From an optimization exercise on the open Yosys and OpenROAD flow, aimed at small area; shortcuts taken in it are not production practice. RTL that was checked went through simulation tests only; none was proved equivalent to the original. Not every run is shown, and edits may drop behaviour that the tests do not exercise. Function not checked in runs 2 to 4: the RTL went through the layout flow alone.

File: design.v
module	CoinsMatrixBitMap	(	
					input	logic	clk,
					input	logic	resetN,
					input	logic	[10:0] offsetX, 
					input	logic	[10:0] offsetY,
					input	logic	InsideRectangle,  
					input	logic	coinCollision,
					input logic [4:0] randomMapLocationX,
					input logic [3:0] randomMapLocationY,
					input logic placeCoin,		 
					input logic placeMoneyBag,	 
					input logic placeTimeBoost,	 
					output	logic	drawingRequest,  
					output	logic	[7:0] RGBout,   
					output	logic upScore,			 
					output	logic upTime			 
 ) ;
localparam logic [7:0] TRANSPARENT_ENCODING = 8'h00 ; 
localparam  int MAZE_NUMBER_OF_X_LOGICS = 18;
localparam  int MAZE_NUMBER_OF_Y_LOGICS = 12;     
logic pick_anotherCoin_flag ;  
logic pick_anotherMoneyBag_flag ;
logic [3:0] Y_adjustment ;
assign Y_adjustment = (randomMapLocationY[3] & randomMapLocationY[2]) ? {1'b0,randomMapLocationY[2:0]} : randomMapLocationY[3:0] ;
logic offset_inMap ;
logic random_inMap ;
logic [2:0] offsetTile ;
logic [2:0] randomTile ;
assign offset_inMap = (offsetX[9:5] < MAZE_NUMBER_OF_X_LOGICS) && (offsetY[8:5] < MAZE_NUMBER_OF_Y_LOGICS) ;
assign random_inMap = (randomMapLocationX[4:0] < MAZE_NUMBER_OF_X_LOGICS) ;
logic [2:0] MazeBitMapMask [0:MAZE_NUMBER_OF_Y_LOGICS-1] [0:MAZE_NUMBER_OF_X_LOGICS-1] ;
assign offsetTile = offset_inMap ? MazeBitMapMask[offsetY[8:5]][offsetX[9:5]] : 3'h4 ;
assign randomTile = random_inMap ? MazeBitMapMask[Y_adjustment[3:0]][randomMapLocationX[4:0]] : 3'h4 ;
logic [0:MAZE_NUMBER_OF_Y_LOGICS-1] [0:MAZE_NUMBER_OF_X_LOGICS-1] [2:0]  starting_MazeBitMapMask ;
assign starting_MazeBitMapMask = STARTING_MAZE_FLAT ;
localparam logic [MAZE_NUMBER_OF_Y_LOGICS*MAZE_NUMBER_OF_X_LOGICS*3-1:0]  STARTING_MAZE_FLAT= 
{{3'h01, 3'h01, 3'h01, 3'h01, 3'h01, 3'h01, 3'h01, 3'h01, 3'h04, 3'h04, 3'h01, 3'h01, 3'h01, 3'h01, 3'h01, 3'h01, 3'h01, 3'h01},
 {3'h01, 3'h04, 3'h04, 3'h04, 3'h01, 3'h01, 3'h01, 3'h01, 3'h04, 3'h04, 3'h01, 3'h01, 3'h04, 3'h01, 3'h01, 3'h04, 3'h04, 3'h01},
 {3'h01, 3'h01, 3'h01, 3'h01, 3'h01, 3'h01, 3'h01, 3'h01, 3'h01, 3'h01, 3'h01, 3'h01, 3'h01, 3'h01, 3'h01, 3'h01, 3'h01, 3'h01},
 {3'h04, 3'h04, 3'h04, 3'h04, 3'h01, 3'h01, 3'h04, 3'h04, 3'h01, 3'h01, 3'h04, 3'h04, 3'h01, 3'h01, 3'h04, 3'h04, 3'h04, 3'h04},
 {3'h02, 3'h02, 3'h02, 3'h04, 3'h01, 3'h01, 3'h04, 3'h01, 3'h01, 3'h01, 3'h01, 3'h04, 3'h01, 3'h01, 3'h04, 3'h01, 3'h01, 3'h01},
 {3'h02, 3'h04, 3'h02, 3'h04, 3'h01, 3'h01, 3'h01, 3'h01, 3'h04, 3'h04, 3'h01, 3'h01, 3'h01, 3'h01, 3'h04, 3'h01, 3'h04, 3'h01},
 {3'h02, 3'h02, 3'h02, 3'h04, 3'h01, 3'h01, 3'h04, 3'h01, 3'h01, 3'h01, 3'h01, 3'h04, 3'h01, 3'h01, 3'h04, 3'h04, 3'h04, 3'h01},
 {3'h02, 3'h04, 3'h02, 3'h04, 3'h01, 3'h01, 3'h04, 3'h04, 3'h01, 3'h01, 3'h04, 3'h04, 3'h01, 3'h01, 3'h01, 3'h01, 3'h01, 3'h01},
 {3'h02, 3'h04, 3'h02, 3'h04, 3'h01, 3'h01, 3'h01, 3'h01, 3'h01, 3'h01, 3'h01, 3'h01, 3'h01, 3'h01, 3'h01, 3'h01, 3'h01, 3'h01},
 {3'h02, 3'h02, 3'h02, 3'h01, 3'h01, 3'h01, 3'h01, 3'h01, 3'h01, 3'h01, 3'h01, 3'h01, 3'h01, 3'h01, 3'h01, 3'h01, 3'h01, 3'h01},
 {3'h02, 3'h04, 3'h02, 3'h01, 3'h01, 3'h01, 3'h04, 3'h04, 3'h01, 3'h01, 3'h01, 3'h04, 3'h04, 3'h01, 3'h01, 3'h04, 3'h04, 3'h01},
 {3'h02, 3'h02, 3'h02, 3'h04, 3'h01, 3'h01, 3'h01, 3'h01, 3'h01, 3'h01, 3'h01, 3'h01, 3'h01, 3'h01, 3'h01, 3'h01, 3'h01, 3'h01}
 };
logic [11:0] spriteAddr ;
logic [7:0]  spritePixel ;
assign spriteAddr = {offsetTile[1:0] - 2'd1, offsetY[4:0], offsetX[4:0]} ;
always_comb begin
	case (spriteAddr)
		12'h1ad: spritePixel = 8'hfe ;
		12'h1ae: spritePixel = 8'hf8 ;
		12'h1af: spritePixel = 8'hf8 ;
		12'h1b0: spritePixel = 8'hfe ;
		12'h1cc: spritePixel = 8'hfe ;
		12'h1cd: spritePixel = 8'hf8 ;
		12'h1ce: spritePixel = 8'hfd ;
		12'h1cf: spritePixel = 8'hfd ;
		12'h1d0: spritePixel = 8'hf8 ;
		12'h1d1: spritePixel = 8'hfe ;
		12'h1ec: spritePixel = 8'hfe ;
		12'h1ed: spritePixel = 8'hf8 ;
		12'h1ee: spritePixel = 8'hfd ;
		12'h1ef: spritePixel = 8'hf9 ;
		12'h1f0: spritePixel = 8'hf8 ;
		12'h1f1: spritePixel = 8'hf9 ;
		12'h20d: spritePixel = 8'hf9 ;
		12'h20e: spritePixel = 8'hf8 ;
		12'h20f: spritePixel = 8'hf8 ;
		12'h210: spritePixel = 8'hf8 ;
		12'h211: spritePixel = 8'hfe ;
		12'h22e: spritePixel = 8'hf9 ;
		12'h22f: spritePixel = 8'hf9 ;
		12'h230: spritePixel = 8'hfe ;
		12'h46a: spritePixel = 8'h6c ;
		12'h46b: spritePixel = 8'h8c ;
		12'h46c: spritePixel = 8'h8c ;
		12'h46d: spritePixel = 8'hd9 ;
		12'h46e: spritePixel = 8'hf9 ;
		12'h46f: spritePixel = 8'hf9 ;
		12'h470: spritePixel = 8'hd9 ;
		12'h471: spritePixel = 8'hf8 ;
		12'h472: spritePixel = 8'h8d ;
		12'h473: spritePixel = 8'h8c ;
		12'h474: spritePixel = 8'h8c ;
		12'h48a: spritePixel = 8'hf9 ;
		12'h48b: spritePixel = 8'hf9 ;
		12'h48c: spritePixel = 8'hfe ;
		12'h48d: spritePixel = 8'hd4 ;
		12'h48e: spritePixel = 8'hb4 ;
		12'h48f: spritePixel = 8'hd4 ;
		12'h490: spritePixel = 8'hb4 ;
		12'h491: spritePixel = 8'hd4 ;
		12'h492: spritePixel = 8'hfe ;
		12'h493: spritePixel = 8'hfd ;
		12'h494: spritePixel = 8'hf9 ;
		12'h495: spritePixel = 8'h6c ;
		12'h4aa: spritePixel = 8'hd9 ;
		12'h4ab: spritePixel = 8'hb4 ;
		12'h4ad: spritePixel = 8'hb4 ;
		12'h4ae: spritePixel = 8'h90 ;
		12'h4af: spritePixel = 8'h90 ;
		12'h4b0: spritePixel = 8'h90 ;
		12'h4b1: spritePixel = 8'hd5 ;
		12'h4b3: spritePixel = 8'hb4 ;
		12'h4b4: spritePixel = 8'hf9 ;
		12'h4b5: spritePixel = 8'h6c ;
		12'h4cb: spritePixel = 8'hf9 ;
		12'h4cc: spritePixel = 8'hd4 ;
		12'h4d2: spritePixel = 8'hf9 ;
		12'h4d3: spritePixel = 8'hf9 ;
		12'h4eb: spritePixel = 8'hd9 ;
		12'h4ec: spritePixel = 8'hd4 ;
		12'h4ed: spritePixel = 8'hd9 ;
		12'h4ee: spritePixel = 8'hf9 ;
		12'h4ef: spritePixel = 8'hf9 ;
		12'h4f0: spritePixel = 8'hf9 ;
		12'h4f1: spritePixel = 8'hf9 ;
		12'h4f2: spritePixel = 8'hb4 ;
		12'h4f3: spritePixel = 8'hd9 ;
		12'h506: spritePixel = 8'h6c ;
		12'h507: spritePixel = 8'h90 ;
		12'h508: spritePixel = 8'hf9 ;
		12'h509: spritePixel = 8'hf9 ;
		12'h50a: spritePixel = 8'hb4 ;
		12'h50c: spritePixel = 8'hd4 ;
		12'h50d: spritePixel = 8'h90 ;
		12'h50e: spritePixel = 8'hd4 ;
		12'h50f: spritePixel = 8'hd4 ;
		12'h510: spritePixel = 8'hf9 ;
		12'h511: spritePixel = 8'h90 ;
		12'h512: spritePixel = 8'hd5 ;
		12'h514: spritePixel = 8'hb4 ;
		12'h515: spritePixel = 8'hf9 ;
		12'h516: spritePixel = 8'hf9 ;
		12'h517: spritePixel = 8'hf9 ;
		12'h526: spritePixel = 8'hf9 ;
		12'h527: spritePixel = 8'hd8 ;
		12'h528: spritePixel = 8'hd4 ;
		12'h529: spritePixel = 8'hd4 ;
		12'h52a: spritePixel = 8'hb4 ;
		12'h52b: spritePixel = 8'h90 ;
		12'h52e: spritePixel = 8'h90 ;
		12'h52f: spritePixel = 8'hd9 ;
		12'h530: spritePixel = 8'hb0 ;
		12'h533: spritePixel = 8'hd5 ;
		12'h534: spritePixel = 8'hfd ;
		12'h535: spritePixel = 8'hf9 ;
		12'h536: spritePixel = 8'hf9 ;
		12'h537: spritePixel = 8'hfe ;
		12'h538: spritePixel = 8'hd9 ;
		12'h545: spritePixel = 8'hfe ;
		12'h546: spritePixel = 8'hd4 ;
		12'h547: spritePixel = 8'hd4 ;
		12'h548: spritePixel = 8'hb4 ;
		12'h549: spritePixel = 8'hb4 ;
		12'h54a: spritePixel = 8'h90 ;
		12'h54b: spritePixel = 8'hd4 ;
		12'h54c: spritePixel = 8'h90 ;
		12'h54d: spritePixel = 8'h90 ;
		12'h551: spritePixel = 8'h90 ;
		12'h552: spritePixel = 8'h90 ;
		12'h553: spritePixel = 8'hfd ;
		12'h554: spritePixel = 8'hfe ;
		12'h555: spritePixel = 8'hfe ;
		12'h556: spritePixel = 8'hfe ;
		12'h557: spritePixel = 8'hd9 ;
		12'h558: spritePixel = 8'hfe ;
		12'h559: spritePixel = 8'hf9 ;
		12'h565: spritePixel = 8'hfe ;
		12'h566: spritePixel = 8'hd4 ;
		12'h567: spritePixel = 8'hd4 ;
		12'h568: spritePixel = 8'hb4 ;
		12'h569: spritePixel = 8'h8c ;
		12'h56a: spritePixel = 8'hd4 ;
		12'h56b: spritePixel = 8'hd4 ;
		12'h56c: spritePixel = 8'hf9 ;
		12'h56d: spritePixel = 8'hd4 ;
		12'h56e: spritePixel = 8'h90 ;
		12'h56f: spritePixel = 8'hb0 ;
		12'h570: spritePixel = 8'h8c ;
		12'h571: spritePixel = 8'hf9 ;
		12'h572: spritePixel = 8'hf9 ;
		12'h573: spritePixel = 8'hfe ;
		12'h574: spritePixel = 8'hfe ;
		12'h575: spritePixel = 8'hfe ;
		12'h576: spritePixel = 8'hfe ;
		12'h577: spritePixel = 8'hfe ;
		12'h578: spritePixel = 8'hf9 ;
		12'h579: spritePixel = 8'hfe ;
		12'h584: spritePixel = 8'hd9 ;
		12'h585: spritePixel = 8'hb4 ;
		12'h586: spritePixel = 8'hd4 ;
		12'h587: spritePixel = 8'hb0 ;
		12'h588: spritePixel = 8'h8c ;
		12'h589: spritePixel = 8'hd4 ;
		12'h58a: spritePixel = 8'hd4 ;
		12'h58b: spritePixel = 8'hd4 ;
		12'h58c: spritePixel = 8'hb4 ;
		12'h58d: spritePixel = 8'hf9 ;
		12'h58f: spritePixel = 8'hd9 ;
		12'h591: spritePixel = 8'hf9 ;
		12'h592: spritePixel = 8'hfe ;
		12'h593: spritePixel = 8'hfe ;
		12'h594: spritePixel = 8'hfe ;
		12'h595: spritePixel = 8'hfe ;
		12'h596: spritePixel = 8'hfe ;
		12'h597: spritePixel = 8'hfe ;
		12'h598: spritePixel = 8'hfe ;
		12'h599: spritePixel = 8'hfd ;
		12'h59a: spritePixel = 8'hf9 ;
		12'h5a4: spritePixel = 8'hd9 ;
		12'h5a5: spritePixel = 8'hb4 ;
		12'h5a6: spritePixel = 8'h90 ;
		12'h5a7: spritePixel = 8'hb0 ;
		12'h5a8: spritePixel = 8'hd4 ;
		12'h5a9: spritePixel = 8'h8c ;
		12'h5aa: spritePixel = 8'hb4 ;
		12'h5ab: spritePixel = 8'hd4 ;
		12'h5ac: spritePixel = 8'hf9 ;
		12'h5ad: spritePixel = 8'hd4 ;
		12'h5af: spritePixel = 8'hfd ;
		12'h5b1: spritePixel = 8'hf9 ;
		12'h5b2: spritePixel = 8'hfe ;
		12'h5b3: spritePixel = 8'hfe ;
		12'h5b4: spritePixel = 8'hfe ;
		12'h5b5: spritePixel = 8'hfe ;
		12'h5b6: spritePixel = 8'hfe ;
		12'h5b7: spritePixel = 8'hfe ;
		12'h5b8: spritePixel = 8'hf9 ;
		12'h5b9: spritePixel = 8'hfe ;
		12'h5ba: spritePixel = 8'hfd ;
		12'h5c4: spritePixel = 8'hd9 ;
		12'h5c5: spritePixel = 8'hb4 ;
		12'h5c6: spritePixel = 8'hb4 ;
		12'h5c7: spritePixel = 8'hd9 ;
		12'h5c8: spritePixel = 8'hb4 ;
		12'h5c9: spritePixel = 8'hd4 ;
		12'h5ca: spritePixel = 8'hb4 ;
		12'h5cb: spritePixel = 8'hd4 ;
		12'h5cc: spritePixel = 8'hb4 ;
		12'h5d2: spritePixel = 8'hfe ;
		12'h5d3: spritePixel = 8'hfe ;
		12'h5d4: spritePixel = 8'hfe ;
		12'h5d5: spritePixel = 8'hfe ;
		12'h5d6: spritePixel = 8'hfe ;
		12'h5d7: spritePixel = 8'hfd ;
		12'h5d8: spritePixel = 8'hfe ;
		12'h5d9: spritePixel = 8'hf9 ;
		12'h5da: spritePixel = 8'hd9 ;
		12'h5e4: spritePixel = 8'hd9 ;
		12'h5e5: spritePixel = 8'hb4 ;
		12'h5e6: spritePixel = 8'h90 ;
		12'h5e7: spritePixel = 8'hd9 ;
		12'h5e8: spritePixel = 8'hf9 ;
		12'h5e9: spritePixel = 8'hb4 ;
		12'h5ea: spritePixel = 8'hb0 ;
		12'h5eb: spritePixel = 8'hb4 ;
		12'h5ed: spritePixel = 8'hd4 ;
		12'h5ef: spritePixel = 8'hd9 ;
		12'h5f1: spritePixel = 8'hfe ;
		12'h5f3: spritePixel = 8'hfe ;
		12'h5f4: spritePixel = 8'hfe ;
		12'h5f5: spritePixel = 8'hfa ;
		12'h5f6: spritePixel = 8'hfd ;
		12'h5f7: spritePixel = 8'hfe ;
		12'h5f8: spritePixel = 8'hd9 ;
		12'h5f9: spritePixel = 8'hfd ;
		12'h5fa: spritePixel = 8'hd9 ;
		12'h604: spritePixel = 8'hd9 ;
		12'h605: spritePixel = 8'hb4 ;
		12'h606: spritePixel = 8'hd4 ;
		12'h607: spritePixel = 8'hb0 ;
		12'h608: spritePixel = 8'h90 ;
		12'h609: spritePixel = 8'hb4 ;
		12'h60a: spritePixel = 8'h90 ;
		12'h60b: spritePixel = 8'hd4 ;
		12'h60d: spritePixel = 8'hd9 ;
		12'h60f: spritePixel = 8'hd9 ;
		12'h611: spritePixel = 8'hfe ;
		12'h613: spritePixel = 8'hfe ;
		12'h614: spritePixel = 8'hf9 ;
		12'h615: spritePixel = 8'hfd ;
		12'h616: spritePixel = 8'hfd ;
		12'h617: spritePixel = 8'hfd ;
		12'h618: spritePixel = 8'hfd ;
		12'h619: spritePixel = 8'hf9 ;
		12'h61a: spritePixel = 8'hf9 ;
		12'h624: spritePixel = 8'hd9 ;
		12'h625: spritePixel = 8'hb4 ;
		12'h626: spritePixel = 8'hb0 ;
		12'h627: spritePixel = 8'hb4 ;
		12'h628: spritePixel = 8'hd4 ;
		12'h629: spritePixel = 8'h8c ;
		12'h62a: spritePixel = 8'hd4 ;
		12'h62b: spritePixel = 8'hd4 ;
		12'h62c: spritePixel = 8'hd4 ;
		12'h62f: spritePixel = 8'hb4 ;
		12'h631: spritePixel = 8'hd9 ;
		12'h632: spritePixel = 8'hf9 ;
		12'h633: spritePixel = 8'hf9 ;
		12'h634: spritePixel = 8'hf9 ;
		12'h635: spritePixel = 8'hf9 ;
		12'h636: spritePixel = 8'hfd ;
		12'h637: spritePixel = 8'hd9 ;
		12'h638: spritePixel = 8'hd9 ;
		12'h639: spritePixel = 8'hd9 ;
		12'h63a: spritePixel = 8'hf9 ;
		12'h644: spritePixel = 8'hd9 ;
		12'h645: spritePixel = 8'hb4 ;
		12'h646: spritePixel = 8'hd4 ;
		12'h647: spritePixel = 8'hb4 ;
		12'h648: spritePixel = 8'h90 ;
		12'h649: spritePixel = 8'hd4 ;
		12'h64a: spritePixel = 8'h90 ;
		12'h64b: spritePixel = 8'hd4 ;
		12'h64c: spritePixel = 8'hd4 ;
		12'h64d: spritePixel = 8'hb4 ;
		12'h651: spritePixel = 8'hd9 ;
		12'h652: spritePixel = 8'hf9 ;
		12'h653: spritePixel = 8'hd9 ;
		12'h654: spritePixel = 8'hf9 ;
		12'h655: spritePixel = 8'hf9 ;
		12'h656: spritePixel = 8'hf9 ;
		12'h657: spritePixel = 8'hf9 ;
		12'h658: spritePixel = 8'hf9 ;
		12'h659: spritePixel = 8'hd4 ;
		12'h65a: spritePixel = 8'hf9 ;
		12'h664: spritePixel = 8'hd9 ;
		12'h665: spritePixel = 8'hb4 ;
		12'h666: spritePixel = 8'h90 ;
		12'h667: spritePixel = 8'hb0 ;
		12'h668: spritePixel = 8'hd4 ;
		12'h669: spritePixel = 8'h90 ;
		12'h66a: spritePixel = 8'hd4 ;
		12'h66b: spritePixel = 8'h90 ;
		12'h66c: spritePixel = 8'hb4 ;
		12'h66d: spritePixel = 8'hb4 ;
		12'h66f: spritePixel = 8'hd4 ;
		12'h672: spritePixel = 8'hd9 ;
		12'h673: spritePixel = 8'hb4 ;
		12'h674: spritePixel = 8'hf9 ;
		12'h675: spritePixel = 8'hd4 ;
		12'h676: spritePixel = 8'hd4 ;
		12'h677: spritePixel = 8'hf9 ;
		12'h678: spritePixel = 8'hd4 ;
		12'h679: spritePixel = 8'hf9 ;
		12'h67a: spritePixel = 8'hd9 ;
		12'h684: spritePixel = 8'hd9 ;
		12'h685: spritePixel = 8'hb4 ;
		12'h686: spritePixel = 8'hd4 ;
		12'h687: spritePixel = 8'hb0 ;
		12'h688: spritePixel = 8'h90 ;
		12'h689: spritePixel = 8'hd4 ;
		12'h68a: spritePixel = 8'h90 ;
		12'h68b: spritePixel = 8'hd4 ;
		12'h68d: spritePixel = 8'hd4 ;
		12'h68f: spritePixel = 8'hd4 ;
		12'h691: spritePixel = 8'hd9 ;
		12'h693: spritePixel = 8'hf9 ;
		12'h694: spritePixel = 8'hb4 ;
		12'h695: spritePixel = 8'hf9 ;
		12'h696: spritePixel = 8'hf9 ;
		12'h697: spritePixel = 8'hd4 ;
		12'h698: spritePixel = 8'hd9 ;
		12'h699: spritePixel = 8'hd4 ;
		12'h69a: spritePixel = 8'hd9 ;
		12'h6a4: spritePixel = 8'hd9 ;
		12'h6a5: spritePixel = 8'hb4 ;
		12'h6a6: spritePixel = 8'hd4 ;
		12'h6a7: spritePixel = 8'hd4 ;
		12'h6a8: spritePixel = 8'hb4 ;
		12'h6a9: spritePixel = 8'h8c ;
		12'h6aa: spritePixel = 8'hd4 ;
		12'h6ab: spritePixel = 8'h90 ;
		12'h6ad: spritePixel = 8'h90 ;
		12'h6af: spritePixel = 8'hb4 ;
		12'h6b1: spritePixel = 8'hb4 ;
		12'h6b3: spritePixel = 8'hd5 ;
		12'h6b4: spritePixel = 8'hd4 ;
		12'h6b5: spritePixel = 8'hd4 ;
		12'h6b6: spritePixel = 8'hd4 ;
		12'h6b7: spritePixel = 8'hd4 ;
		12'h6b8: spritePixel = 8'hd4 ;
		12'h6b9: spritePixel = 8'hd4 ;
		12'h6ba: spritePixel = 8'hd9 ;
		12'h6c5: spritePixel = 8'h90 ;
		12'h6c6: spritePixel = 8'h24 ;
		12'h6c7: spritePixel = 8'h8c ;
		12'h6c8: spritePixel = 8'hd4 ;
		12'h6c9: spritePixel = 8'hb4 ;
		12'h6ca: spritePixel = 8'h8c ;
		12'h6cb: spritePixel = 8'hd4 ;
		12'h6cc: spritePixel = 8'h90 ;
		12'h6d2: spritePixel = 8'hb4 ;
		12'h6d3: spritePixel = 8'hb4 ;
		12'h6d4: spritePixel = 8'hb4 ;
		12'h6d5: spritePixel = 8'hd4 ;
		12'h6d6: spritePixel = 8'hd0 ;
		12'h6d7: spritePixel = 8'hb4 ;
		12'h6d9: spritePixel = 8'hd4 ;
		12'h6e5: spritePixel = 8'hd5 ;
		12'h6e6: spritePixel = 8'h90 ;
		12'h6e7: spritePixel = 8'h24 ;
		12'h6e9: spritePixel = 8'hd4 ;
		12'h6ea: spritePixel = 8'hb4 ;
		12'h6eb: spritePixel = 8'h90 ;
		12'h6ec: spritePixel = 8'hd4 ;
		12'h6ed: spritePixel = 8'h90 ;
		12'h6ef: spritePixel = 8'h90 ;
		12'h6f1: spritePixel = 8'h90 ;
		12'h6f2: spritePixel = 8'hd4 ;
		12'h6f3: spritePixel = 8'hb0 ;
		12'h6f4: spritePixel = 8'hd4 ;
		12'h6f5: spritePixel = 8'hd4 ;
		12'h6f6: spritePixel = 8'hd5 ;
		12'h6f8: spritePixel = 8'hb0 ;
		12'h6f9: spritePixel = 8'hb4 ;
		12'h705: spritePixel = 8'h90 ;
		12'h706: spritePixel = 8'h24 ;
		12'h707: spritePixel = 8'h8c ;
		12'h708: spritePixel = 8'hd4 ;
		12'h709: spritePixel = 8'h90 ;
		12'h70a: spritePixel = 8'h90 ;
		12'h70b: spritePixel = 8'hd4 ;
		12'h70c: spritePixel = 8'h90 ;
		12'h70d: spritePixel = 8'hb4 ;
		12'h70f: spritePixel = 8'hd4 ;
		12'h711: spritePixel = 8'hb0 ;
		12'h712: spritePixel = 8'hb0 ;
		12'h713: spritePixel = 8'hd4 ;
		12'h714: spritePixel = 8'h90 ;
		12'h715: spritePixel = 8'h90 ;
		12'h716: spritePixel = 8'h90 ;
		12'h717: spritePixel = 8'hb4 ;
		12'h719: spritePixel = 8'h90 ;
		12'h726: spritePixel = 8'hd5 ;
		12'h727: spritePixel = 8'hb4 ;
		12'h728: spritePixel = 8'hd4 ;
		12'h729: spritePixel = 8'hd4 ;
		12'h72a: spritePixel = 8'hb4 ;
		12'h72b: spritePixel = 8'h90 ;
		12'h72c: spritePixel = 8'h90 ;
		12'h72d: spritePixel = 8'h90 ;
		12'h72e: spritePixel = 8'h90 ;
		12'h72f: spritePixel = 8'h90 ;
		12'h730: spritePixel = 8'h90 ;
		12'h731: spritePixel = 8'hb0 ;
		12'h732: spritePixel = 8'h90 ;
		12'h733: spritePixel = 8'h90 ;
		12'h734: spritePixel = 8'hd4 ;
		12'h735: spritePixel = 8'hd4 ;
		12'h736: spritePixel = 8'hb0 ;
		12'h737: spritePixel = 8'hd4 ;
		12'h738: spritePixel = 8'hb4 ;
		12'h74b: spritePixel = 8'hd4 ;
		12'h74c: spritePixel = 8'hd4 ;
		12'h74d: spritePixel = 8'hd4 ;
		12'h74e: spritePixel = 8'hd4 ;
		12'h74f: spritePixel = 8'hd4 ;
		12'h750: spritePixel = 8'hd4 ;
		12'h751: spritePixel = 8'hd4 ;
		12'h752: spritePixel = 8'hd4 ;
		12'h753: spritePixel = 8'hd4 ;
		12'h8ed: spritePixel = 8'h64 ;
		12'h8ee: spritePixel = 8'h6c ;
		12'h8ef: spritePixel = 8'h6c ;
		12'h8f0: spritePixel = 8'h64 ;
		12'h8f1: spritePixel = 8'h64 ;
		12'h8f2: spritePixel = 8'h24 ;
		12'h90d: spritePixel = 8'hcc ;
		12'h90e: spritePixel = 8'hf8 ;
		12'h90f: spritePixel = 8'hf8 ;
		12'h910: spritePixel = 8'hfc ;
		12'h911: spritePixel = 8'hfc ;
		12'h912: spritePixel = 8'h90 ;
		12'h92d: spritePixel = 8'h20 ;
		12'h92e: spritePixel = 8'h64 ;
		12'h92f: spritePixel = 8'hf0 ;
		12'h930: spritePixel = 8'hd0 ;
		12'h931: spritePixel = 8'h24 ;
		12'h932: spritePixel = 8'h20 ;
		12'h94f: spritePixel = 8'h6c ;
		12'h950: spritePixel = 8'h24 ;
		12'h96c: spritePixel = 8'h20 ;
		12'h96d: spritePixel = 8'h60 ;
		12'h96e: spritePixel = 8'ha0 ;
		12'h96f: spritePixel = 8'ha0 ;
		12'h970: spritePixel = 8'ha0 ;
		12'h971: spritePixel = 8'ha0 ;
		12'h972: spritePixel = 8'h60 ;
		12'h98b: spritePixel = 8'h60 ;
		12'h98c: spritePixel = 8'h80 ;
		12'h98d: spritePixel = 8'ha0 ;
		12'h98e: spritePixel = 8'ha4 ;
		12'h98f: spritePixel = 8'hd6 ;
		12'h990: spritePixel = 8'hd6 ;
		12'h991: spritePixel = 8'ha0 ;
		12'h992: spritePixel = 8'hc0 ;
		12'h993: spritePixel = 8'h80 ;
		12'h994: spritePixel = 8'h60 ;
		12'h9aa: spritePixel = 8'h60 ;
		12'h9ab: spritePixel = 8'ha0 ;
		12'h9ac: spritePixel = 8'hac ;
		12'h9ad: spritePixel = 8'hfa ;
		12'h9ae: spritePixel = 8'hff ;
		12'h9af: spritePixel = 8'hff ;
		12'h9b1: spritePixel = 8'hff ;
		12'h9b2: spritePixel = 8'hd1 ;
		12'h9b3: spritePixel = 8'ha4 ;
		12'h9b4: spritePixel = 8'hc0 ;
		12'h9b5: spritePixel = 8'h60 ;
		12'h9ca: spritePixel = 8'ha0 ;
		12'h9cb: spritePixel = 8'hd1 ;
		12'h9cc: spritePixel = 8'hff ;
		12'h9cd: spritePixel = 8'hff ;
		12'h9ce: spritePixel = 8'hff ;
		12'h9cf: spritePixel = 8'hff ;
		12'h9d1: spritePixel = 8'hff ;
		12'h9d2: spritePixel = 8'hff ;
		12'h9d3: spritePixel = 8'hff ;
		12'h9d4: spritePixel = 8'had ;
		12'h9d5: spritePixel = 8'ha0 ;
		12'h9e9: spritePixel = 8'h80 ;
		12'h9ea: spritePixel = 8'ha4 ;
		12'h9eb: spritePixel = 8'hff ;
		12'h9ec: spritePixel = 8'hff ;
		12'h9ed: spritePixel = 8'hff ;
		12'h9ee: spritePixel = 8'hff ;
		12'h9ef: spritePixel = 8'hff ;
		12'h9f1: spritePixel = 8'hff ;
		12'h9f2: spritePixel = 8'hff ;
		12'h9f3: spritePixel = 8'hff ;
		12'h9f4: spritePixel = 8'hd6 ;
		12'h9f5: spritePixel = 8'hc0 ;
		12'h9f6: spritePixel = 8'h60 ;
		12'ha08: spritePixel = 8'h20 ;
		12'ha09: spritePixel = 8'ha0 ;
		12'ha0a: spritePixel = 8'had ;
		12'ha0b: spritePixel = 8'hff ;
		12'ha0c: spritePixel = 8'hff ;
		12'ha0d: spritePixel = 8'hff ;
		12'ha0e: spritePixel = 8'hff ;
		12'ha0f: spritePixel = 8'hff ;
		12'ha11: spritePixel = 8'hff ;
		12'ha12: spritePixel = 8'hff ;
		12'ha13: spritePixel = 8'hff ;
		12'ha14: spritePixel = 8'hff ;
		12'ha15: spritePixel = 8'ha4 ;
		12'ha16: spritePixel = 8'hc0 ;
		12'ha17: spritePixel = 8'h20 ;
		12'ha28: spritePixel = 8'h20 ;
		12'ha29: spritePixel = 8'h80 ;
		12'ha2a: spritePixel = 8'hff ;
		12'ha2c: spritePixel = 8'hff ;
		12'ha2d: spritePixel = 8'hff ;
		12'ha31: spritePixel = 8'hff ;
		12'ha32: spritePixel = 8'hff ;
		12'ha33: spritePixel = 8'hff ;
		12'ha35: spritePixel = 8'hfa ;
		12'ha36: spritePixel = 8'ha0 ;
		12'ha37: spritePixel = 8'h20 ;
		12'ha48: spritePixel = 8'h20 ;
		12'ha49: spritePixel = 8'h80 ;
		12'ha4a: spritePixel = 8'hff ;
		12'ha4c: spritePixel = 8'hff ;
		12'ha4d: spritePixel = 8'hff ;
		12'ha4e: spritePixel = 8'hff ;
		12'ha4f: spritePixel = 8'hff ;
		12'ha50: spritePixel = 8'hff ;
		12'ha51: spritePixel = 8'hff ;
		12'ha52: spritePixel = 8'hff ;
		12'ha53: spritePixel = 8'hff ;
		12'ha55: spritePixel = 8'ha4 ;
		12'ha56: spritePixel = 8'ha0 ;
		12'ha57: spritePixel = 8'h20 ;
		12'ha68: spritePixel = 8'h20 ;
		12'ha69: spritePixel = 8'ha0 ;
		12'ha6a: spritePixel = 8'had ;
		12'ha6b: spritePixel = 8'hff ;
		12'ha6c: spritePixel = 8'hff ;
		12'ha6d: spritePixel = 8'hff ;
		12'ha6e: spritePixel = 8'hff ;
		12'ha6f: spritePixel = 8'hff ;
		12'ha70: spritePixel = 8'hff ;
		12'ha71: spritePixel = 8'hff ;
		12'ha72: spritePixel = 8'hff ;
		12'ha73: spritePixel = 8'hff ;
		12'ha74: spritePixel = 8'hff ;
		12'ha75: spritePixel = 8'ha4 ;
		12'ha76: spritePixel = 8'ha0 ;
		12'ha77: spritePixel = 8'h20 ;
		12'ha89: spritePixel = 8'h80 ;
		12'ha8a: spritePixel = 8'ha0 ;
		12'ha8b: spritePixel = 8'hff ;
		12'ha8c: spritePixel = 8'hff ;
		12'ha8d: spritePixel = 8'hff ;
		12'ha8e: spritePixel = 8'hff ;
		12'ha8f: spritePixel = 8'hff ;
		12'ha90: spritePixel = 8'hff ;
		12'ha91: spritePixel = 8'hff ;
		12'ha92: spritePixel = 8'hff ;
		12'ha93: spritePixel = 8'hff ;
		12'ha94: spritePixel = 8'hd6 ;
		12'ha95: spritePixel = 8'hc0 ;
		12'ha96: spritePixel = 8'h60 ;
		12'haaa: spritePixel = 8'ha0 ;
		12'haab: spritePixel = 8'hd1 ;
		12'haac: spritePixel = 8'hff ;
		12'haad: spritePixel = 8'hff ;
		12'haae: spritePixel = 8'hff ;
		12'haaf: spritePixel = 8'hff ;
		12'hab0: spritePixel = 8'hff ;
		12'hab1: spritePixel = 8'hff ;
		12'hab2: spritePixel = 8'hff ;
		12'hab3: spritePixel = 8'hff ;
		12'hab4: spritePixel = 8'had ;
		12'hab5: spritePixel = 8'ha0 ;
		12'haca: spritePixel = 8'h60 ;
		12'hacb: spritePixel = 8'ha0 ;
		12'hacc: spritePixel = 8'ha4 ;
		12'hacd: spritePixel = 8'hfa ;
		12'hace: spritePixel = 8'hff ;
		12'had1: spritePixel = 8'hff ;
		12'had2: spritePixel = 8'hd5 ;
		12'had3: spritePixel = 8'ha4 ;
		12'had4: spritePixel = 8'hc0 ;
		12'had5: spritePixel = 8'h60 ;
		12'haeb: spritePixel = 8'h60 ;
		12'haec: spritePixel = 8'h80 ;
		12'haed: spritePixel = 8'ha0 ;
		12'haee: spritePixel = 8'h84 ;
		12'haef: spritePixel = 8'hd1 ;
		12'haf0: spritePixel = 8'hd1 ;
		12'haf1: spritePixel = 8'ha0 ;
		12'haf2: spritePixel = 8'hc0 ;
		12'haf3: spritePixel = 8'h80 ;
		12'haf4: spritePixel = 8'h60 ;
		12'hb0c: spritePixel = 8'h20 ;
		12'hb0d: spritePixel = 8'h60 ;
		12'hb0e: spritePixel = 8'ha0 ;
		12'hb0f: spritePixel = 8'ha0 ;
		12'hb10: spritePixel = 8'ha0 ;
		12'hb11: spritePixel = 8'ha0 ;
		12'hb12: spritePixel = 8'h60 ;
		default: spritePixel = 8'h00 ;
	endcase
end
always_ff@(posedge clk or negedge resetN)
begin
	if(!resetN) begin
		RGBout <=	8'h00;
		for (int y = 0; y < MAZE_NUMBER_OF_Y_LOGICS; y++)
			for (int x = 0; x < MAZE_NUMBER_OF_X_LOGICS; x++)
				MazeBitMapMask[y][x] <= starting_MazeBitMapMask[y][x] ;
		pick_anotherCoin_flag <= 1'b0 ;
		pick_anotherMoneyBag_flag <= 1'b0 ;
		upScore <= 1'b0 ;
		upTime <= 1'b0 ;
	end  
	else begin
		RGBout <= TRANSPARENT_ENCODING ; 
		pick_anotherCoin_flag <= 1'b0 ;
		pick_anotherMoneyBag_flag <= 1'b0 ; 
		upScore <= 1'b0 ;
		upTime <= 1'b0 ;
		if (InsideRectangle == 1'b1 ) begin
			case (offsetTile)
				3'h01 : RGBout <= spritePixel ;	 
				3'h02 : RGBout <= spritePixel ;	 
				3'h03 : RGBout <= spritePixel ;	 
				default: RGBout <= TRANSPARENT_ENCODING ;
			endcase
			if (coinCollision == 1'b1) begin									  
				if (offset_inMap)
					MazeBitMapMask[offsetY[8:5]][offsetX[9:5]] <= 0	;		 
				case (offsetTile)
					3'h02 : upScore <= 1'b1 ;
					3'h03 : upTime <= 1'b1 ;
					default: begin
									upScore <= 1'b0 ;
									upTime <= 1'b0 ;
					end  
				endcase
			end
		end  
		if ( placeCoin	|| pick_anotherCoin_flag ) begin	
			if (randomTile == 0) begin
				MazeBitMapMask[Y_adjustment[3:0]][randomMapLocationX[4:0]] <= 3'h01;
				pick_anotherCoin_flag <= 1'b0 ;
			end
			else pick_anotherCoin_flag <= 1'b1;
		end  
		if ( placeMoneyBag	|| pick_anotherMoneyBag_flag ) begin	
			if (randomTile == 0) begin
				MazeBitMapMask[Y_adjustment[3:0]][randomMapLocationX[4:0]] <= 3'h02;
				pick_anotherMoneyBag_flag <= 1'b0;
			end
			else pick_anotherMoneyBag_flag <= 1'b1;
		end  
		if ( placeTimeBoost == 1'b1 )
			MazeBitMapMask[5][15] <= 3'h03;
	end  
end  
assign drawingRequest = (RGBout != TRANSPARENT_ENCODING ) ? 1'b1 : 1'b0 ;  
endmodule
File: run.sh
#!/bin/bash
# synth_recipe.tcl (not shown) runs the flow's synth.tcl, then flattens the netlist and writes it again
# the make line also repeats each setting of config.mk as NAME=value (left out here)
make -C /OpenROAD-flow-scripts/flow DESIGN_CONFIG=/design/flow/config.mk WORK_HOME=/design/flow/orfs CLKGATE_MAP_FILE= SYNTH_SCRIPT=/design/flow/synth_recipe.tcl finish
File: config.mk
export PLATFORM = sky130hd
export DESIGN_NAME = CoinsMatrixBitMap
export DESIGN_NICKNAME = CoinsMatrixBitMap
export VERILOG_FILES = /design/flow/design.v
export SDC_FILE = /design/flow/constraint.sdc
export NUM_CORES = 8
export LEC_CHECK = 0
export CAP_MARGIN = 20
export CORE_MARGIN = 2
export CORE_UTILIZATION = 30
export PLACE_DENSITY = 0.5
export SLEW_MARGIN = 20
File: constraint.sdc
create_clock -name core_clock -period 12.0 [get_ports {clk}]
set_input_delay 2.4000 -clock core_clock [delete_from_list [all_inputs] [get_ports {clk}]]
set_output_delay 2.4000 -clock core_clock [all_outputs]
set_load 0.01 [all_outputs]
==> results.cfg, run 1 <==
[setup_path]
ff2ff_setup_slack_ns = 6.13
worst-path-max-fanout = 28
crit_buf_inv = 4
critPathSlowestCell = o21ai_1
crit_chain = clkdlybuf4s50_1, nor2b_1, ha_1, ha_1, nand2_1, xnor2_2, buf_4, nor3_1, o21ai_1, o21ai_0, o41ai_1, nand3_1, a211oi_1, nand4_1, nor4_1, a21o_4, buf_12, buf_4, a31oi_1, a31oi_1
max_stage_delay_ns = 0.93
crit_type = primary input to flip-flop

[timing]
setup_ws_ns = 1.72
fin_tns_setup_ns = 0
fmax_mhz = 97.2
tightest_slew_ns = 1.37

[clock_tree]
clk_pin_slew_worst_paths_ns = 0.07
cts_resized = 0
cts_setup_buffers = 0
cts_max_level = 3

[drt]
drtIter0Drc = 12645
top_layer = met5
via_per_inst = 8.26

[final_layout]
dominant_cells = multi-input gates
nFlopsAndLatches = 660
clk_share = 0.0565
fin_util = 0.357
clockBufferCount = 116
layout_common_cells = 524 x o21ai_0, 475 x nand2_1, 444 x dfrtp_1, 364 x buf_4, 272 x a31oi_1

[global_route]
grt_remaining_overflow = 0
grt_pass1_vias = 52365
grt-busiest-layer = met2
grt.met1_usage = 0.682

[place]
dp_hpwl_um = 322000

[outcome]
status = finished clean

[synthesis]
ys_ff_latch = 660
synth_ff_type = dfrtp_1
synth_top_family_by_area = compound AO/OA/AOI/OAI gates
synth_area_leaders = dfrtp_1 25%, dfstp_2 13%, o21ai_0 6.1%, nand2_1 4.2%, clkbuf_1 3.9%

[floorplanning]
ios = 49
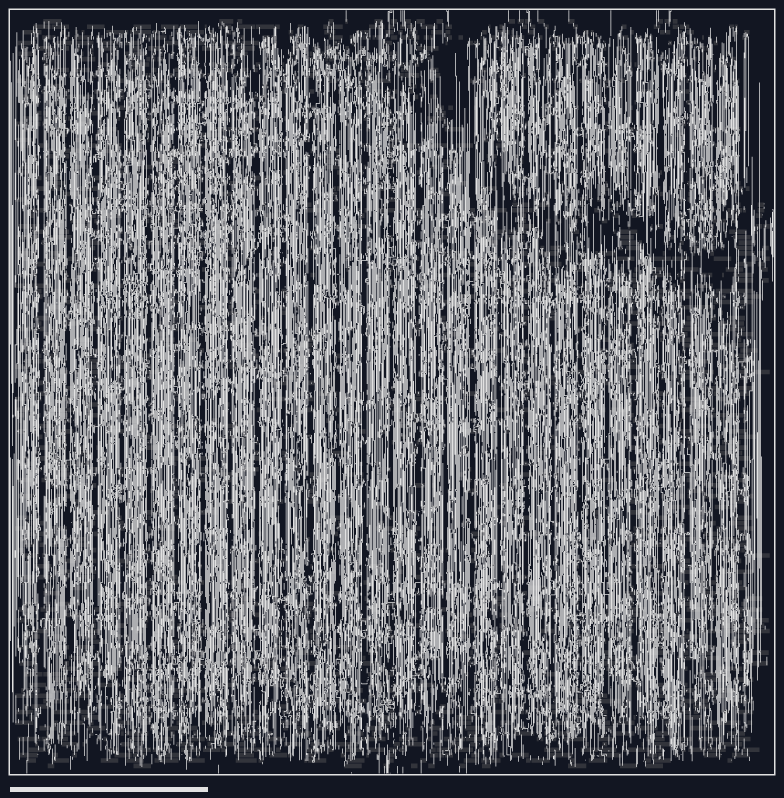
Fig. 1. The metal 2 layer (run 1).
Bar = 100 um.
The layer holds 37% of the routed length. The layer carries 166 mm of wire. The wires run mostly vertical. 4274 nets have wire on it. The longest straight run is 264 um.
Via Count: 59727
WL final: 455000 um
met2 Track Usage GR: 0.757

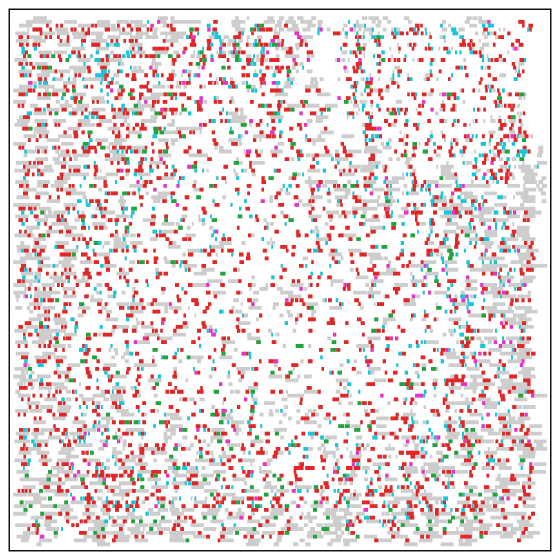
Fig. 2. Logic cells by family (run 1).
Key: AND-OR and OR-AND gates = green [cells 255, most used o21a_1, where spread over the die]; inverting AOI/OAI gates = red [cells 2086, most used o21ai_0, where spread over the die]; AND and OR gates = magenta [cells 185, most used and2_1, where spread over the die]; NAND gates = cyan [cells 853, most used nand2_1, where spread over the die]
fraction of area in multi-input gates: 0.493
commonest non-fill, non-tap cell in the layout: o21ai_0
Post-Layout Cell Count: 7229

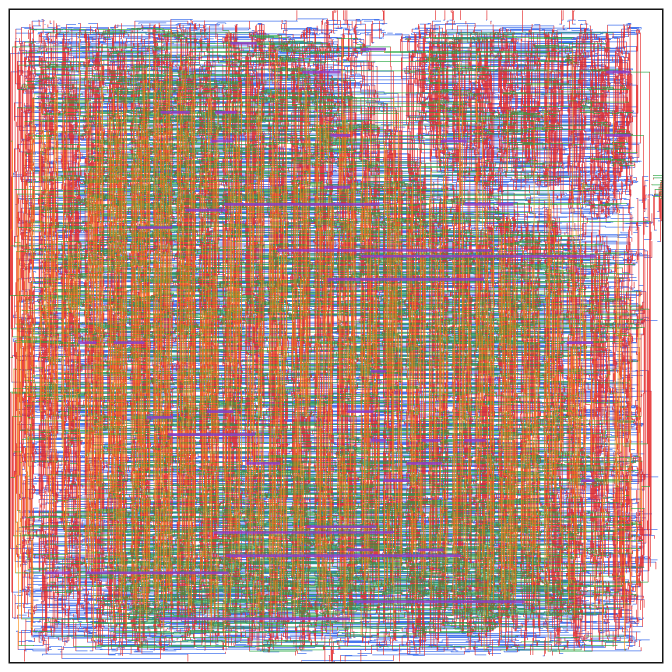
Fig. 3. Metal layers overlaid (run 1).
Key: metal 5 = purple [wire length 1500 um]; metal 2 = red [wire length 166 mm]; metal 4 = orange [wire length 50.8 mm]; metal 1 = blue [wire length 160 mm]; metal 3 = green [wire length 76.0 mm]
Total GRT Usage: 0.598
Avg WL per Cell: 62.9 um

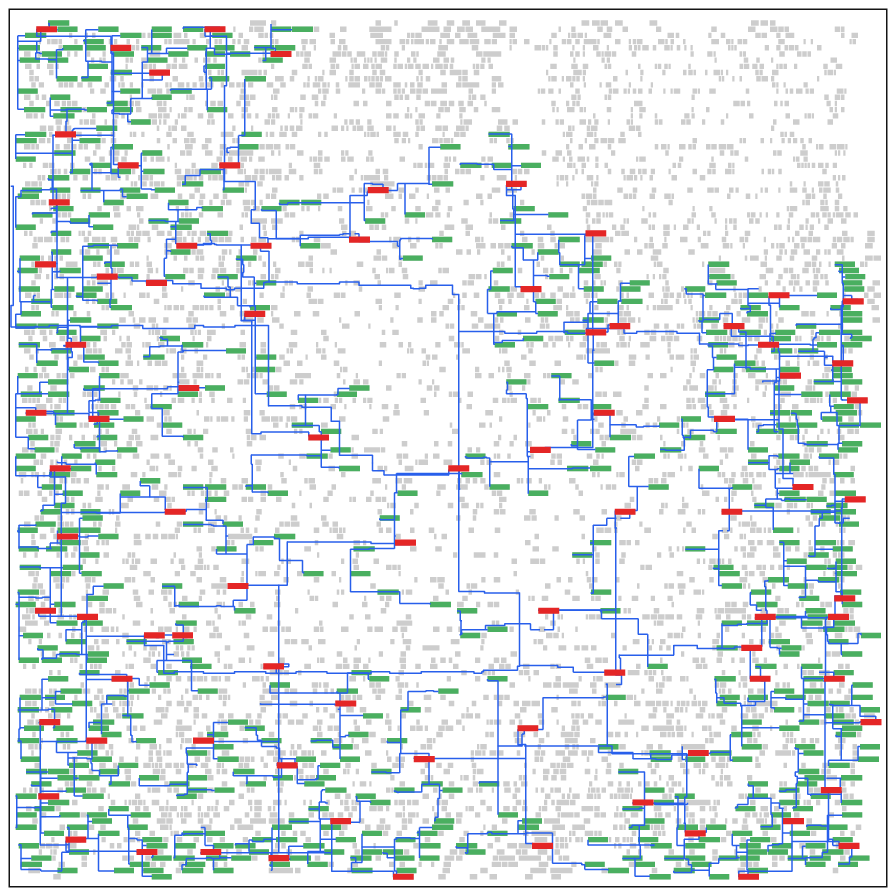
Fig. 4. Clock distribution (run 1).
Key: clock wires = blue [length 11500 um]; clock drivers = red [count 84]; flip-flops = green [count 660]
There are 85 routed clock nets.
worst skew pair latency: 0.78 ns
Clock Skews: 0.0708 ns

==> run 1 -> run 2 <==
--- a/design.v
+++ b/design.v
@@ -15,41 +15,45 @@
 					output	logic upScore,			 
 					output	logic upTime			 
  ) ;
-localparam logic [7:0] TRANSPARENT_ENCODING = 8'h00 ; 
-localparam  int MAZE_NUMBER_OF_X_LOGICS = 18;
-localparam  int MAZE_NUMBER_OF_Y_LOGICS = 12;     
-logic pick_anotherCoin_flag ;  
+localparam int NX = 18 ;
+localparam int NY = 12 ;
+localparam logic [NX*NY-1:0] P_INIT = 216'hfffde673dffffffff5fccd637b7af3d7b7b70ccc3ffff9b3c7fcff ;
+localparam logic [NX*NY-1:0] Q_INIT = 216'h3d98c70001c000f0333dc84f50c3c484ff333c000064c380300 ;
+localparam logic [NX*NY-1:0] PQ_TILE = 216'h2198c200000000a03329c84870c284848f333c000064c380300 ;
+logic [NX*NY-1:0] P, Q, nonEmpty ;
+logic pick_anotherCoin_flag ;
 logic pick_anotherMoneyBag_flag ;
-logic [3:0] Y_adjustment ;
-assign Y_adjustment = (randomMapLocationY[3] & randomMapLocationY[2]) ? {1'b0,randomMapLocationY[2:0]} : randomMapLocationY[3:0] ;
+logic [4:0] oX ; logic [3:0] oY ;
+assign oX = offsetX[9:5] ;
+assign oY = offsetY[8:5] ;
 logic offset_inMap ;
+assign offset_inMap = (oX < NX) && (oY < NY) ;
+logic [3:0] rY ; logic [4:0] rX ;
+assign rY = (randomMapLocationY[3] & randomMapLocationY[2]) ? {1'b0,randomMapLocationY[2:0]} : randomMapLocationY ;
+assign rX = randomMapLocationX ;
 logic random_inMap ;
-logic [2:0] offsetTile ;
-logic [2:0] randomTile ;
-assign offset_inMap = (offsetX[9:5] < MAZE_NUMBER_OF_X_LOGICS) && (offsetY[8:5] < MAZE_NUMBER_OF_Y_LOGICS) ;
-assign random_inMap = (randomMapLocationX[4:0] < MAZE_NUMBER_OF_X_LOGICS) ;
-logic [2:0] MazeBitMapMask [0:MAZE_NUMBER_OF_Y_LOGICS-1] [0:MAZE_NUMBER_OF_X_LOGICS-1] ;
-assign offsetTile = offset_inMap ? MazeBitMapMask[offsetY[8:5]][offsetX[9:5]] : 3'h4 ;
-assign randomTile = random_inMap ? MazeBitMapMask[Y_adjustment[3:0]][randomMapLocationX[4:0]] : 3'h4 ;
-logic [0:MAZE_NUMBER_OF_Y_LOGICS-1] [0:MAZE_NUMBER_OF_X_LOGICS-1] [2:0]  starting_MazeBitMapMask ;
-assign starting_MazeBitMapMask = STARTING_MAZE_FLAT ;
-localparam logic [MAZE_NUMBER_OF_Y_LOGICS*MAZE_NUMBER_OF_X_LOGICS*3-1:0]  STARTING_MAZE_FLAT= 
-{{3'h01, 3'h01, 3'h01, 3'h01, 3'h01, 3'h01, 3'h01, 3'h01, 3'h04, 3'h04, 3'h01, 3'h01, 3'h01, 3'h01, 3'h01, 3'h01, 3'h01, 3'h01},
- {3'h01, 3'h04, 3'h04, 3'h04, 3'h01, 3'h01, 3'h01, 3'h01, 3'h04, 3'h04, 3'h01, 3'h01, 3'h04, 3'h01, 3'h01, 3'h04, 3'h04, 3'h01},
- {3'h01, 3'h01, 3'h01, 3'h01, 3'h01, 3'h01, 3'h01, 3'h01, 3'h01, 3'h01, 3'h01, 3'h01, 3'h01, 3'h01, 3'h01, 3'h01, 3'h01, 3'h01},
- {3'h04, 3'h04, 3'h04, 3'h04, 3'h01, 3'h01, 3'h04, 3'h04, 3'h01, 3'h01, 3'h04, 3'h04, 3'h01, 3'h01, 3'h04, 3'h04, 3'h04, 3'h04},
- {3'h02, 3'h02, 3'h02, 3'h04, 3'h01, 3'h01, 3'h04, 3'h01, 3'h01, 3'h01, 3'h01, 3'h04, 3'h01, 3'h01, 3'h04, 3'h01, 3'h01, 3'h01},
- {3'h02, 3'h04, 3'h02, 3'h04, 3'h01, 3'h01, 3'h01, 3'h01, 3'h04, 3'h04, 3'h01, 3'h01, 3'h01, 3'h01, 3'h04, 3'h01, 3'h04, 3'h01},
- {3'h02, 3'h02, 3'h02, 3'h04, 3'h01, 3'h01, 3'h04, 3'h01, 3'h01, 3'h01, 3'h01, 3'h04, 3'h01, 3'h01, 3'h04, 3'h04, 3'h04, 3'h01},
- {3'h02, 3'h04, 3'h02, 3'h04, 3'h01, 3'h01, 3'h04, 3'h04, 3'h01, 3'h01, 3'h04, 3'h04, 3'h01, 3'h01, 3'h01, 3'h01, 3'h01, 3'h01},
- {3'h02, 3'h04, 3'h02, 3'h04, 3'h01, 3'h01, 3'h01, 3'h01, 3'h01, 3'h01, 3'h01, 3'h01, 3'h01, 3'h01, 3'h01, 3'h01, 3'h01, 3'h01},
- {3'h02, 3'h02, 3'h02, 3'h01, 3'h01, 3'h01, 3'h01, 3'h01, 3'h01, 3'h01, 3'h01, 3'h01, 3'h01, 3'h01, 3'h01, 3'h01, 3'h01, 3'h01},
- {3'h02, 3'h04, 3'h02, 3'h01, 3'h01, 3'h01, 3'h04, 3'h04, 3'h01, 3'h01, 3'h01, 3'h04, 3'h04, 3'h01, 3'h01, 3'h04, 3'h04, 3'h01},
- {3'h02, 3'h02, 3'h02, 3'h04, 3'h01, 3'h01, 3'h01, 3'h01, 3'h01, 3'h01, 3'h01, 3'h01, 3'h01, 3'h01, 3'h01, 3'h01, 3'h01, 3'h01}
- };
+assign random_inMap = (rX < NX) ;
+logic oP, oQ, rNonEmpty ;
+logic [1:0] oPQ ;
+logic [NX-1:0] Prow [NY] ; logic [NX-1:0] Qrow [NY] ; logic [NX-1:0] Nrow [NY] ;
+logic [NY-1:0] Pc, Qc, Nc ;
+always_comb for (int y = 0; y < NY; y++) begin
+  Prow[y] = P[y*NX +: NX] ; Qrow[y] = Q[y*NX +: NX] ; Nrow[y] = nonEmpty[y*NX +: NX] ;
+  Pc[y] = Prow[y][oX] ; Qc[y] = Qrow[y][oX] ; Nc[y] = Nrow[y][rX] ;
+end
+assign oPQ = offset_inMap ? {Pc[oY], Qc[oY]} : 2'b01 ;
+assign oP = oPQ[1] ;
+assign oQ = oPQ[0] ;
+assign rNonEmpty = random_inMap ? Nc[rY] : 1'b1 ;
+logic is515 ;
+assign is515 = (oY == 4'd5) && (oX == 5'd15) ;
+logic code1, code2, code3 ;
+assign code1 = oP & ~oQ ;
+assign code2 = oP & oQ ;
+assign code3 = ~oP & oQ & is515 ;
 logic [11:0] spriteAddr ;
 logic [7:0]  spritePixel ;
-assign spriteAddr = {offsetTile[1:0] - 2'd1, offsetY[4:0], offsetX[4:0]} ;
+assign spriteAddr = {~oP, code2, offsetY[4:0], offsetX[4:0]} ;
 always_comb begin
 	case (spriteAddr)
 		12'h1ad: spritePixel = 8'hfe ;
@@ -650,61 +654,79 @@
 		default: spritePixel = 8'h00 ;
 	endcase
 end
+logic erase, coinTry, bagTry, randEmpty, wrCoin, wrBag, wrRand ;
+assign erase = InsideRectangle & coinCollision ;
+assign coinTry = placeCoin | pick_anotherCoin_flag ;
+assign bagTry = placeMoneyBag | pick_anotherMoneyBag_flag ;
+assign randEmpty = ~rNonEmpty ;
+assign wrCoin = coinTry & randEmpty ;
+assign wrBag = bagTry & randEmpty ;
+assign wrRand = wrCoin | wrBag ;
+logic [NX-1:0] colO, colR ;
+logic [NY-1:0] rowO, rowR ;
+always_comb begin
+	for (int x = 0; x < NX; x++) begin
+		colO[x] = (oX == x) ;
+		colR[x] = (rX == x) ;
+	end
+	for (int y = 0; y < NY; y++) begin
+		rowO[y] = (oY == y) ;
+		rowR[y] = (rY == y) ;
+	end
+end
+logic [NY-1:0] rowRW, rowRB, rowOE ;
+assign rowRW = rowR & {NY{wrRand}} ;
+assign rowRB = rowR & {NY{wrBag}} ;
+assign rowOE = rowO & {NY{erase}} ;
+genvar gy, gx ;
+generate
+	for (gy = 0; gy < NY; gy++) begin : row
+		for (gx = 0; gx < NX; gx++) begin : col
+			localparam int I = gy*NX+gx ;
+			logic rs, rsb, oe ;
+			assign rs = rowRW[gy] & colR[gx] ;
+			assign rsb = rowRB[gy] & colR[gx] ;
+			assign oe = rowOE[gy] & colO[gx] ;
+			if (PQ_TILE[I]) begin : pq
+				assign nonEmpty[I] = P[I] | Q[I] ;
+			end else begin : p
+				assign nonEmpty[I] = P[I] ;
+			end
+			logic Pn, Qn ;
+			if ((gy == 5) && (gx == 15)) begin : tb
+				assign Pn = ~placeTimeBoost & (rs | (~oe & P[I])) ;
+				assign Qn = placeTimeBoost | rsb | (~rs & ~oe & Q[I]) ;
+			end else begin : n
+				assign Pn = rs | (~oe & P[I]) ;
+				assign Qn = rsb | (~rs & ~oe & Q[I]) ;
+			end
+			always_ff @(posedge clk or negedge resetN) begin
+				if (!resetN) begin
+					P[I] <= P_INIT[I] ;
+					Q[I] <= Q_INIT[I] ;
+				end else begin
+					P[I] <= Pn ;
+					Q[I] <= Qn ;
+				end
+			end
+		end
+	end
+endgenerate
 always_ff@(posedge clk or negedge resetN)
 begin
 	if(!resetN) begin
-		RGBout <=	8'h00;
-		for (int y = 0; y < MAZE_NUMBER_OF_Y_LOGICS; y++)
-			for (int x = 0; x < MAZE_NUMBER_OF_X_LOGICS; x++)
-				MazeBitMapMask[y][x] <= starting_MazeBitMapMask[y][x] ;
+		RGBout <= 8'h00 ;
 		pick_anotherCoin_flag <= 1'b0 ;
 		pick_anotherMoneyBag_flag <= 1'b0 ;
 		upScore <= 1'b0 ;
 		upTime <= 1'b0 ;
-	end  
-	else begin
-		RGBout <= TRANSPARENT_ENCODING ; 
-		pick_anotherCoin_flag <= 1'b0 ;
-		pick_anotherMoneyBag_flag <= 1'b0 ; 
-		upScore <= 1'b0 ;
-		upTime <= 1'b0 ;
-		if (InsideRectangle == 1'b1 ) begin
-			case (offsetTile)
-				3'h01 : RGBout <= spritePixel ;	 
-				3'h02 : RGBout <= spritePixel ;	 
-				3'h03 : RGBout <= spritePixel ;	 
-				default: RGBout <= TRANSPARENT_ENCODING ;
-			endcase
-			if (coinCollision == 1'b1) begin									  
-				if (offset_inMap)
-					MazeBitMapMask[offsetY[8:5]][offsetX[9:5]] <= 0	;		 
-				case (offsetTile)
-					3'h02 : upScore <= 1'b1 ;
-					3'h03 : upTime <= 1'b1 ;
-					default: begin
-									upScore <= 1'b0 ;
-									upTime <= 1'b0 ;
-					end  
-				endcase
-			end
-		end  
-		if ( placeCoin	|| pick_anotherCoin_flag ) begin	
-			if (randomTile == 0) begin
-				MazeBitMapMask[Y_adjustment[3:0]][randomMapLocationX[4:0]] <= 3'h01;
-				pick_anotherCoin_flag <= 1'b0 ;
-			end
-			else pick_anotherCoin_flag <= 1'b1;
-		end  
-		if ( placeMoneyBag	|| pick_anotherMoneyBag_flag ) begin	
-			if (randomTile == 0) begin
-				MazeBitMapMask[Y_adjustment[3:0]][randomMapLocationX[4:0]] <= 3'h02;
-				pick_anotherMoneyBag_flag <= 1'b0;
-			end
-			else pick_anotherMoneyBag_flag <= 1'b1;
-		end  
-		if ( placeTimeBoost == 1'b1 )
-			MazeBitMapMask[5][15] <= 3'h03;
-	end  
-end  
-assign drawingRequest = (RGBout != TRANSPARENT_ENCODING ) ? 1'b1 : 1'b0 ;  
+	end else begin
+		RGBout <= (InsideRectangle & offset_inMap & (code1 | code2 | code3)) ? spritePixel : 8'h00 ;
+		pick_anotherCoin_flag <= coinTry & ~randEmpty ;
+		pick_anotherMoneyBag_flag <= bagTry & ~randEmpty ;
+		upScore <= erase & offset_inMap & code2 ;
+		upTime <= erase & offset_inMap & code3 ;
+	end
+end
+assign drawingRequest = (RGBout != 8'h00) ;
 endmodule
==> results.cfg, run 2 <==
[outcome]
status = finished clean

[global_route]
grt-busiest-layer = met2
antenna_found_initial = 2
met3_usage = 0.0708
grt_remaining_overflow = 0
grt.met1_usage = 0.376
grt_pass1_vias = 26764

[setup_path]
ff2ff_setup_slack_ns = 7.08
cp-end-kind = flip-flop
arrival_ns = 7.95
crit_type = primary input to flip-flop
critPathCapture = RGBout[1]
required_ns = 12.47
crit_chain = buf_8, buf_4, nor2b_1, and2_0, a22oi_1, o21ai_0, o31ai_1, o2111a_1, and2_1, nor3_1, o2111ai_1, a311oi_1
max_stage_delay_ns = 1.07
crit_buf_inv = 2
crit_start = offsetX[5]
critPathSlowestCell = and2_0
worst-path-max-fanout = 67

[timing]
fin_tns_setup_ns = 0
timing.hold.ws_ns = 0.488
fmax_mhz = 134
setup_ws_ns = 4.53
tightest_slew_ns = 1.30

[final_layout]
multi_input_area_share = 0.492
dominant_cells = multi-input gates
clk_share = 0.0518
nFlopsAndLatches = 444
area_share_nonclk_buffers = 0.0374
area_growth_pct = 11.0
fin_util = 0.335
layout_commonest_cell = o21ai_0
layout_common_cells = 716 x o21ai_0, 236 x dfstp_2, 208 x dfrtp_1, 196 x nor2_1, 184 x nand2_1
instances_no_fill = 4228
clockBufferCount = 87

[place]
gp_congestion = 1.01
dp_hpwl_um = 88800

[floorplanning]
die_x_um = 310
rows = 112
tap-cell-count = 1254
ios = 49

[clock_tree]
clk_path_buf_depth = 3
cts_resized = 0
clk_pin_slew_worst_paths_ns = 0.06
cts_max_level = 2
hold_buffers = 0
cts_setup_buffers = 0

[synthesis]
syn-num-nets = 3083
synth_top_family_by_area = compound AO/OA/AOI/OAI gates
synth_area_leaders = dfstp_2 22%, dfrtp_1 19%, o21ai_0 13%, mux4_2 7.5%, mux2i_1 4.4%
ys_ff_latch = 444
synth_ff_type = dfstp_2

[min_path]
whs_path_depth = 2

[drt]
top_layer = met4
wl_met2_um = 59700
drtIter0Drc = 4219
via_per_inst = 6.58
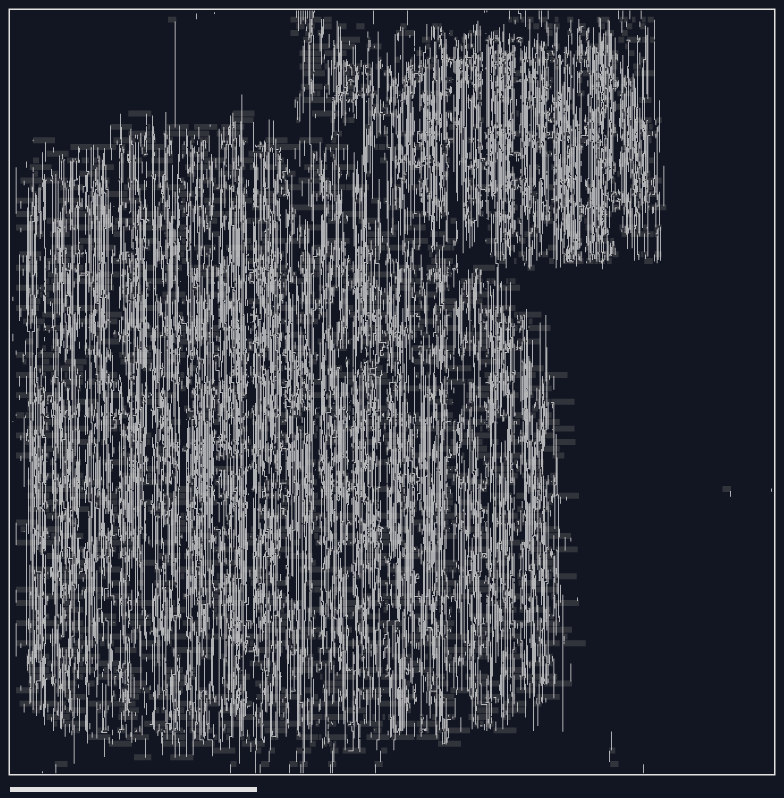
Fig. 5. The metal 2 layer (run 2).
Bar = 100 um.
2338 nets have wire on it. The layer holds 44% of the routed length.
Via Count: 27820
met2 Track Usage GR: 0.421
WL final: 137000 um

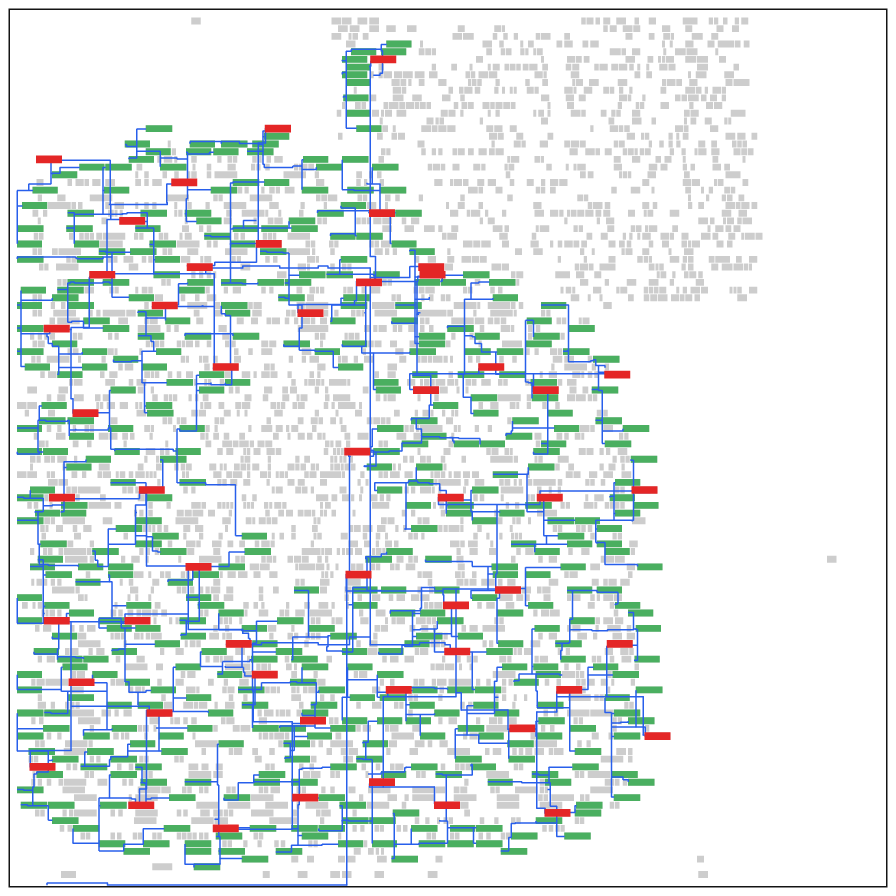
Fig. 6. Clock distribution (run 2).
Key: clock wires = blue [length 6740 um]; flip-flops = green [count 444]; clock drivers = red [count 51]
There are 52 routed clock nets.
Clock Skews: 0.0453 ns
worst skew pair latency: 0.64 ns

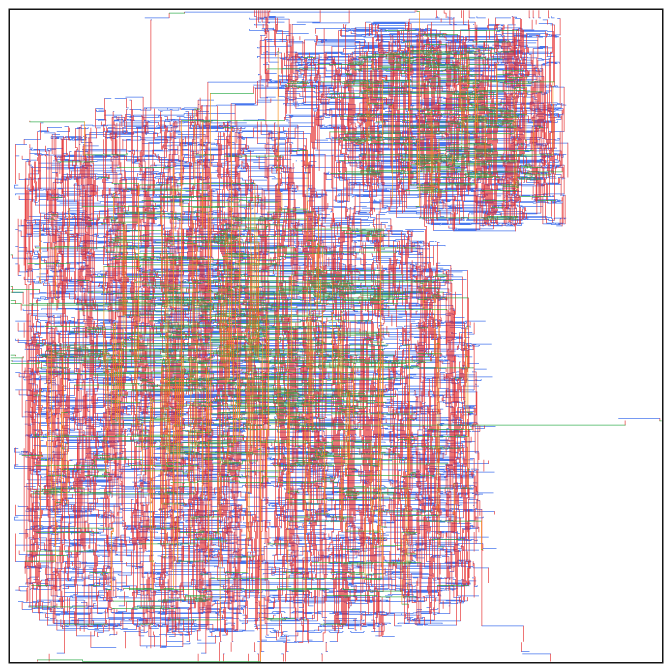
Fig. 7. Metal layers overlaid (run 2).
Key: metal 1 = blue [wire length 55.1 mm]; metal 2 = red [wire length 59.7 mm]; metal 3 = green [wire length 14600 um]; metal 4 = orange [wire length 7420 um]
Avg WL per Cell: 32.4 um
Total GRT Usage: 0.280

==> run 2 -> run 3 <==
--- a/design.v
+++ b/design.v
@@ -35,16 +35,16 @@
 assign random_inMap = (rX < NX) ;
 logic oP, oQ, rNonEmpty ;
 logic [1:0] oPQ ;
-logic [NX-1:0] Prow [NY] ; logic [NX-1:0] Qrow [NY] ; logic [NX-1:0] Nrow [NY] ;
 logic [NY-1:0] Pc, Qc, Nc ;
 always_comb for (int y = 0; y < NY; y++) begin
-  Prow[y] = P[y*NX +: NX] ; Qrow[y] = Q[y*NX +: NX] ; Nrow[y] = nonEmpty[y*NX +: NX] ;
-  Pc[y] = Prow[y][oX] ; Qc[y] = Qrow[y][oX] ; Nc[y] = Nrow[y][rX] ;
+  Pc[y] = |(colO & P[y*NX +: NX]) ;
+  Qc[y] = |(colO & Q[y*NX +: NX]) ;
+  Nc[y] = |(colR & nonEmpty[y*NX +: NX]) ;
 end
-assign oPQ = offset_inMap ? {Pc[oY], Qc[oY]} : 2'b01 ;
+assign oPQ = offset_inMap ? {|(rowO & Pc), |(rowO & Qc)} : 2'b01 ;
 assign oP = oPQ[1] ;
 assign oQ = oPQ[0] ;
-assign rNonEmpty = random_inMap ? Nc[rY] : 1'b1 ;
+assign rNonEmpty = random_inMap ? |(rowR & Nc) : 1'b1 ;
 logic is515 ;
 assign is515 = (oY == 4'd5) && (oX == 5'd15) ;
 logic code1, code2, code3 ;
@@ -683,10 +683,10 @@
 	for (gy = 0; gy < NY; gy++) begin : row
 		for (gx = 0; gx < NX; gx++) begin : col
 			localparam int I = gy*NX+gx ;
-			logic rs, rsb, oe ;
-			assign rs = rowRW[gy] & colR[gx] ;
-			assign rsb = rowRB[gy] & colR[gx] ;
-			assign oe = rowOE[gy] & colO[gx] ;
+			logic rs_n, rsb_n, oe_n ;
+			assign rs_n = ~(rowRW[gy] & colR[gx]) ;
+			assign rsb_n = ~(rowRB[gy] & colR[gx]) ;
+			assign oe_n = ~(rowOE[gy] & colO[gx]) ;
 			if (PQ_TILE[I]) begin : pq
 				assign nonEmpty[I] = P[I] | Q[I] ;
 			end else begin : p
@@ -694,11 +694,11 @@
 			end
 			logic Pn, Qn ;
 			if ((gy == 5) && (gx == 15)) begin : tb
-				assign Pn = ~placeTimeBoost & (rs | (~oe & P[I])) ;
-				assign Qn = placeTimeBoost | rsb | (~rs & ~oe & Q[I]) ;
+				assign Pn = ~placeTimeBoost & ~(rs_n & ~(oe_n & P[I])) ;
+				assign Qn = placeTimeBoost | ~(rsb_n & ~(rs_n & oe_n & Q[I])) ;
 			end else begin : n
-				assign Pn = rs | (~oe & P[I]) ;
-				assign Qn = rsb | (~rs & ~oe & Q[I]) ;
+				assign Pn = ~(rs_n & ~(oe_n & P[I])) ;
+				assign Qn = ~(rsb_n & ~(rs_n & oe_n & Q[I])) ;
 			end
 			always_ff @(posedge clk or negedge resetN) begin
 				if (!resetN) begin
--- a/config.mk
+++ b/config.mk
@@ -8,5 +8,7 @@
 export CAP_MARGIN = 20
 export CORE_MARGIN = 2
 export CORE_UTILIZATION = 30
+export CTS_BUF_LIST = sky130_fd_sc_hd__clkbuf_4
+export CTS_CLUSTER_SIZE = 30
 export PLACE_DENSITY = 0.5
 export SLEW_MARGIN = 20
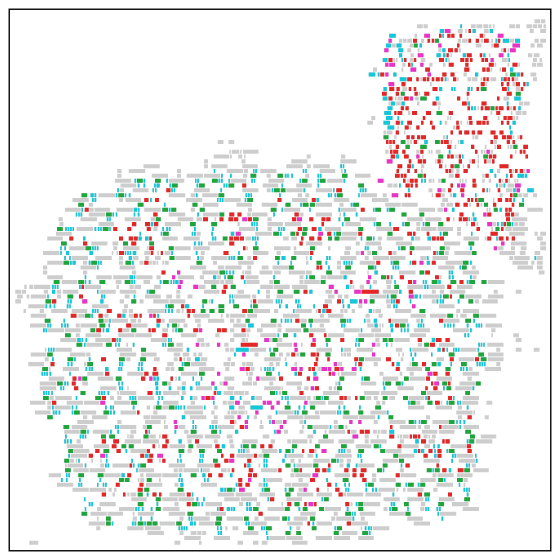
Fig. 8. Logic cells by family (run 3).
Key: AND and OR gates = magenta [cells 119, most used and3_1]; inverting AOI/OAI gates = red [cells 539, most used a22oi_1, where spread over the die]; NAND gates = cyan [cells 874, most used nand2_1]; AND-OR and OR-AND gates = green [cells 362, most used a32o_1]
commonest non-fill, non-tap cell in the layout: nand2_1
fraction of area in multi-input gates: 0.478
Post-Layout Cell Count: 4285

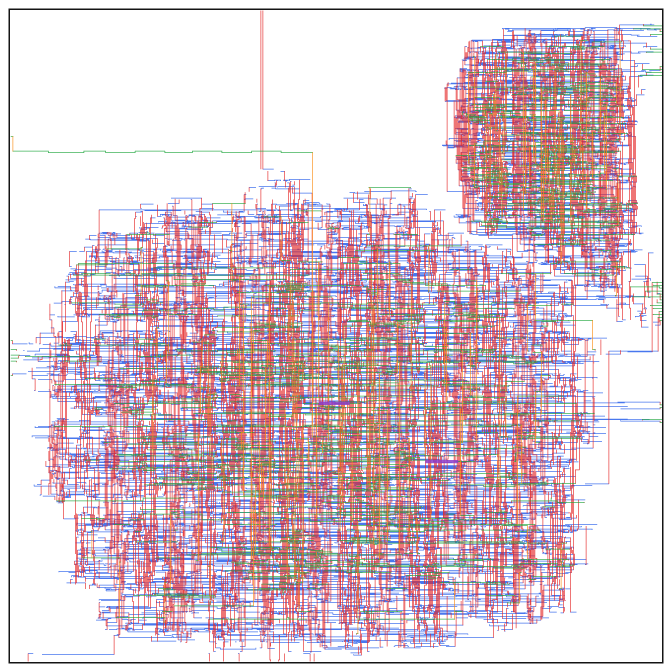
Fig. 9. Metal layers overlaid (run 3).
Key: metal 4 = orange [wire length 5300 um]; metal 1 = blue [wire length 54.0 mm]; metal 5 = purple [wire length 26.7 um]; metal 3 = green [wire length 14100 um]; metal 2 = red [wire length 53.5 mm]
Avg WL per Cell: 29.6 um
Total GRT Usage: 0.266
WL final: 127000 um
Via Count: 27594

==> results.cfg, run 3 <==
[floorplanning]
tap-cell-count = 1176
rows = 110
die_x_um = 304
ios = 49

[final_layout]
clockBufferCount = 185
clk_share = 0.0509
nFlopsAndLatches = 444
dominant_cells = multi-input gates
fin_util = 0.336

[timing]
fin_tns_setup_ns = 0
setup_ws_ns = 4.08
timing.hold.ws_ns = 0.469
period_minus_slack_ns = 7.92
finalClockSkew_ns = 0.0612
tightest_slew_ns = 1.18

[setup_path]
critPathCapture = Q[159]
crit_buf_inv = 2
crit_type = primary input to flip-flop
crit_chain = clkdlybuf4s50_1, and3b_1, and2_2, buf_4, o21ai_0, nand4b_1, o311ai_1, a21o_1, nand3_2, nor3_4, and3_1, nand2_1, a32o_1
worst-path-max-fanout = 20
max_stage_delay_ns = 0.97
ff2ff_setup_slack_ns = 6.96
arrival_ns = 8.75
required_ns = 12.83
crit_start = randomMapLocationX[1]

[global_route]
use_met2 = 0.385
grt_pass1_vias = 26270
antenna_found_initial = 7
grt.met1_usage = 0.380

[clock_tree]
clk_path_buf_depth = 3
cts_resized = 0
clk_pin_slew_worst_paths_ns = 0.07
cts_setup_buffers = 0
hold_buffers = 0

[synthesis]
synth_ff_type = dfstp_2
synth_top_family_by_area = compound AO/OA/AOI/OAI gates
synth_edf_count = 0
synth_area_leaders = dfstp_2 23%, dfrtp_1 19%, nand2_1 10%, a32o_1 6.1%, a22o_1 5.2%
ys_ff_latch = 444
syn-num-nets = 3063

[outcome]
status = finished clean

[drt]
drtIter0Drc = 3900
top_layer = met5
wl_met2_um = 53500
via_per_inst = 6.44

[min_path]
whs_path_depth = 2

[place]
gp_congestion = 1.00
dp_hpwl_um = 81700
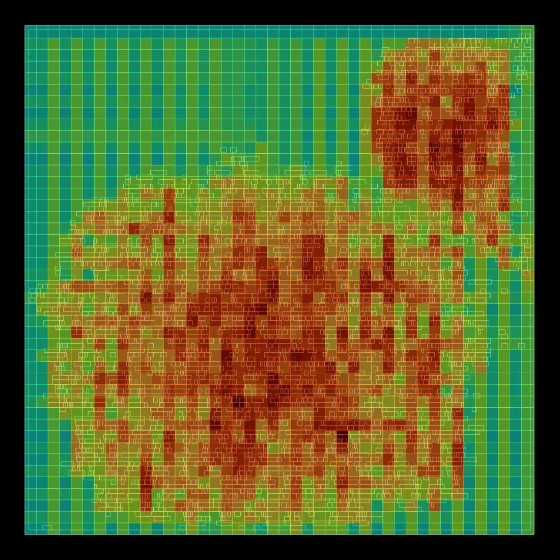
Fig. 10. Track usage over the die (run 3).
most used routing layer: met2
met3 Resource Use GR: 0.0618

==> run 3 -> run 4 <==
--- a/config.mk
+++ b/config.mk
@@ -7,8 +7,9 @@
 export LEC_CHECK = 0
 export CAP_MARGIN = 20
 export CORE_MARGIN = 2
-export CORE_UTILIZATION = 30
-export CTS_BUF_LIST = sky130_fd_sc_hd__clkbuf_4
-export CTS_CLUSTER_SIZE = 30
-export PLACE_DENSITY = 0.5
+export CORE_UTILIZATION = 65
+export CTS_BUF_LIST = sky130_fd_sc_hd__clkbuf_16
+export CTS_CLUSTER_DIAMETER = 60
+export CTS_CLUSTER_SIZE = 40
+export PLACE_DENSITY = 0.75
 export SLEW_MARGIN = 20
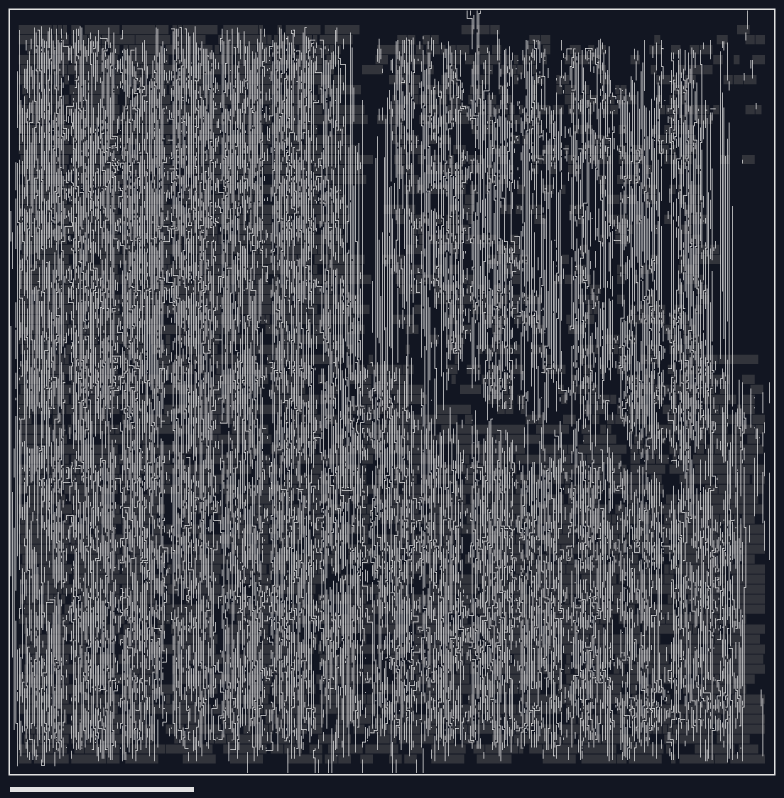
Fig. 11. The metal 2 layer (run 4).
Bar = 50 um.
The longest straight run is 89.9 um. The layer holds 39% of the routed length.
WL final: 122000 um
Via Count: 29429
met2 Track Usage GR: 0.750

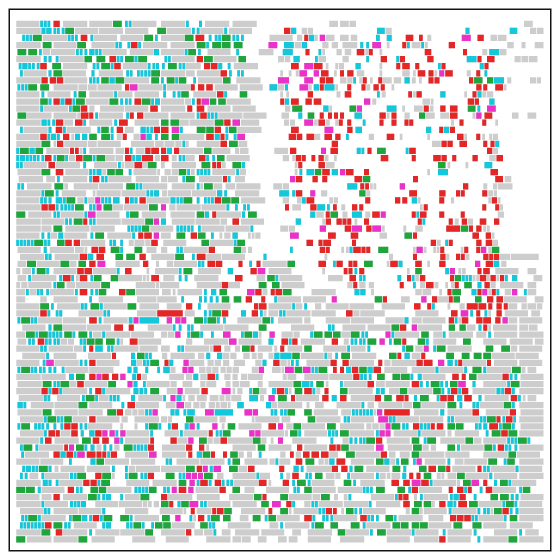
Fig. 12. Logic cells by family (run 4).
Key: NAND gates = cyan [cells 874, most used nand2_1, where spread over the die]; inverting AOI/OAI gates = red [cells 539, most used a22oi_1, where spread over the die]; AND-OR and OR-AND gates = green [cells 362, most used a32o_1, where spread over the die]; AND and OR gates = magenta [cells 119, most used and3_1]
Post-Layout Cell Count: 3470
fraction of area in multi-input gates: 0.499

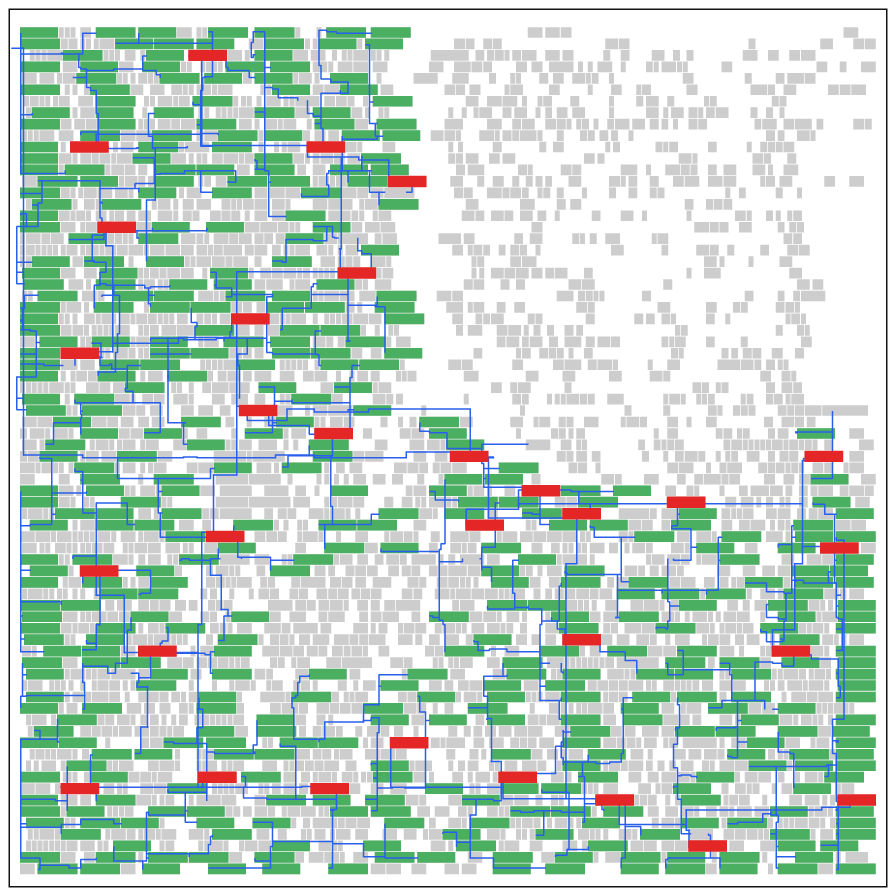
Fig. 13. Clock distribution (run 4).
Key: flip-flops = green [count 444]; clock drivers = red [count 30]; clock wires = blue [length 4820 um]
There are 31 routed clock nets. Position of the flops: spread over the die.
Clock Skews: 0.0782 ns
worst skew pair latency: 0.66 ns

==> results.cfg, run 4 <==
[global_route]
grt.met1_usage = 0.661
met3_usage = 0.261
grtUsageTotal = 0.547

[floorplanning]
die_x_um = 208
ios = 49

[synthesis]
synth_edf_count = 0
synth_ff_type = dfstp_2
syn-num-nets = 3063
synth_top_family_by_area = compound AO/OA/AOI/OAI gates
ys_ff_latch = 444

[setup_path]
worst-path-max-fanout = 26
required_ns = 12.54
crit_buf_inv = 2
max_stage_delay_ns = 1.16
crit_chain = clkdlybuf4s50_1, nand2b_1, nor3_4, buf_4, a221oi_1, nand4_1, o31ai_2, a21o_1, nand3_2, nor3_2, and3_1, a221o_1
critPathSlowestCell = nor3_2
crit_type = primary input to flip-flop
cp-end-kind = flip-flop

[clock_tree]
clk_path_buf_depth = 3
cts_setup_buffers = 0

[final_layout]
layout_common_cells = 720 x nand2_1, 236 x dfstp_2, 208 x dfrtp_1, 164 x a32o_1, 161 x a22o_1
dominant_cells = multi-input gates
layout_commonest_cell = nand2_1
clk_share = 0.0386

[drt]
drtIter0Drc = 5641
top_layer = met5
via_per_inst = 8.48
wl_per_cell_um = 35.1

[timing]
fin_tns_setup_ns = 0
fmax_mhz = 125
setup_ws_ns = 3.97
timing.hold.ws_ns = 0.475

[place]
gp_congestion = 1.06

[min_path]
whs_path_depth = 2

[outcome]
status = finished clean
==> run 5: a larger rewrite; changed files in full <==
removed: run.sh
==> design.v <==
module	CoinsMatrixBitMap	(	
					input	logic	clk,
					input	logic	resetN,
					input	logic	[10:0] offsetX, 
					input	logic	[10:0] offsetY,
					input	logic	InsideRectangle,  
					input	logic	coinCollision,
					input logic [4:0] randomMapLocationX,
					input logic [3:0] randomMapLocationY,
					input logic placeCoin,		 
					input logic placeMoneyBag,	 
					input logic placeTimeBoost,	 
					output	logic	drawingRequest,  
					output	logic	[7:0] RGBout,   
					output	logic upScore,			 
					output	logic upTime			 
 ) ;
localparam int NX = 18 ;
localparam int NY = 12 ;
localparam logic [NX*NY-1:0] NP_INIT = 216'h2198c200000000a03329c84850c284848f333c000064c380300 ;
localparam logic [NX*NY-1:0] Q_INIT  = 216'h3d98c70001c000f0333dc84f50c3c484ff333c000064c380300 ;
localparam logic [NX*NY-1:0] PQ_TILE = 216'h2198c200000000a03329c84870c284848f333c000064c380300 ;
logic [NX*NY-1:0] nP, Q, empty ;
logic pick_anotherCoin_flag ;    
logic pick_anotherMoneyBag_flag ;
logic [4:0] oX ;
logic [3:0] oY ;
assign oX = offsetX[9:5] ;
assign oY = offsetY[8:5] ;
logic offset_inMap ;
assign offset_inMap = (oX < NX) && (oY < NY) ;
logic [4:0] rX ;
logic [3:0] rY ;
assign rX = randomMapLocationX ;
assign rY = (randomMapLocationY[3] & randomMapLocationY[2]) ? {1'b0, randomMapLocationY[2:0]} : randomMapLocationY ;
logic random_inMap ;
assign random_inMap = (rX < NX) ;
logic [NX-1:0] colO, colR ;
logic [NY-1:0] rowO, rowR ;
always_comb begin
	for (int x = 0; x < NX; x++) begin
		colO[x] = (oX == x) ;
		colR[x] = (rX == x) ;
	end
	for (int y = 0; y < NY; y++) begin
		rowO[y] = (oY == y) ;
		rowR[y] = (rY == y) ;
	end
end
logic [NY-1:0] nPc, Qc, Ec ;
always_comb begin
	for (int y = 0; y < NY; y++) begin
		nPc[y] = |(colO & nP[y*NX +: NX]) ;
		Qc[y]  = |(colO & Q[y*NX +: NX]) ;
		Ec[y]  = |(colR & empty[y*NX +: NX]) ;
	end
end
logic oItem, oQ ;    
assign oItem = offset_inMap & ~|(rowO & nPc) ;
assign oQ = offset_inMap & |(rowO & Qc) ;
logic randEmpty ;
assign randEmpty = random_inMap & |(rowR & Ec) ;
logic is515 ;
assign is515 = (oY == 4'd5) && (oX == 5'd15) ;
logic code2, code3, codeItem ;
assign code2 = oItem & oQ ;             
assign code3 = ~oItem & oQ & is515 ;    
assign codeItem = oItem | code3 ;       
logic [11:0] spriteAddr ;
logic [7:0]  spritePixel ;
assign spriteAddr = {~oItem, oQ, offsetY[4:0], offsetX[4:0]} ;
always_comb begin
	case (spriteAddr)
		12'h1ad: spritePixel = 8'hfe ;
		12'h1ae: spritePixel = 8'hf8 ;
		12'h1af: spritePixel = 8'hf8 ;
		12'h1b0: spritePixel = 8'hfe ;
		12'h1cc: spritePixel = 8'hfe ;
		12'h1cd: spritePixel = 8'hf8 ;
		12'h1ce: spritePixel = 8'hfd ;
		12'h1cf: spritePixel = 8'hfd ;
		12'h1d0: spritePixel = 8'hf8 ;
		12'h1d1: spritePixel = 8'hfe ;
		12'h1ec: spritePixel = 8'hfe ;
		12'h1ed: spritePixel = 8'hf8 ;
		12'h1ee: spritePixel = 8'hfd ;
		12'h1ef: spritePixel = 8'hf9 ;
		12'h1f0: spritePixel = 8'hf8 ;
		12'h1f1: spritePixel = 8'hf9 ;
		12'h20d: spritePixel = 8'hf9 ;
		12'h20e: spritePixel = 8'hf8 ;
		12'h20f: spritePixel = 8'hf8 ;
		12'h210: spritePixel = 8'hf8 ;
		12'h211: spritePixel = 8'hfe ;
		12'h22e: spritePixel = 8'hf9 ;
		12'h22f: spritePixel = 8'hf9 ;
		12'h230: spritePixel = 8'hfe ;
		12'h46a: spritePixel = 8'h6c ;
		12'h46b: spritePixel = 8'h8c ;
		12'h46c: spritePixel = 8'h8c ;
		12'h46d: spritePixel = 8'hd9 ;
		12'h46e: spritePixel = 8'hf9 ;
		12'h46f: spritePixel = 8'hf9 ;
		12'h470: spritePixel = 8'hd9 ;
		12'h471: spritePixel = 8'hf8 ;
		12'h472: spritePixel = 8'h8d ;
		12'h473: spritePixel = 8'h8c ;
		12'h474: spritePixel = 8'h8c ;
		12'h48a: spritePixel = 8'hf9 ;
		12'h48b: spritePixel = 8'hf9 ;
		12'h48c: spritePixel = 8'hfe ;
		12'h48d: spritePixel = 8'hd4 ;
		12'h48e: spritePixel = 8'hb4 ;
		12'h48f: spritePixel = 8'hd4 ;
		12'h490: spritePixel = 8'hb4 ;
		12'h491: spritePixel = 8'hd4 ;
		12'h492: spritePixel = 8'hfe ;
		12'h493: spritePixel = 8'hfd ;
		12'h494: spritePixel = 8'hf9 ;
		12'h495: spritePixel = 8'h6c ;
		12'h4aa: spritePixel = 8'hd9 ;
		12'h4ab: spritePixel = 8'hb4 ;
		12'h4ad: spritePixel = 8'hb4 ;
		12'h4ae: spritePixel = 8'h90 ;
		12'h4af: spritePixel = 8'h90 ;
		12'h4b0: spritePixel = 8'h90 ;
		12'h4b1: spritePixel = 8'hd5 ;
		12'h4b3: spritePixel = 8'hb4 ;
		12'h4b4: spritePixel = 8'hf9 ;
		12'h4b5: spritePixel = 8'h6c ;
		12'h4cb: spritePixel = 8'hf9 ;
		12'h4cc: spritePixel = 8'hd4 ;
		12'h4d2: spritePixel = 8'hf9 ;
		12'h4d3: spritePixel = 8'hf9 ;
		12'h4eb: spritePixel = 8'hd9 ;
		12'h4ec: spritePixel = 8'hd4 ;
		12'h4ed: spritePixel = 8'hd9 ;
		12'h4ee: spritePixel = 8'hf9 ;
		12'h4ef: spritePixel = 8'hf9 ;
		12'h4f0: spritePixel = 8'hf9 ;
		12'h4f1: spritePixel = 8'hf9 ;
		12'h4f2: spritePixel = 8'hb4 ;
		12'h4f3: spritePixel = 8'hd9 ;
		12'h506: spritePixel = 8'h6c ;
		12'h507: spritePixel = 8'h90 ;
		12'h508: spritePixel = 8'hf9 ;
		12'h509: spritePixel = 8'hf9 ;
		12'h50a: spritePixel = 8'hb4 ;
		12'h50c: spritePixel = 8'hd4 ;
		12'h50d: spritePixel = 8'h90 ;
		12'h50e: spritePixel = 8'hd4 ;
		12'h50f: spritePixel = 8'hd4 ;
		12'h510: spritePixel = 8'hf9 ;
		12'h511: spritePixel = 8'h90 ;
		12'h512: spritePixel = 8'hd5 ;
		12'h514: spritePixel = 8'hb4 ;
		12'h515: spritePixel = 8'hf9 ;
		12'h516: spritePixel = 8'hf9 ;
		12'h517: spritePixel = 8'hf9 ;
		12'h526: spritePixel = 8'hf9 ;
		12'h527: spritePixel = 8'hd8 ;
		12'h528: spritePixel = 8'hd4 ;
		12'h529: spritePixel = 8'hd4 ;
		12'h52a: spritePixel = 8'hb4 ;
		12'h52b: spritePixel = 8'h90 ;
		12'h52e: spritePixel = 8'h90 ;
		12'h52f: spritePixel = 8'hd9 ;
		12'h530: spritePixel = 8'hb0 ;
		12'h533: spritePixel = 8'hd5 ;
		12'h534: spritePixel = 8'hfd ;
		12'h535: spritePixel = 8'hf9 ;
		12'h536: spritePixel = 8'hf9 ;
		12'h537: spritePixel = 8'hfe ;
		12'h538: spritePixel = 8'hd9 ;
		12'h545: spritePixel = 8'hfe ;
		12'h546: spritePixel = 8'hd4 ;
		12'h547: spritePixel = 8'hd4 ;
		12'h548: spritePixel = 8'hb4 ;
		12'h549: spritePixel = 8'hb4 ;
		12'h54a: spritePixel = 8'h90 ;
		12'h54b: spritePixel = 8'hd4 ;
		12'h54c: spritePixel = 8'h90 ;
		12'h54d: spritePixel = 8'h90 ;
		12'h551: spritePixel = 8'h90 ;
		12'h552: spritePixel = 8'h90 ;
		12'h553: spritePixel = 8'hfd ;
		12'h554: spritePixel = 8'hfe ;
		12'h555: spritePixel = 8'hfe ;
		12'h556: spritePixel = 8'hfe ;
		12'h557: spritePixel = 8'hd9 ;
		12'h558: spritePixel = 8'hfe ;
		12'h559: spritePixel = 8'hf9 ;
		12'h565: spritePixel = 8'hfe ;
		12'h566: spritePixel = 8'hd4 ;
		12'h567: spritePixel = 8'hd4 ;
		12'h568: spritePixel = 8'hb4 ;
		12'h569: spritePixel = 8'h8c ;
		12'h56a: spritePixel = 8'hd4 ;
		12'h56b: spritePixel = 8'hd4 ;
		12'h56c: spritePixel = 8'hf9 ;
		12'h56d: spritePixel = 8'hd4 ;
		12'h56e: spritePixel = 8'h90 ;
		12'h56f: spritePixel = 8'hb0 ;
		12'h570: spritePixel = 8'h8c ;
		12'h571: spritePixel = 8'hf9 ;
		12'h572: spritePixel = 8'hf9 ;
		12'h573: spritePixel = 8'hfe ;
		12'h574: spritePixel = 8'hfe ;
		12'h575: spritePixel = 8'hfe ;
		12'h576: spritePixel = 8'hfe ;
		12'h577: spritePixel = 8'hfe ;
		12'h578: spritePixel = 8'hf9 ;
		12'h579: spritePixel = 8'hfe ;
		12'h584: spritePixel = 8'hd9 ;
		12'h585: spritePixel = 8'hb4 ;
		12'h586: spritePixel = 8'hd4 ;
		12'h587: spritePixel = 8'hb0 ;
		12'h588: spritePixel = 8'h8c ;
		12'h589: spritePixel = 8'hd4 ;
		12'h58a: spritePixel = 8'hd4 ;
		12'h58b: spritePixel = 8'hd4 ;
		12'h58c: spritePixel = 8'hb4 ;
		12'h58d: spritePixel = 8'hf9 ;
		12'h58f: spritePixel = 8'hd9 ;
		12'h591: spritePixel = 8'hf9 ;
		12'h592: spritePixel = 8'hfe ;
		12'h593: spritePixel = 8'hfe ;
		12'h594: spritePixel = 8'hfe ;
		12'h595: spritePixel = 8'hfe ;
		12'h596: spritePixel = 8'hfe ;
		12'h597: spritePixel = 8'hfe ;
		12'h598: spritePixel = 8'hfe ;
		12'h599: spritePixel = 8'hfd ;
		12'h59a: spritePixel = 8'hf9 ;
		12'h5a4: spritePixel = 8'hd9 ;
		12'h5a5: spritePixel = 8'hb4 ;
		12'h5a6: spritePixel = 8'h90 ;
		12'h5a7: spritePixel = 8'hb0 ;
		12'h5a8: spritePixel = 8'hd4 ;
		12'h5a9: spritePixel = 8'h8c ;
		12'h5aa: spritePixel = 8'hb4 ;
		12'h5ab: spritePixel = 8'hd4 ;
		12'h5ac: spritePixel = 8'hf9 ;
		12'h5ad: spritePixel = 8'hd4 ;
		12'h5af: spritePixel = 8'hfd ;
		12'h5b1: spritePixel = 8'hf9 ;
		12'h5b2: spritePixel = 8'hfe ;
		12'h5b3: spritePixel = 8'hfe ;
		12'h5b4: spritePixel = 8'hfe ;
		12'h5b5: spritePixel = 8'hfe ;
		12'h5b6: spritePixel = 8'hfe ;
		12'h5b7: spritePixel = 8'hfe ;
		12'h5b8: spritePixel = 8'hf9 ;
		12'h5b9: spritePixel = 8'hfe ;
		12'h5ba: spritePixel = 8'hfd ;
		12'h5c4: spritePixel = 8'hd9 ;
		12'h5c5: spritePixel = 8'hb4 ;
		12'h5c6: spritePixel = 8'hb4 ;
		12'h5c7: spritePixel = 8'hd9 ;
		12'h5c8: spritePixel = 8'hb4 ;
		12'h5c9: spritePixel = 8'hd4 ;
		12'h5ca: spritePixel = 8'hb4 ;
		12'h5cb: spritePixel = 8'hd4 ;
		12'h5cc: spritePixel = 8'hb4 ;
		12'h5d2: spritePixel = 8'hfe ;
		12'h5d3: spritePixel = 8'hfe ;
		12'h5d4: spritePixel = 8'hfe ;
		12'h5d5: spritePixel = 8'hfe ;
		12'h5d6: spritePixel = 8'hfe ;
		12'h5d7: spritePixel = 8'hfd ;
		12'h5d8: spritePixel = 8'hfe ;
		12'h5d9: spritePixel = 8'hf9 ;
		12'h5da: spritePixel = 8'hd9 ;
		12'h5e4: spritePixel = 8'hd9 ;
		12'h5e5: spritePixel = 8'hb4 ;
		12'h5e6: spritePixel = 8'h90 ;
		12'h5e7: spritePixel = 8'hd9 ;
		12'h5e8: spritePixel = 8'hf9 ;
		12'h5e9: spritePixel = 8'hb4 ;
		12'h5ea: spritePixel = 8'hb0 ;
		12'h5eb: spritePixel = 8'hb4 ;
		12'h5ed: spritePixel = 8'hd4 ;
		12'h5ef: spritePixel = 8'hd9 ;
		12'h5f1: spritePixel = 8'hfe ;
		12'h5f3: spritePixel = 8'hfe ;
		12'h5f4: spritePixel = 8'hfe ;
		12'h5f5: spritePixel = 8'hfa ;
		12'h5f6: spritePixel = 8'hfd ;
		12'h5f7: spritePixel = 8'hfe ;
		12'h5f8: spritePixel = 8'hd9 ;
		12'h5f9: spritePixel = 8'hfd ;
		12'h5fa: spritePixel = 8'hd9 ;
		12'h604: spritePixel = 8'hd9 ;
		12'h605: spritePixel = 8'hb4 ;
		12'h606: spritePixel = 8'hd4 ;
		12'h607: spritePixel = 8'hb0 ;
		12'h608: spritePixel = 8'h90 ;
		12'h609: spritePixel = 8'hb4 ;
		12'h60a: spritePixel = 8'h90 ;
		12'h60b: spritePixel = 8'hd4 ;
		12'h60d: spritePixel = 8'hd9 ;
		12'h60f: spritePixel = 8'hd9 ;
		12'h611: spritePixel = 8'hfe ;
		12'h613: spritePixel = 8'hfe ;
		12'h614: spritePixel = 8'hf9 ;
		12'h615: spritePixel = 8'hfd ;
		12'h616: spritePixel = 8'hfd ;
		12'h617: spritePixel = 8'hfd ;
		12'h618: spritePixel = 8'hfd ;
		12'h619: spritePixel = 8'hf9 ;
		12'h61a: spritePixel = 8'hf9 ;
		12'h624: spritePixel = 8'hd9 ;
		12'h625: spritePixel = 8'hb4 ;
		12'h626: spritePixel = 8'hb0 ;
		12'h627: spritePixel = 8'hb4 ;
		12'h628: spritePixel = 8'hd4 ;
		12'h629: spritePixel = 8'h8c ;
		12'h62a: spritePixel = 8'hd4 ;
		12'h62b: spritePixel = 8'hd4 ;
		12'h62c: spritePixel = 8'hd4 ;
		12'h62f: spritePixel = 8'hb4 ;
		12'h631: spritePixel = 8'hd9 ;
		12'h632: spritePixel = 8'hf9 ;
		12'h633: spritePixel = 8'hf9 ;
		12'h634: spritePixel = 8'hf9 ;
		12'h635: spritePixel = 8'hf9 ;
		12'h636: spritePixel = 8'hfd ;
		12'h637: spritePixel = 8'hd9 ;
		12'h638: spritePixel = 8'hd9 ;
		12'h639: spritePixel = 8'hd9 ;
		12'h63a: spritePixel = 8'hf9 ;
		12'h644: spritePixel = 8'hd9 ;
		12'h645: spritePixel = 8'hb4 ;
		12'h646: spritePixel = 8'hd4 ;
		12'h647: spritePixel = 8'hb4 ;
		12'h648: spritePixel = 8'h90 ;
		12'h649: spritePixel = 8'hd4 ;
		12'h64a: spritePixel = 8'h90 ;
		12'h64b: spritePixel = 8'hd4 ;
		12'h64c: spritePixel = 8'hd4 ;
		12'h64d: spritePixel = 8'hb4 ;
		12'h651: spritePixel = 8'hd9 ;
		12'h652: spritePixel = 8'hf9 ;
		12'h653: spritePixel = 8'hd9 ;
		12'h654: spritePixel = 8'hf9 ;
		12'h655: spritePixel = 8'hf9 ;
		12'h656: spritePixel = 8'hf9 ;
		12'h657: spritePixel = 8'hf9 ;
		12'h658: spritePixel = 8'hf9 ;
		12'h659: spritePixel = 8'hd4 ;
		12'h65a: spritePixel = 8'hf9 ;
		12'h664: spritePixel = 8'hd9 ;
		12'h665: spritePixel = 8'hb4 ;
		12'h666: spritePixel = 8'h90 ;
		12'h667: spritePixel = 8'hb0 ;
		12'h668: spritePixel = 8'hd4 ;
		12'h669: spritePixel = 8'h90 ;
		12'h66a: spritePixel = 8'hd4 ;
		12'h66b: spritePixel = 8'h90 ;
		12'h66c: spritePixel = 8'hb4 ;
		12'h66d: spritePixel = 8'hb4 ;
		12'h66f: spritePixel = 8'hd4 ;
		12'h672: spritePixel = 8'hd9 ;
		12'h673: spritePixel = 8'hb4 ;
		12'h674: spritePixel = 8'hf9 ;
		12'h675: spritePixel = 8'hd4 ;
		12'h676: spritePixel = 8'hd4 ;
		12'h677: spritePixel = 8'hf9 ;
		12'h678: spritePixel = 8'hd4 ;
		12'h679: spritePixel = 8'hf9 ;
		12'h67a: spritePixel = 8'hd9 ;
		12'h684: spritePixel = 8'hd9 ;
		12'h685: spritePixel = 8'hb4 ;
		12'h686: spritePixel = 8'hd4 ;
		12'h687: spritePixel = 8'hb0 ;
		12'h688: spritePixel = 8'h90 ;
		12'h689: spritePixel = 8'hd4 ;
		12'h68a: spritePixel = 8'h90 ;
		12'h68b: spritePixel = 8'hd4 ;
		12'h68d: spritePixel = 8'hd4 ;
		12'h68f: spritePixel = 8'hd4 ;
		12'h691: spritePixel = 8'hd9 ;
		12'h693: spritePixel = 8'hf9 ;
		12'h694: spritePixel = 8'hb4 ;
		12'h695: spritePixel = 8'hf9 ;
		12'h696: spritePixel = 8'hf9 ;
		12'h697: spritePixel = 8'hd4 ;
		12'h698: spritePixel = 8'hd9 ;
		12'h699: spritePixel = 8'hd4 ;
		12'h69a: spritePixel = 8'hd9 ;
		12'h6a4: spritePixel = 8'hd9 ;
		12'h6a5: spritePixel = 8'hb4 ;
		12'h6a6: spritePixel = 8'hd4 ;
		12'h6a7: spritePixel = 8'hd4 ;
		12'h6a8: spritePixel = 8'hb4 ;
		12'h6a9: spritePixel = 8'h8c ;
		12'h6aa: spritePixel = 8'hd4 ;
		12'h6ab: spritePixel = 8'h90 ;
		12'h6ad: spritePixel = 8'h90 ;
		12'h6af: spritePixel = 8'hb4 ;
		12'h6b1: spritePixel = 8'hb4 ;
		12'h6b3: spritePixel = 8'hd5 ;
		12'h6b4: spritePixel = 8'hd4 ;
		12'h6b5: spritePixel = 8'hd4 ;
		12'h6b6: spritePixel = 8'hd4 ;
		12'h6b7: spritePixel = 8'hd4 ;
		12'h6b8: spritePixel = 8'hd4 ;
		12'h6b9: spritePixel = 8'hd4 ;
		12'h6ba: spritePixel = 8'hd9 ;
		12'h6c5: spritePixel = 8'h90 ;
		12'h6c6: spritePixel = 8'h24 ;
		12'h6c7: spritePixel = 8'h8c ;
		12'h6c8: spritePixel = 8'hd4 ;
		12'h6c9: spritePixel = 8'hb4 ;
		12'h6ca: spritePixel = 8'h8c ;
		12'h6cb: spritePixel = 8'hd4 ;
		12'h6cc: spritePixel = 8'h90 ;
		12'h6d2: spritePixel = 8'hb4 ;
		12'h6d3: spritePixel = 8'hb4 ;
		12'h6d4: spritePixel = 8'hb4 ;
		12'h6d5: spritePixel = 8'hd4 ;
		12'h6d6: spritePixel = 8'hd0 ;
		12'h6d7: spritePixel = 8'hb4 ;
		12'h6d9: spritePixel = 8'hd4 ;
		12'h6e5: spritePixel = 8'hd5 ;
		12'h6e6: spritePixel = 8'h90 ;
		12'h6e7: spritePixel = 8'h24 ;
		12'h6e9: spritePixel = 8'hd4 ;
		12'h6ea: spritePixel = 8'hb4 ;
		12'h6eb: spritePixel = 8'h90 ;
		12'h6ec: spritePixel = 8'hd4 ;
		12'h6ed: spritePixel = 8'h90 ;
		12'h6ef: spritePixel = 8'h90 ;
		12'h6f1: spritePixel = 8'h90 ;
		12'h6f2: spritePixel = 8'hd4 ;
		12'h6f3: spritePixel = 8'hb0 ;
		12'h6f4: spritePixel = 8'hd4 ;
		12'h6f5: spritePixel = 8'hd4 ;
		12'h6f6: spritePixel = 8'hd5 ;
		12'h6f8: spritePixel = 8'hb0 ;
		12'h6f9: spritePixel = 8'hb4 ;
		12'h705: spritePixel = 8'h90 ;
		12'h706: spritePixel = 8'h24 ;
		12'h707: spritePixel = 8'h8c ;
		12'h708: spritePixel = 8'hd4 ;
		12'h709: spritePixel = 8'h90 ;
		12'h70a: spritePixel = 8'h90 ;
		12'h70b: spritePixel = 8'hd4 ;
		12'h70c: spritePixel = 8'h90 ;
		12'h70d: spritePixel = 8'hb4 ;
		12'h70f: spritePixel = 8'hd4 ;
		12'h711: spritePixel = 8'hb0 ;
		12'h712: spritePixel = 8'hb0 ;
		12'h713: spritePixel = 8'hd4 ;
		12'h714: spritePixel = 8'h90 ;
		12'h715: spritePixel = 8'h90 ;
		12'h716: spritePixel = 8'h90 ;
		12'h717: spritePixel = 8'hb4 ;
		12'h719: spritePixel = 8'h90 ;
		12'h726: spritePixel = 8'hd5 ;
		12'h727: spritePixel = 8'hb4 ;
		12'h728: spritePixel = 8'hd4 ;
		12'h729: spritePixel = 8'hd4 ;
		12'h72a: spritePixel = 8'hb4 ;
		12'h72b: spritePixel = 8'h90 ;
		12'h72c: spritePixel = 8'h90 ;
		12'h72d: spritePixel = 8'h90 ;
		12'h72e: spritePixel = 8'h90 ;
		12'h72f: spritePixel = 8'h90 ;
		12'h730: spritePixel = 8'h90 ;
		12'h731: spritePixel = 8'hb0 ;
		12'h732: spritePixel = 8'h90 ;
		12'h733: spritePixel = 8'h90 ;
		12'h734: spritePixel = 8'hd4 ;
		12'h735: spritePixel = 8'hd4 ;
		12'h736: spritePixel = 8'hb0 ;
		12'h737: spritePixel = 8'hd4 ;
		12'h738: spritePixel = 8'hb4 ;
		12'h74b: spritePixel = 8'hd4 ;
		12'h74c: spritePixel = 8'hd4 ;
		12'h74d: spritePixel = 8'hd4 ;
		12'h74e: spritePixel = 8'hd4 ;
		12'h74f: spritePixel = 8'hd4 ;
		12'h750: spritePixel = 8'hd4 ;
		12'h751: spritePixel = 8'hd4 ;
		12'h752: spritePixel = 8'hd4 ;
		12'h753: spritePixel = 8'hd4 ;
		12'h8ed: spritePixel = 8'h64 ;
		12'hced: spritePixel = 8'h64 ;
		12'h8ee: spritePixel = 8'h6c ;
		12'hcee: spritePixel = 8'h6c ;
		12'h8ef: spritePixel = 8'h6c ;
		12'hcef: spritePixel = 8'h6c ;
		12'h8f0: spritePixel = 8'h64 ;
		12'hcf0: spritePixel = 8'h64 ;
		12'h8f1: spritePixel = 8'h64 ;
		12'hcf1: spritePixel = 8'h64 ;
		12'h8f2: spritePixel = 8'h24 ;
		12'hcf2: spritePixel = 8'h24 ;
		12'h90d: spritePixel = 8'hcc ;
		12'hd0d: spritePixel = 8'hcc ;
		12'h90e: spritePixel = 8'hf8 ;
		12'hd0e: spritePixel = 8'hf8 ;
		12'h90f: spritePixel = 8'hf8 ;
		12'hd0f: spritePixel = 8'hf8 ;
		12'h910: spritePixel = 8'hfc ;
		12'hd10: spritePixel = 8'hfc ;
		12'h911: spritePixel = 8'hfc ;
		12'hd11: spritePixel = 8'hfc ;
		12'h912: spritePixel = 8'h90 ;
		12'hd12: spritePixel = 8'h90 ;
		12'h92d: spritePixel = 8'h20 ;
		12'hd2d: spritePixel = 8'h20 ;
		12'h92e: spritePixel = 8'h64 ;
		12'hd2e: spritePixel = 8'h64 ;
		12'h92f: spritePixel = 8'hf0 ;
		12'hd2f: spritePixel = 8'hf0 ;
		12'h930: spritePixel = 8'hd0 ;
		12'hd30: spritePixel = 8'hd0 ;
		12'h931: spritePixel = 8'h24 ;
		12'hd31: spritePixel = 8'h24 ;
		12'h932: spritePixel = 8'h20 ;
		12'hd32: spritePixel = 8'h20 ;
		12'h94f: spritePixel = 8'h6c ;
		12'hd4f: spritePixel = 8'h6c ;
		12'h950: spritePixel = 8'h24 ;
		12'hd50: spritePixel = 8'h24 ;
		12'h96c: spritePixel = 8'h20 ;
		12'hd6c: spritePixel = 8'h20 ;
		12'h96d: spritePixel = 8'h60 ;
		12'hd6d: spritePixel = 8'h60 ;
		12'h96e: spritePixel = 8'ha0 ;
		12'hd6e: spritePixel = 8'ha0 ;
		12'h96f: spritePixel = 8'ha0 ;
		12'hd6f: spritePixel = 8'ha0 ;
		12'h970: spritePixel = 8'ha0 ;
		12'hd70: spritePixel = 8'ha0 ;
		12'h971: spritePixel = 8'ha0 ;
		12'hd71: spritePixel = 8'ha0 ;
		12'h972: spritePixel = 8'h60 ;
		12'hd72: spritePixel = 8'h60 ;
		12'h98b: spritePixel = 8'h60 ;
		12'hd8b: spritePixel = 8'h60 ;
		12'h98c: spritePixel = 8'h80 ;
		12'hd8c: spritePixel = 8'h80 ;
		12'h98d: spritePixel = 8'ha0 ;
		12'hd8d: spritePixel = 8'ha0 ;
		12'h98e: spritePixel = 8'ha4 ;
		12'hd8e: spritePixel = 8'ha4 ;
		12'h98f: spritePixel = 8'hd6 ;
		12'hd8f: spritePixel = 8'hd6 ;
		12'h990: spritePixel = 8'hd6 ;
		12'hd90: spritePixel = 8'hd6 ;
		12'h991: spritePixel = 8'ha0 ;
		12'hd91: spritePixel = 8'ha0 ;
		12'h992: spritePixel = 8'hc0 ;
		12'hd92: spritePixel = 8'hc0 ;
		12'h993: spritePixel = 8'h80 ;
		12'hd93: spritePixel = 8'h80 ;
		12'h994: spritePixel = 8'h60 ;
		12'hd94: spritePixel = 8'h60 ;
		12'h9aa: spritePixel = 8'h60 ;
		12'hdaa: spritePixel = 8'h60 ;
		12'h9ab: spritePixel = 8'ha0 ;
		12'hdab: spritePixel = 8'ha0 ;
		12'h9ac: spritePixel = 8'hac ;
		12'hdac: spritePixel = 8'hac ;
		12'h9ad: spritePixel = 8'hfa ;
		12'hdad: spritePixel = 8'hfa ;
		12'h9ae: spritePixel = 8'hff ;
		12'hdae: spritePixel = 8'hff ;
		12'h9af: spritePixel = 8'hff ;
		12'hdaf: spritePixel = 8'hff ;
		12'h9b1: spritePixel = 8'hff ;
		12'hdb1: spritePixel = 8'hff ;
		12'h9b2: spritePixel = 8'hd1 ;
		12'hdb2: spritePixel = 8'hd1 ;
		12'h9b3: spritePixel = 8'ha4 ;
		12'hdb3: spritePixel = 8'ha4 ;
		12'h9b4: spritePixel = 8'hc0 ;
		12'hdb4: spritePixel = 8'hc0 ;
		12'h9b5: spritePixel = 8'h60 ;
		12'hdb5: spritePixel = 8'h60 ;
		12'h9ca: spritePixel = 8'ha0 ;
		12'hdca: spritePixel = 8'ha0 ;
		12'h9cb: spritePixel = 8'hd1 ;
		12'hdcb: spritePixel = 8'hd1 ;
		12'h9cc: spritePixel = 8'hff ;
		12'hdcc: spritePixel = 8'hff ;
		12'h9cd: spritePixel = 8'hff ;
		12'hdcd: spritePixel = 8'hff ;
		12'h9ce: spritePixel = 8'hff ;
		12'hdce: spritePixel = 8'hff ;
		12'h9cf: spritePixel = 8'hff ;
		12'hdcf: spritePixel = 8'hff ;
		12'h9d1: spritePixel = 8'hff ;
		12'hdd1: spritePixel = 8'hff ;
		12'h9d2: spritePixel = 8'hff ;
		12'hdd2: spritePixel = 8'hff ;
		12'h9d3: spritePixel = 8'hff ;
		12'hdd3: spritePixel = 8'hff ;
		12'h9d4: spritePixel = 8'had ;
		12'hdd4: spritePixel = 8'had ;
		12'h9d5: spritePixel = 8'ha0 ;
		12'hdd5: spritePixel = 8'ha0 ;
		12'h9e9: spritePixel = 8'h80 ;
		12'hde9: spritePixel = 8'h80 ;
		12'h9ea: spritePixel = 8'ha4 ;
		12'hdea: spritePixel = 8'ha4 ;
		12'h9eb: spritePixel = 8'hff ;
		12'hdeb: spritePixel = 8'hff ;
		12'h9ec: spritePixel = 8'hff ;
		12'hdec: spritePixel = 8'hff ;
		12'h9ed: spritePixel = 8'hff ;
		12'hded: spritePixel = 8'hff ;
		12'h9ee: spritePixel = 8'hff ;
		12'hdee: spritePixel = 8'hff ;
		12'h9ef: spritePixel = 8'hff ;
		12'hdef: spritePixel = 8'hff ;
		12'h9f1: spritePixel = 8'hff ;
		12'hdf1: spritePixel = 8'hff ;
		12'h9f2: spritePixel = 8'hff ;
		12'hdf2: spritePixel = 8'hff ;
		12'h9f3: spritePixel = 8'hff ;
		12'hdf3: spritePixel = 8'hff ;
		12'h9f4: spritePixel = 8'hd6 ;
		12'hdf4: spritePixel = 8'hd6 ;
		12'h9f5: spritePixel = 8'hc0 ;
		12'hdf5: spritePixel = 8'hc0 ;
		12'h9f6: spritePixel = 8'h60 ;
		12'hdf6: spritePixel = 8'h60 ;
		12'ha08: spritePixel = 8'h20 ;
		12'he08: spritePixel = 8'h20 ;
		12'ha09: spritePixel = 8'ha0 ;
		12'he09: spritePixel = 8'ha0 ;
		12'ha0a: spritePixel = 8'had ;
		12'he0a: spritePixel = 8'had ;
		12'ha0b: spritePixel = 8'hff ;
		12'he0b: spritePixel = 8'hff ;
		12'ha0c: spritePixel = 8'hff ;
		12'he0c: spritePixel = 8'hff ;
		12'ha0d: spritePixel = 8'hff ;
		12'he0d: spritePixel = 8'hff ;
		12'ha0e: spritePixel = 8'hff ;
		12'he0e: spritePixel = 8'hff ;
		12'ha0f: spritePixel = 8'hff ;
		12'he0f: spritePixel = 8'hff ;
		12'ha11: spritePixel = 8'hff ;
		12'he11: spritePixel = 8'hff ;
		12'ha12: spritePixel = 8'hff ;
		12'he12: spritePixel = 8'hff ;
		12'ha13: spritePixel = 8'hff ;
		12'he13: spritePixel = 8'hff ;
		12'ha14: spritePixel = 8'hff ;
		12'he14: spritePixel = 8'hff ;
		12'ha15: spritePixel = 8'ha4 ;
		12'he15: spritePixel = 8'ha4 ;
		12'ha16: spritePixel = 8'hc0 ;
		12'he16: spritePixel = 8'hc0 ;
		12'ha17: spritePixel = 8'h20 ;
		12'he17: spritePixel = 8'h20 ;
		12'ha28: spritePixel = 8'h20 ;
		12'he28: spritePixel = 8'h20 ;
		12'ha29: spritePixel = 8'h80 ;
		12'he29: spritePixel = 8'h80 ;
		12'ha2a: spritePixel = 8'hff ;
		12'he2a: spritePixel = 8'hff ;
		12'ha2c: spritePixel = 8'hff ;
		12'he2c: spritePixel = 8'hff ;
		12'ha2d: spritePixel = 8'hff ;
		12'he2d: spritePixel = 8'hff ;
		12'ha31: spritePixel = 8'hff ;
		12'he31: spritePixel = 8'hff ;
		12'ha32: spritePixel = 8'hff ;
		12'he32: spritePixel = 8'hff ;
		12'ha33: spritePixel = 8'hff ;
		12'he33: spritePixel = 8'hff ;
		12'ha35: spritePixel = 8'hfa ;
		12'he35: spritePixel = 8'hfa ;
		12'ha36: spritePixel = 8'ha0 ;
		12'he36: spritePixel = 8'ha0 ;
		12'ha37: spritePixel = 8'h20 ;
		12'he37: spritePixel = 8'h20 ;
		12'ha48: spritePixel = 8'h20 ;
		12'he48: spritePixel = 8'h20 ;
		12'ha49: spritePixel = 8'h80 ;
		12'he49: spritePixel = 8'h80 ;
		12'ha4a: spritePixel = 8'hff ;
		12'he4a: spritePixel = 8'hff ;
		12'ha4c: spritePixel = 8'hff ;
		12'he4c: spritePixel = 8'hff ;
		12'ha4d: spritePixel = 8'hff ;
		12'he4d: spritePixel = 8'hff ;
		12'ha4e: spritePixel = 8'hff ;
		12'he4e: spritePixel = 8'hff ;
		12'ha4f: spritePixel = 8'hff ;
		12'he4f: spritePixel = 8'hff ;
		12'ha50: spritePixel = 8'hff ;
		12'he50: spritePixel = 8'hff ;
		12'ha51: spritePixel = 8'hff ;
		12'he51: spritePixel = 8'hff ;
		12'ha52: spritePixel = 8'hff ;
		12'he52: spritePixel = 8'hff ;
		12'ha53: spritePixel = 8'hff ;
		12'he53: spritePixel = 8'hff ;
		12'ha55: spritePixel = 8'ha4 ;
		12'he55: spritePixel = 8'ha4 ;
		12'ha56: spritePixel = 8'ha0 ;
		12'he56: spritePixel = 8'ha0 ;
		12'ha57: spritePixel = 8'h20 ;
		12'he57: spritePixel = 8'h20 ;
		12'ha68: spritePixel = 8'h20 ;
		12'he68: spritePixel = 8'h20 ;
		12'ha69: spritePixel = 8'ha0 ;
		12'he69: spritePixel = 8'ha0 ;
		12'ha6a: spritePixel = 8'had ;
		12'he6a: spritePixel = 8'had ;
		12'ha6b: spritePixel = 8'hff ;
		12'he6b: spritePixel = 8'hff ;
		12'ha6c: spritePixel = 8'hff ;
		12'he6c: spritePixel = 8'hff ;
		12'ha6d: spritePixel = 8'hff ;
		12'he6d: spritePixel = 8'hff ;
		12'ha6e: spritePixel = 8'hff ;
		12'he6e: spritePixel = 8'hff ;
		12'ha6f: spritePixel = 8'hff ;
		12'he6f: spritePixel = 8'hff ;
		12'ha70: spritePixel = 8'hff ;
		12'he70: spritePixel = 8'hff ;
		12'ha71: spritePixel = 8'hff ;
		12'he71: spritePixel = 8'hff ;
		12'ha72: spritePixel = 8'hff ;
		12'he72: spritePixel = 8'hff ;
		12'ha73: spritePixel = 8'hff ;
		12'he73: spritePixel = 8'hff ;
		12'ha74: spritePixel = 8'hff ;
		12'he74: spritePixel = 8'hff ;
		12'ha75: spritePixel = 8'ha4 ;
		12'he75: spritePixel = 8'ha4 ;
		12'ha76: spritePixel = 8'ha0 ;
		12'he76: spritePixel = 8'ha0 ;
		12'ha77: spritePixel = 8'h20 ;
		12'he77: spritePixel = 8'h20 ;
		12'ha89: spritePixel = 8'h80 ;
		12'he89: spritePixel = 8'h80 ;
		12'ha8a: spritePixel = 8'ha0 ;
		12'he8a: spritePixel = 8'ha0 ;
		12'ha8b: spritePixel = 8'hff ;
		12'he8b: spritePixel = 8'hff ;
		12'ha8c: spritePixel = 8'hff ;
		12'he8c: spritePixel = 8'hff ;
		12'ha8d: spritePixel = 8'hff ;
		12'he8d: spritePixel = 8'hff ;
		12'ha8e: spritePixel = 8'hff ;
		12'he8e: spritePixel = 8'hff ;
		12'ha8f: spritePixel = 8'hff ;
		12'he8f: spritePixel = 8'hff ;
		12'ha90: spritePixel = 8'hff ;
		12'he90: spritePixel = 8'hff ;
		12'ha91: spritePixel = 8'hff ;
		12'he91: spritePixel = 8'hff ;
		12'ha92: spritePixel = 8'hff ;
		12'he92: spritePixel = 8'hff ;
		12'ha93: spritePixel = 8'hff ;
		12'he93: spritePixel = 8'hff ;
		12'ha94: spritePixel = 8'hd6 ;
		12'he94: spritePixel = 8'hd6 ;
		12'ha95: spritePixel = 8'hc0 ;
		12'he95: spritePixel = 8'hc0 ;
		12'ha96: spritePixel = 8'h60 ;
		12'he96: spritePixel = 8'h60 ;
		12'haaa: spritePixel = 8'ha0 ;
		12'heaa: spritePixel = 8'ha0 ;
		12'haab: spritePixel = 8'hd1 ;
		12'heab: spritePixel = 8'hd1 ;
		12'haac: spritePixel = 8'hff ;
		12'heac: spritePixel = 8'hff ;
		12'haad: spritePixel = 8'hff ;
		12'head: spritePixel = 8'hff ;
		12'haae: spritePixel = 8'hff ;
		12'heae: spritePixel = 8'hff ;
		12'haaf: spritePixel = 8'hff ;
		12'heaf: spritePixel = 8'hff ;
		12'hab0: spritePixel = 8'hff ;
		12'heb0: spritePixel = 8'hff ;
		12'hab1: spritePixel = 8'hff ;
		12'heb1: spritePixel = 8'hff ;
		12'hab2: spritePixel = 8'hff ;
		12'heb2: spritePixel = 8'hff ;
		12'hab3: spritePixel = 8'hff ;
		12'heb3: spritePixel = 8'hff ;
		12'hab4: spritePixel = 8'had ;
		12'heb4: spritePixel = 8'had ;
		12'hab5: spritePixel = 8'ha0 ;
		12'heb5: spritePixel = 8'ha0 ;
		12'haca: spritePixel = 8'h60 ;
		12'heca: spritePixel = 8'h60 ;
		12'hacb: spritePixel = 8'ha0 ;
		12'hecb: spritePixel = 8'ha0 ;
		12'hacc: spritePixel = 8'ha4 ;
		12'hecc: spritePixel = 8'ha4 ;
		12'hacd: spritePixel = 8'hfa ;
		12'hecd: spritePixel = 8'hfa ;
		12'hace: spritePixel = 8'hff ;
		12'hece: spritePixel = 8'hff ;
		12'had1: spritePixel = 8'hff ;
		12'hed1: spritePixel = 8'hff ;
		12'had2: spritePixel = 8'hd5 ;
		12'hed2: spritePixel = 8'hd5 ;
		12'had3: spritePixel = 8'ha4 ;
		12'hed3: spritePixel = 8'ha4 ;
		12'had4: spritePixel = 8'hc0 ;
		12'hed4: spritePixel = 8'hc0 ;
		12'had5: spritePixel = 8'h60 ;
		12'hed5: spritePixel = 8'h60 ;
		12'haeb: spritePixel = 8'h60 ;
		12'heeb: spritePixel = 8'h60 ;
		12'haec: spritePixel = 8'h80 ;
		12'heec: spritePixel = 8'h80 ;
		12'haed: spritePixel = 8'ha0 ;
		12'heed: spritePixel = 8'ha0 ;
		12'haee: spritePixel = 8'h84 ;
		12'heee: spritePixel = 8'h84 ;
		12'haef: spritePixel = 8'hd1 ;
		12'heef: spritePixel = 8'hd1 ;
		12'haf0: spritePixel = 8'hd1 ;
		12'hef0: spritePixel = 8'hd1 ;
		12'haf1: spritePixel = 8'ha0 ;
		12'hef1: spritePixel = 8'ha0 ;
		12'haf2: spritePixel = 8'hc0 ;
		12'hef2: spritePixel = 8'hc0 ;
		12'haf3: spritePixel = 8'h80 ;
		12'hef3: spritePixel = 8'h80 ;
		12'haf4: spritePixel = 8'h60 ;
		12'hef4: spritePixel = 8'h60 ;
		12'hb0c: spritePixel = 8'h20 ;
		12'hf0c: spritePixel = 8'h20 ;
		12'hb0d: spritePixel = 8'h60 ;
		12'hf0d: spritePixel = 8'h60 ;
		12'hb0e: spritePixel = 8'ha0 ;
		12'hf0e: spritePixel = 8'ha0 ;
		12'hb0f: spritePixel = 8'ha0 ;
		12'hf0f: spritePixel = 8'ha0 ;
		12'hb10: spritePixel = 8'ha0 ;
		12'hf10: spritePixel = 8'ha0 ;
		12'hb11: spritePixel = 8'ha0 ;
		12'hf11: spritePixel = 8'ha0 ;
		12'hb12: spritePixel = 8'h60 ;
		12'hf12: spritePixel = 8'h60 ;
		default: spritePixel = 8'h00 ;
	endcase
end
logic erase, coinTry, bagTry, wrCoin, wrBag, wrRand ;
assign erase = InsideRectangle & coinCollision ;
assign coinTry = placeCoin | pick_anotherCoin_flag ;
assign bagTry = placeMoneyBag | pick_anotherMoneyBag_flag ;
assign wrCoin = coinTry & randEmpty ;
assign wrBag = bagTry & randEmpty ;
assign wrRand = wrCoin | wrBag ;
logic [NY-1:0] rowRW, rowRB, rowOE ;
assign rowRW = rowR & {NY{wrRand}} ;
assign rowRB = rowR & {NY{wrBag}} ;
assign rowOE = rowO & {NY{erase}} ;
genvar gy, gx ;
generate
	for (gy = 0; gy < NY; gy++) begin : row
		for (gx = 0; gx < NX; gx++) begin : col
			localparam int I = gy*NX + gx ;
			logic rs_n, rsb_n, oe_n ;     
			assign rs_n = ~(rowRW[gy] & colR[gx]) ;
			assign rsb_n = ~(rowRB[gy] & colR[gx]) ;
			assign oe_n = ~(rowOE[gy] & colO[gx]) ;
			if (PQ_TILE[I]) begin : pq
				assign empty[I] = nP[I] & ~Q[I] ;
			end else begin : p
				assign empty[I] = nP[I] ;
			end
			logic nPn, Qn ;
			if ((gy == 5) && (gx == 15)) begin : tb
				assign nPn = placeTimeBoost | (rs_n & (~oe_n | nP[I])) ;
				assign Qn = placeTimeBoost | ~(rsb_n & ~(rs_n & oe_n & Q[I])) ;
			end else if (PQ_TILE[I]) begin : npq
				assign nPn = rs_n & (~oe_n | nP[I]) ;
				assign Qn = ~(rsb_n & ~(rs_n & oe_n & Q[I])) ;
			end else begin : n
				assign nPn = rs_n & (~oe_n | nP[I]) ;
				assign Qn = ~(rsb_n & ~(rs_n & Q[I])) ;
			end
			always_ff @(posedge clk or negedge resetN) begin
				if (!resetN) begin
					nP[I] <= NP_INIT[I] ;
					Q[I] <= Q_INIT[I] ;
				end else begin
					nP[I] <= nPn ;
					Q[I] <= Qn ;
				end
			end
		end
	end
endgenerate
always_ff @(posedge clk or negedge resetN) begin
	if (!resetN) begin
		RGBout <= 8'h00 ;
		pick_anotherCoin_flag <= 1'b0 ;
		pick_anotherMoneyBag_flag <= 1'b0 ;
		upScore <= 1'b0 ;
		upTime <= 1'b0 ;
	end else begin
		RGBout <= (InsideRectangle & codeItem) ? spritePixel : 8'h00 ;
		pick_anotherCoin_flag <= coinTry & ~randEmpty ;
		pick_anotherMoneyBag_flag <= bagTry & ~randEmpty ;
		upScore <= erase & code2 ;
		upTime <= erase & code3 ;
	end
end
assign drawingRequest = (RGBout != 8'h00) ;
endmodule
==> flow/run.sh <==
#!/bin/bash
# Own layout flow: the standard synthesis, then the combinational logic is mapped again
# for area with ABC (registers kept as they are: same instances, names and cells), then
# the standard layout steps with a smaller clock tree and lighter port buffers.
set -uo pipefail
WORK=$(pwd)
FLOWDIR=$WORK/flow
R=$WORK/orfs/results/$FLOW_PLATFORM/CoinsMatrixBitMap/base
YOSYS=$(dirname "$FLOW_HOME")/tools/install/yosys/bin/yosys
LIB=$FLOW_HOME/platforms/$FLOW_PLATFORM/lib/sky130_fd_sc_hd__tt_025C_1v80.lib

# 1. standard synthesis
bash standard.sh synth > synth_standard.log 2>&1 || { echo "standard synthesis failed"; exit 1; }
cp "$R/1_2_yosys.v" std_1_2_yosys.v

# 2. area re-mapping of the combinational logic
python3 "$FLOWDIR/libcells.py" "$LIB" comb_cells.v > libcells.log 2>&1
# the platform's don't-use cells
DONTUSE=""
for c in probe_p_8 probec_p_8 lpflow_bleeder_1 lpflow_clkbufkapwr_1 lpflow_clkbufkapwr_16 \
    lpflow_clkbufkapwr_2 lpflow_clkbufkapwr_4 lpflow_clkbufkapwr_8 lpflow_clkinvkapwr_1 \
    lpflow_clkinvkapwr_16 lpflow_clkinvkapwr_2 lpflow_clkinvkapwr_4 lpflow_clkinvkapwr_8 \
    lpflow_decapkapwr_12 lpflow_decapkapwr_3 lpflow_decapkapwr_4 lpflow_decapkapwr_6 \
    lpflow_decapkapwr_8 lpflow_inputiso0n_1 lpflow_inputiso0p_1 lpflow_inputiso1n_1 \
    lpflow_inputiso1p_1 lpflow_inputisolatch_1 lpflow_isobufsrc_1 lpflow_isobufsrc_16 \
    lpflow_isobufsrc_2 lpflow_isobufsrc_4 lpflow_isobufsrc_8 lpflow_isobufsrckapwr_16 \
    lpflow_lsbuf_lh_hl_isowell_tap_1 lpflow_lsbuf_lh_hl_isowell_tap_2 \
    lpflow_lsbuf_lh_hl_isowell_tap_4 lpflow_lsbuf_lh_isowell_4 lpflow_lsbuf_lh_isowell_tap_1 \
    lpflow_lsbuf_lh_isowell_tap_2 lpflow_lsbuf_lh_isowell_tap_4; do
  DONTUSE="$DONTUSE -dont_use sky130_fd_sc_hd__$c"
done
sed "s|@ABCSCRIPT@|$FLOWDIR/area.abc|; s|@LIB@|$LIB|g; s|@DONTUSE@|$DONTUSE|; s|@IN@|std_1_2_yosys.v|; s|@OUT@|resyn.v|" "$FLOWDIR/resyn.ys" > resyn.ys
if "$YOSYS" -l resyn.log -q resyn.ys > resyn.stdout 2>&1 && python3 "$FLOWDIR/sameregs.py" std_1_2_yosys.v resyn.v > sameregs.log 2>&1; then
  cp resyn.v "$R/1_2_yosys.v"
  touch "$R/1_2_yosys.v"
  echo "using the re-mapped netlist"
else
  echo "re-mapping failed; using the standard netlist"
fi

# 3. standard layout steps
export CTS_ARGS="-sink_clustering_enable -repair_clock_nets -dont_use_dummy_load -buf_list sky130_fd_sc_hd__clkbuf_8 -sink_clustering_size 24 -sink_clustering_max_diameter 45"
export BUFFER_PORTS_ARGS="-buffer_cell sky130_fd_sc_hd__buf_1"
bash standard.sh > layout.log 2>&1 || { echo "layout failed"; exit 1; }
==> flow/area.abc <==
&get -n
&st
&deepsyn -T 240
&dch
&nf -R 1000
&put
==> flow/libcells.py <==
#!/usr/bin/env python3
"""Write Verilog modules giving the logic function of every combinational cell of a liberty file."""
import re, sys
lib, out = sys.argv[1], sys.argv[2]
t = open(lib).read()
# split into cells
pos = [m for m in re.finditer(r'\n\s*cell\s*\(\s*"?([\w]+)"?\s*\)\s*\{', t)]
mods = []
for i, m in enumerate(pos):
    body = t[m.end(): pos[i + 1].start() if i + 1 < len(pos) else len(t)]
    name = m.group(1)
    if re.search(r'\b(ff|latch|statetable)\s*\(', body):
        continue
    pins = []
    for pm in re.finditer(r'\n\s*pin\s*\(\s*"?(\w+)"?\s*\)\s*\{', body):
        seg = body[pm.end(): pm.end() + 3000]
        d = re.search(r'direction\s*:\s*"?(\w+)"?', seg)
        f = re.search(r'function\s*:\s*"([^"]*)"', seg.split('\n    pin')[0] if False else seg[:seg.find('timing')] if 'timing' in seg else seg)
        pins.append((pm.group(1), d.group(1) if d else None, f.group(1) if f else None))
    ins = [p for p, d, f in pins if d == 'input']
    outs = [(p, f) for p, d, f in pins if d == 'output']
    if not outs or any(f is None for p, f in outs):
        continue
    if any(re.search(r'VPWR|VGND|KAPWR|SLEEP', f) for p, f in outs):
        continue
    L = [f"module {name}(" + ", ".join([f"input {p}" for p in ins] + [f"output {p}" for p, f in outs]) + ");"]
    for p, f in outs:
        e = f.replace('!', '~').replace('+', '|').replace('*', '&')
        L.append(f"  assign {p} = {e};")
    L.append("endmodule")
    mods.append("\n".join(L))
open(out, 'w').write("\n".join(mods) + "\n")
print(len(mods), "cells")
==> flow/resyn.ys <==
read_verilog comb_cells.v
read_liberty -lib -ignore_redef @LIB@
read_verilog @IN@
hierarchy -top CoinsMatrixBitMap
flatten
techmap
opt -fast -purge
abc -script @ABCSCRIPT@ -liberty @LIB@ @DONTUSE@
opt_clean -purge
hilomap -singleton -hicell sky130_fd_sc_hd__conb_1 HI -locell sky130_fd_sc_hd__conb_1 LO
splitnets
opt_clean -purge
stat -liberty @LIB@
write_verilog -noattr -noexpr -nohex -nodec @OUT@
==> flow/sameregs.py <==
#!/usr/bin/env python3
"""Check that two netlists hold the same register instances (name and cell type)."""
import re, sys
def regs(f):
    t = open(f).read()
    return {(n, c) for c, n in re.findall(r"^\s*(sky130_fd_sc_hd__(?:df|sdf|edf|dl)\w*)\s+(\S+)\s*\(", t, re.M)}
a, b = regs(sys.argv[1]), regs(sys.argv[2])
print(len(a), "registers in the standard netlist,", len(b), "in the re-mapped one")
sys.exit(0 if a == b and a else 1)
==> standard.sh <==
#!/bin/bash
# synth_recipe.tcl (not shown) runs the flow's synth.tcl, then flattens the netlist and writes it again
# the make line also repeats each setting of config.mk as NAME=value (left out here)
make -C /OpenROAD-flow-scripts/flow DESIGN_CONFIG=/design/flow/config.mk WORK_HOME=/design/flow/orfs CLKGATE_MAP_FILE= SYNTH_SCRIPT=/design/flow/synth_recipe.tcl "${@:-finish}"
==> config.mk <==
export PLATFORM = sky130hd
export DESIGN_NAME = CoinsMatrixBitMap
export DESIGN_NICKNAME = CoinsMatrixBitMap
export VERILOG_FILES = /design/flow/design.v
export SDC_FILE = /design/flow/constraint.sdc
export NUM_CORES = 8
export LEC_CHECK = 0
export CAP_MARGIN = 20
export CORE_MARGIN = 2
export CORE_UTILIZATION = 50
export PLACE_DENSITY = 0.6
export SLEW_MARGIN = 20
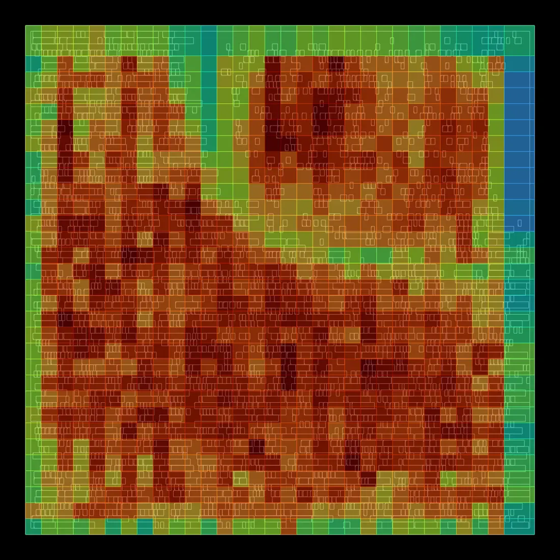
Fig. 14. Track usage over the die (run 5).
Total GRT Usage: 0.490
Global Route met1 Usage: 0.619

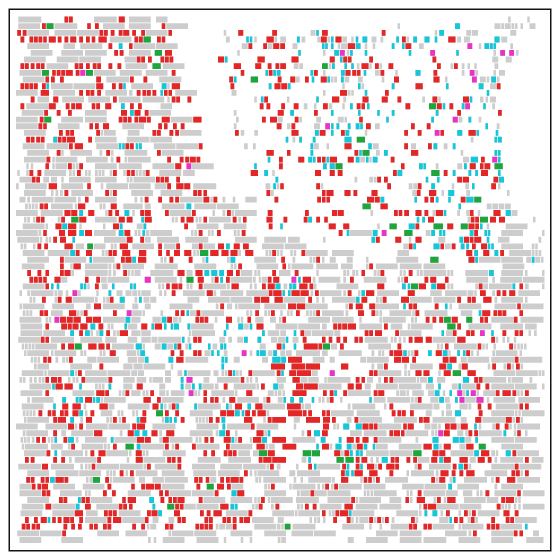
Fig. 15. Logic cells by family (run 5).
Key: AND-OR and OR-AND gates = green [cells 47, most used a22o_1, where spread over the die]; inverting AOI/OAI gates = red [cells 1108, most used o21ai_0, where spread over the die]; NAND gates = cyan [cells 382, most used nand2_1, where spread over the die]; AND and OR gates = magenta [cells 30, most used or2_0, where spread over the die]
commonest non-fill, non-tap cell in the layout: nor2_1
Post-Layout Cell Count: 3555
fraction of area in multi-input gates: 0.472

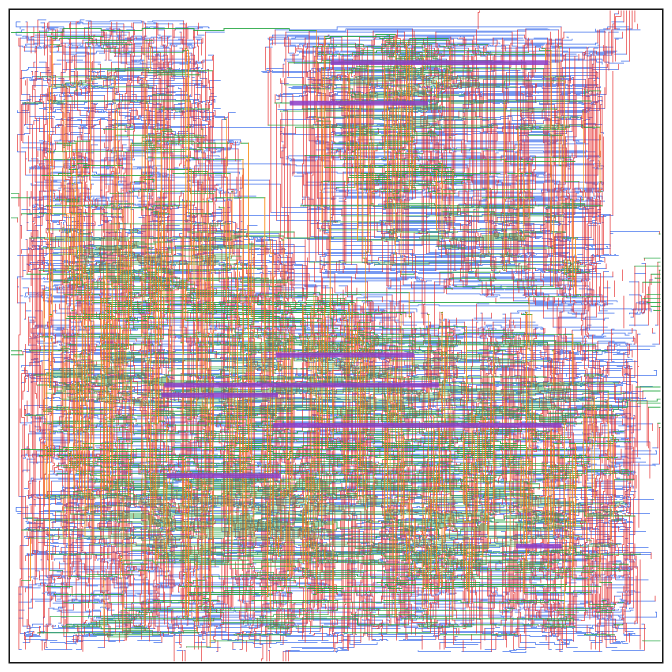
Fig. 16. Metal layers overlaid (run 5).
Key: metal 4 = orange [wire length 10200 um]; metal 1 = blue [wire length 41.7 mm]; metal 5 = purple [wire length 437 um]; metal 3 = green [wire length 21.0 mm]; metal 2 = red [wire length 46.1 mm]
WL final: 120000 um
Via Count: 27128

==> results.cfg, run 5 <==
[setup_path]
worst-path-max-fanout = 20
arrival_ns = 8.07
ff2ff_setup_slack_ns = 7.00
crit_buf_inv = 2
required_ns = 12.55
critPathCapture = Q[26]
crit_start = randomMapLocationX[3]
crit_type = primary input to flip-flop
crit_chain = buf_1, nand2_1, nor2_1, buf_4, a22o_1, a221oi_1, nand4_1, o21ai_0, a21oi_1, a21oi_1, nor2_4, nor2_1, nor2b_1, nand2_1, o31ai_1

[final_layout]
area_share_nonclk_buffers = 0.0372
layout_common_cells = 575 x nor2_1, 444 x o21ai_0, 316 x dfrtp_1, 293 x a21oi_1, 233 x nand2_1
clk_share = 0.0278
clockBufferCount = 53
area_growth_pct = 12.4
fin_util = 0.566
nFlopsAndLatches = 444
dominant_cells = multi-input gates

[synthesis]
syn-num-nets = 2779

[global_route]
grt_remaining_overflow = 0
grt_pass1_vias = 25838
grt-busiest-layer = met2

[clock_tree]
cts_resized = 0
cts_setup_buffers = 0
clk_pin_slew_worst_paths_ns = 0.07

[timing]
finalClockSkew_ns = 0.129
fin_tns_setup_ns = 0
period_minus_slack_ns = 7.52
fmax_mhz = 133
tightest_slew_ns = 1.31
timing.hold.ws_ns = 0.493
setup_ws_ns = 4.48

[outcome]
status = finished clean

[floorplanning]
die_x_um = 220
rows = 79
tap-cell-count = 607

[drt]
drtIter0Drc = 5392
top_layer = met5

[place]
gp_congestion = 1.04
==> run 5 -> run 6 <==
--- a/config.mk
+++ b/config.mk
@@ -7,6 +7,6 @@
 export LEC_CHECK = 0
 export CAP_MARGIN = 20
 export CORE_MARGIN = 2
-export CORE_UTILIZATION = 50
-export PLACE_DENSITY = 0.6
+export CORE_UTILIZATION = 40
+export PLACE_DENSITY = 0.5
 export SLEW_MARGIN = 20
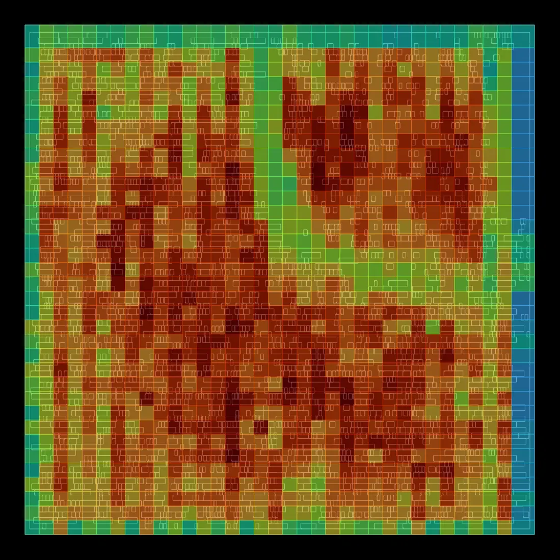
Fig. 17. Track usage over the die (run 6).
Avg WL per Cell: 34.6 um
Final Core Density: 0.465
met2 Track Usage GR: 0.604
Total GRT Usage: 0.424
met3 Resource Use GR: 0.142

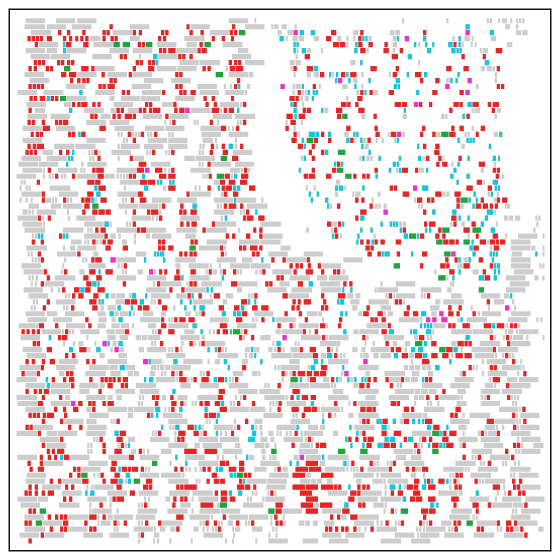
Fig. 18. Logic cells by family (run 6).
Key: inverting AOI/OAI gates = red [cells 1108, most used o21ai_0, where spread over the die]; NAND gates = cyan [cells 382, most used nand2_1, where spread over the die]; AND and OR gates = magenta [cells 30, most used or2_0]; AND-OR and OR-AND gates = green [cells 47, most used a22o_1, where spread over the die]
fraction of area in multi-input gates: 0.464
Post-Layout Cell Count: 3743

==> results.cfg, run 6 <==
[setup_path]
worst-path-max-fanout = 20
crit_chain = buf_1, nand2b_1, nor2_2, buf_4, a221oi_1, nand4_1, o21ai_0, a31oi_1, o21ai_0, nand3_2, o21ai_2, buf_4, o21ai_0, o21ai_0
cp-end-kind = flip-flop
arrival_ns = 8.30
crit_start = randomMapLocationX[1]

[timing]
period_minus_slack_ns = 7.76
fin_tns_setup_ns = 0
setup_ws_ns = 4.24
finalClockSkew_ns = 0.144

[global_route]
antenna_found_initial = 6
grt-busiest-layer = met2
grt_remaining_overflow = 0

[clock_tree]
clk_latency_ns = 0.73
clk_path_buf_depth = 3
clk_pin_slew_worst_paths_ns = 0.06
cts_resized = 0
cts_setup_buffers = 0

[drt]
via_per_inst = 7.16

[floorplanning]
ios = 49
die_x_um = 246

[outcome]
status = finished clean

[place]
gp_congestion = 1.06

[final_layout]
layout_commonest_cell = nor2_1
layout_common_cells = 570 x nor2_1, 445 x o21ai_0, 316 x dfrtp_1, 293 x a21oi_1, 231 x nand2_1
area_share_nonclk_buffers = 0.0405

[synthesis]
syn-num-nets = 2779
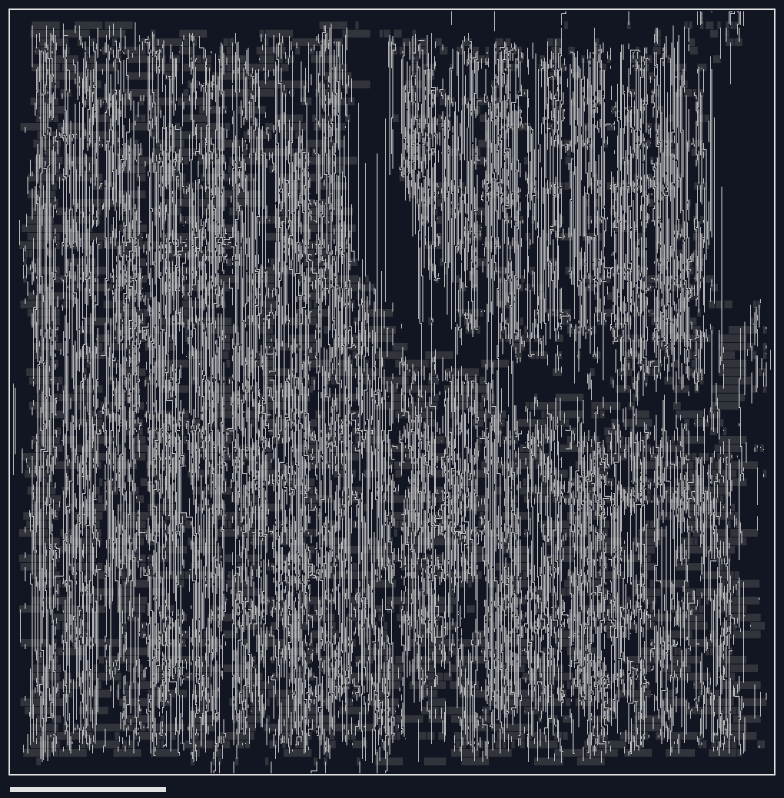
Fig. 19. The metal 2 layer (run 6).
Bar = 50 um.
2384 nets have wire on it. The wires run mostly vertical. The layer holds 41% of the routed length. The longest straight run is 86.0 um.
Via Count: 26816
WL final: 130000 um

==> run 6 -> run 7 <==
--- a/flow/run.sh
+++ b/flow/run.sh
@@ -39,6 +39,6 @@
 fi
 
 # 3. standard layout steps
-export CTS_ARGS="-sink_clustering_enable -repair_clock_nets -dont_use_dummy_load -buf_list sky130_fd_sc_hd__clkbuf_8 -sink_clustering_size 24 -sink_clustering_max_diameter 45"
+export CTS_ARGS="-sink_clustering_enable -repair_clock_nets -dont_use_dummy_load -buf_list sky130_fd_sc_hd__clkbuf_16 -sink_clustering_size 30 -sink_clustering_max_diameter 70"
 export BUFFER_PORTS_ARGS="-buffer_cell sky130_fd_sc_hd__buf_1"
 bash standard.sh > layout.log 2>&1 || { echo "layout failed"; exit 1; }
--- a/config.mk
+++ b/config.mk
@@ -5,8 +5,9 @@
 export SDC_FILE = /design/flow/constraint.sdc
 export NUM_CORES = 8
 export LEC_CHECK = 0
-export CAP_MARGIN = 20
+export CAP_MARGIN = 10
 export CORE_MARGIN = 2
 export CORE_UTILIZATION = 40
+export GPL_TIMING_DRIVEN = 0
 export PLACE_DENSITY = 0.5
-export SLEW_MARGIN = 20
+export SLEW_MARGIN = 10
==> results.cfg, run 7 <==
[outcome]
status = finished clean

[timing]
timing.hold.ws_ns = 0.502

[global_route]
grt.met1_usage = 0.561
grt-busiest-layer = met2
grt_pass1_vias = 25157
met3_usage = 0.143

[setup_path]
crit_chain = buf_1, clkinv_1, nand3_1, nor2_4, buf_16, a22o_1, a221oi_1, nand4_1, nor2_1, o21ai_0, nor3_1, nand3_1, nor3_2, buf_4, nand2b_1, o211a_1, a21oi_1, nor2_1, nand2_1, nand2_1, o211ai_1
cp-end-kind = flip-flop
worst-path-max-fanout = 18
critPathCapture = RGBout[4]
crit_buf_inv = 4

[place]
dp_hpwl_um = 89300

[drt]
wl_met2_um = 53300
via_per_inst = 7.21

[min_path]
whs_path_depth = 2

[clock_tree]
cts_setup_buffers = 0
clk_path_buf_depth = 3
cts_resized = 0

[final_layout]
multi_input_area_share = 0.456
area_share_nonclk_buffers = 0.0646
fin_util = 0.474
clk_share = 0.0284
area_growth_pct = 17.1
layout_commonest_cell = nor2_1
dominant_cells = multi-input gates

[floorplanning]
tap-cell-count = 765
ios = 49
die_x_um = 246
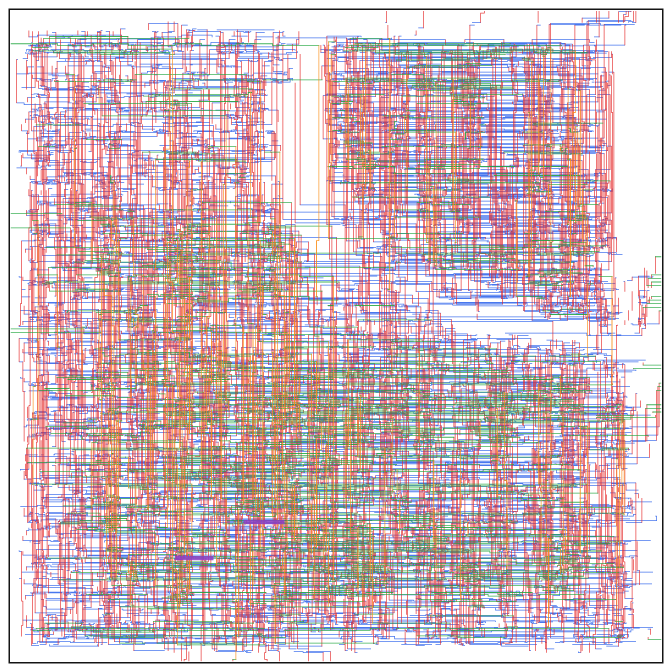
Fig. 20. Metal layers overlaid (run 7).
Key: metal 5 = purple [wire length 26.7 um]; metal 2 = red [wire length 53.3 mm]; metal 4 = orange [wire length 7990 um]; metal 3 = green [wire length 18600 um]; metal 1 = blue [wire length 48.7 mm]
Avg WL per Cell: 35.0 um
Via Count: 26467
Total GRT Usage: 0.420
WL final: 129000 um

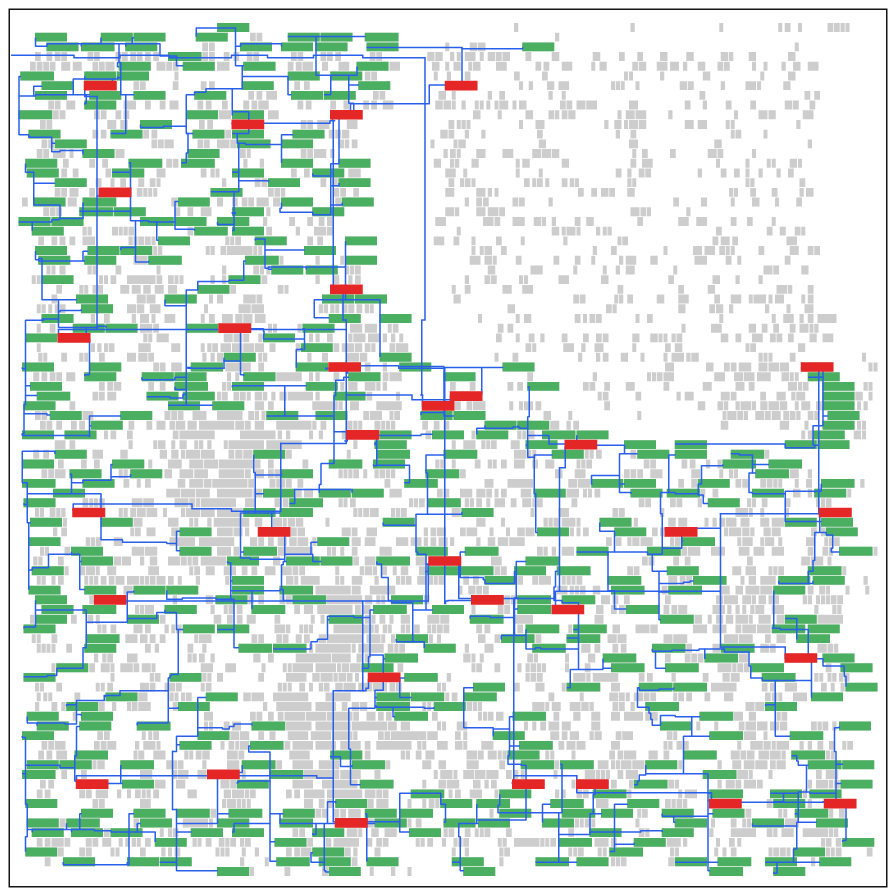
Fig. 21. Clock distribution (run 7).
Key: clock drivers = red [count 31]; flip-flops = green [count 444]; clock wires = blue [length 5610 um]
There are 32 routed clock nets.
Clock Skews: 0.136 ns
worst skew pair latency: 0.68 ns

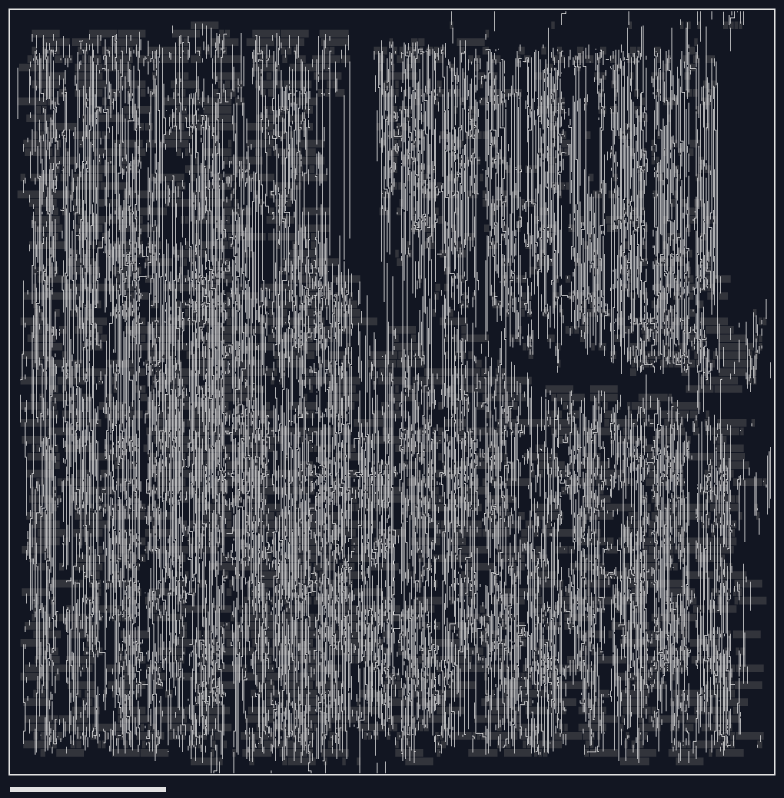
Fig. 22. The metal 2 layer (run 7).
Bar = 50 um.
The layer carries 53.3 mm of wire. The wires run mostly vertical. The longest straight run is 106 um. The layer holds 41% of the routed length. 2382 nets have wire on it.
met2 Track Usage GR: 0.601

==> run 7 -> run 8 <==
--- a/flow/run.sh
+++ b/flow/run.sh
@@ -39,6 +39,6 @@
 fi
 
 # 3. standard layout steps
-export CTS_ARGS="-sink_clustering_enable -repair_clock_nets -dont_use_dummy_load -buf_list sky130_fd_sc_hd__clkbuf_16 -sink_clustering_size 30 -sink_clustering_max_diameter 70"
+export CTS_ARGS="-sink_clustering_enable -repair_clock_nets -dont_use_dummy_load -buf_list sky130_fd_sc_hd__clkbuf_8 -sink_clustering_size 16 -sink_clustering_max_diameter 70"
 export BUFFER_PORTS_ARGS="-buffer_cell sky130_fd_sc_hd__buf_1"
 bash standard.sh > layout.log 2>&1 || { echo "layout failed"; exit 1; }
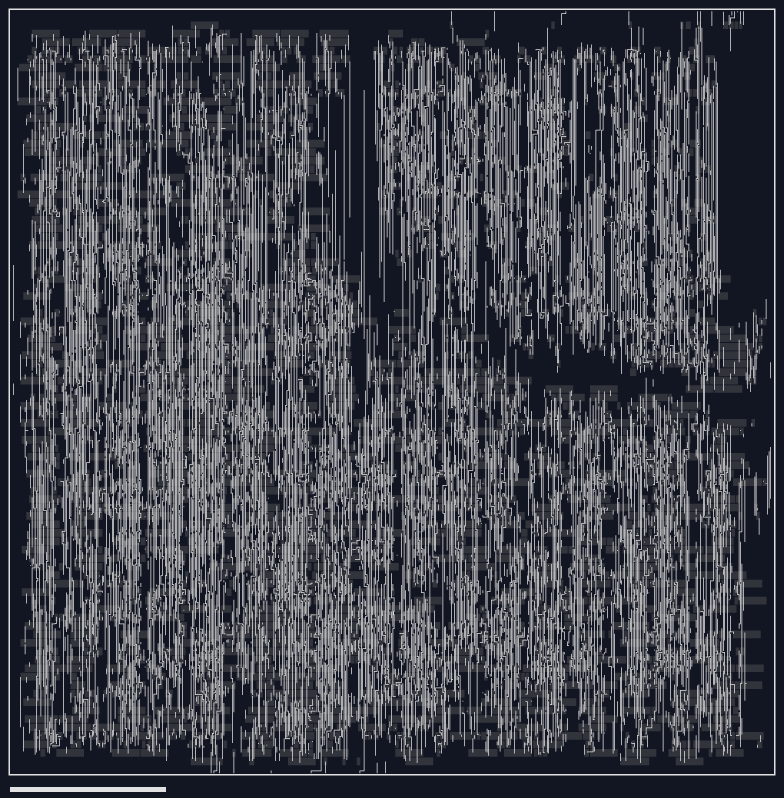
Fig. 23. The metal 2 layer (run 8).
Bar = 50 um.
The longest straight run is 83.3 um. The layer carries 52.6 mm of wire. The layer holds 41% of the routed length. The wires run mostly vertical.
Via Count: 26554
WL final: 129000 um

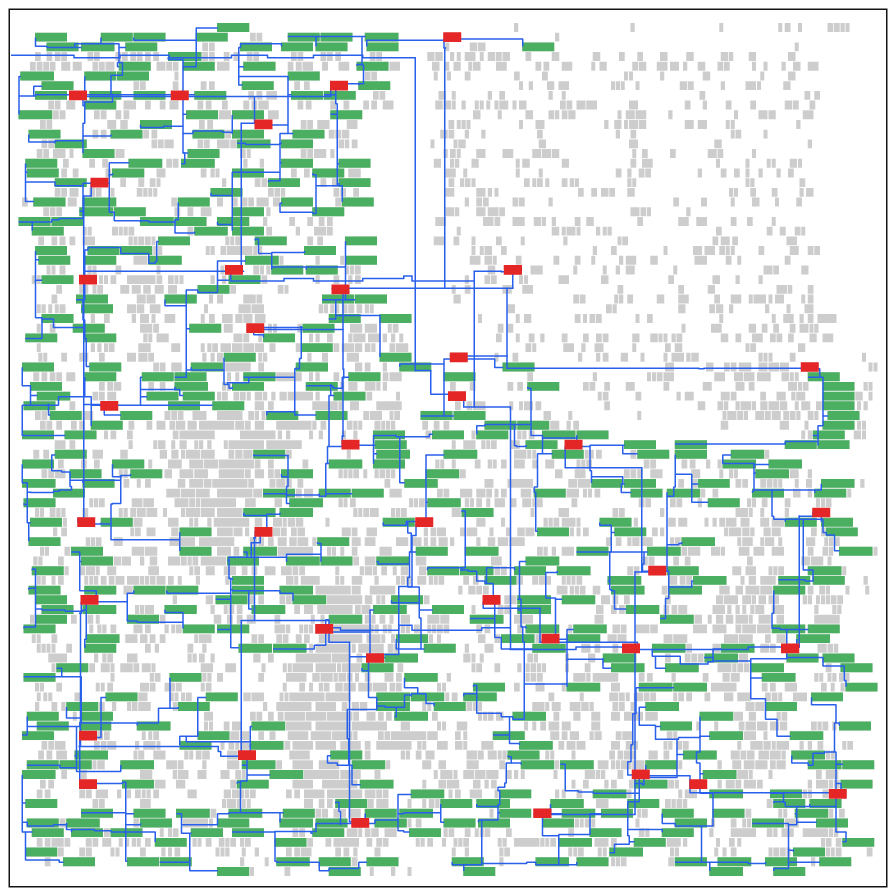
Fig. 24. Clock distribution (run 8).
Key: clock drivers = red [count 37]; flip-flops = green [count 444]; clock wires = blue [length 5970 um]
There are 38 routed clock nets.
Clock Skews: 0.106 ns

==> results.cfg, run 8 <==
[outcome]
status = finished clean

[timing]
period_minus_slack_ns = 7.53

[final_layout]
clk_share = 0.0188
area_share_nonclk_buffers = 0.0662
fin_util = 0.470
layout_common_cells = 564 x nor2_1, 445 x o21ai_0, 316 x dfrtp_1, 293 x a21oi_1, 234 x nand2_1
layout_commonest_cell = nor2_1
area_growth_pct = 16.1

[setup_path]
crit_chain = buf_1, clkinv_1, nand3_1, nor2_4, buf_16, a22o_1, a221oi_1, nand4_1, nor2_1, o21ai_0, nor3_1, nand3_1, nor3_2, buf_4, nand2b_1, o211a_1, a21oi_1, nor2_1, nand2_1, nand2_1, o211ai_1
crit_start = offsetX[9]
crit_type = primary input to flip-flop

[floorplanning]
rows = 88
die_x_um = 246
tap-cell-count = 765

[clock_tree]
clk_latency_ns = 0.69
cts_resized = 0
cts_max_level = 2

[drt]
drtIter0Drc = 4403
wl_met2_um = 52600

[global_route]
use_met2 = 0.598
met3_usage = 0.148
grt-busiest-layer = met2
grt.met1_usage = 0.560

[place]
gp_congestion = 1.07
dp_hpwl_um = 89300
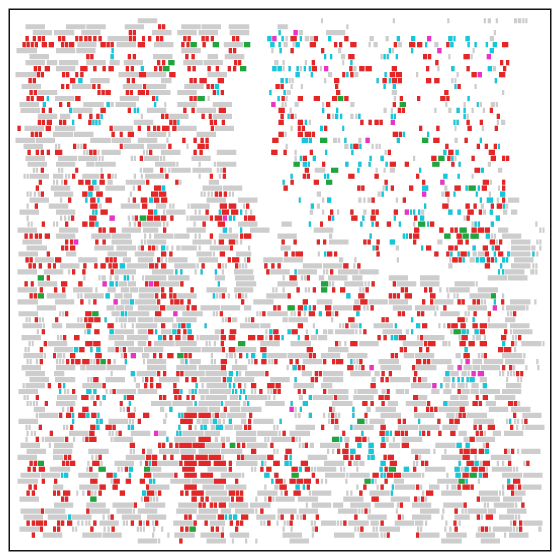
Fig. 25. Logic cells by family (run 8).
Key: AND and OR gates = magenta [cells 30, most used or2_0, where spread over the die]; NAND gates = cyan [cells 382, most used nand2_1, where spread over the die]; inverting AOI/OAI gates = red [cells 1108, most used o21ai_0, where spread over the die]; AND-OR and OR-AND gates = green [cells 47, most used a22o_1, where spread over the die]
Post-Layout Cell Count: 3679
fraction of area in multi-input gates: 0.460

==> run 8 -> run 9 <==
==> flow/run.sh (replaced) <==
#!/bin/bash
# Own layout flow:
#  2. the same synthesis script again, with ABC's delay-oriented mapping script replaced by an
#     area-oriented one (area.abc); the registers come out the same (same instances, names and
#     cells, checked against step 1), only the combinational logic is mapped differently;
#  3. the standard layout steps on that netlist, with a clock tree without dummy loads and
#     lighter port buffers.
set -uo pipefail
WORK=$(pwd)
FLOWDIR=$WORK/flow
R=$WORK/orfs/results/$FLOW_PLATFORM/CoinsMatrixBitMap/base

# 1. standard synthesis
bash standard.sh synth > synth_standard.log 2>&1 || { echo "standard synthesis failed"; exit 1; }
cp "$R/1_2_yosys.v" std_1_2_yosys.v

# 2. area-oriented synthesis
rm -rf scripts_area orfs_area
cp -r "$FLOW_HOME/scripts" scripts_area
cp "$FLOWDIR/area.abc" scripts_area/abc_speed.script
A=$WORK/orfs_area/results/$FLOW_PLATFORM/CoinsMatrixBitMap/base
if make -C "$FLOW_HOME" DESIGN_CONFIG="$WORK/config.mk" WORK_HOME="$WORK/orfs_area" CLKGATE_MAP_FILE= \
     SYNTH_SCRIPT="$WORK/synth_recipe.tcl" SCRIPTS_DIR="$WORK/scripts_area" "$A/1_2_yosys.v" > synth_area.log 2>&1 \
   && python3 "$FLOWDIR/sameregs.py" std_1_2_yosys.v "$A/1_2_yosys.v" > sameregs.log 2>&1; then
  cp "$A/1_2_yosys.v" "$R/1_2_yosys.v"
  touch "$R/1_2_yosys.v"
  echo "using the area-mapped netlist"
else
  echo "area synthesis failed or changed the registers; using the standard netlist"
fi

# 3. standard layout steps
export CTS_ARGS="-sink_clustering_enable -repair_clock_nets -dont_use_dummy_load -buf_list sky130_fd_sc_hd__clkbuf_8 -sink_clustering_size 24 -sink_clustering_max_diameter 45"
export BUFFER_PORTS_ARGS="-buffer_cell sky130_fd_sc_hd__buf_1"
bash standard.sh > layout.log 2>&1 || { echo "layout failed"; exit 1; }
==> flow/area.abc (replaced) <==
strash
&get -n
&deepsyn -T 200
&dch
&nf -R 1000 -p -F 8 -C 32
&put
==> config.mk (replaced) <==
export PLATFORM = sky130hd
export DESIGN_NAME = CoinsMatrixBitMap
export DESIGN_NICKNAME = CoinsMatrixBitMap
export VERILOG_FILES = /design/flow/design.v
export SDC_FILE = /design/flow/constraint.sdc
export NUM_CORES = 8
export LEC_CHECK = 0
export CAP_MARGIN = 20
export CORE_MARGIN = 2
export CORE_UTILIZATION = 50
export PLACE_DENSITY = 0.6
export SLEW_MARGIN = 20
removed: flow/libcells.py
removed: flow/resyn.ys
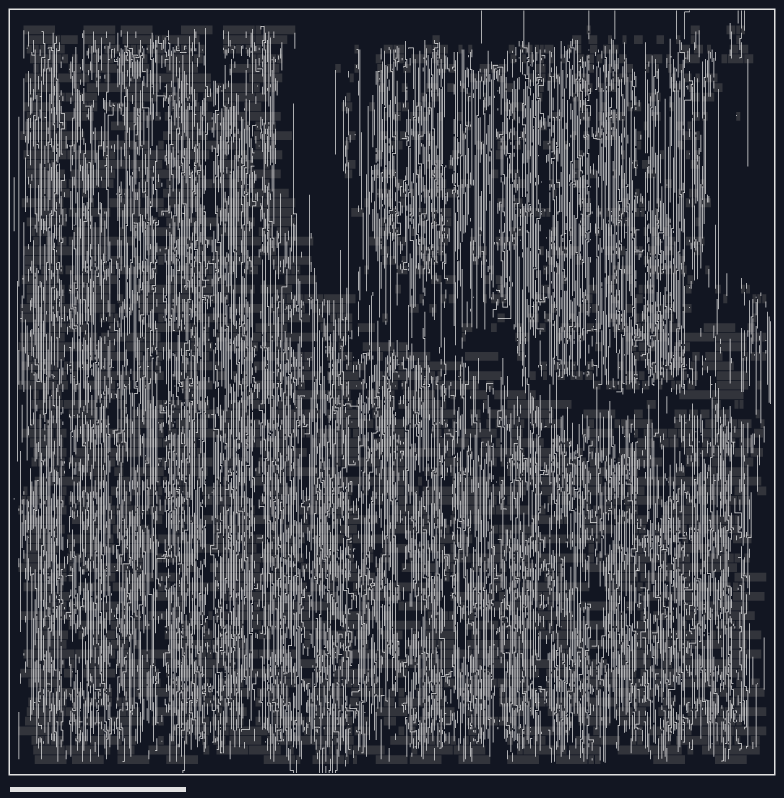
Fig. 26. The metal 2 layer (run 9).
Bar = 50 um.
The layer holds 41% of the routed length. The wires run mostly vertical. 2275 nets have wire on it.
WL final: 107000 um
met2 Track Usage GR: 0.637
Via Count: 25091

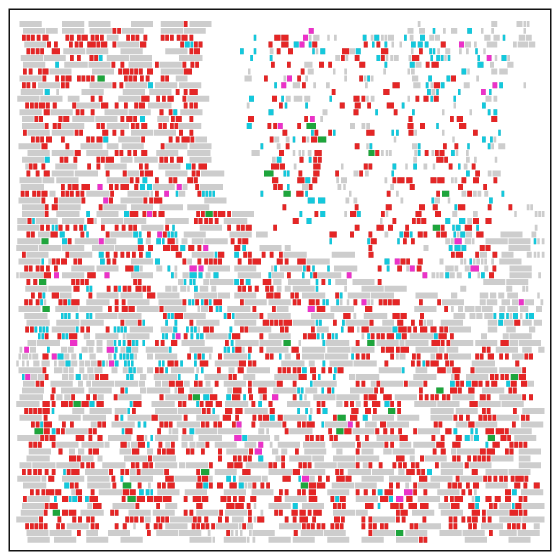
Fig. 27. Logic cells by family (run 9).
Key: AND and OR gates = magenta [cells 48, most used or3_1, where spread over the die]; inverting AOI/OAI gates = red [cells 1257, most used a21oi_1, where spread over the die]; AND-OR and OR-AND gates = green [cells 29, most used a22o_1, where spread over the die]; NAND gates = cyan [cells 388, most used nand2_1, where spread over the die]
fraction of area in multi-input gates: 0.457
Post-Layout Cell Count: 3261
commonest non-fill, non-tap cell in the layout: a21oi_1

==> results.cfg, run 9 <==
[final_layout]
clockBufferCount = 51
clk_share = 0.0279
area_growth_pct = 11.6
nFlopsAndLatches = 444
fin_util = 0.567
area_share_nonclk_buffers = 0.0363
layout_common_cells = 483 x a21oi_1, 413 x o21ai_0, 316 x dfrtp_1, 251 x nand2_1, 133 x nor2_1

[setup_path]
ff2ff_setup_slack_ns = 6.75
cp-end-kind = flip-flop
critPathCapture = RGBout[4]
crit_start = offsetX[7]
required_ns = 12.47
arrival_ns = 8.70
worst-path-max-fanout = 24
crit_type = primary input to flip-flop

[global_route]
met3_usage = 0.153
grtUsageTotal = 0.446
grt-busiest-layer = met2
antenna_found_initial = 1
grt_pass1_vias = 23812

[timing]
fmax_mhz = 121
timing.hold.ws_ns = 0.491
tightest_slew_ns = 1.19
finalClockSkew_ns = 0.116

[floorplanning]
die_x_um = 216
ios = 49

[clock_tree]
clk_pin_slew_worst_paths_ns = 0.06
clk_latency_ns = 0.71
cts_setup_buffers = 0
clk_path_buf_depth = 3
cts_resized = 0

[synthesis]
syn-num-nets = 2514

[place]
dp_hpwl_um = 67900

[outcome]
status = finished clean
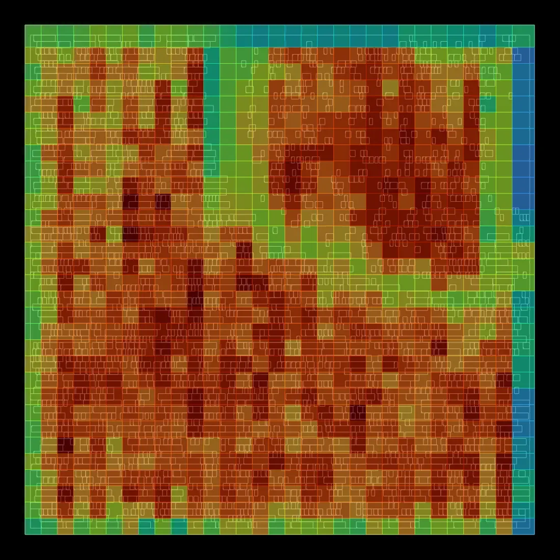
Fig. 28. Track usage over the die (run 9).
Global Route met1 Usage: 0.592
Avg WL per Cell: 32.7 um

==> run 9 -> run 10 <==
--- a/flow/run.sh
+++ b/flow/run.sh
@@ -30,6 +30,6 @@
 fi
 
 # 3. standard layout steps
-export CTS_ARGS="-sink_clustering_enable -repair_clock_nets -dont_use_dummy_load -buf_list sky130_fd_sc_hd__clkbuf_8 -sink_clustering_size 24 -sink_clustering_max_diameter 45"
+export CTS_ARGS="-sink_clustering_enable -repair_clock_nets -dont_use_dummy_load -buf_list sky130_fd_sc_hd__clkbuf_8 -sink_clustering_size 16 -sink_clustering_max_diameter 70"
 export BUFFER_PORTS_ARGS="-buffer_cell sky130_fd_sc_hd__buf_1"
 bash standard.sh > layout.log 2>&1 || { echo "layout failed"; exit 1; }
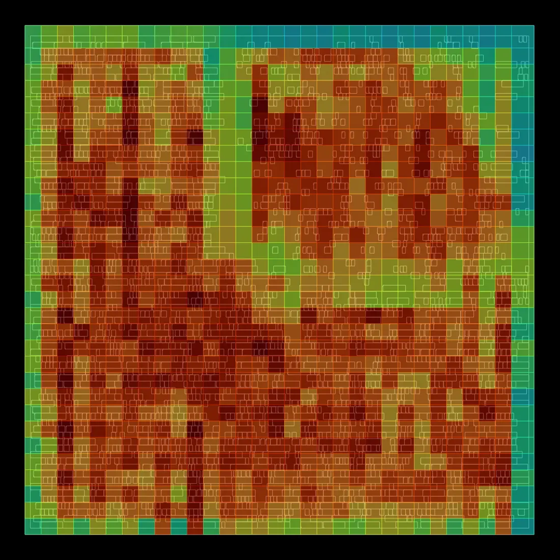
Fig. 29. Track usage over the die (run 10).
Global Route met1 Usage: 0.592
met2 Track Usage GR: 0.634
Final Core Density: 0.563
Avg WL per Cell: 33.0 um

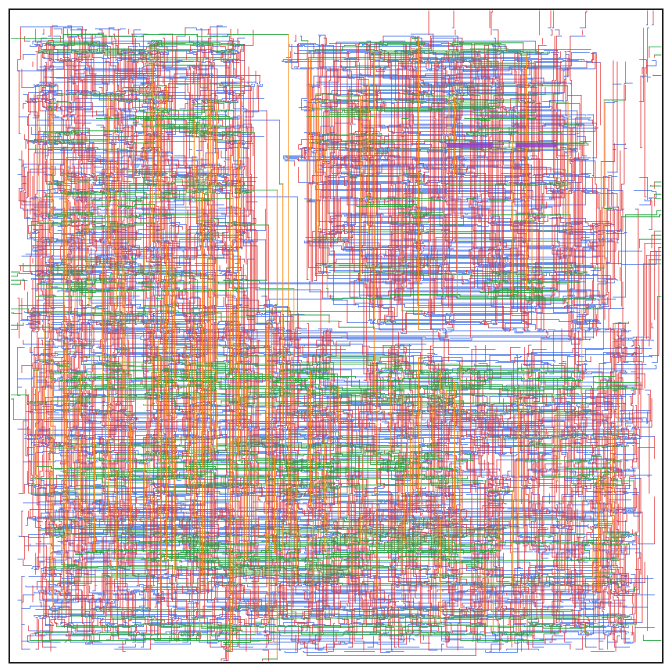
Fig. 30. Metal layers overlaid (run 10).
Key: metal 5 = purple [wire length 25.8 um]; metal 3 = green [wire length 16300 um]; metal 2 = red [wire length 44.2 mm]; metal 4 = orange [wire length 8650 um]; metal 1 = blue [wire length 38.8 mm]
Via Count: 25294
WL final: 108000 um

==> results.cfg, run 10 <==
[setup_path]
ff2ff_setup_slack_ns = 6.03
crit_buf_inv = 2
crit_start = offsetX[9]
critPathSlowestCell = a2111oi_2
cp-end-kind = flip-flop
required_ns = 12.43
crit_chain = buf_1, nand2b_1, nor4_2, buf_4, a222oi_1, nand3_1, a2111oi_2, o22ai_1, nor3_1, nand3_1, nand3_1, or3b_1, a41oi_1, nor3_1, nand2_1, nor4_1, o311a_1, nor4bb_1, a31oi_1
arrival_ns = 8.96

[final_layout]
dominant_cells = multi-input gates
layout_commonest_cell = a21oi_1
area_share_nonclk_buffers = 0.0388
area_growth_pct = 10.7
clockBufferCount = 35

[drt]
via_per_inst = 7.74
wl_met2_um = 44200

[clock_tree]
clk_path_buf_depth = 3
clk_pin_slew_worst_paths_ns = 0.11

[global_route]
antenna_found_initial = 3
grt-busiest-layer = met2
grt_pass1_vias = 24126

[timing]
tightest_slew_ns = 1.18

[synthesis]
syn-num-nets = 2528

[outcome]
status = finished clean

[floorplanning]
rows = 77
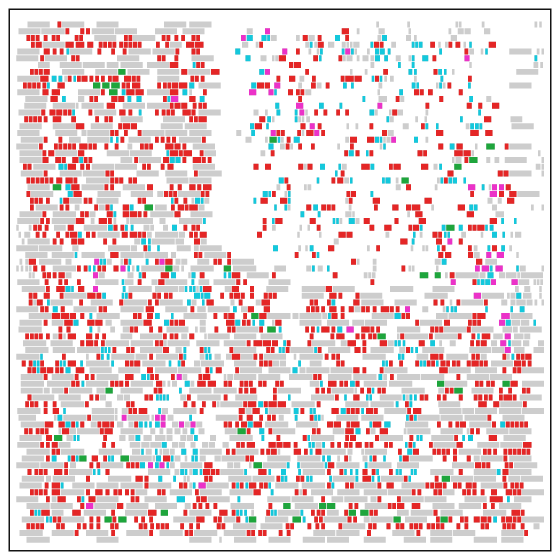
Fig. 31. Logic cells by family (run 10).
Key: AND and OR gates = magenta [cells 54, where spread over the die]; AND-OR and OR-AND gates = green [cells 42, most used a22o_1, where spread over the die]; inverting AOI/OAI gates = red [cells 1242, most used a21oi_1, where spread over the die]; NAND gates = cyan [cells 431, most used nand2_1, where spread over the die]
Post-Layout Cell Count: 3269
fraction of area in multi-input gates: 0.459

==> run 10 -> run 11 <==
--- a/config.mk
+++ b/config.mk
@@ -5,8 +5,8 @@
 export SDC_FILE = /design/flow/constraint.sdc
 export NUM_CORES = 8
 export LEC_CHECK = 0
-export CAP_MARGIN = 20
+export CAP_MARGIN = 5
 export CORE_MARGIN = 2
 export CORE_UTILIZATION = 50
 export PLACE_DENSITY = 0.6
-export SLEW_MARGIN = 20
+export SLEW_MARGIN = 5
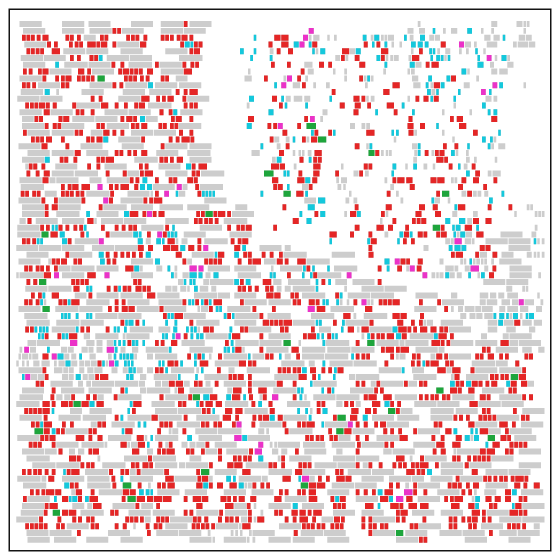
Fig. 32. Logic cells by family (run 11).
Key: AND and OR gates = magenta [cells 48, most used or3_1, where spread over the die]; NAND gates = cyan [cells 388, most used nand2_1, where spread over the die]; inverting AOI/OAI gates = red [cells 1257, most used a21oi_1, where spread over the die]; AND-OR and OR-AND gates = green [cells 29, most used a22o_1, where spread over the die]
Post-Layout Cell Count: 3244
fraction of area in multi-input gates: 0.461

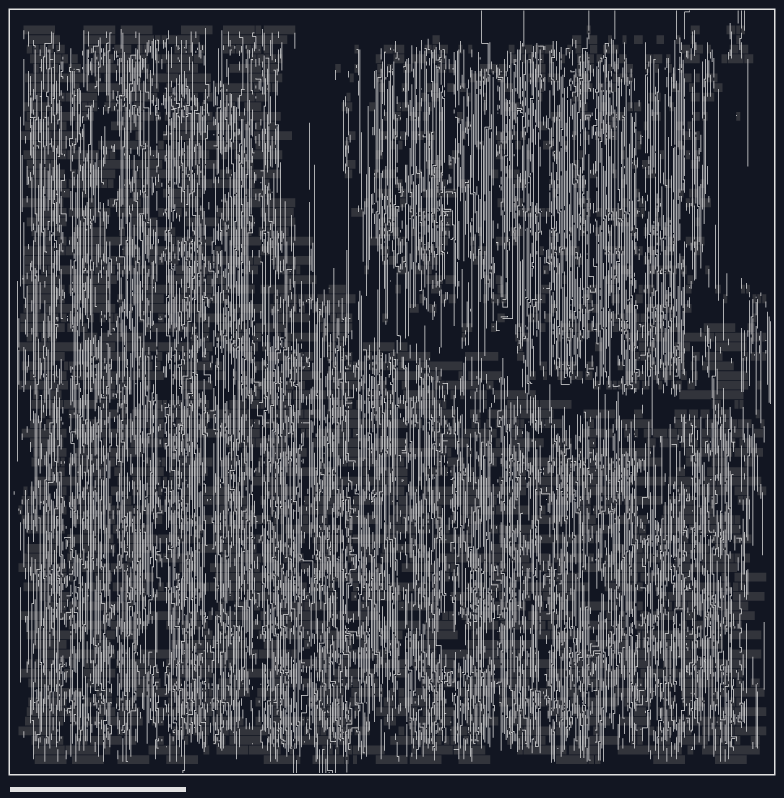
Fig. 33. The metal 2 layer (run 11).
Bar = 50 um.
2252 nets have wire on it. The longest straight run is 73.8 um. The layer carries 43.6 mm of wire.
Via Count: 24986
met2 Track Usage GR: 0.631
WL final: 106000 um

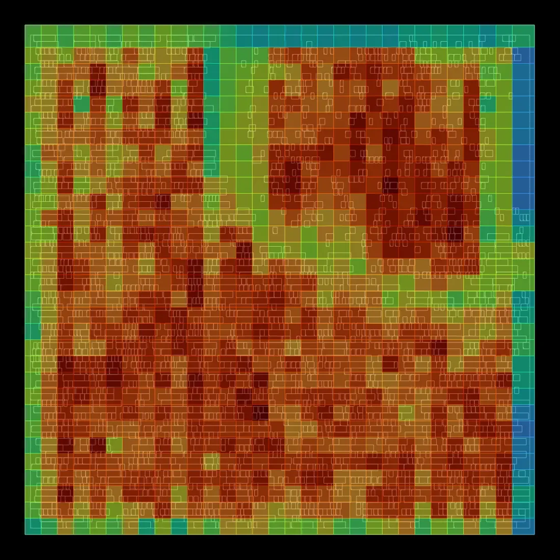
Fig. 34. Track usage over the die (run 11).
Total GRT Usage: 0.444
Final Core Density: 0.561
Global Route met1 Usage: 0.584
Avg WL per Cell: 32.8 um
met3 Resource Use GR: 0.161

==> results.cfg, run 11 <==
[min_path]
whs_path_depth = 2
worstHoldStart = nP[106]

[clock_tree]
cts_resized = 0
cts_max_level = 2
cts_setup_buffers = 0
clk_path_buf_depth = 3
clk_pin_slew_worst_paths_ns = 0.09
hold_buffers = 0

[setup_path]
critPathCapture = RGBout[4]
ff2ff_setup_slack_ns = 6.66
crit_start = offsetX[7]
arrival_ns = 8.69
crit_chain = buf_1, nand2b_1, nand2b_1, nor2_4, buf_4, a22o_1, a221oi_1, nand4_1, nor2_1, o2111ai_1, or4_1, nand2b_1, nand2b_1, o32ai_1, a211oi_1, o211ai_1, a211o_1, a311oi_1, and4b_1, a31oi_1
max_stage_delay_ns = 0.63
critPathSlowestCell = nor2_4
cp-end-kind = flip-flop
required_ns = 12.43
worst-path-max-fanout = 24
crit_type = primary input to flip-flop

[final_layout]
layout_common_cells = 483 x a21oi_1, 413 x o21ai_0, 316 x dfrtp_1, 251 x nand2_1, 140 x nor2_1
nFlopsAndLatches = 444
clk_share = 0.0188
dominant_cells = multi-input gates
clockBufferCount = 34
area_share_nonclk_buffers = 0.0363

[global_route]
grt_pass1_vias = 23665
antenna_found_initial = 4
grt_remaining_overflow = 0

[timing]
timing.final.crit_share = 0.688
fmax_mhz = 121
setup_ws_ns = 3.74
finalClockSkew_ns = 0.0774
timing.hold.ws_ns = 0.498

[floorplanning]
die_x_um = 216
tap-cell-count = 592
ios = 49
start_util = 0.508
rows = 77

[synthesis]
syn-num-nets = 2514

[drt]
via_per_inst = 7.70
drtIter0Drc = 4958
top_layer = met5
wl_met2_um = 43600

[place]
gp_congestion = 1.04
dp_hpwl_um = 67900

[outcome]
status = finished clean
Fig. 35: run 11, clock distribution
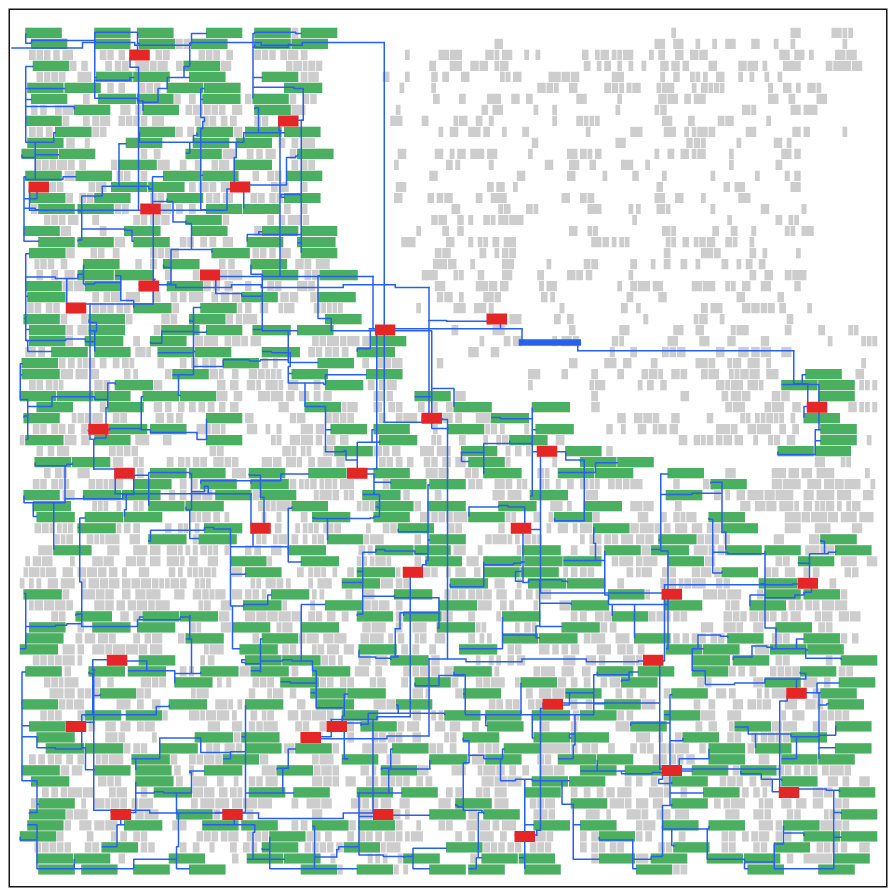

==> run 11 -> run 12 <==
==> flow/run.sh (replaced) <==
#!/bin/bash
# Own layout flow:
#  2. the same synthesis script again, once per area-oriented ABC script in flow/abc_*.script,
#     each replacing ABC's delay-oriented script; the registers come out the same (same
#     instances, names and cells, checked against step 1), only the combinational logic is
#     mapped differently; the smallest netlist is kept;
#  3. the standard layout steps on that netlist, with a clock tree without dummy loads and
#     lighter port buffers.
set -uo pipefail
WORK=$(pwd)
FLOWDIR=$WORK/flow
R=$WORK/orfs/results/$FLOW_PLATFORM/CoinsMatrixBitMap/base

# 1. standard synthesis
bash standard.sh synth > synth_standard.log 2>&1 || { echo "standard synthesis failed"; exit 1; }
cp "$R/1_2_yosys.v" std_1_2_yosys.v

# 2. area-oriented synthesis, one run per ABC script, in parallel
synth_area() {
  local name=$1 script=$2
  rm -rf "scripts_$name" "orfs_$name"
  cp -r "$FLOW_HOME/scripts" "scripts_$name"
  cp "$script" "scripts_$name/abc_speed.script"
  local A=$WORK/orfs_$name/results/$FLOW_PLATFORM/CoinsMatrixBitMap/base
  make -C "$FLOW_HOME" DESIGN_CONFIG="$WORK/config.mk" WORK_HOME="$WORK/orfs_$name" CLKGATE_MAP_FILE= \
    SYNTH_SCRIPT="$WORK/synth_recipe.tcl" SCRIPTS_DIR="$WORK/scripts_$name" "$A/1_2_yosys.v" > "synth_$name.log" 2>&1 \
  && python3 "$FLOWDIR/sameregs.py" std_1_2_yosys.v "$A/1_2_yosys.v" > "sameregs_$name.log" 2>&1 \
  && touch "ok_$name"
}
names=()
for s in "$FLOWDIR"/abc_*.script; do
  n=$(basename "$s" .script); n=${n#abc_}
  names+=("$n")
  synth_area "$n" "$s" &
done
wait
best=""; best_area=""
for n in "${names[@]}"; do
  st=$WORK/orfs_$n/reports/$FLOW_PLATFORM/CoinsMatrixBitMap/base/synth_stat.txt
  if [[ -f ok_$n && -f $st ]]; then
    a=$(sed -n "s/.*Chip area for module.*: *\([0-9.]*\).*/\1/p" "$st" | tail -1)
    echo "$n: $a" >> synth_areas.log
    if [[ -n $a ]] && { [[ -z $best_area ]] || python3 -c "import sys; sys.exit(0 if $a < $best_area else 1)"; }; then
      best=$n; best_area=$a
    fi
  else
    echo "$n: failed" >> synth_areas.log
  fi
done
if [[ -n $best ]]; then
  cp "$WORK/orfs_$best/results/$FLOW_PLATFORM/CoinsMatrixBitMap/base/1_2_yosys.v" "$R/1_2_yosys.v"
  touch "$R/1_2_yosys.v"
  echo "using the area-mapped netlist from $best ($best_area um2)" | tee -a synth_areas.log
else
  echo "area synthesis failed; using the standard netlist" | tee -a synth_areas.log
fi

# 3. standard layout steps
export CTS_ARGS="-sink_clustering_enable -repair_clock_nets -dont_use_dummy_load -buf_list sky130_fd_sc_hd__clkbuf_8 -sink_clustering_size 16 -sink_clustering_max_diameter 70"
export BUFFER_PORTS_ARGS="-buffer_cell sky130_fd_sc_hd__buf_1"
bash standard.sh > layout.log 2>&1 || { echo "layout failed"; exit 1; }
==> flow/abc_dc4.script (new file) <==
strash
dc2
dc2
dc2
dc2
&get -n
&dch
&nf -R 1000 -p -F 8 -C 32
&put
==> flow/abc_dc4mfs.script (new file) <==
strash
dc2
dc2
dc2
dc2
&get -n
&dch
&nf -R 1000 -p -F 8 -C 32
&put
mfs3 -a
==> flow/abc_deep0.script (new file) <==
strash
&get -n
&deepsyn -T 200 -S 0
&dch
&nf -R 1000 -p -F 8 -C 32
&put
==> flow/abc_deep1.script (new file) <==
strash
&get -n
&deepsyn -T 200 -S 1
&dch
&nf -R 1000 -p -F 8 -C 32
&put
==> flow/abc_deep2.script (new file) <==
strash
&get -n
&deepsyn -T 200 -S 2
&dch
&nf -R 1000 -p -F 8 -C 32
&put
==> flow/abc_deep4.script (new file) <==
strash
&get -n
&deepsyn -T 200 -S 4
&dch
&nf -R 1000 -p -F 8 -C 32
&put
--- a/config.mk
+++ b/config.mk
@@ -5,8 +5,8 @@
 export SDC_FILE = /design/flow/constraint.sdc
 export NUM_CORES = 8
 export LEC_CHECK = 0
-export CAP_MARGIN = 5
+export CAP_MARGIN = 10
 export CORE_MARGIN = 2
 export CORE_UTILIZATION = 50
 export PLACE_DENSITY = 0.6
-export SLEW_MARGIN = 5
+export SLEW_MARGIN = 10
removed: flow/area.abc
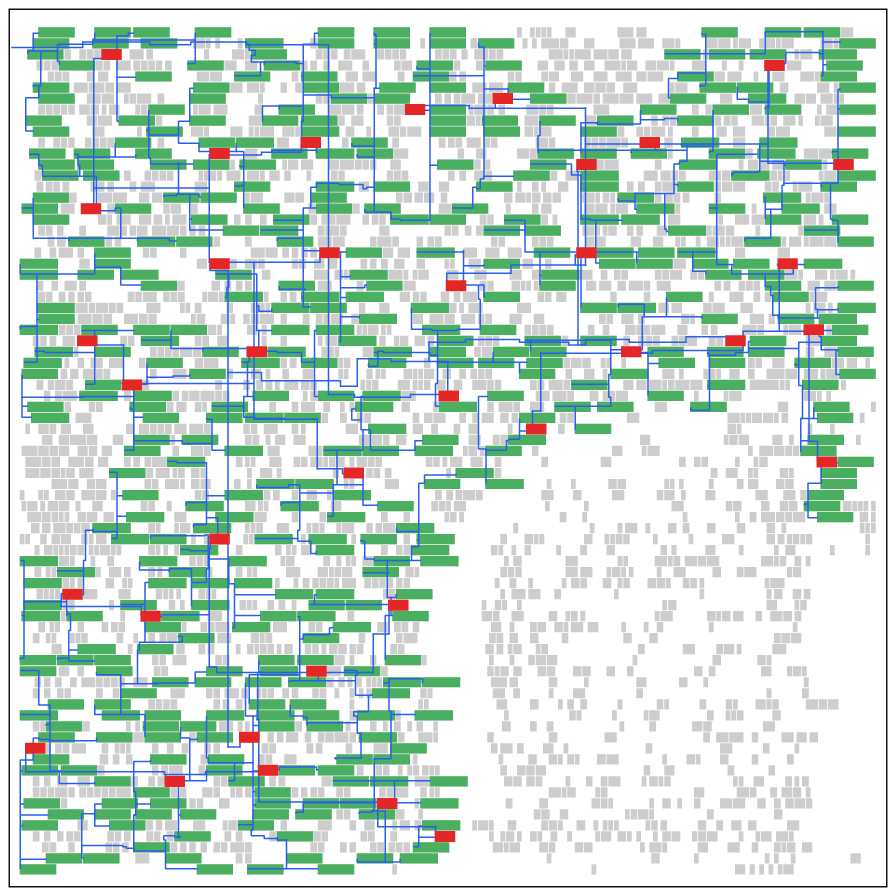
Fig. 36. Clock distribution (run 12).
Key: clock wires = blue [length 5160 um]; clock drivers = red [count 36]; flip-flops = green [count 444]
Position of the flops: spread over the die.
Clock Skews: 0.145 ns

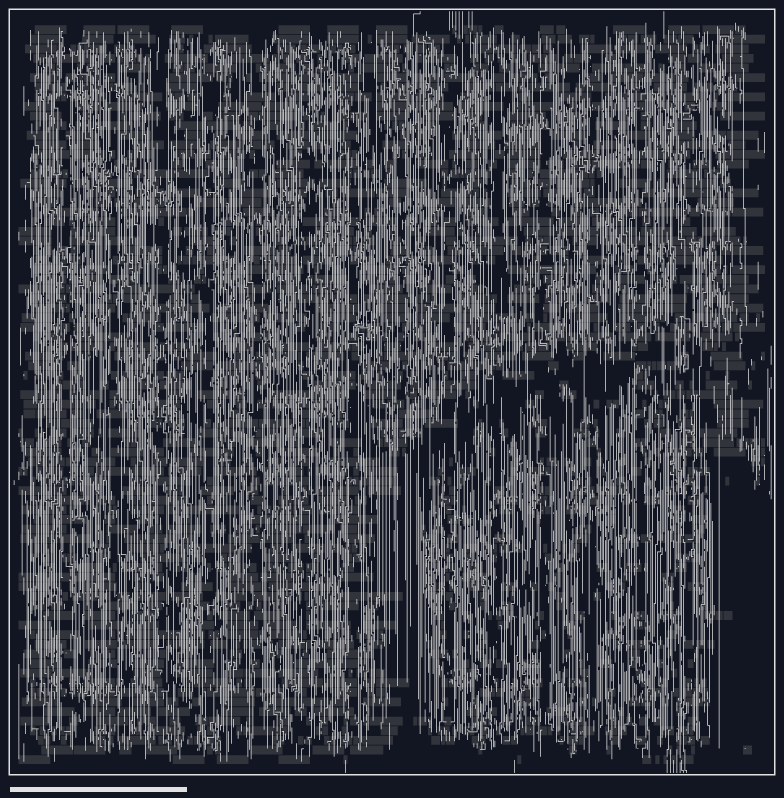
Fig. 37. The metal 2 layer (run 12).
Bar = 50 um.
The layer holds 43% of the routed length. The wires run mostly vertical. 2186 nets have wire on it.
met2 Track Usage GR: 0.621
Via Count: 24250
WL final: 101000 um

==> results.cfg, run 12 <==
[outcome]
status = finished clean

[final_layout]
dominant_cells = multi-input gates
multi_input_area_share = 0.462
clockBufferCount = 36
nFlopsAndLatches = 444
layout_commonest_cell = a21oi_1

[setup_path]
crit_type = primary input to flip-flop
crit_buf_inv = 3
cp-end-kind = flip-flop
crit_start = offsetX[6]
crit_chain = buf_1, nand2b_1, nor2_4, buf_4, a222oi_1, nand4_1, o311ai_0, o2111ai_1, or4_1, nand2_1, nor3b_1, buf_4, o41ai_1, o41ai_1, a221o_1, nor2_1, and3_1, nand3_1, nor4b_1, a31oi_1

[clock_tree]
cts_resized = 0
clk_pin_slew_worst_paths_ns = 0.07
cts_setup_buffers = 0
hold_buffers = 0

[floorplanning]
start_util = 0.509
tap-cell-count = 592

[timing]
timing.final.crit_share = 0.658
period_minus_slack_ns = 7.90

[place]
gp_congestion = 0.993

[min_path]
whs_path_depth = 2
worstHoldStart = pick_anotherCoin_flag

[global_route]
grt-busiest-layer = met2
grt_pass1_vias = 23202

[drt]
via_per_inst = 7.61

[power]
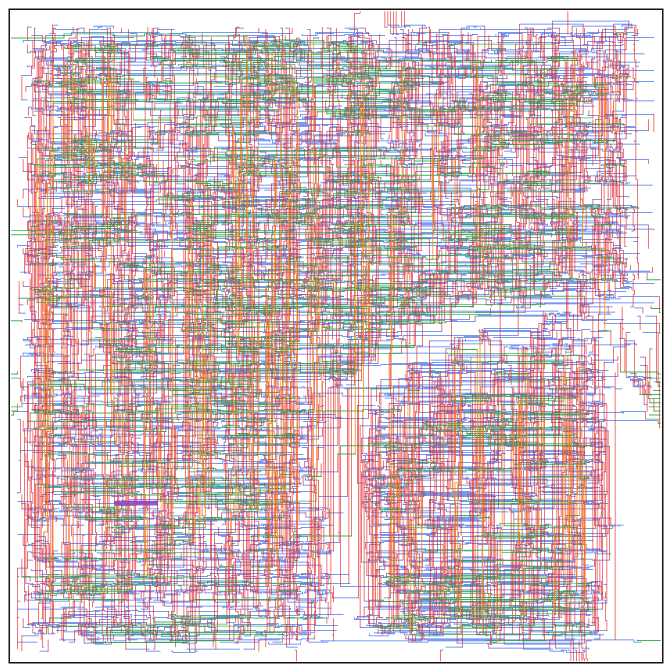
Fig. 38. Metal layers overlaid (run 12).
Key: metal 3 = green [wire length 14200 um]; metal 1 = blue [wire length 37.2 mm]; metal 2 = red [wire length 43.2 mm]; metal 5 = purple [wire length 12.9 um]; metal 4 = orange [wire length 6540 um]
Avg WL per Cell: 31.8 um
Total GRT Usage: 0.426

==> run 12 -> run 13 <==
--- a/config.mk
+++ b/config.mk
@@ -7,6 +7,6 @@
 export LEC_CHECK = 0
 export CAP_MARGIN = 10
 export CORE_MARGIN = 2
-export CORE_UTILIZATION = 50
-export PLACE_DENSITY = 0.6
+export CORE_UTILIZATION = 58
+export PLACE_DENSITY = 0.68
 export SLEW_MARGIN = 10
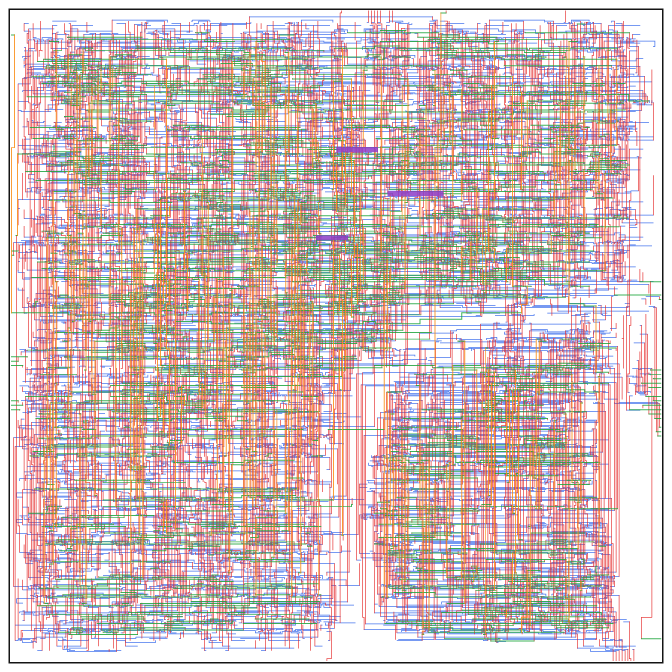
Fig. 39. Metal layers overlaid (run 13).
Key: metal 1 = blue [wire length 33.3 mm]; metal 5 = purple [wire length 35.2 um]; metal 3 = green [wire length 15500 um]; metal 2 = red [wire length 41.1 mm]; metal 4 = orange [wire length 7940 um]
Total GRT Usage: 0.476
WL final: 97900 um
Avg WL per Cell: 31.5 um

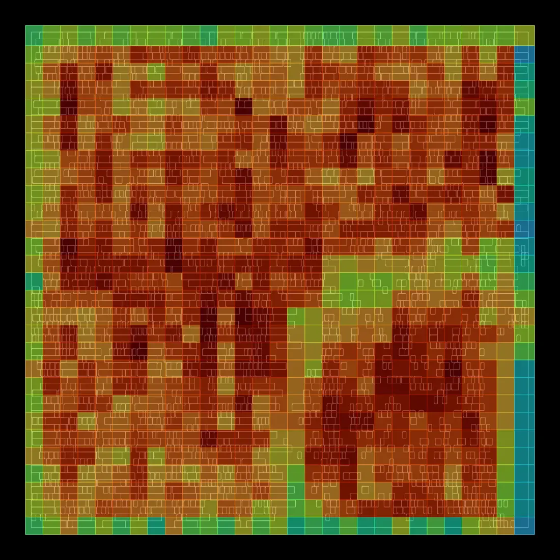
Fig. 40. Track usage over the die (run 13).
met3 Resource Use GR: 0.157
met2 Track Usage GR: 0.689

==> results.cfg, run 13 <==
[outcome]
status = finished clean

[floorplanning]
ios = 49

[timing]
tightest_slew_ns = 1.35
period_minus_slack_ns = 7.73
setup_ws_ns = 4.27
finalClockSkew_ns = 0.109
fmax_mhz = 129

[setup_path]
crit_type = primary input to flip-flop
arrival_ns = 8.18
ff2ff_setup_slack_ns = 6.97
crit_chain = buf_1, nand2b_1, nor2_4, buf_4, a22oi_1, nand4_1, o311ai_0, o2111ai_1, or4_1, nand2_1, nor3b_1, buf_4, o41ai_1, o41ai_1, a221o_1, nor2_1, and3_1, nand3_1, nor4b_1, a31oi_1
required_ns = 12.45

[global_route]
grt.met1_usage = 0.609
grt-busiest-layer = met2
grt_remaining_overflow = 0
antenna_found_initial = 6

[place]
dp_hpwl_um = 59900
gp_congestion = 0.998

[drt]
vias = 24746
top_layer = met5

[min_path]
whs_path_depth = 2
worstHoldStart = pick_anotherCoin_flag

[clock_tree]
cts_setup_buffers = 0
clk_pin_slew_worst_paths_ns = 0.11
clk_latency_ns = 0.66
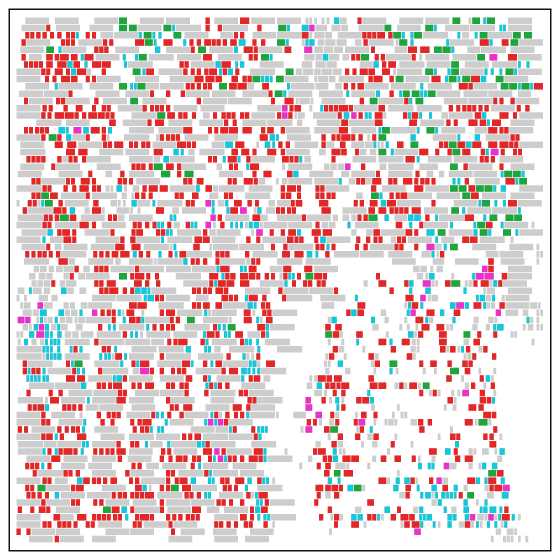
Fig. 41. Logic cells by family (run 13).
Key: inverting AOI/OAI gates = red [cells 1095, most used a21oi_1, where spread over the die]; NAND gates = cyan [cells 441, most used nand2_1, where spread over the die]; AND-OR and OR-AND gates = green [cells 110, most used a22o_1, where spread over the die]; AND and OR gates = magenta [cells 46, where spread over the die]
fraction of area in multi-input gates: 0.464
Post-Layout Cell Count: 3106

==> run 13 -> run 14 <==
==> flow/abc_deep0mfs.script (new file) <==
strash
&get -n
&deepsyn -T 200 -S 0
&dch
&nf -R 1000 -p -F 8 -C 32
&put
mfs3 -a
==> flow/abc_deep1mfs.script (new file) <==
strash
&get -n
&deepsyn -T 200 -S 1
&dch
&nf -R 1000 -p -F 8 -C 32
&put
mfs3 -a
==> flow/abc_deep2mfs.script (new file) <==
strash
&get -n
&deepsyn -T 200 -S 2
&dch
&nf -R 1000 -p -F 8 -C 32
&put
mfs3 -a
==> flow/abc_deep4mfs.script (new file) <==
strash
&get -n
&deepsyn -T 200 -S 4
&dch
&nf -R 1000 -p -F 8 -C 32
&put
mfs3 -a
==> flow/abc_deep5mfs.script (new file) <==
strash
&get -n
&deepsyn -T 200 -S 5
&dch
&nf -R 1000 -p -F 8 -C 32
&put
mfs3 -a
removed: flow/abc_dc4.script
removed: flow/abc_deep0.script
removed: flow/abc_deep1.script
removed: flow/abc_deep2.script
removed: flow/abc_deep4.script
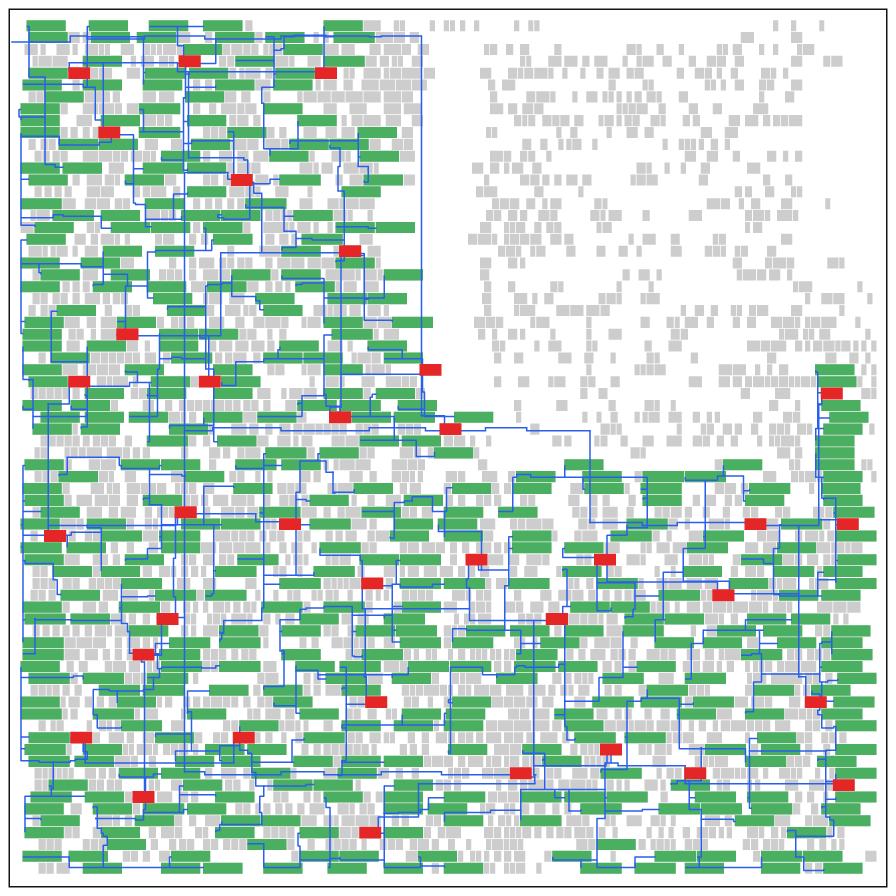
Fig. 42. Clock distribution (run 14).
Key: clock drivers = red [count 35]; flip-flops = green [count 444]; clock wires = blue [length 5060 um]
Position of the flops: spread over the die. There are 36 routed clock nets.
Clock Skews: 0.137 ns

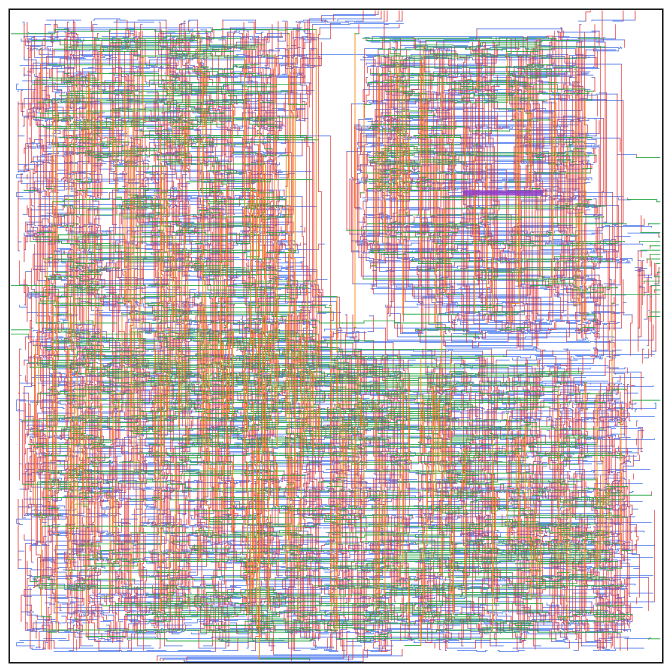
Fig. 43. Metal layers overlaid (run 14).
Key: metal 3 = green [wire length 16500 um]; metal 1 = blue [wire length 33.5 mm]; metal 4 = orange [wire length 7980 um]; metal 5 = purple [wire length 23.0 um]; metal 2 = red [wire length 39.8 mm]
Via Count: 24624
WL final: 97900 um
Total GRT Usage: 0.480

==> results.cfg, run 14 <==
[outcome]
status = finished clean

[timing]
timing.final.crit_share = 0.703
tightest_slew_ns = 1.31
setup_ws_ns = 3.56
timing.hold.ws_ns = 0.501
fmax_mhz = 118
period_minus_slack_ns = 8.44
fin_tns_setup_ns = 0

[global_route]
met3_usage = 0.179
grt_remaining_overflow = 0
use_met2 = 0.673
grt_pass1_vias = 24093
grt-busiest-layer = met2
grt.met1_usage = 0.620
antenna_found_initial = 3

[clock_tree]
cts_resized = 0
clk_latency_ns = 0.68
clk_pin_slew_worst_paths_ns = 0.05
cts_max_level = 2
cts_setup_buffers = 0

[floorplanning]
rows = 72
start_util = 0.584
tap-cell-count = 518
die_x_um = 201

[final_layout]
clk_share = 0.0196
area_growth_pct = 9.50
drive_gt1_frac = 0.109
nFlopsAndLatches = 444
layout_commonest_cell = a21oi_1
layout_common_cells = 467 x a21oi_1, 316 x dfrtp_1, 311 x nand2_1, 277 x o21ai_0, 143 x nor2_1
clockBufferCount = 35
dominant_cells = multi-input gates

[drt]
drtIter0Drc = 4513
wl_met2_um = 39800
wl_per_cell_um = 31.6
via_per_inst = 7.95

[setup_path]
crit_chain = buf_1, nand2_1, nor2_4, buf_4, a222oi_1, nand4_1, nor2_1, o221ai_1, or4_1, clkinv_1, nand2_1, nor3b_1, buf_4, o41ai_1, o41ai_1, a221o_1, nor2_1, and3_1, nand3_1, nor4b_1, a31oi_1
ff2ff_setup_slack_ns = 6.66
crit_buf_inv = 4
worst-path-max-fanout = 27
arrival_ns = 8.83
max_stage_delay_ns = 0.67
crit_start = offsetX[6]
critPathCapture = RGBout[6]
critPathSlowestCell = nor2_4

[min_path]
worstHoldStart = pick_anotherCoin_flag
min_to = pick_anotherCoin_flag

[synthesis]
syn-num-nets = 2458
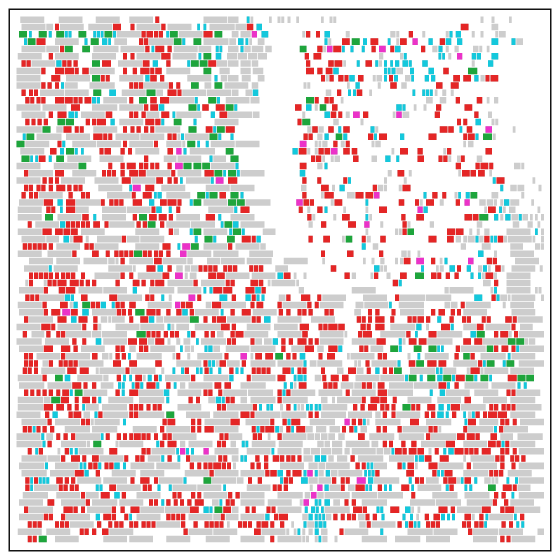
Fig. 44. Logic cells by family (run 14).
Key: AND-OR and OR-AND gates = green [cells 111, most used a22o_1, where spread over the die]; AND and OR gates = magenta [cells 36, most used or4_1]; NAND gates = cyan [cells 443, most used nand2_1, where spread over the die]; inverting AOI/OAI gates = red [cells 1091, most used a21oi_1, where spread over the die]
Post-Layout Cell Count: 3096
fraction of area in multi-input gates: 0.461

==> run 14 -> run 15 <==
--- a/design.v
+++ b/design.v
@@ -21,6 +21,8 @@
 localparam logic [NX*NY-1:0] Q_INIT  = 216'h3d98c70001c000f0333dc84f50c3c484ff333c000064c380300 ;
 localparam logic [NX*NY-1:0] PQ_TILE = 216'h2198c200000000a03329c84870c284848f333c000064c380300 ;
 logic [NX*NY-1:0] nP, Q, empty ;
+logic [NX*NY-1:0] Qs ;
+assign Q = Qs ^ Q_INIT ;
 logic pick_anotherCoin_flag ;    
 logic pick_anotherMoneyBag_flag ;
 logic [4:0] oX ;
@@ -889,10 +891,10 @@
 			always_ff @(posedge clk or negedge resetN) begin
 				if (!resetN) begin
 					nP[I] <= NP_INIT[I] ;
-					Q[I] <= Q_INIT[I] ;
+					Qs[I] <= 1'b0 ;
 				end else begin
 					nP[I] <= nPn ;
-					Q[I] <= Qn ;
+					Qs[I] <= Qn ^ Q_INIT[I] ;
 				end
 			end
 		end
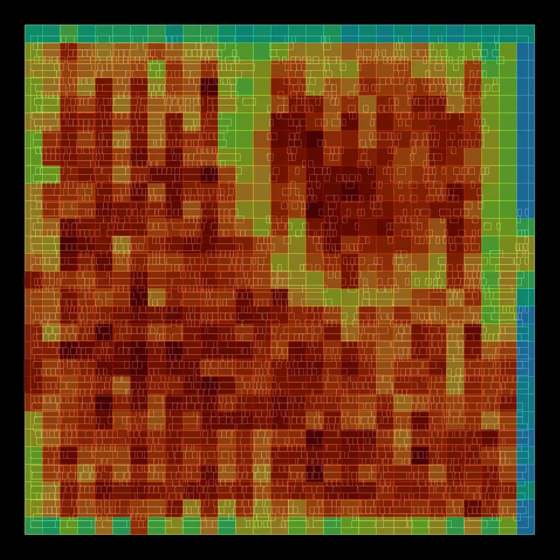
Fig. 45. Track usage over the die (run 15).
Avg WL per Cell: 33.3 um
met3 Resource Use GR: 0.233
Total GRT Usage: 0.508
Final Core Density: 0.647

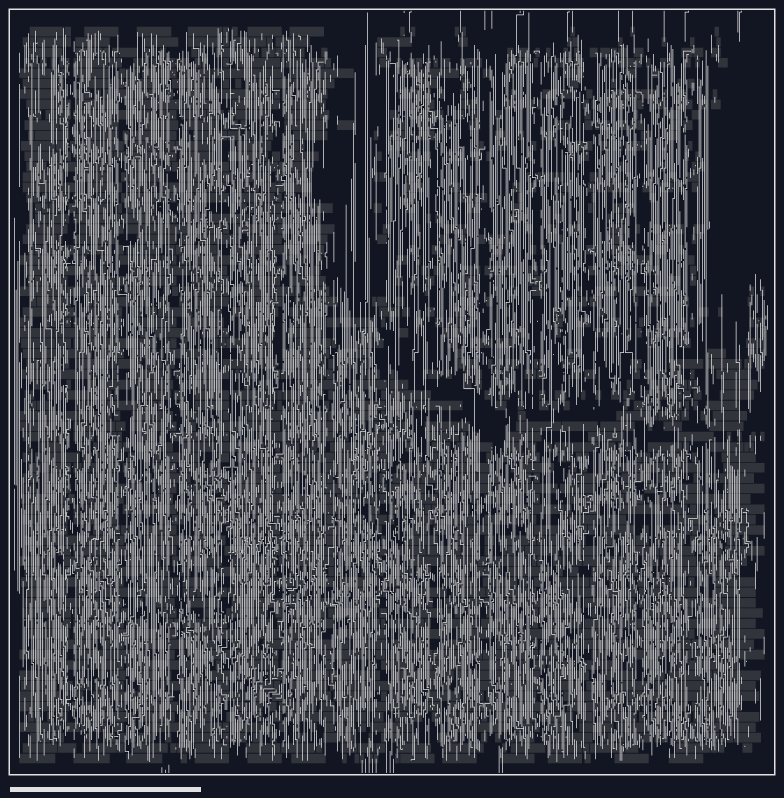
Fig. 46. The metal 2 layer (run 15).
Bar = 50 um.
The layer carries 40.9 mm of wire. The wires run mostly vertical. The longest straight run is 90.1 um.
WL final: 105000 um
Via Count: 25861
met2 Track Usage GR: 0.692

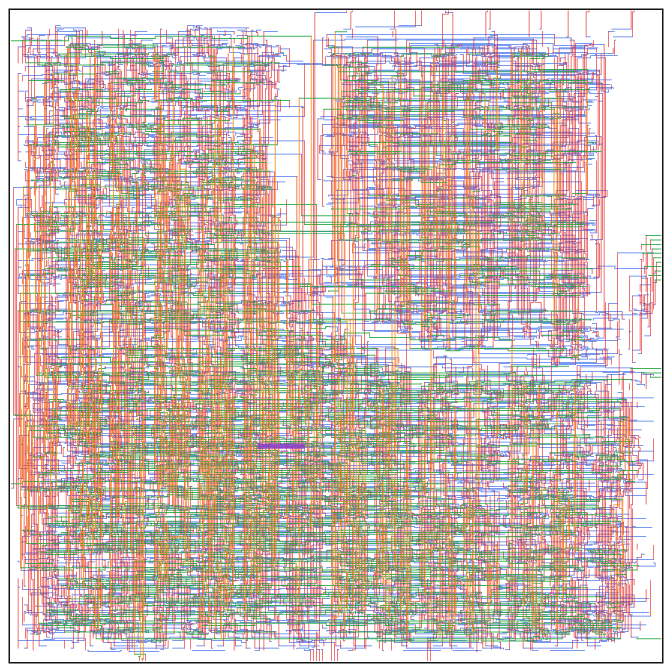
Fig. 47. Metal layers overlaid (run 15).
Key: metal 5 = purple [wire length 12.9 um]; metal 1 = blue [wire length 33.3 mm]; metal 3 = green [wire length 19000 um]; metal 4 = orange [wire length 11400 um]; metal 2 = red [wire length 40.9 mm]

==> results.cfg, run 15 <==
[outcome]
status = finished clean

[setup_path]
required_ns = 12.40
cp-end-kind = flip-flop
worst-path-max-fanout = 26
crit_start = offsetX[6]
crit_type = primary input to flip-flop
critPathCapture = RGBout[4]

[global_route]
grt.met1_usage = 0.615
grt_remaining_overflow = 0
grt-busiest-layer = met2

[floorplanning]
die_x_um = 200
ios = 49
rows = 71

[timing]
tightest_slew_ns = 1.33
timing.hold.ws_ns = 0.511
period_minus_slack_ns = 8.37
fmax_mhz = 120

[final_layout]
drive_gt1_frac = 0.0804
clockBufferCount = 35
layout_common_cells = 569 x a21oi_1, 390 x dfrtp_1, 326 x o21ai_0, 185 x nor2_1, 155 x nand2_1
layout_commonest_cell = a21oi_1
dominant_cells = multi-input gates
instances_no_fill = 3140
area_growth_pct = 9.49

[clock_tree]
cts_resized = 0
hold_buffers = 0
clk_latency_ns = 0.66

[place]
dp_hpwl_um = 65500

[synthesis]
syn-num-nets = 2507

[min_path]
min_to = Qs[108]
whs_path_depth = 2
==> run 15 -> run 16 <==
--- a/flow/run.sh
+++ b/flow/run.sh
@@ -58,4 +58,5 @@
 # 3. standard layout steps
 export CTS_ARGS="-sink_clustering_enable -repair_clock_nets -dont_use_dummy_load -buf_list sky130_fd_sc_hd__clkbuf_8 -sink_clustering_size 16 -sink_clustering_max_diameter 70"
 export BUFFER_PORTS_ARGS="-buffer_cell sky130_fd_sc_hd__buf_1"
+export RECOVER_POWER=100
 bash standard.sh > layout.log 2>&1 || { echo "layout failed"; exit 1; }
--- a/config.mk
+++ b/config.mk
@@ -8,5 +8,5 @@
 export CAP_MARGIN = 10
 export CORE_MARGIN = 2
 export CORE_UTILIZATION = 58
-export PLACE_DENSITY = 0.68
+export PLACE_DENSITY = 0.75
 export SLEW_MARGIN = 10
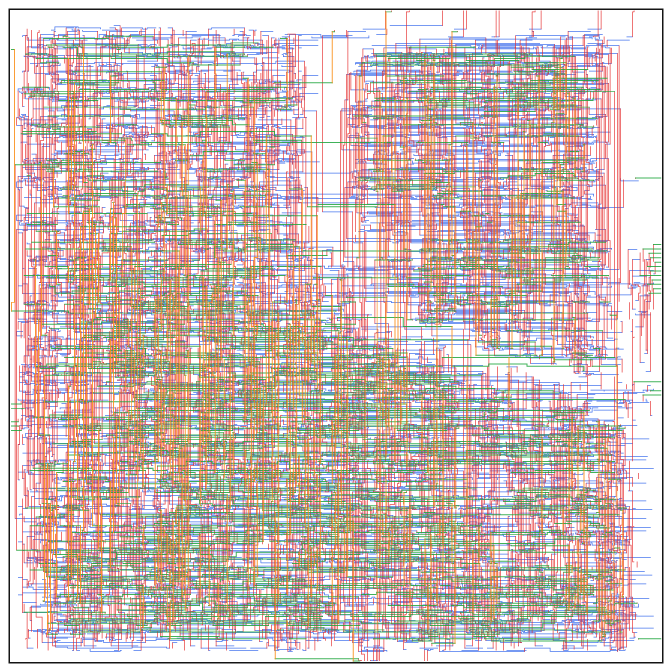
Fig. 48. Metal layers overlaid (run 16).
Key: metal 2 = red [wire length 40.6 mm]; metal 1 = blue [wire length 33.9 mm]; metal 4 = orange [wire length 9240 um]; metal 3 = green [wire length 17700 um]
WL final: 101000 um
Via Count: 25412
Total GRT Usage: 0.494

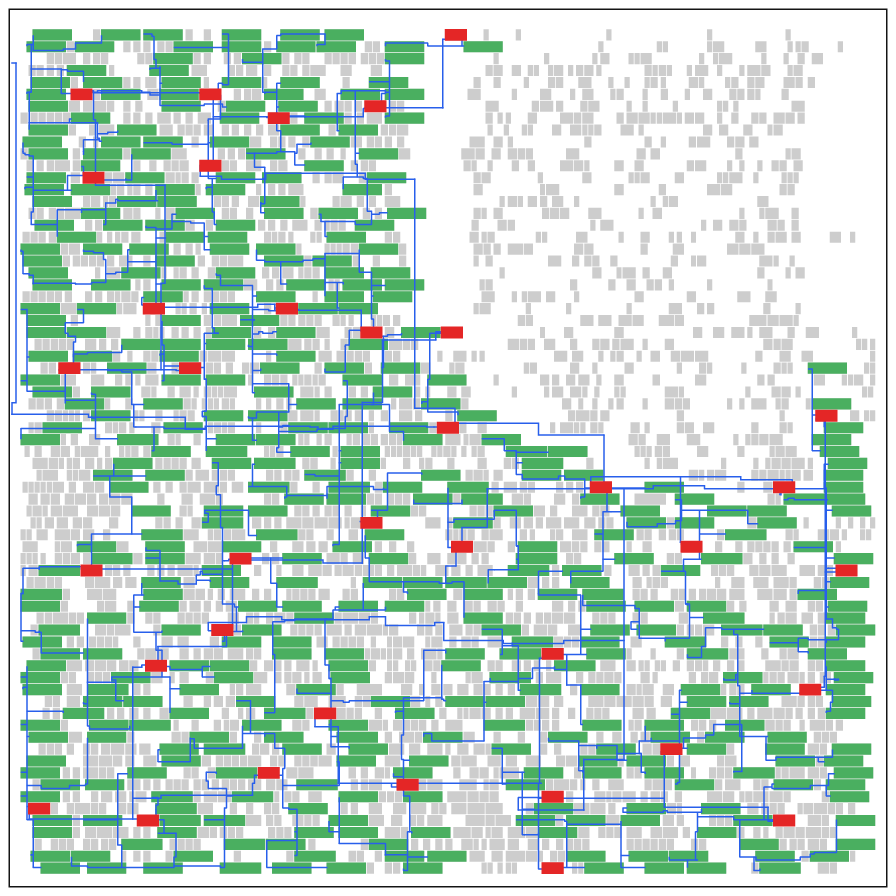
Fig. 49. Clock distribution (run 16).
Key: clock drivers = red [count 36]; clock wires = blue [length 5060 um]; flip-flops = green [count 444]
Position of the flops: spread over the die.
Clock Skews: 0.130 ns

==> results.cfg, run 16 <==
[outcome]
status = failed layout checks
so_faults = max-capacitance violations, max-slew violations

[final_layout]
fin_util = 0.646
layout_commonest_cell = a21oi_1
clk_share = 0.0203
layout_common_cells = 569 x a21oi_1, 390 x dfrtp_1, 326 x o21ai_0, 186 x nor2_1, 155 x nand2_1
dominant_cells = sequential cells
clockBufferCount = 36
multi_input_area_share = 0.457
nFlopsAndLatches = 444
area_growth_pct = 9.26

[place]
gp_congestion = 1.05
dp_hpwl_um = 64400

[clock_tree]
clk_path_buf_depth = 3
clk_latency_ns = 0.71
cts_setup_buffers = 0
cts_max_level = 2
cts_resized = 0
hold_buffers = 0
clk_pin_slew_worst_paths_ns = 0.09

[global_route]
grt_remaining_overflow = 0
grt.met1_usage = 0.628
grt_pass1_vias = 24211
grt-busiest-layer = met2

[setup_path]
required_ns = 12.49
crit_type = primary input to flip-flop
critPathCapture = RGBout[5]
critPathSlowestCell = clkbuf_1
ff2ff_setup_slack_ns = 6.00
cp-end-kind = flip-flop
crit_buf_inv = 3
arrival_ns = 10.53
crit_chain = clkbuf_1, or3_1, nor3_1, clkbuf_1, clkinv_1, o22ai_1, a221oi_1, and4_1, a31oi_1, nor3_1, a31oi_1, nand3b_1, o311ai_0, nor2_1, nand2_1, nor3_1, a31oi_1
crit_start = offsetX[8]
worst-path-max-fanout = 20

[floorplanning]
rows = 71
ios = 49
die_x_um = 200
start_util = 0.591
tap-cell-count = 511

[drt]
wl_met2_um = 40600
wl_per_cell_um = 32.3
top_layer = met4
drtIter0Drc = 5145

[timing]
fin_tns_setup_ns = 0
timing.final.crit_share = 0.836
fmax_mhz = 99.7
setup_ws_ns = 1.97
slew_viol_final = 316
period_minus_slack_ns = 10.03

[min_path]
min_to = pick_anotherCoin_flag
whs_path_depth = 2

[synthesis]
syn-num-nets = 2507

[flow_run]
cap_violations = 7
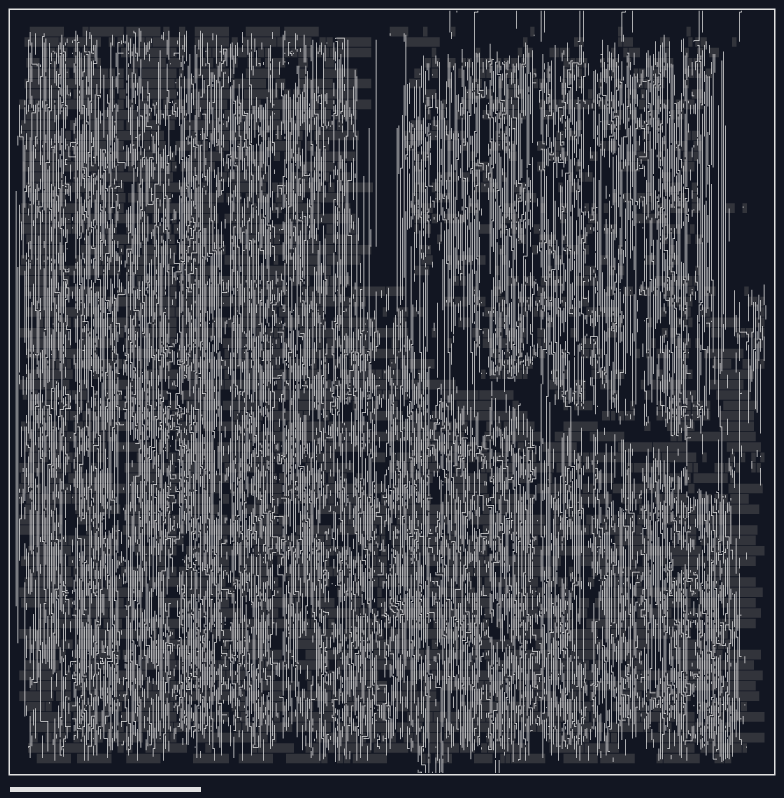
Fig. 50. The metal 2 layer (run 16).
Bar = 50 um.
The longest straight run is 109 um. The wires run mostly vertical. The layer carries 40.6 mm of wire. The layer holds 40% of the routed length.
met2 Track Usage GR: 0.689

Fig. 51: run 16, track usage over the die
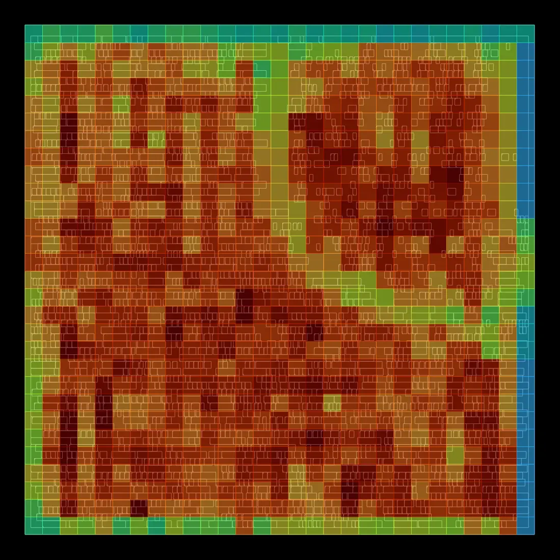

==> run 16 -> run 17 <==
--- a/flow/run.sh
+++ b/flow/run.sh
@@ -58,5 +58,4 @@
 # 3. standard layout steps
 export CTS_ARGS="-sink_clustering_enable -repair_clock_nets -dont_use_dummy_load -buf_list sky130_fd_sc_hd__clkbuf_8 -sink_clustering_size 16 -sink_clustering_max_diameter 70"
 export BUFFER_PORTS_ARGS="-buffer_cell sky130_fd_sc_hd__buf_1"
-export RECOVER_POWER=100
 bash standard.sh > layout.log 2>&1 || { echo "layout failed"; exit 1; }
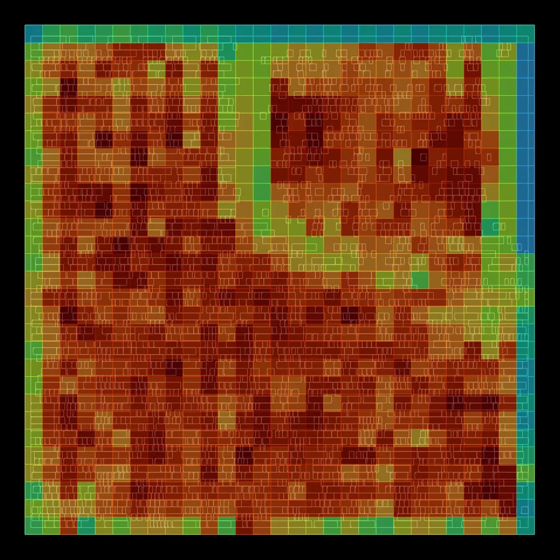
Fig. 52. Track usage over the die (run 17).
Global Route met1 Usage: 0.621
Avg WL per Cell: 32.9 um
Final Core Density: 0.648
met2 Track Usage GR: 0.685
met3 Resource Use GR: 0.254

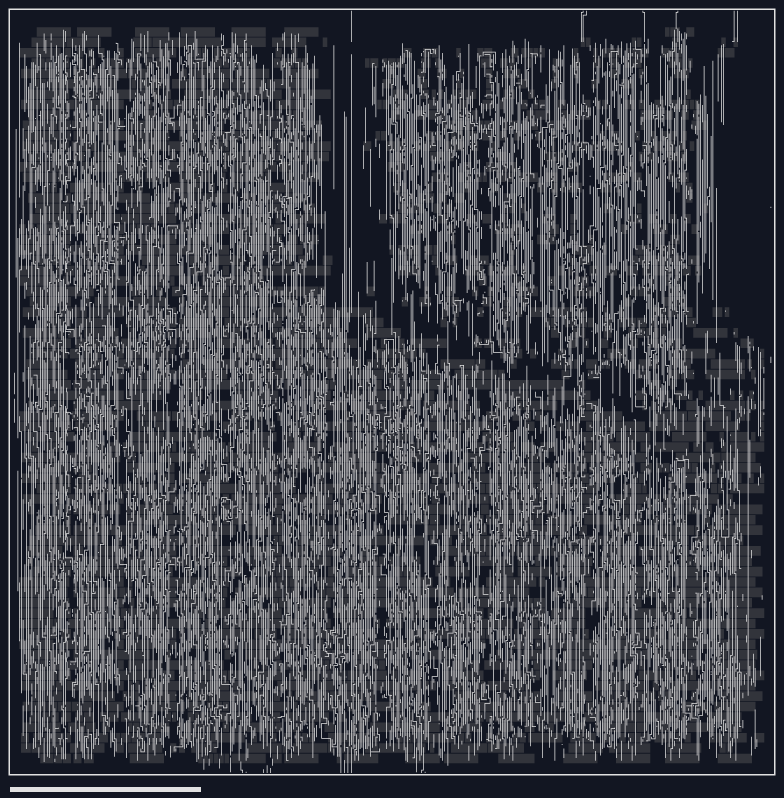
Fig. 53. The metal 2 layer (run 17).
Bar = 50 um.
2275 nets have wire on it. The layer carries 41.1 mm of wire. The wires run mostly vertical. The layer holds 39% of the routed length. The longest straight run is 78.4 um.
Via Count: 25895
WL final: 104000 um

==> results.cfg, run 17 <==
[drt]
wl_met2_um = 41100
top_layer = met5

[setup_path]
cp-end-kind = flip-flop
required_ns = 12.46
max_stage_delay_ns = 1.13
ff2ff_setup_slack_ns = 5.44
worst-path-max-fanout = 13
crit_chain = buf_1, nand2b_1, nor2_4, clkinv_1, o32ai_1, a211oi_1, o2111ai_1, a2111oi_0, a31oi_1, nor4_1, a31oi_1, nand2_1, a21oi_1, nor4_1, o311ai_0, nor3_1, a41oi_1

[final_layout]
clk_share = 0.0191
drive_gt1_frac = 0.0809
dominant_cells = multi-input gates

[timing]
fmax_mhz = 108
timing.hold.ws_ns = 0.508
finalClockSkew_ns = 0.0941

[floorplanning]
die_x_um = 200
ios = 49

[clock_tree]
clk_pin_slew_worst_paths_ns = 0.09
hold_buffers = 0

[synthesis]
syn-num-nets = 2522

[flow_run]
cap_violations = 0

[global_route]
grtUsageTotal = 0.509
antenna_found_initial = 4
grt_pass1_vias = 25232
grt-busiest-layer = met2

[outcome]
status = finished clean

[min_path]
min_to = pick_anotherMoneyBag_flag
worstHoldStart = pick_anotherMoneyBag_flag
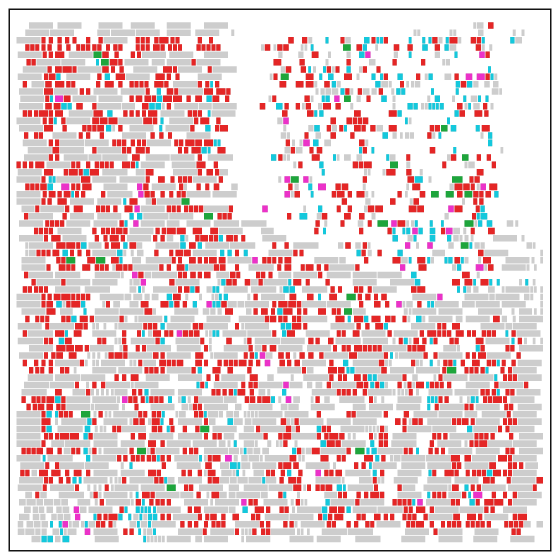
Fig. 54. Logic cells by family (run 17).
Key: NAND gates = cyan [cells 317, most used nand2_1, where spread over the die]; inverting AOI/OAI gates = red [cells 1272, most used a21oi_1, where spread over the die]; AND-OR and OR-AND gates = green [cells 28, most used a221o_1, where spread over the die]; AND and OR gates = magenta [cells 48, most used and3_1, where spread over the die]
Post-Layout Cell Count: 3161
fraction of area in multi-input gates: 0.459

==> run 17 -> run 18 <==
--- a/flow/run.sh
+++ b/flow/run.sh
@@ -56,6 +56,6 @@
 fi
 
 # 3. standard layout steps
-export CTS_ARGS="-sink_clustering_enable -repair_clock_nets -dont_use_dummy_load -buf_list sky130_fd_sc_hd__clkbuf_8 -sink_clustering_size 16 -sink_clustering_max_diameter 70"
+export CTS_ARGS="-sink_clustering_enable -repair_clock_nets -dont_use_dummy_load -buf_list sky130_fd_sc_hd__clkbuf_16 -sink_clustering_size 28 -sink_clustering_max_diameter 80"
 export BUFFER_PORTS_ARGS="-buffer_cell sky130_fd_sc_hd__buf_1"
 bash standard.sh > layout.log 2>&1 || { echo "layout failed"; exit 1; }
--- a/config.mk
+++ b/config.mk
@@ -7,6 +7,6 @@
 export LEC_CHECK = 0
 export CAP_MARGIN = 10
 export CORE_MARGIN = 2
-export CORE_UTILIZATION = 58
-export PLACE_DENSITY = 0.75
+export CORE_UTILIZATION = 55
+export PLACE_DENSITY = 0.65
 export SLEW_MARGIN = 10
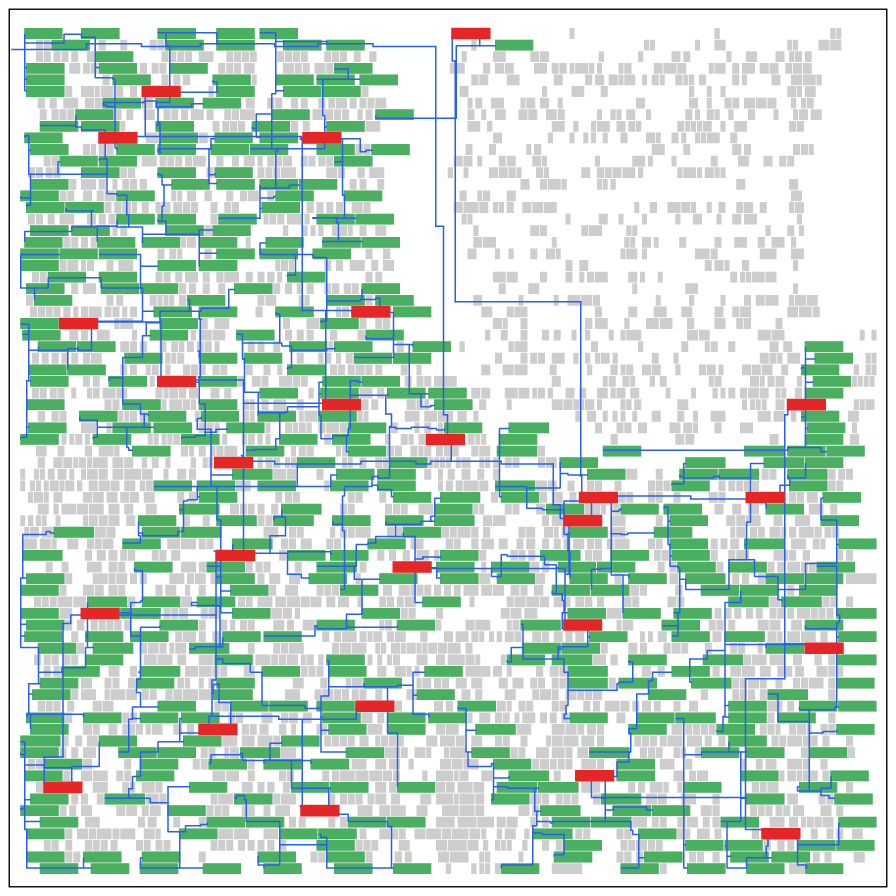
Fig. 55. Clock distribution (run 18).
Key: clock drivers = red [count 25]; flip-flops = green [count 444]; clock wires = blue [length 4680 um]
There are 26 routed clock nets. Position of the flops: spread over the die.
worst skew pair latency: 0.62 ns
Clock Skews: 0.108 ns

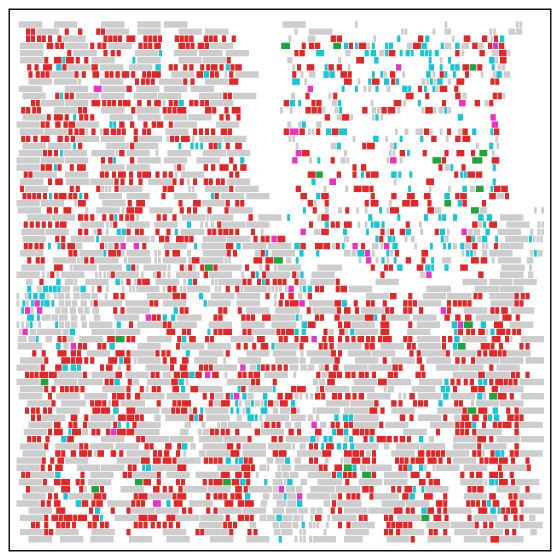
Fig. 56. Logic cells by family (run 18).
Key: inverting AOI/OAI gates = red [cells 1281, most used a21oi_1, where spread over the die]; NAND gates = cyan [cells 328, most used nand2_1, where spread over the die]; AND-OR and OR-AND gates = green [cells 24, most used a22o_1, where spread over the die]; AND and OR gates = magenta [cells 41, most used and3_1]
fraction of area in multi-input gates: 0.454
Post-Layout Cell Count: 3145

==> results.cfg, run 18 <==
[timing]
timing.final.crit_share = 0.712
period_minus_slack_ns = 8.54
fmax_mhz = 117
slew_viol_final = 0
fin_tns_setup_ns = 0
timing.hold.ws_ns = 0.507
setup_ws_ns = 3.46

[setup_path]
worst-path-max-fanout = 20
crit_type = primary input to flip-flop
ff2ff_setup_slack_ns = 6.31
crit_chain = buf_1, nand2b_1, nand2b_1, nor2_4, buf_4, a222oi_1, o211ai_1, nor2_1, o22ai_1, nor3_1, a31oi_1, nand3b_1, o22ai_1, a221oi_1, o311ai_0, nor4_1, a41oi_1
critPathCapture = RGBout[4]
crit_start = offsetX[9]
crit_buf_inv = 2

[floorplanning]
ios = 49
tap-cell-count = 525
start_util = 0.559
rows = 73

[min_path]
min_to = Qs[108]
whs_path_depth = 2
worstHoldStart = Qs[108]

[drt]
wl_per_cell_um = 32.2
top_layer = met5
drtIter0Drc = 4698
via_per_inst = 7.98

[final_layout]
dominant_cells = sequential cells
clk_share = 0.0254
layout_common_cells = 569 x a21oi_1, 390 x dfrtp_1, 326 x o21ai_0, 186 x nor2_1, 155 x nand2_1
fin_util = 0.616
area_growth_pct = 10.2
layout_commonest_cell = a21oi_1
area_share_nonclk_buffers = 0.0312

[clock_tree]
cts_resized = 0
cts_max_level = 1
hold_buffers = 0
cts_setup_buffers = 0

[flow_run]
cap_violations = 0

[global_route]
grtUsageTotal = 0.475
grt_remaining_overflow = 0
grt_pass1_vias = 23775
grt-busiest-layer = met2

[outcome]
status = finished clean
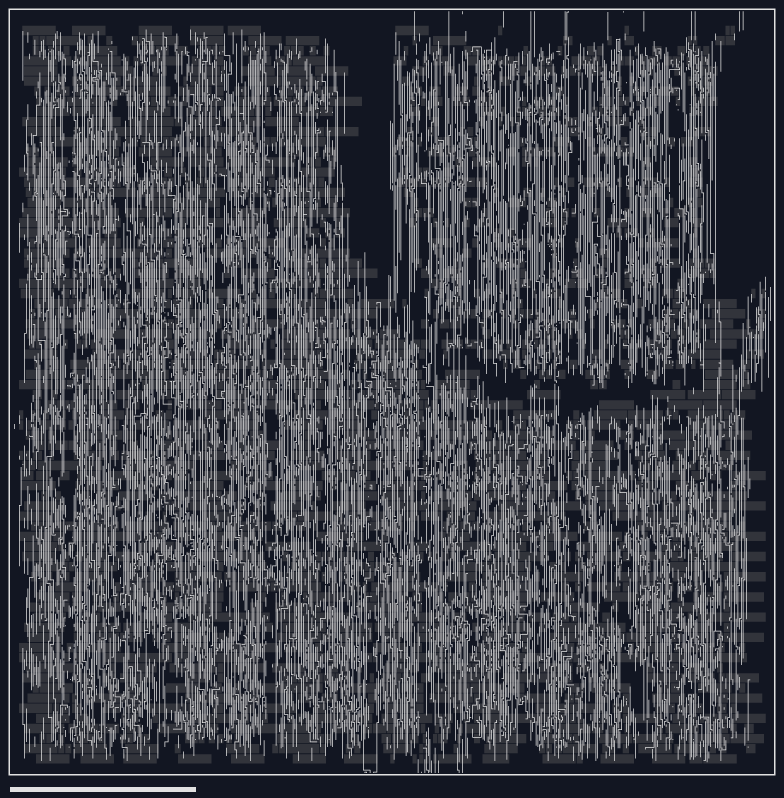
Fig. 57. The metal 2 layer (run 18).
Bar = 50 um.
2235 nets have wire on it. The wires run mostly vertical. The layer carries 41.0 mm of wire. The layer holds 40% of the routed length. The longest straight run is 75.5 um.
Via Count: 25096
met2 Track Usage GR: 0.658
WL final: 101000 um

what the ideal ports hide:
How much do the figures lean on ideal ports? The routed layouts below were timed once more, with nothing changed but the port constraints.
Step 1 assumes that a clkbuf_16 drives the clock port and a buf_2 every other input.
Step 2, shift: input delay + t, output delay - t, t = (earliest + latest rising clock arrival at the registers) / 2. This alone moves slack from input paths to output paths.
Slacks: ideal ports / drivers / drivers and shift; pairs: ideal ports / drivers.
run	t (ns)	slack for setup (ns)	worst setup path at the end
run 1	0.826	1.717 / 1.763 / 0.937	input to register
run 2	0.681	4.527 / 4.464 / 3.782	input to register
run 3	0.990	4.076 / 4.118 / 3.127	input to register
run 4	0.693	3.975 / 4.018 / 3.325	input to register
run 5	0.720	4.482 / 4.510 / 3.791	input to register
run 6	0.712	4.245 / 4.277 / 3.565	input to register
run 7	0.672	4.467 / 4.428 / 3.756	input to register
run 8	0.695	4.473 / 4.440 / 3.745	input to register
run 9	0.701	3.769 / 3.782 / 3.082	input to register
run 10	0.653	3.468 / 3.469 / 2.815	input to register
run 11	0.658	3.741 / 3.752 / 3.094	input to register
run 12	0.652	4.104 / 4.137 / 3.484	input to register
run 13	0.659	4.271 / 4.300 / 3.641	input to register
run 14	0.664	3.558 / 3.586 / 2.922	input to register
run 15	0.664	3.633 / 3.661 / 2.997	input to register
run 16	0.695	1.967 / 2.001 / 1.307	input to register
run 17	0.677	2.780 / 2.805 / 2.128	input to register
run 18	0.623	3.455 / 3.488 / 2.865	input to register
For run 3, which loses most, drivers alone change the setup slack by +0.042 ns; drivers and shift together by -0.949 ns.
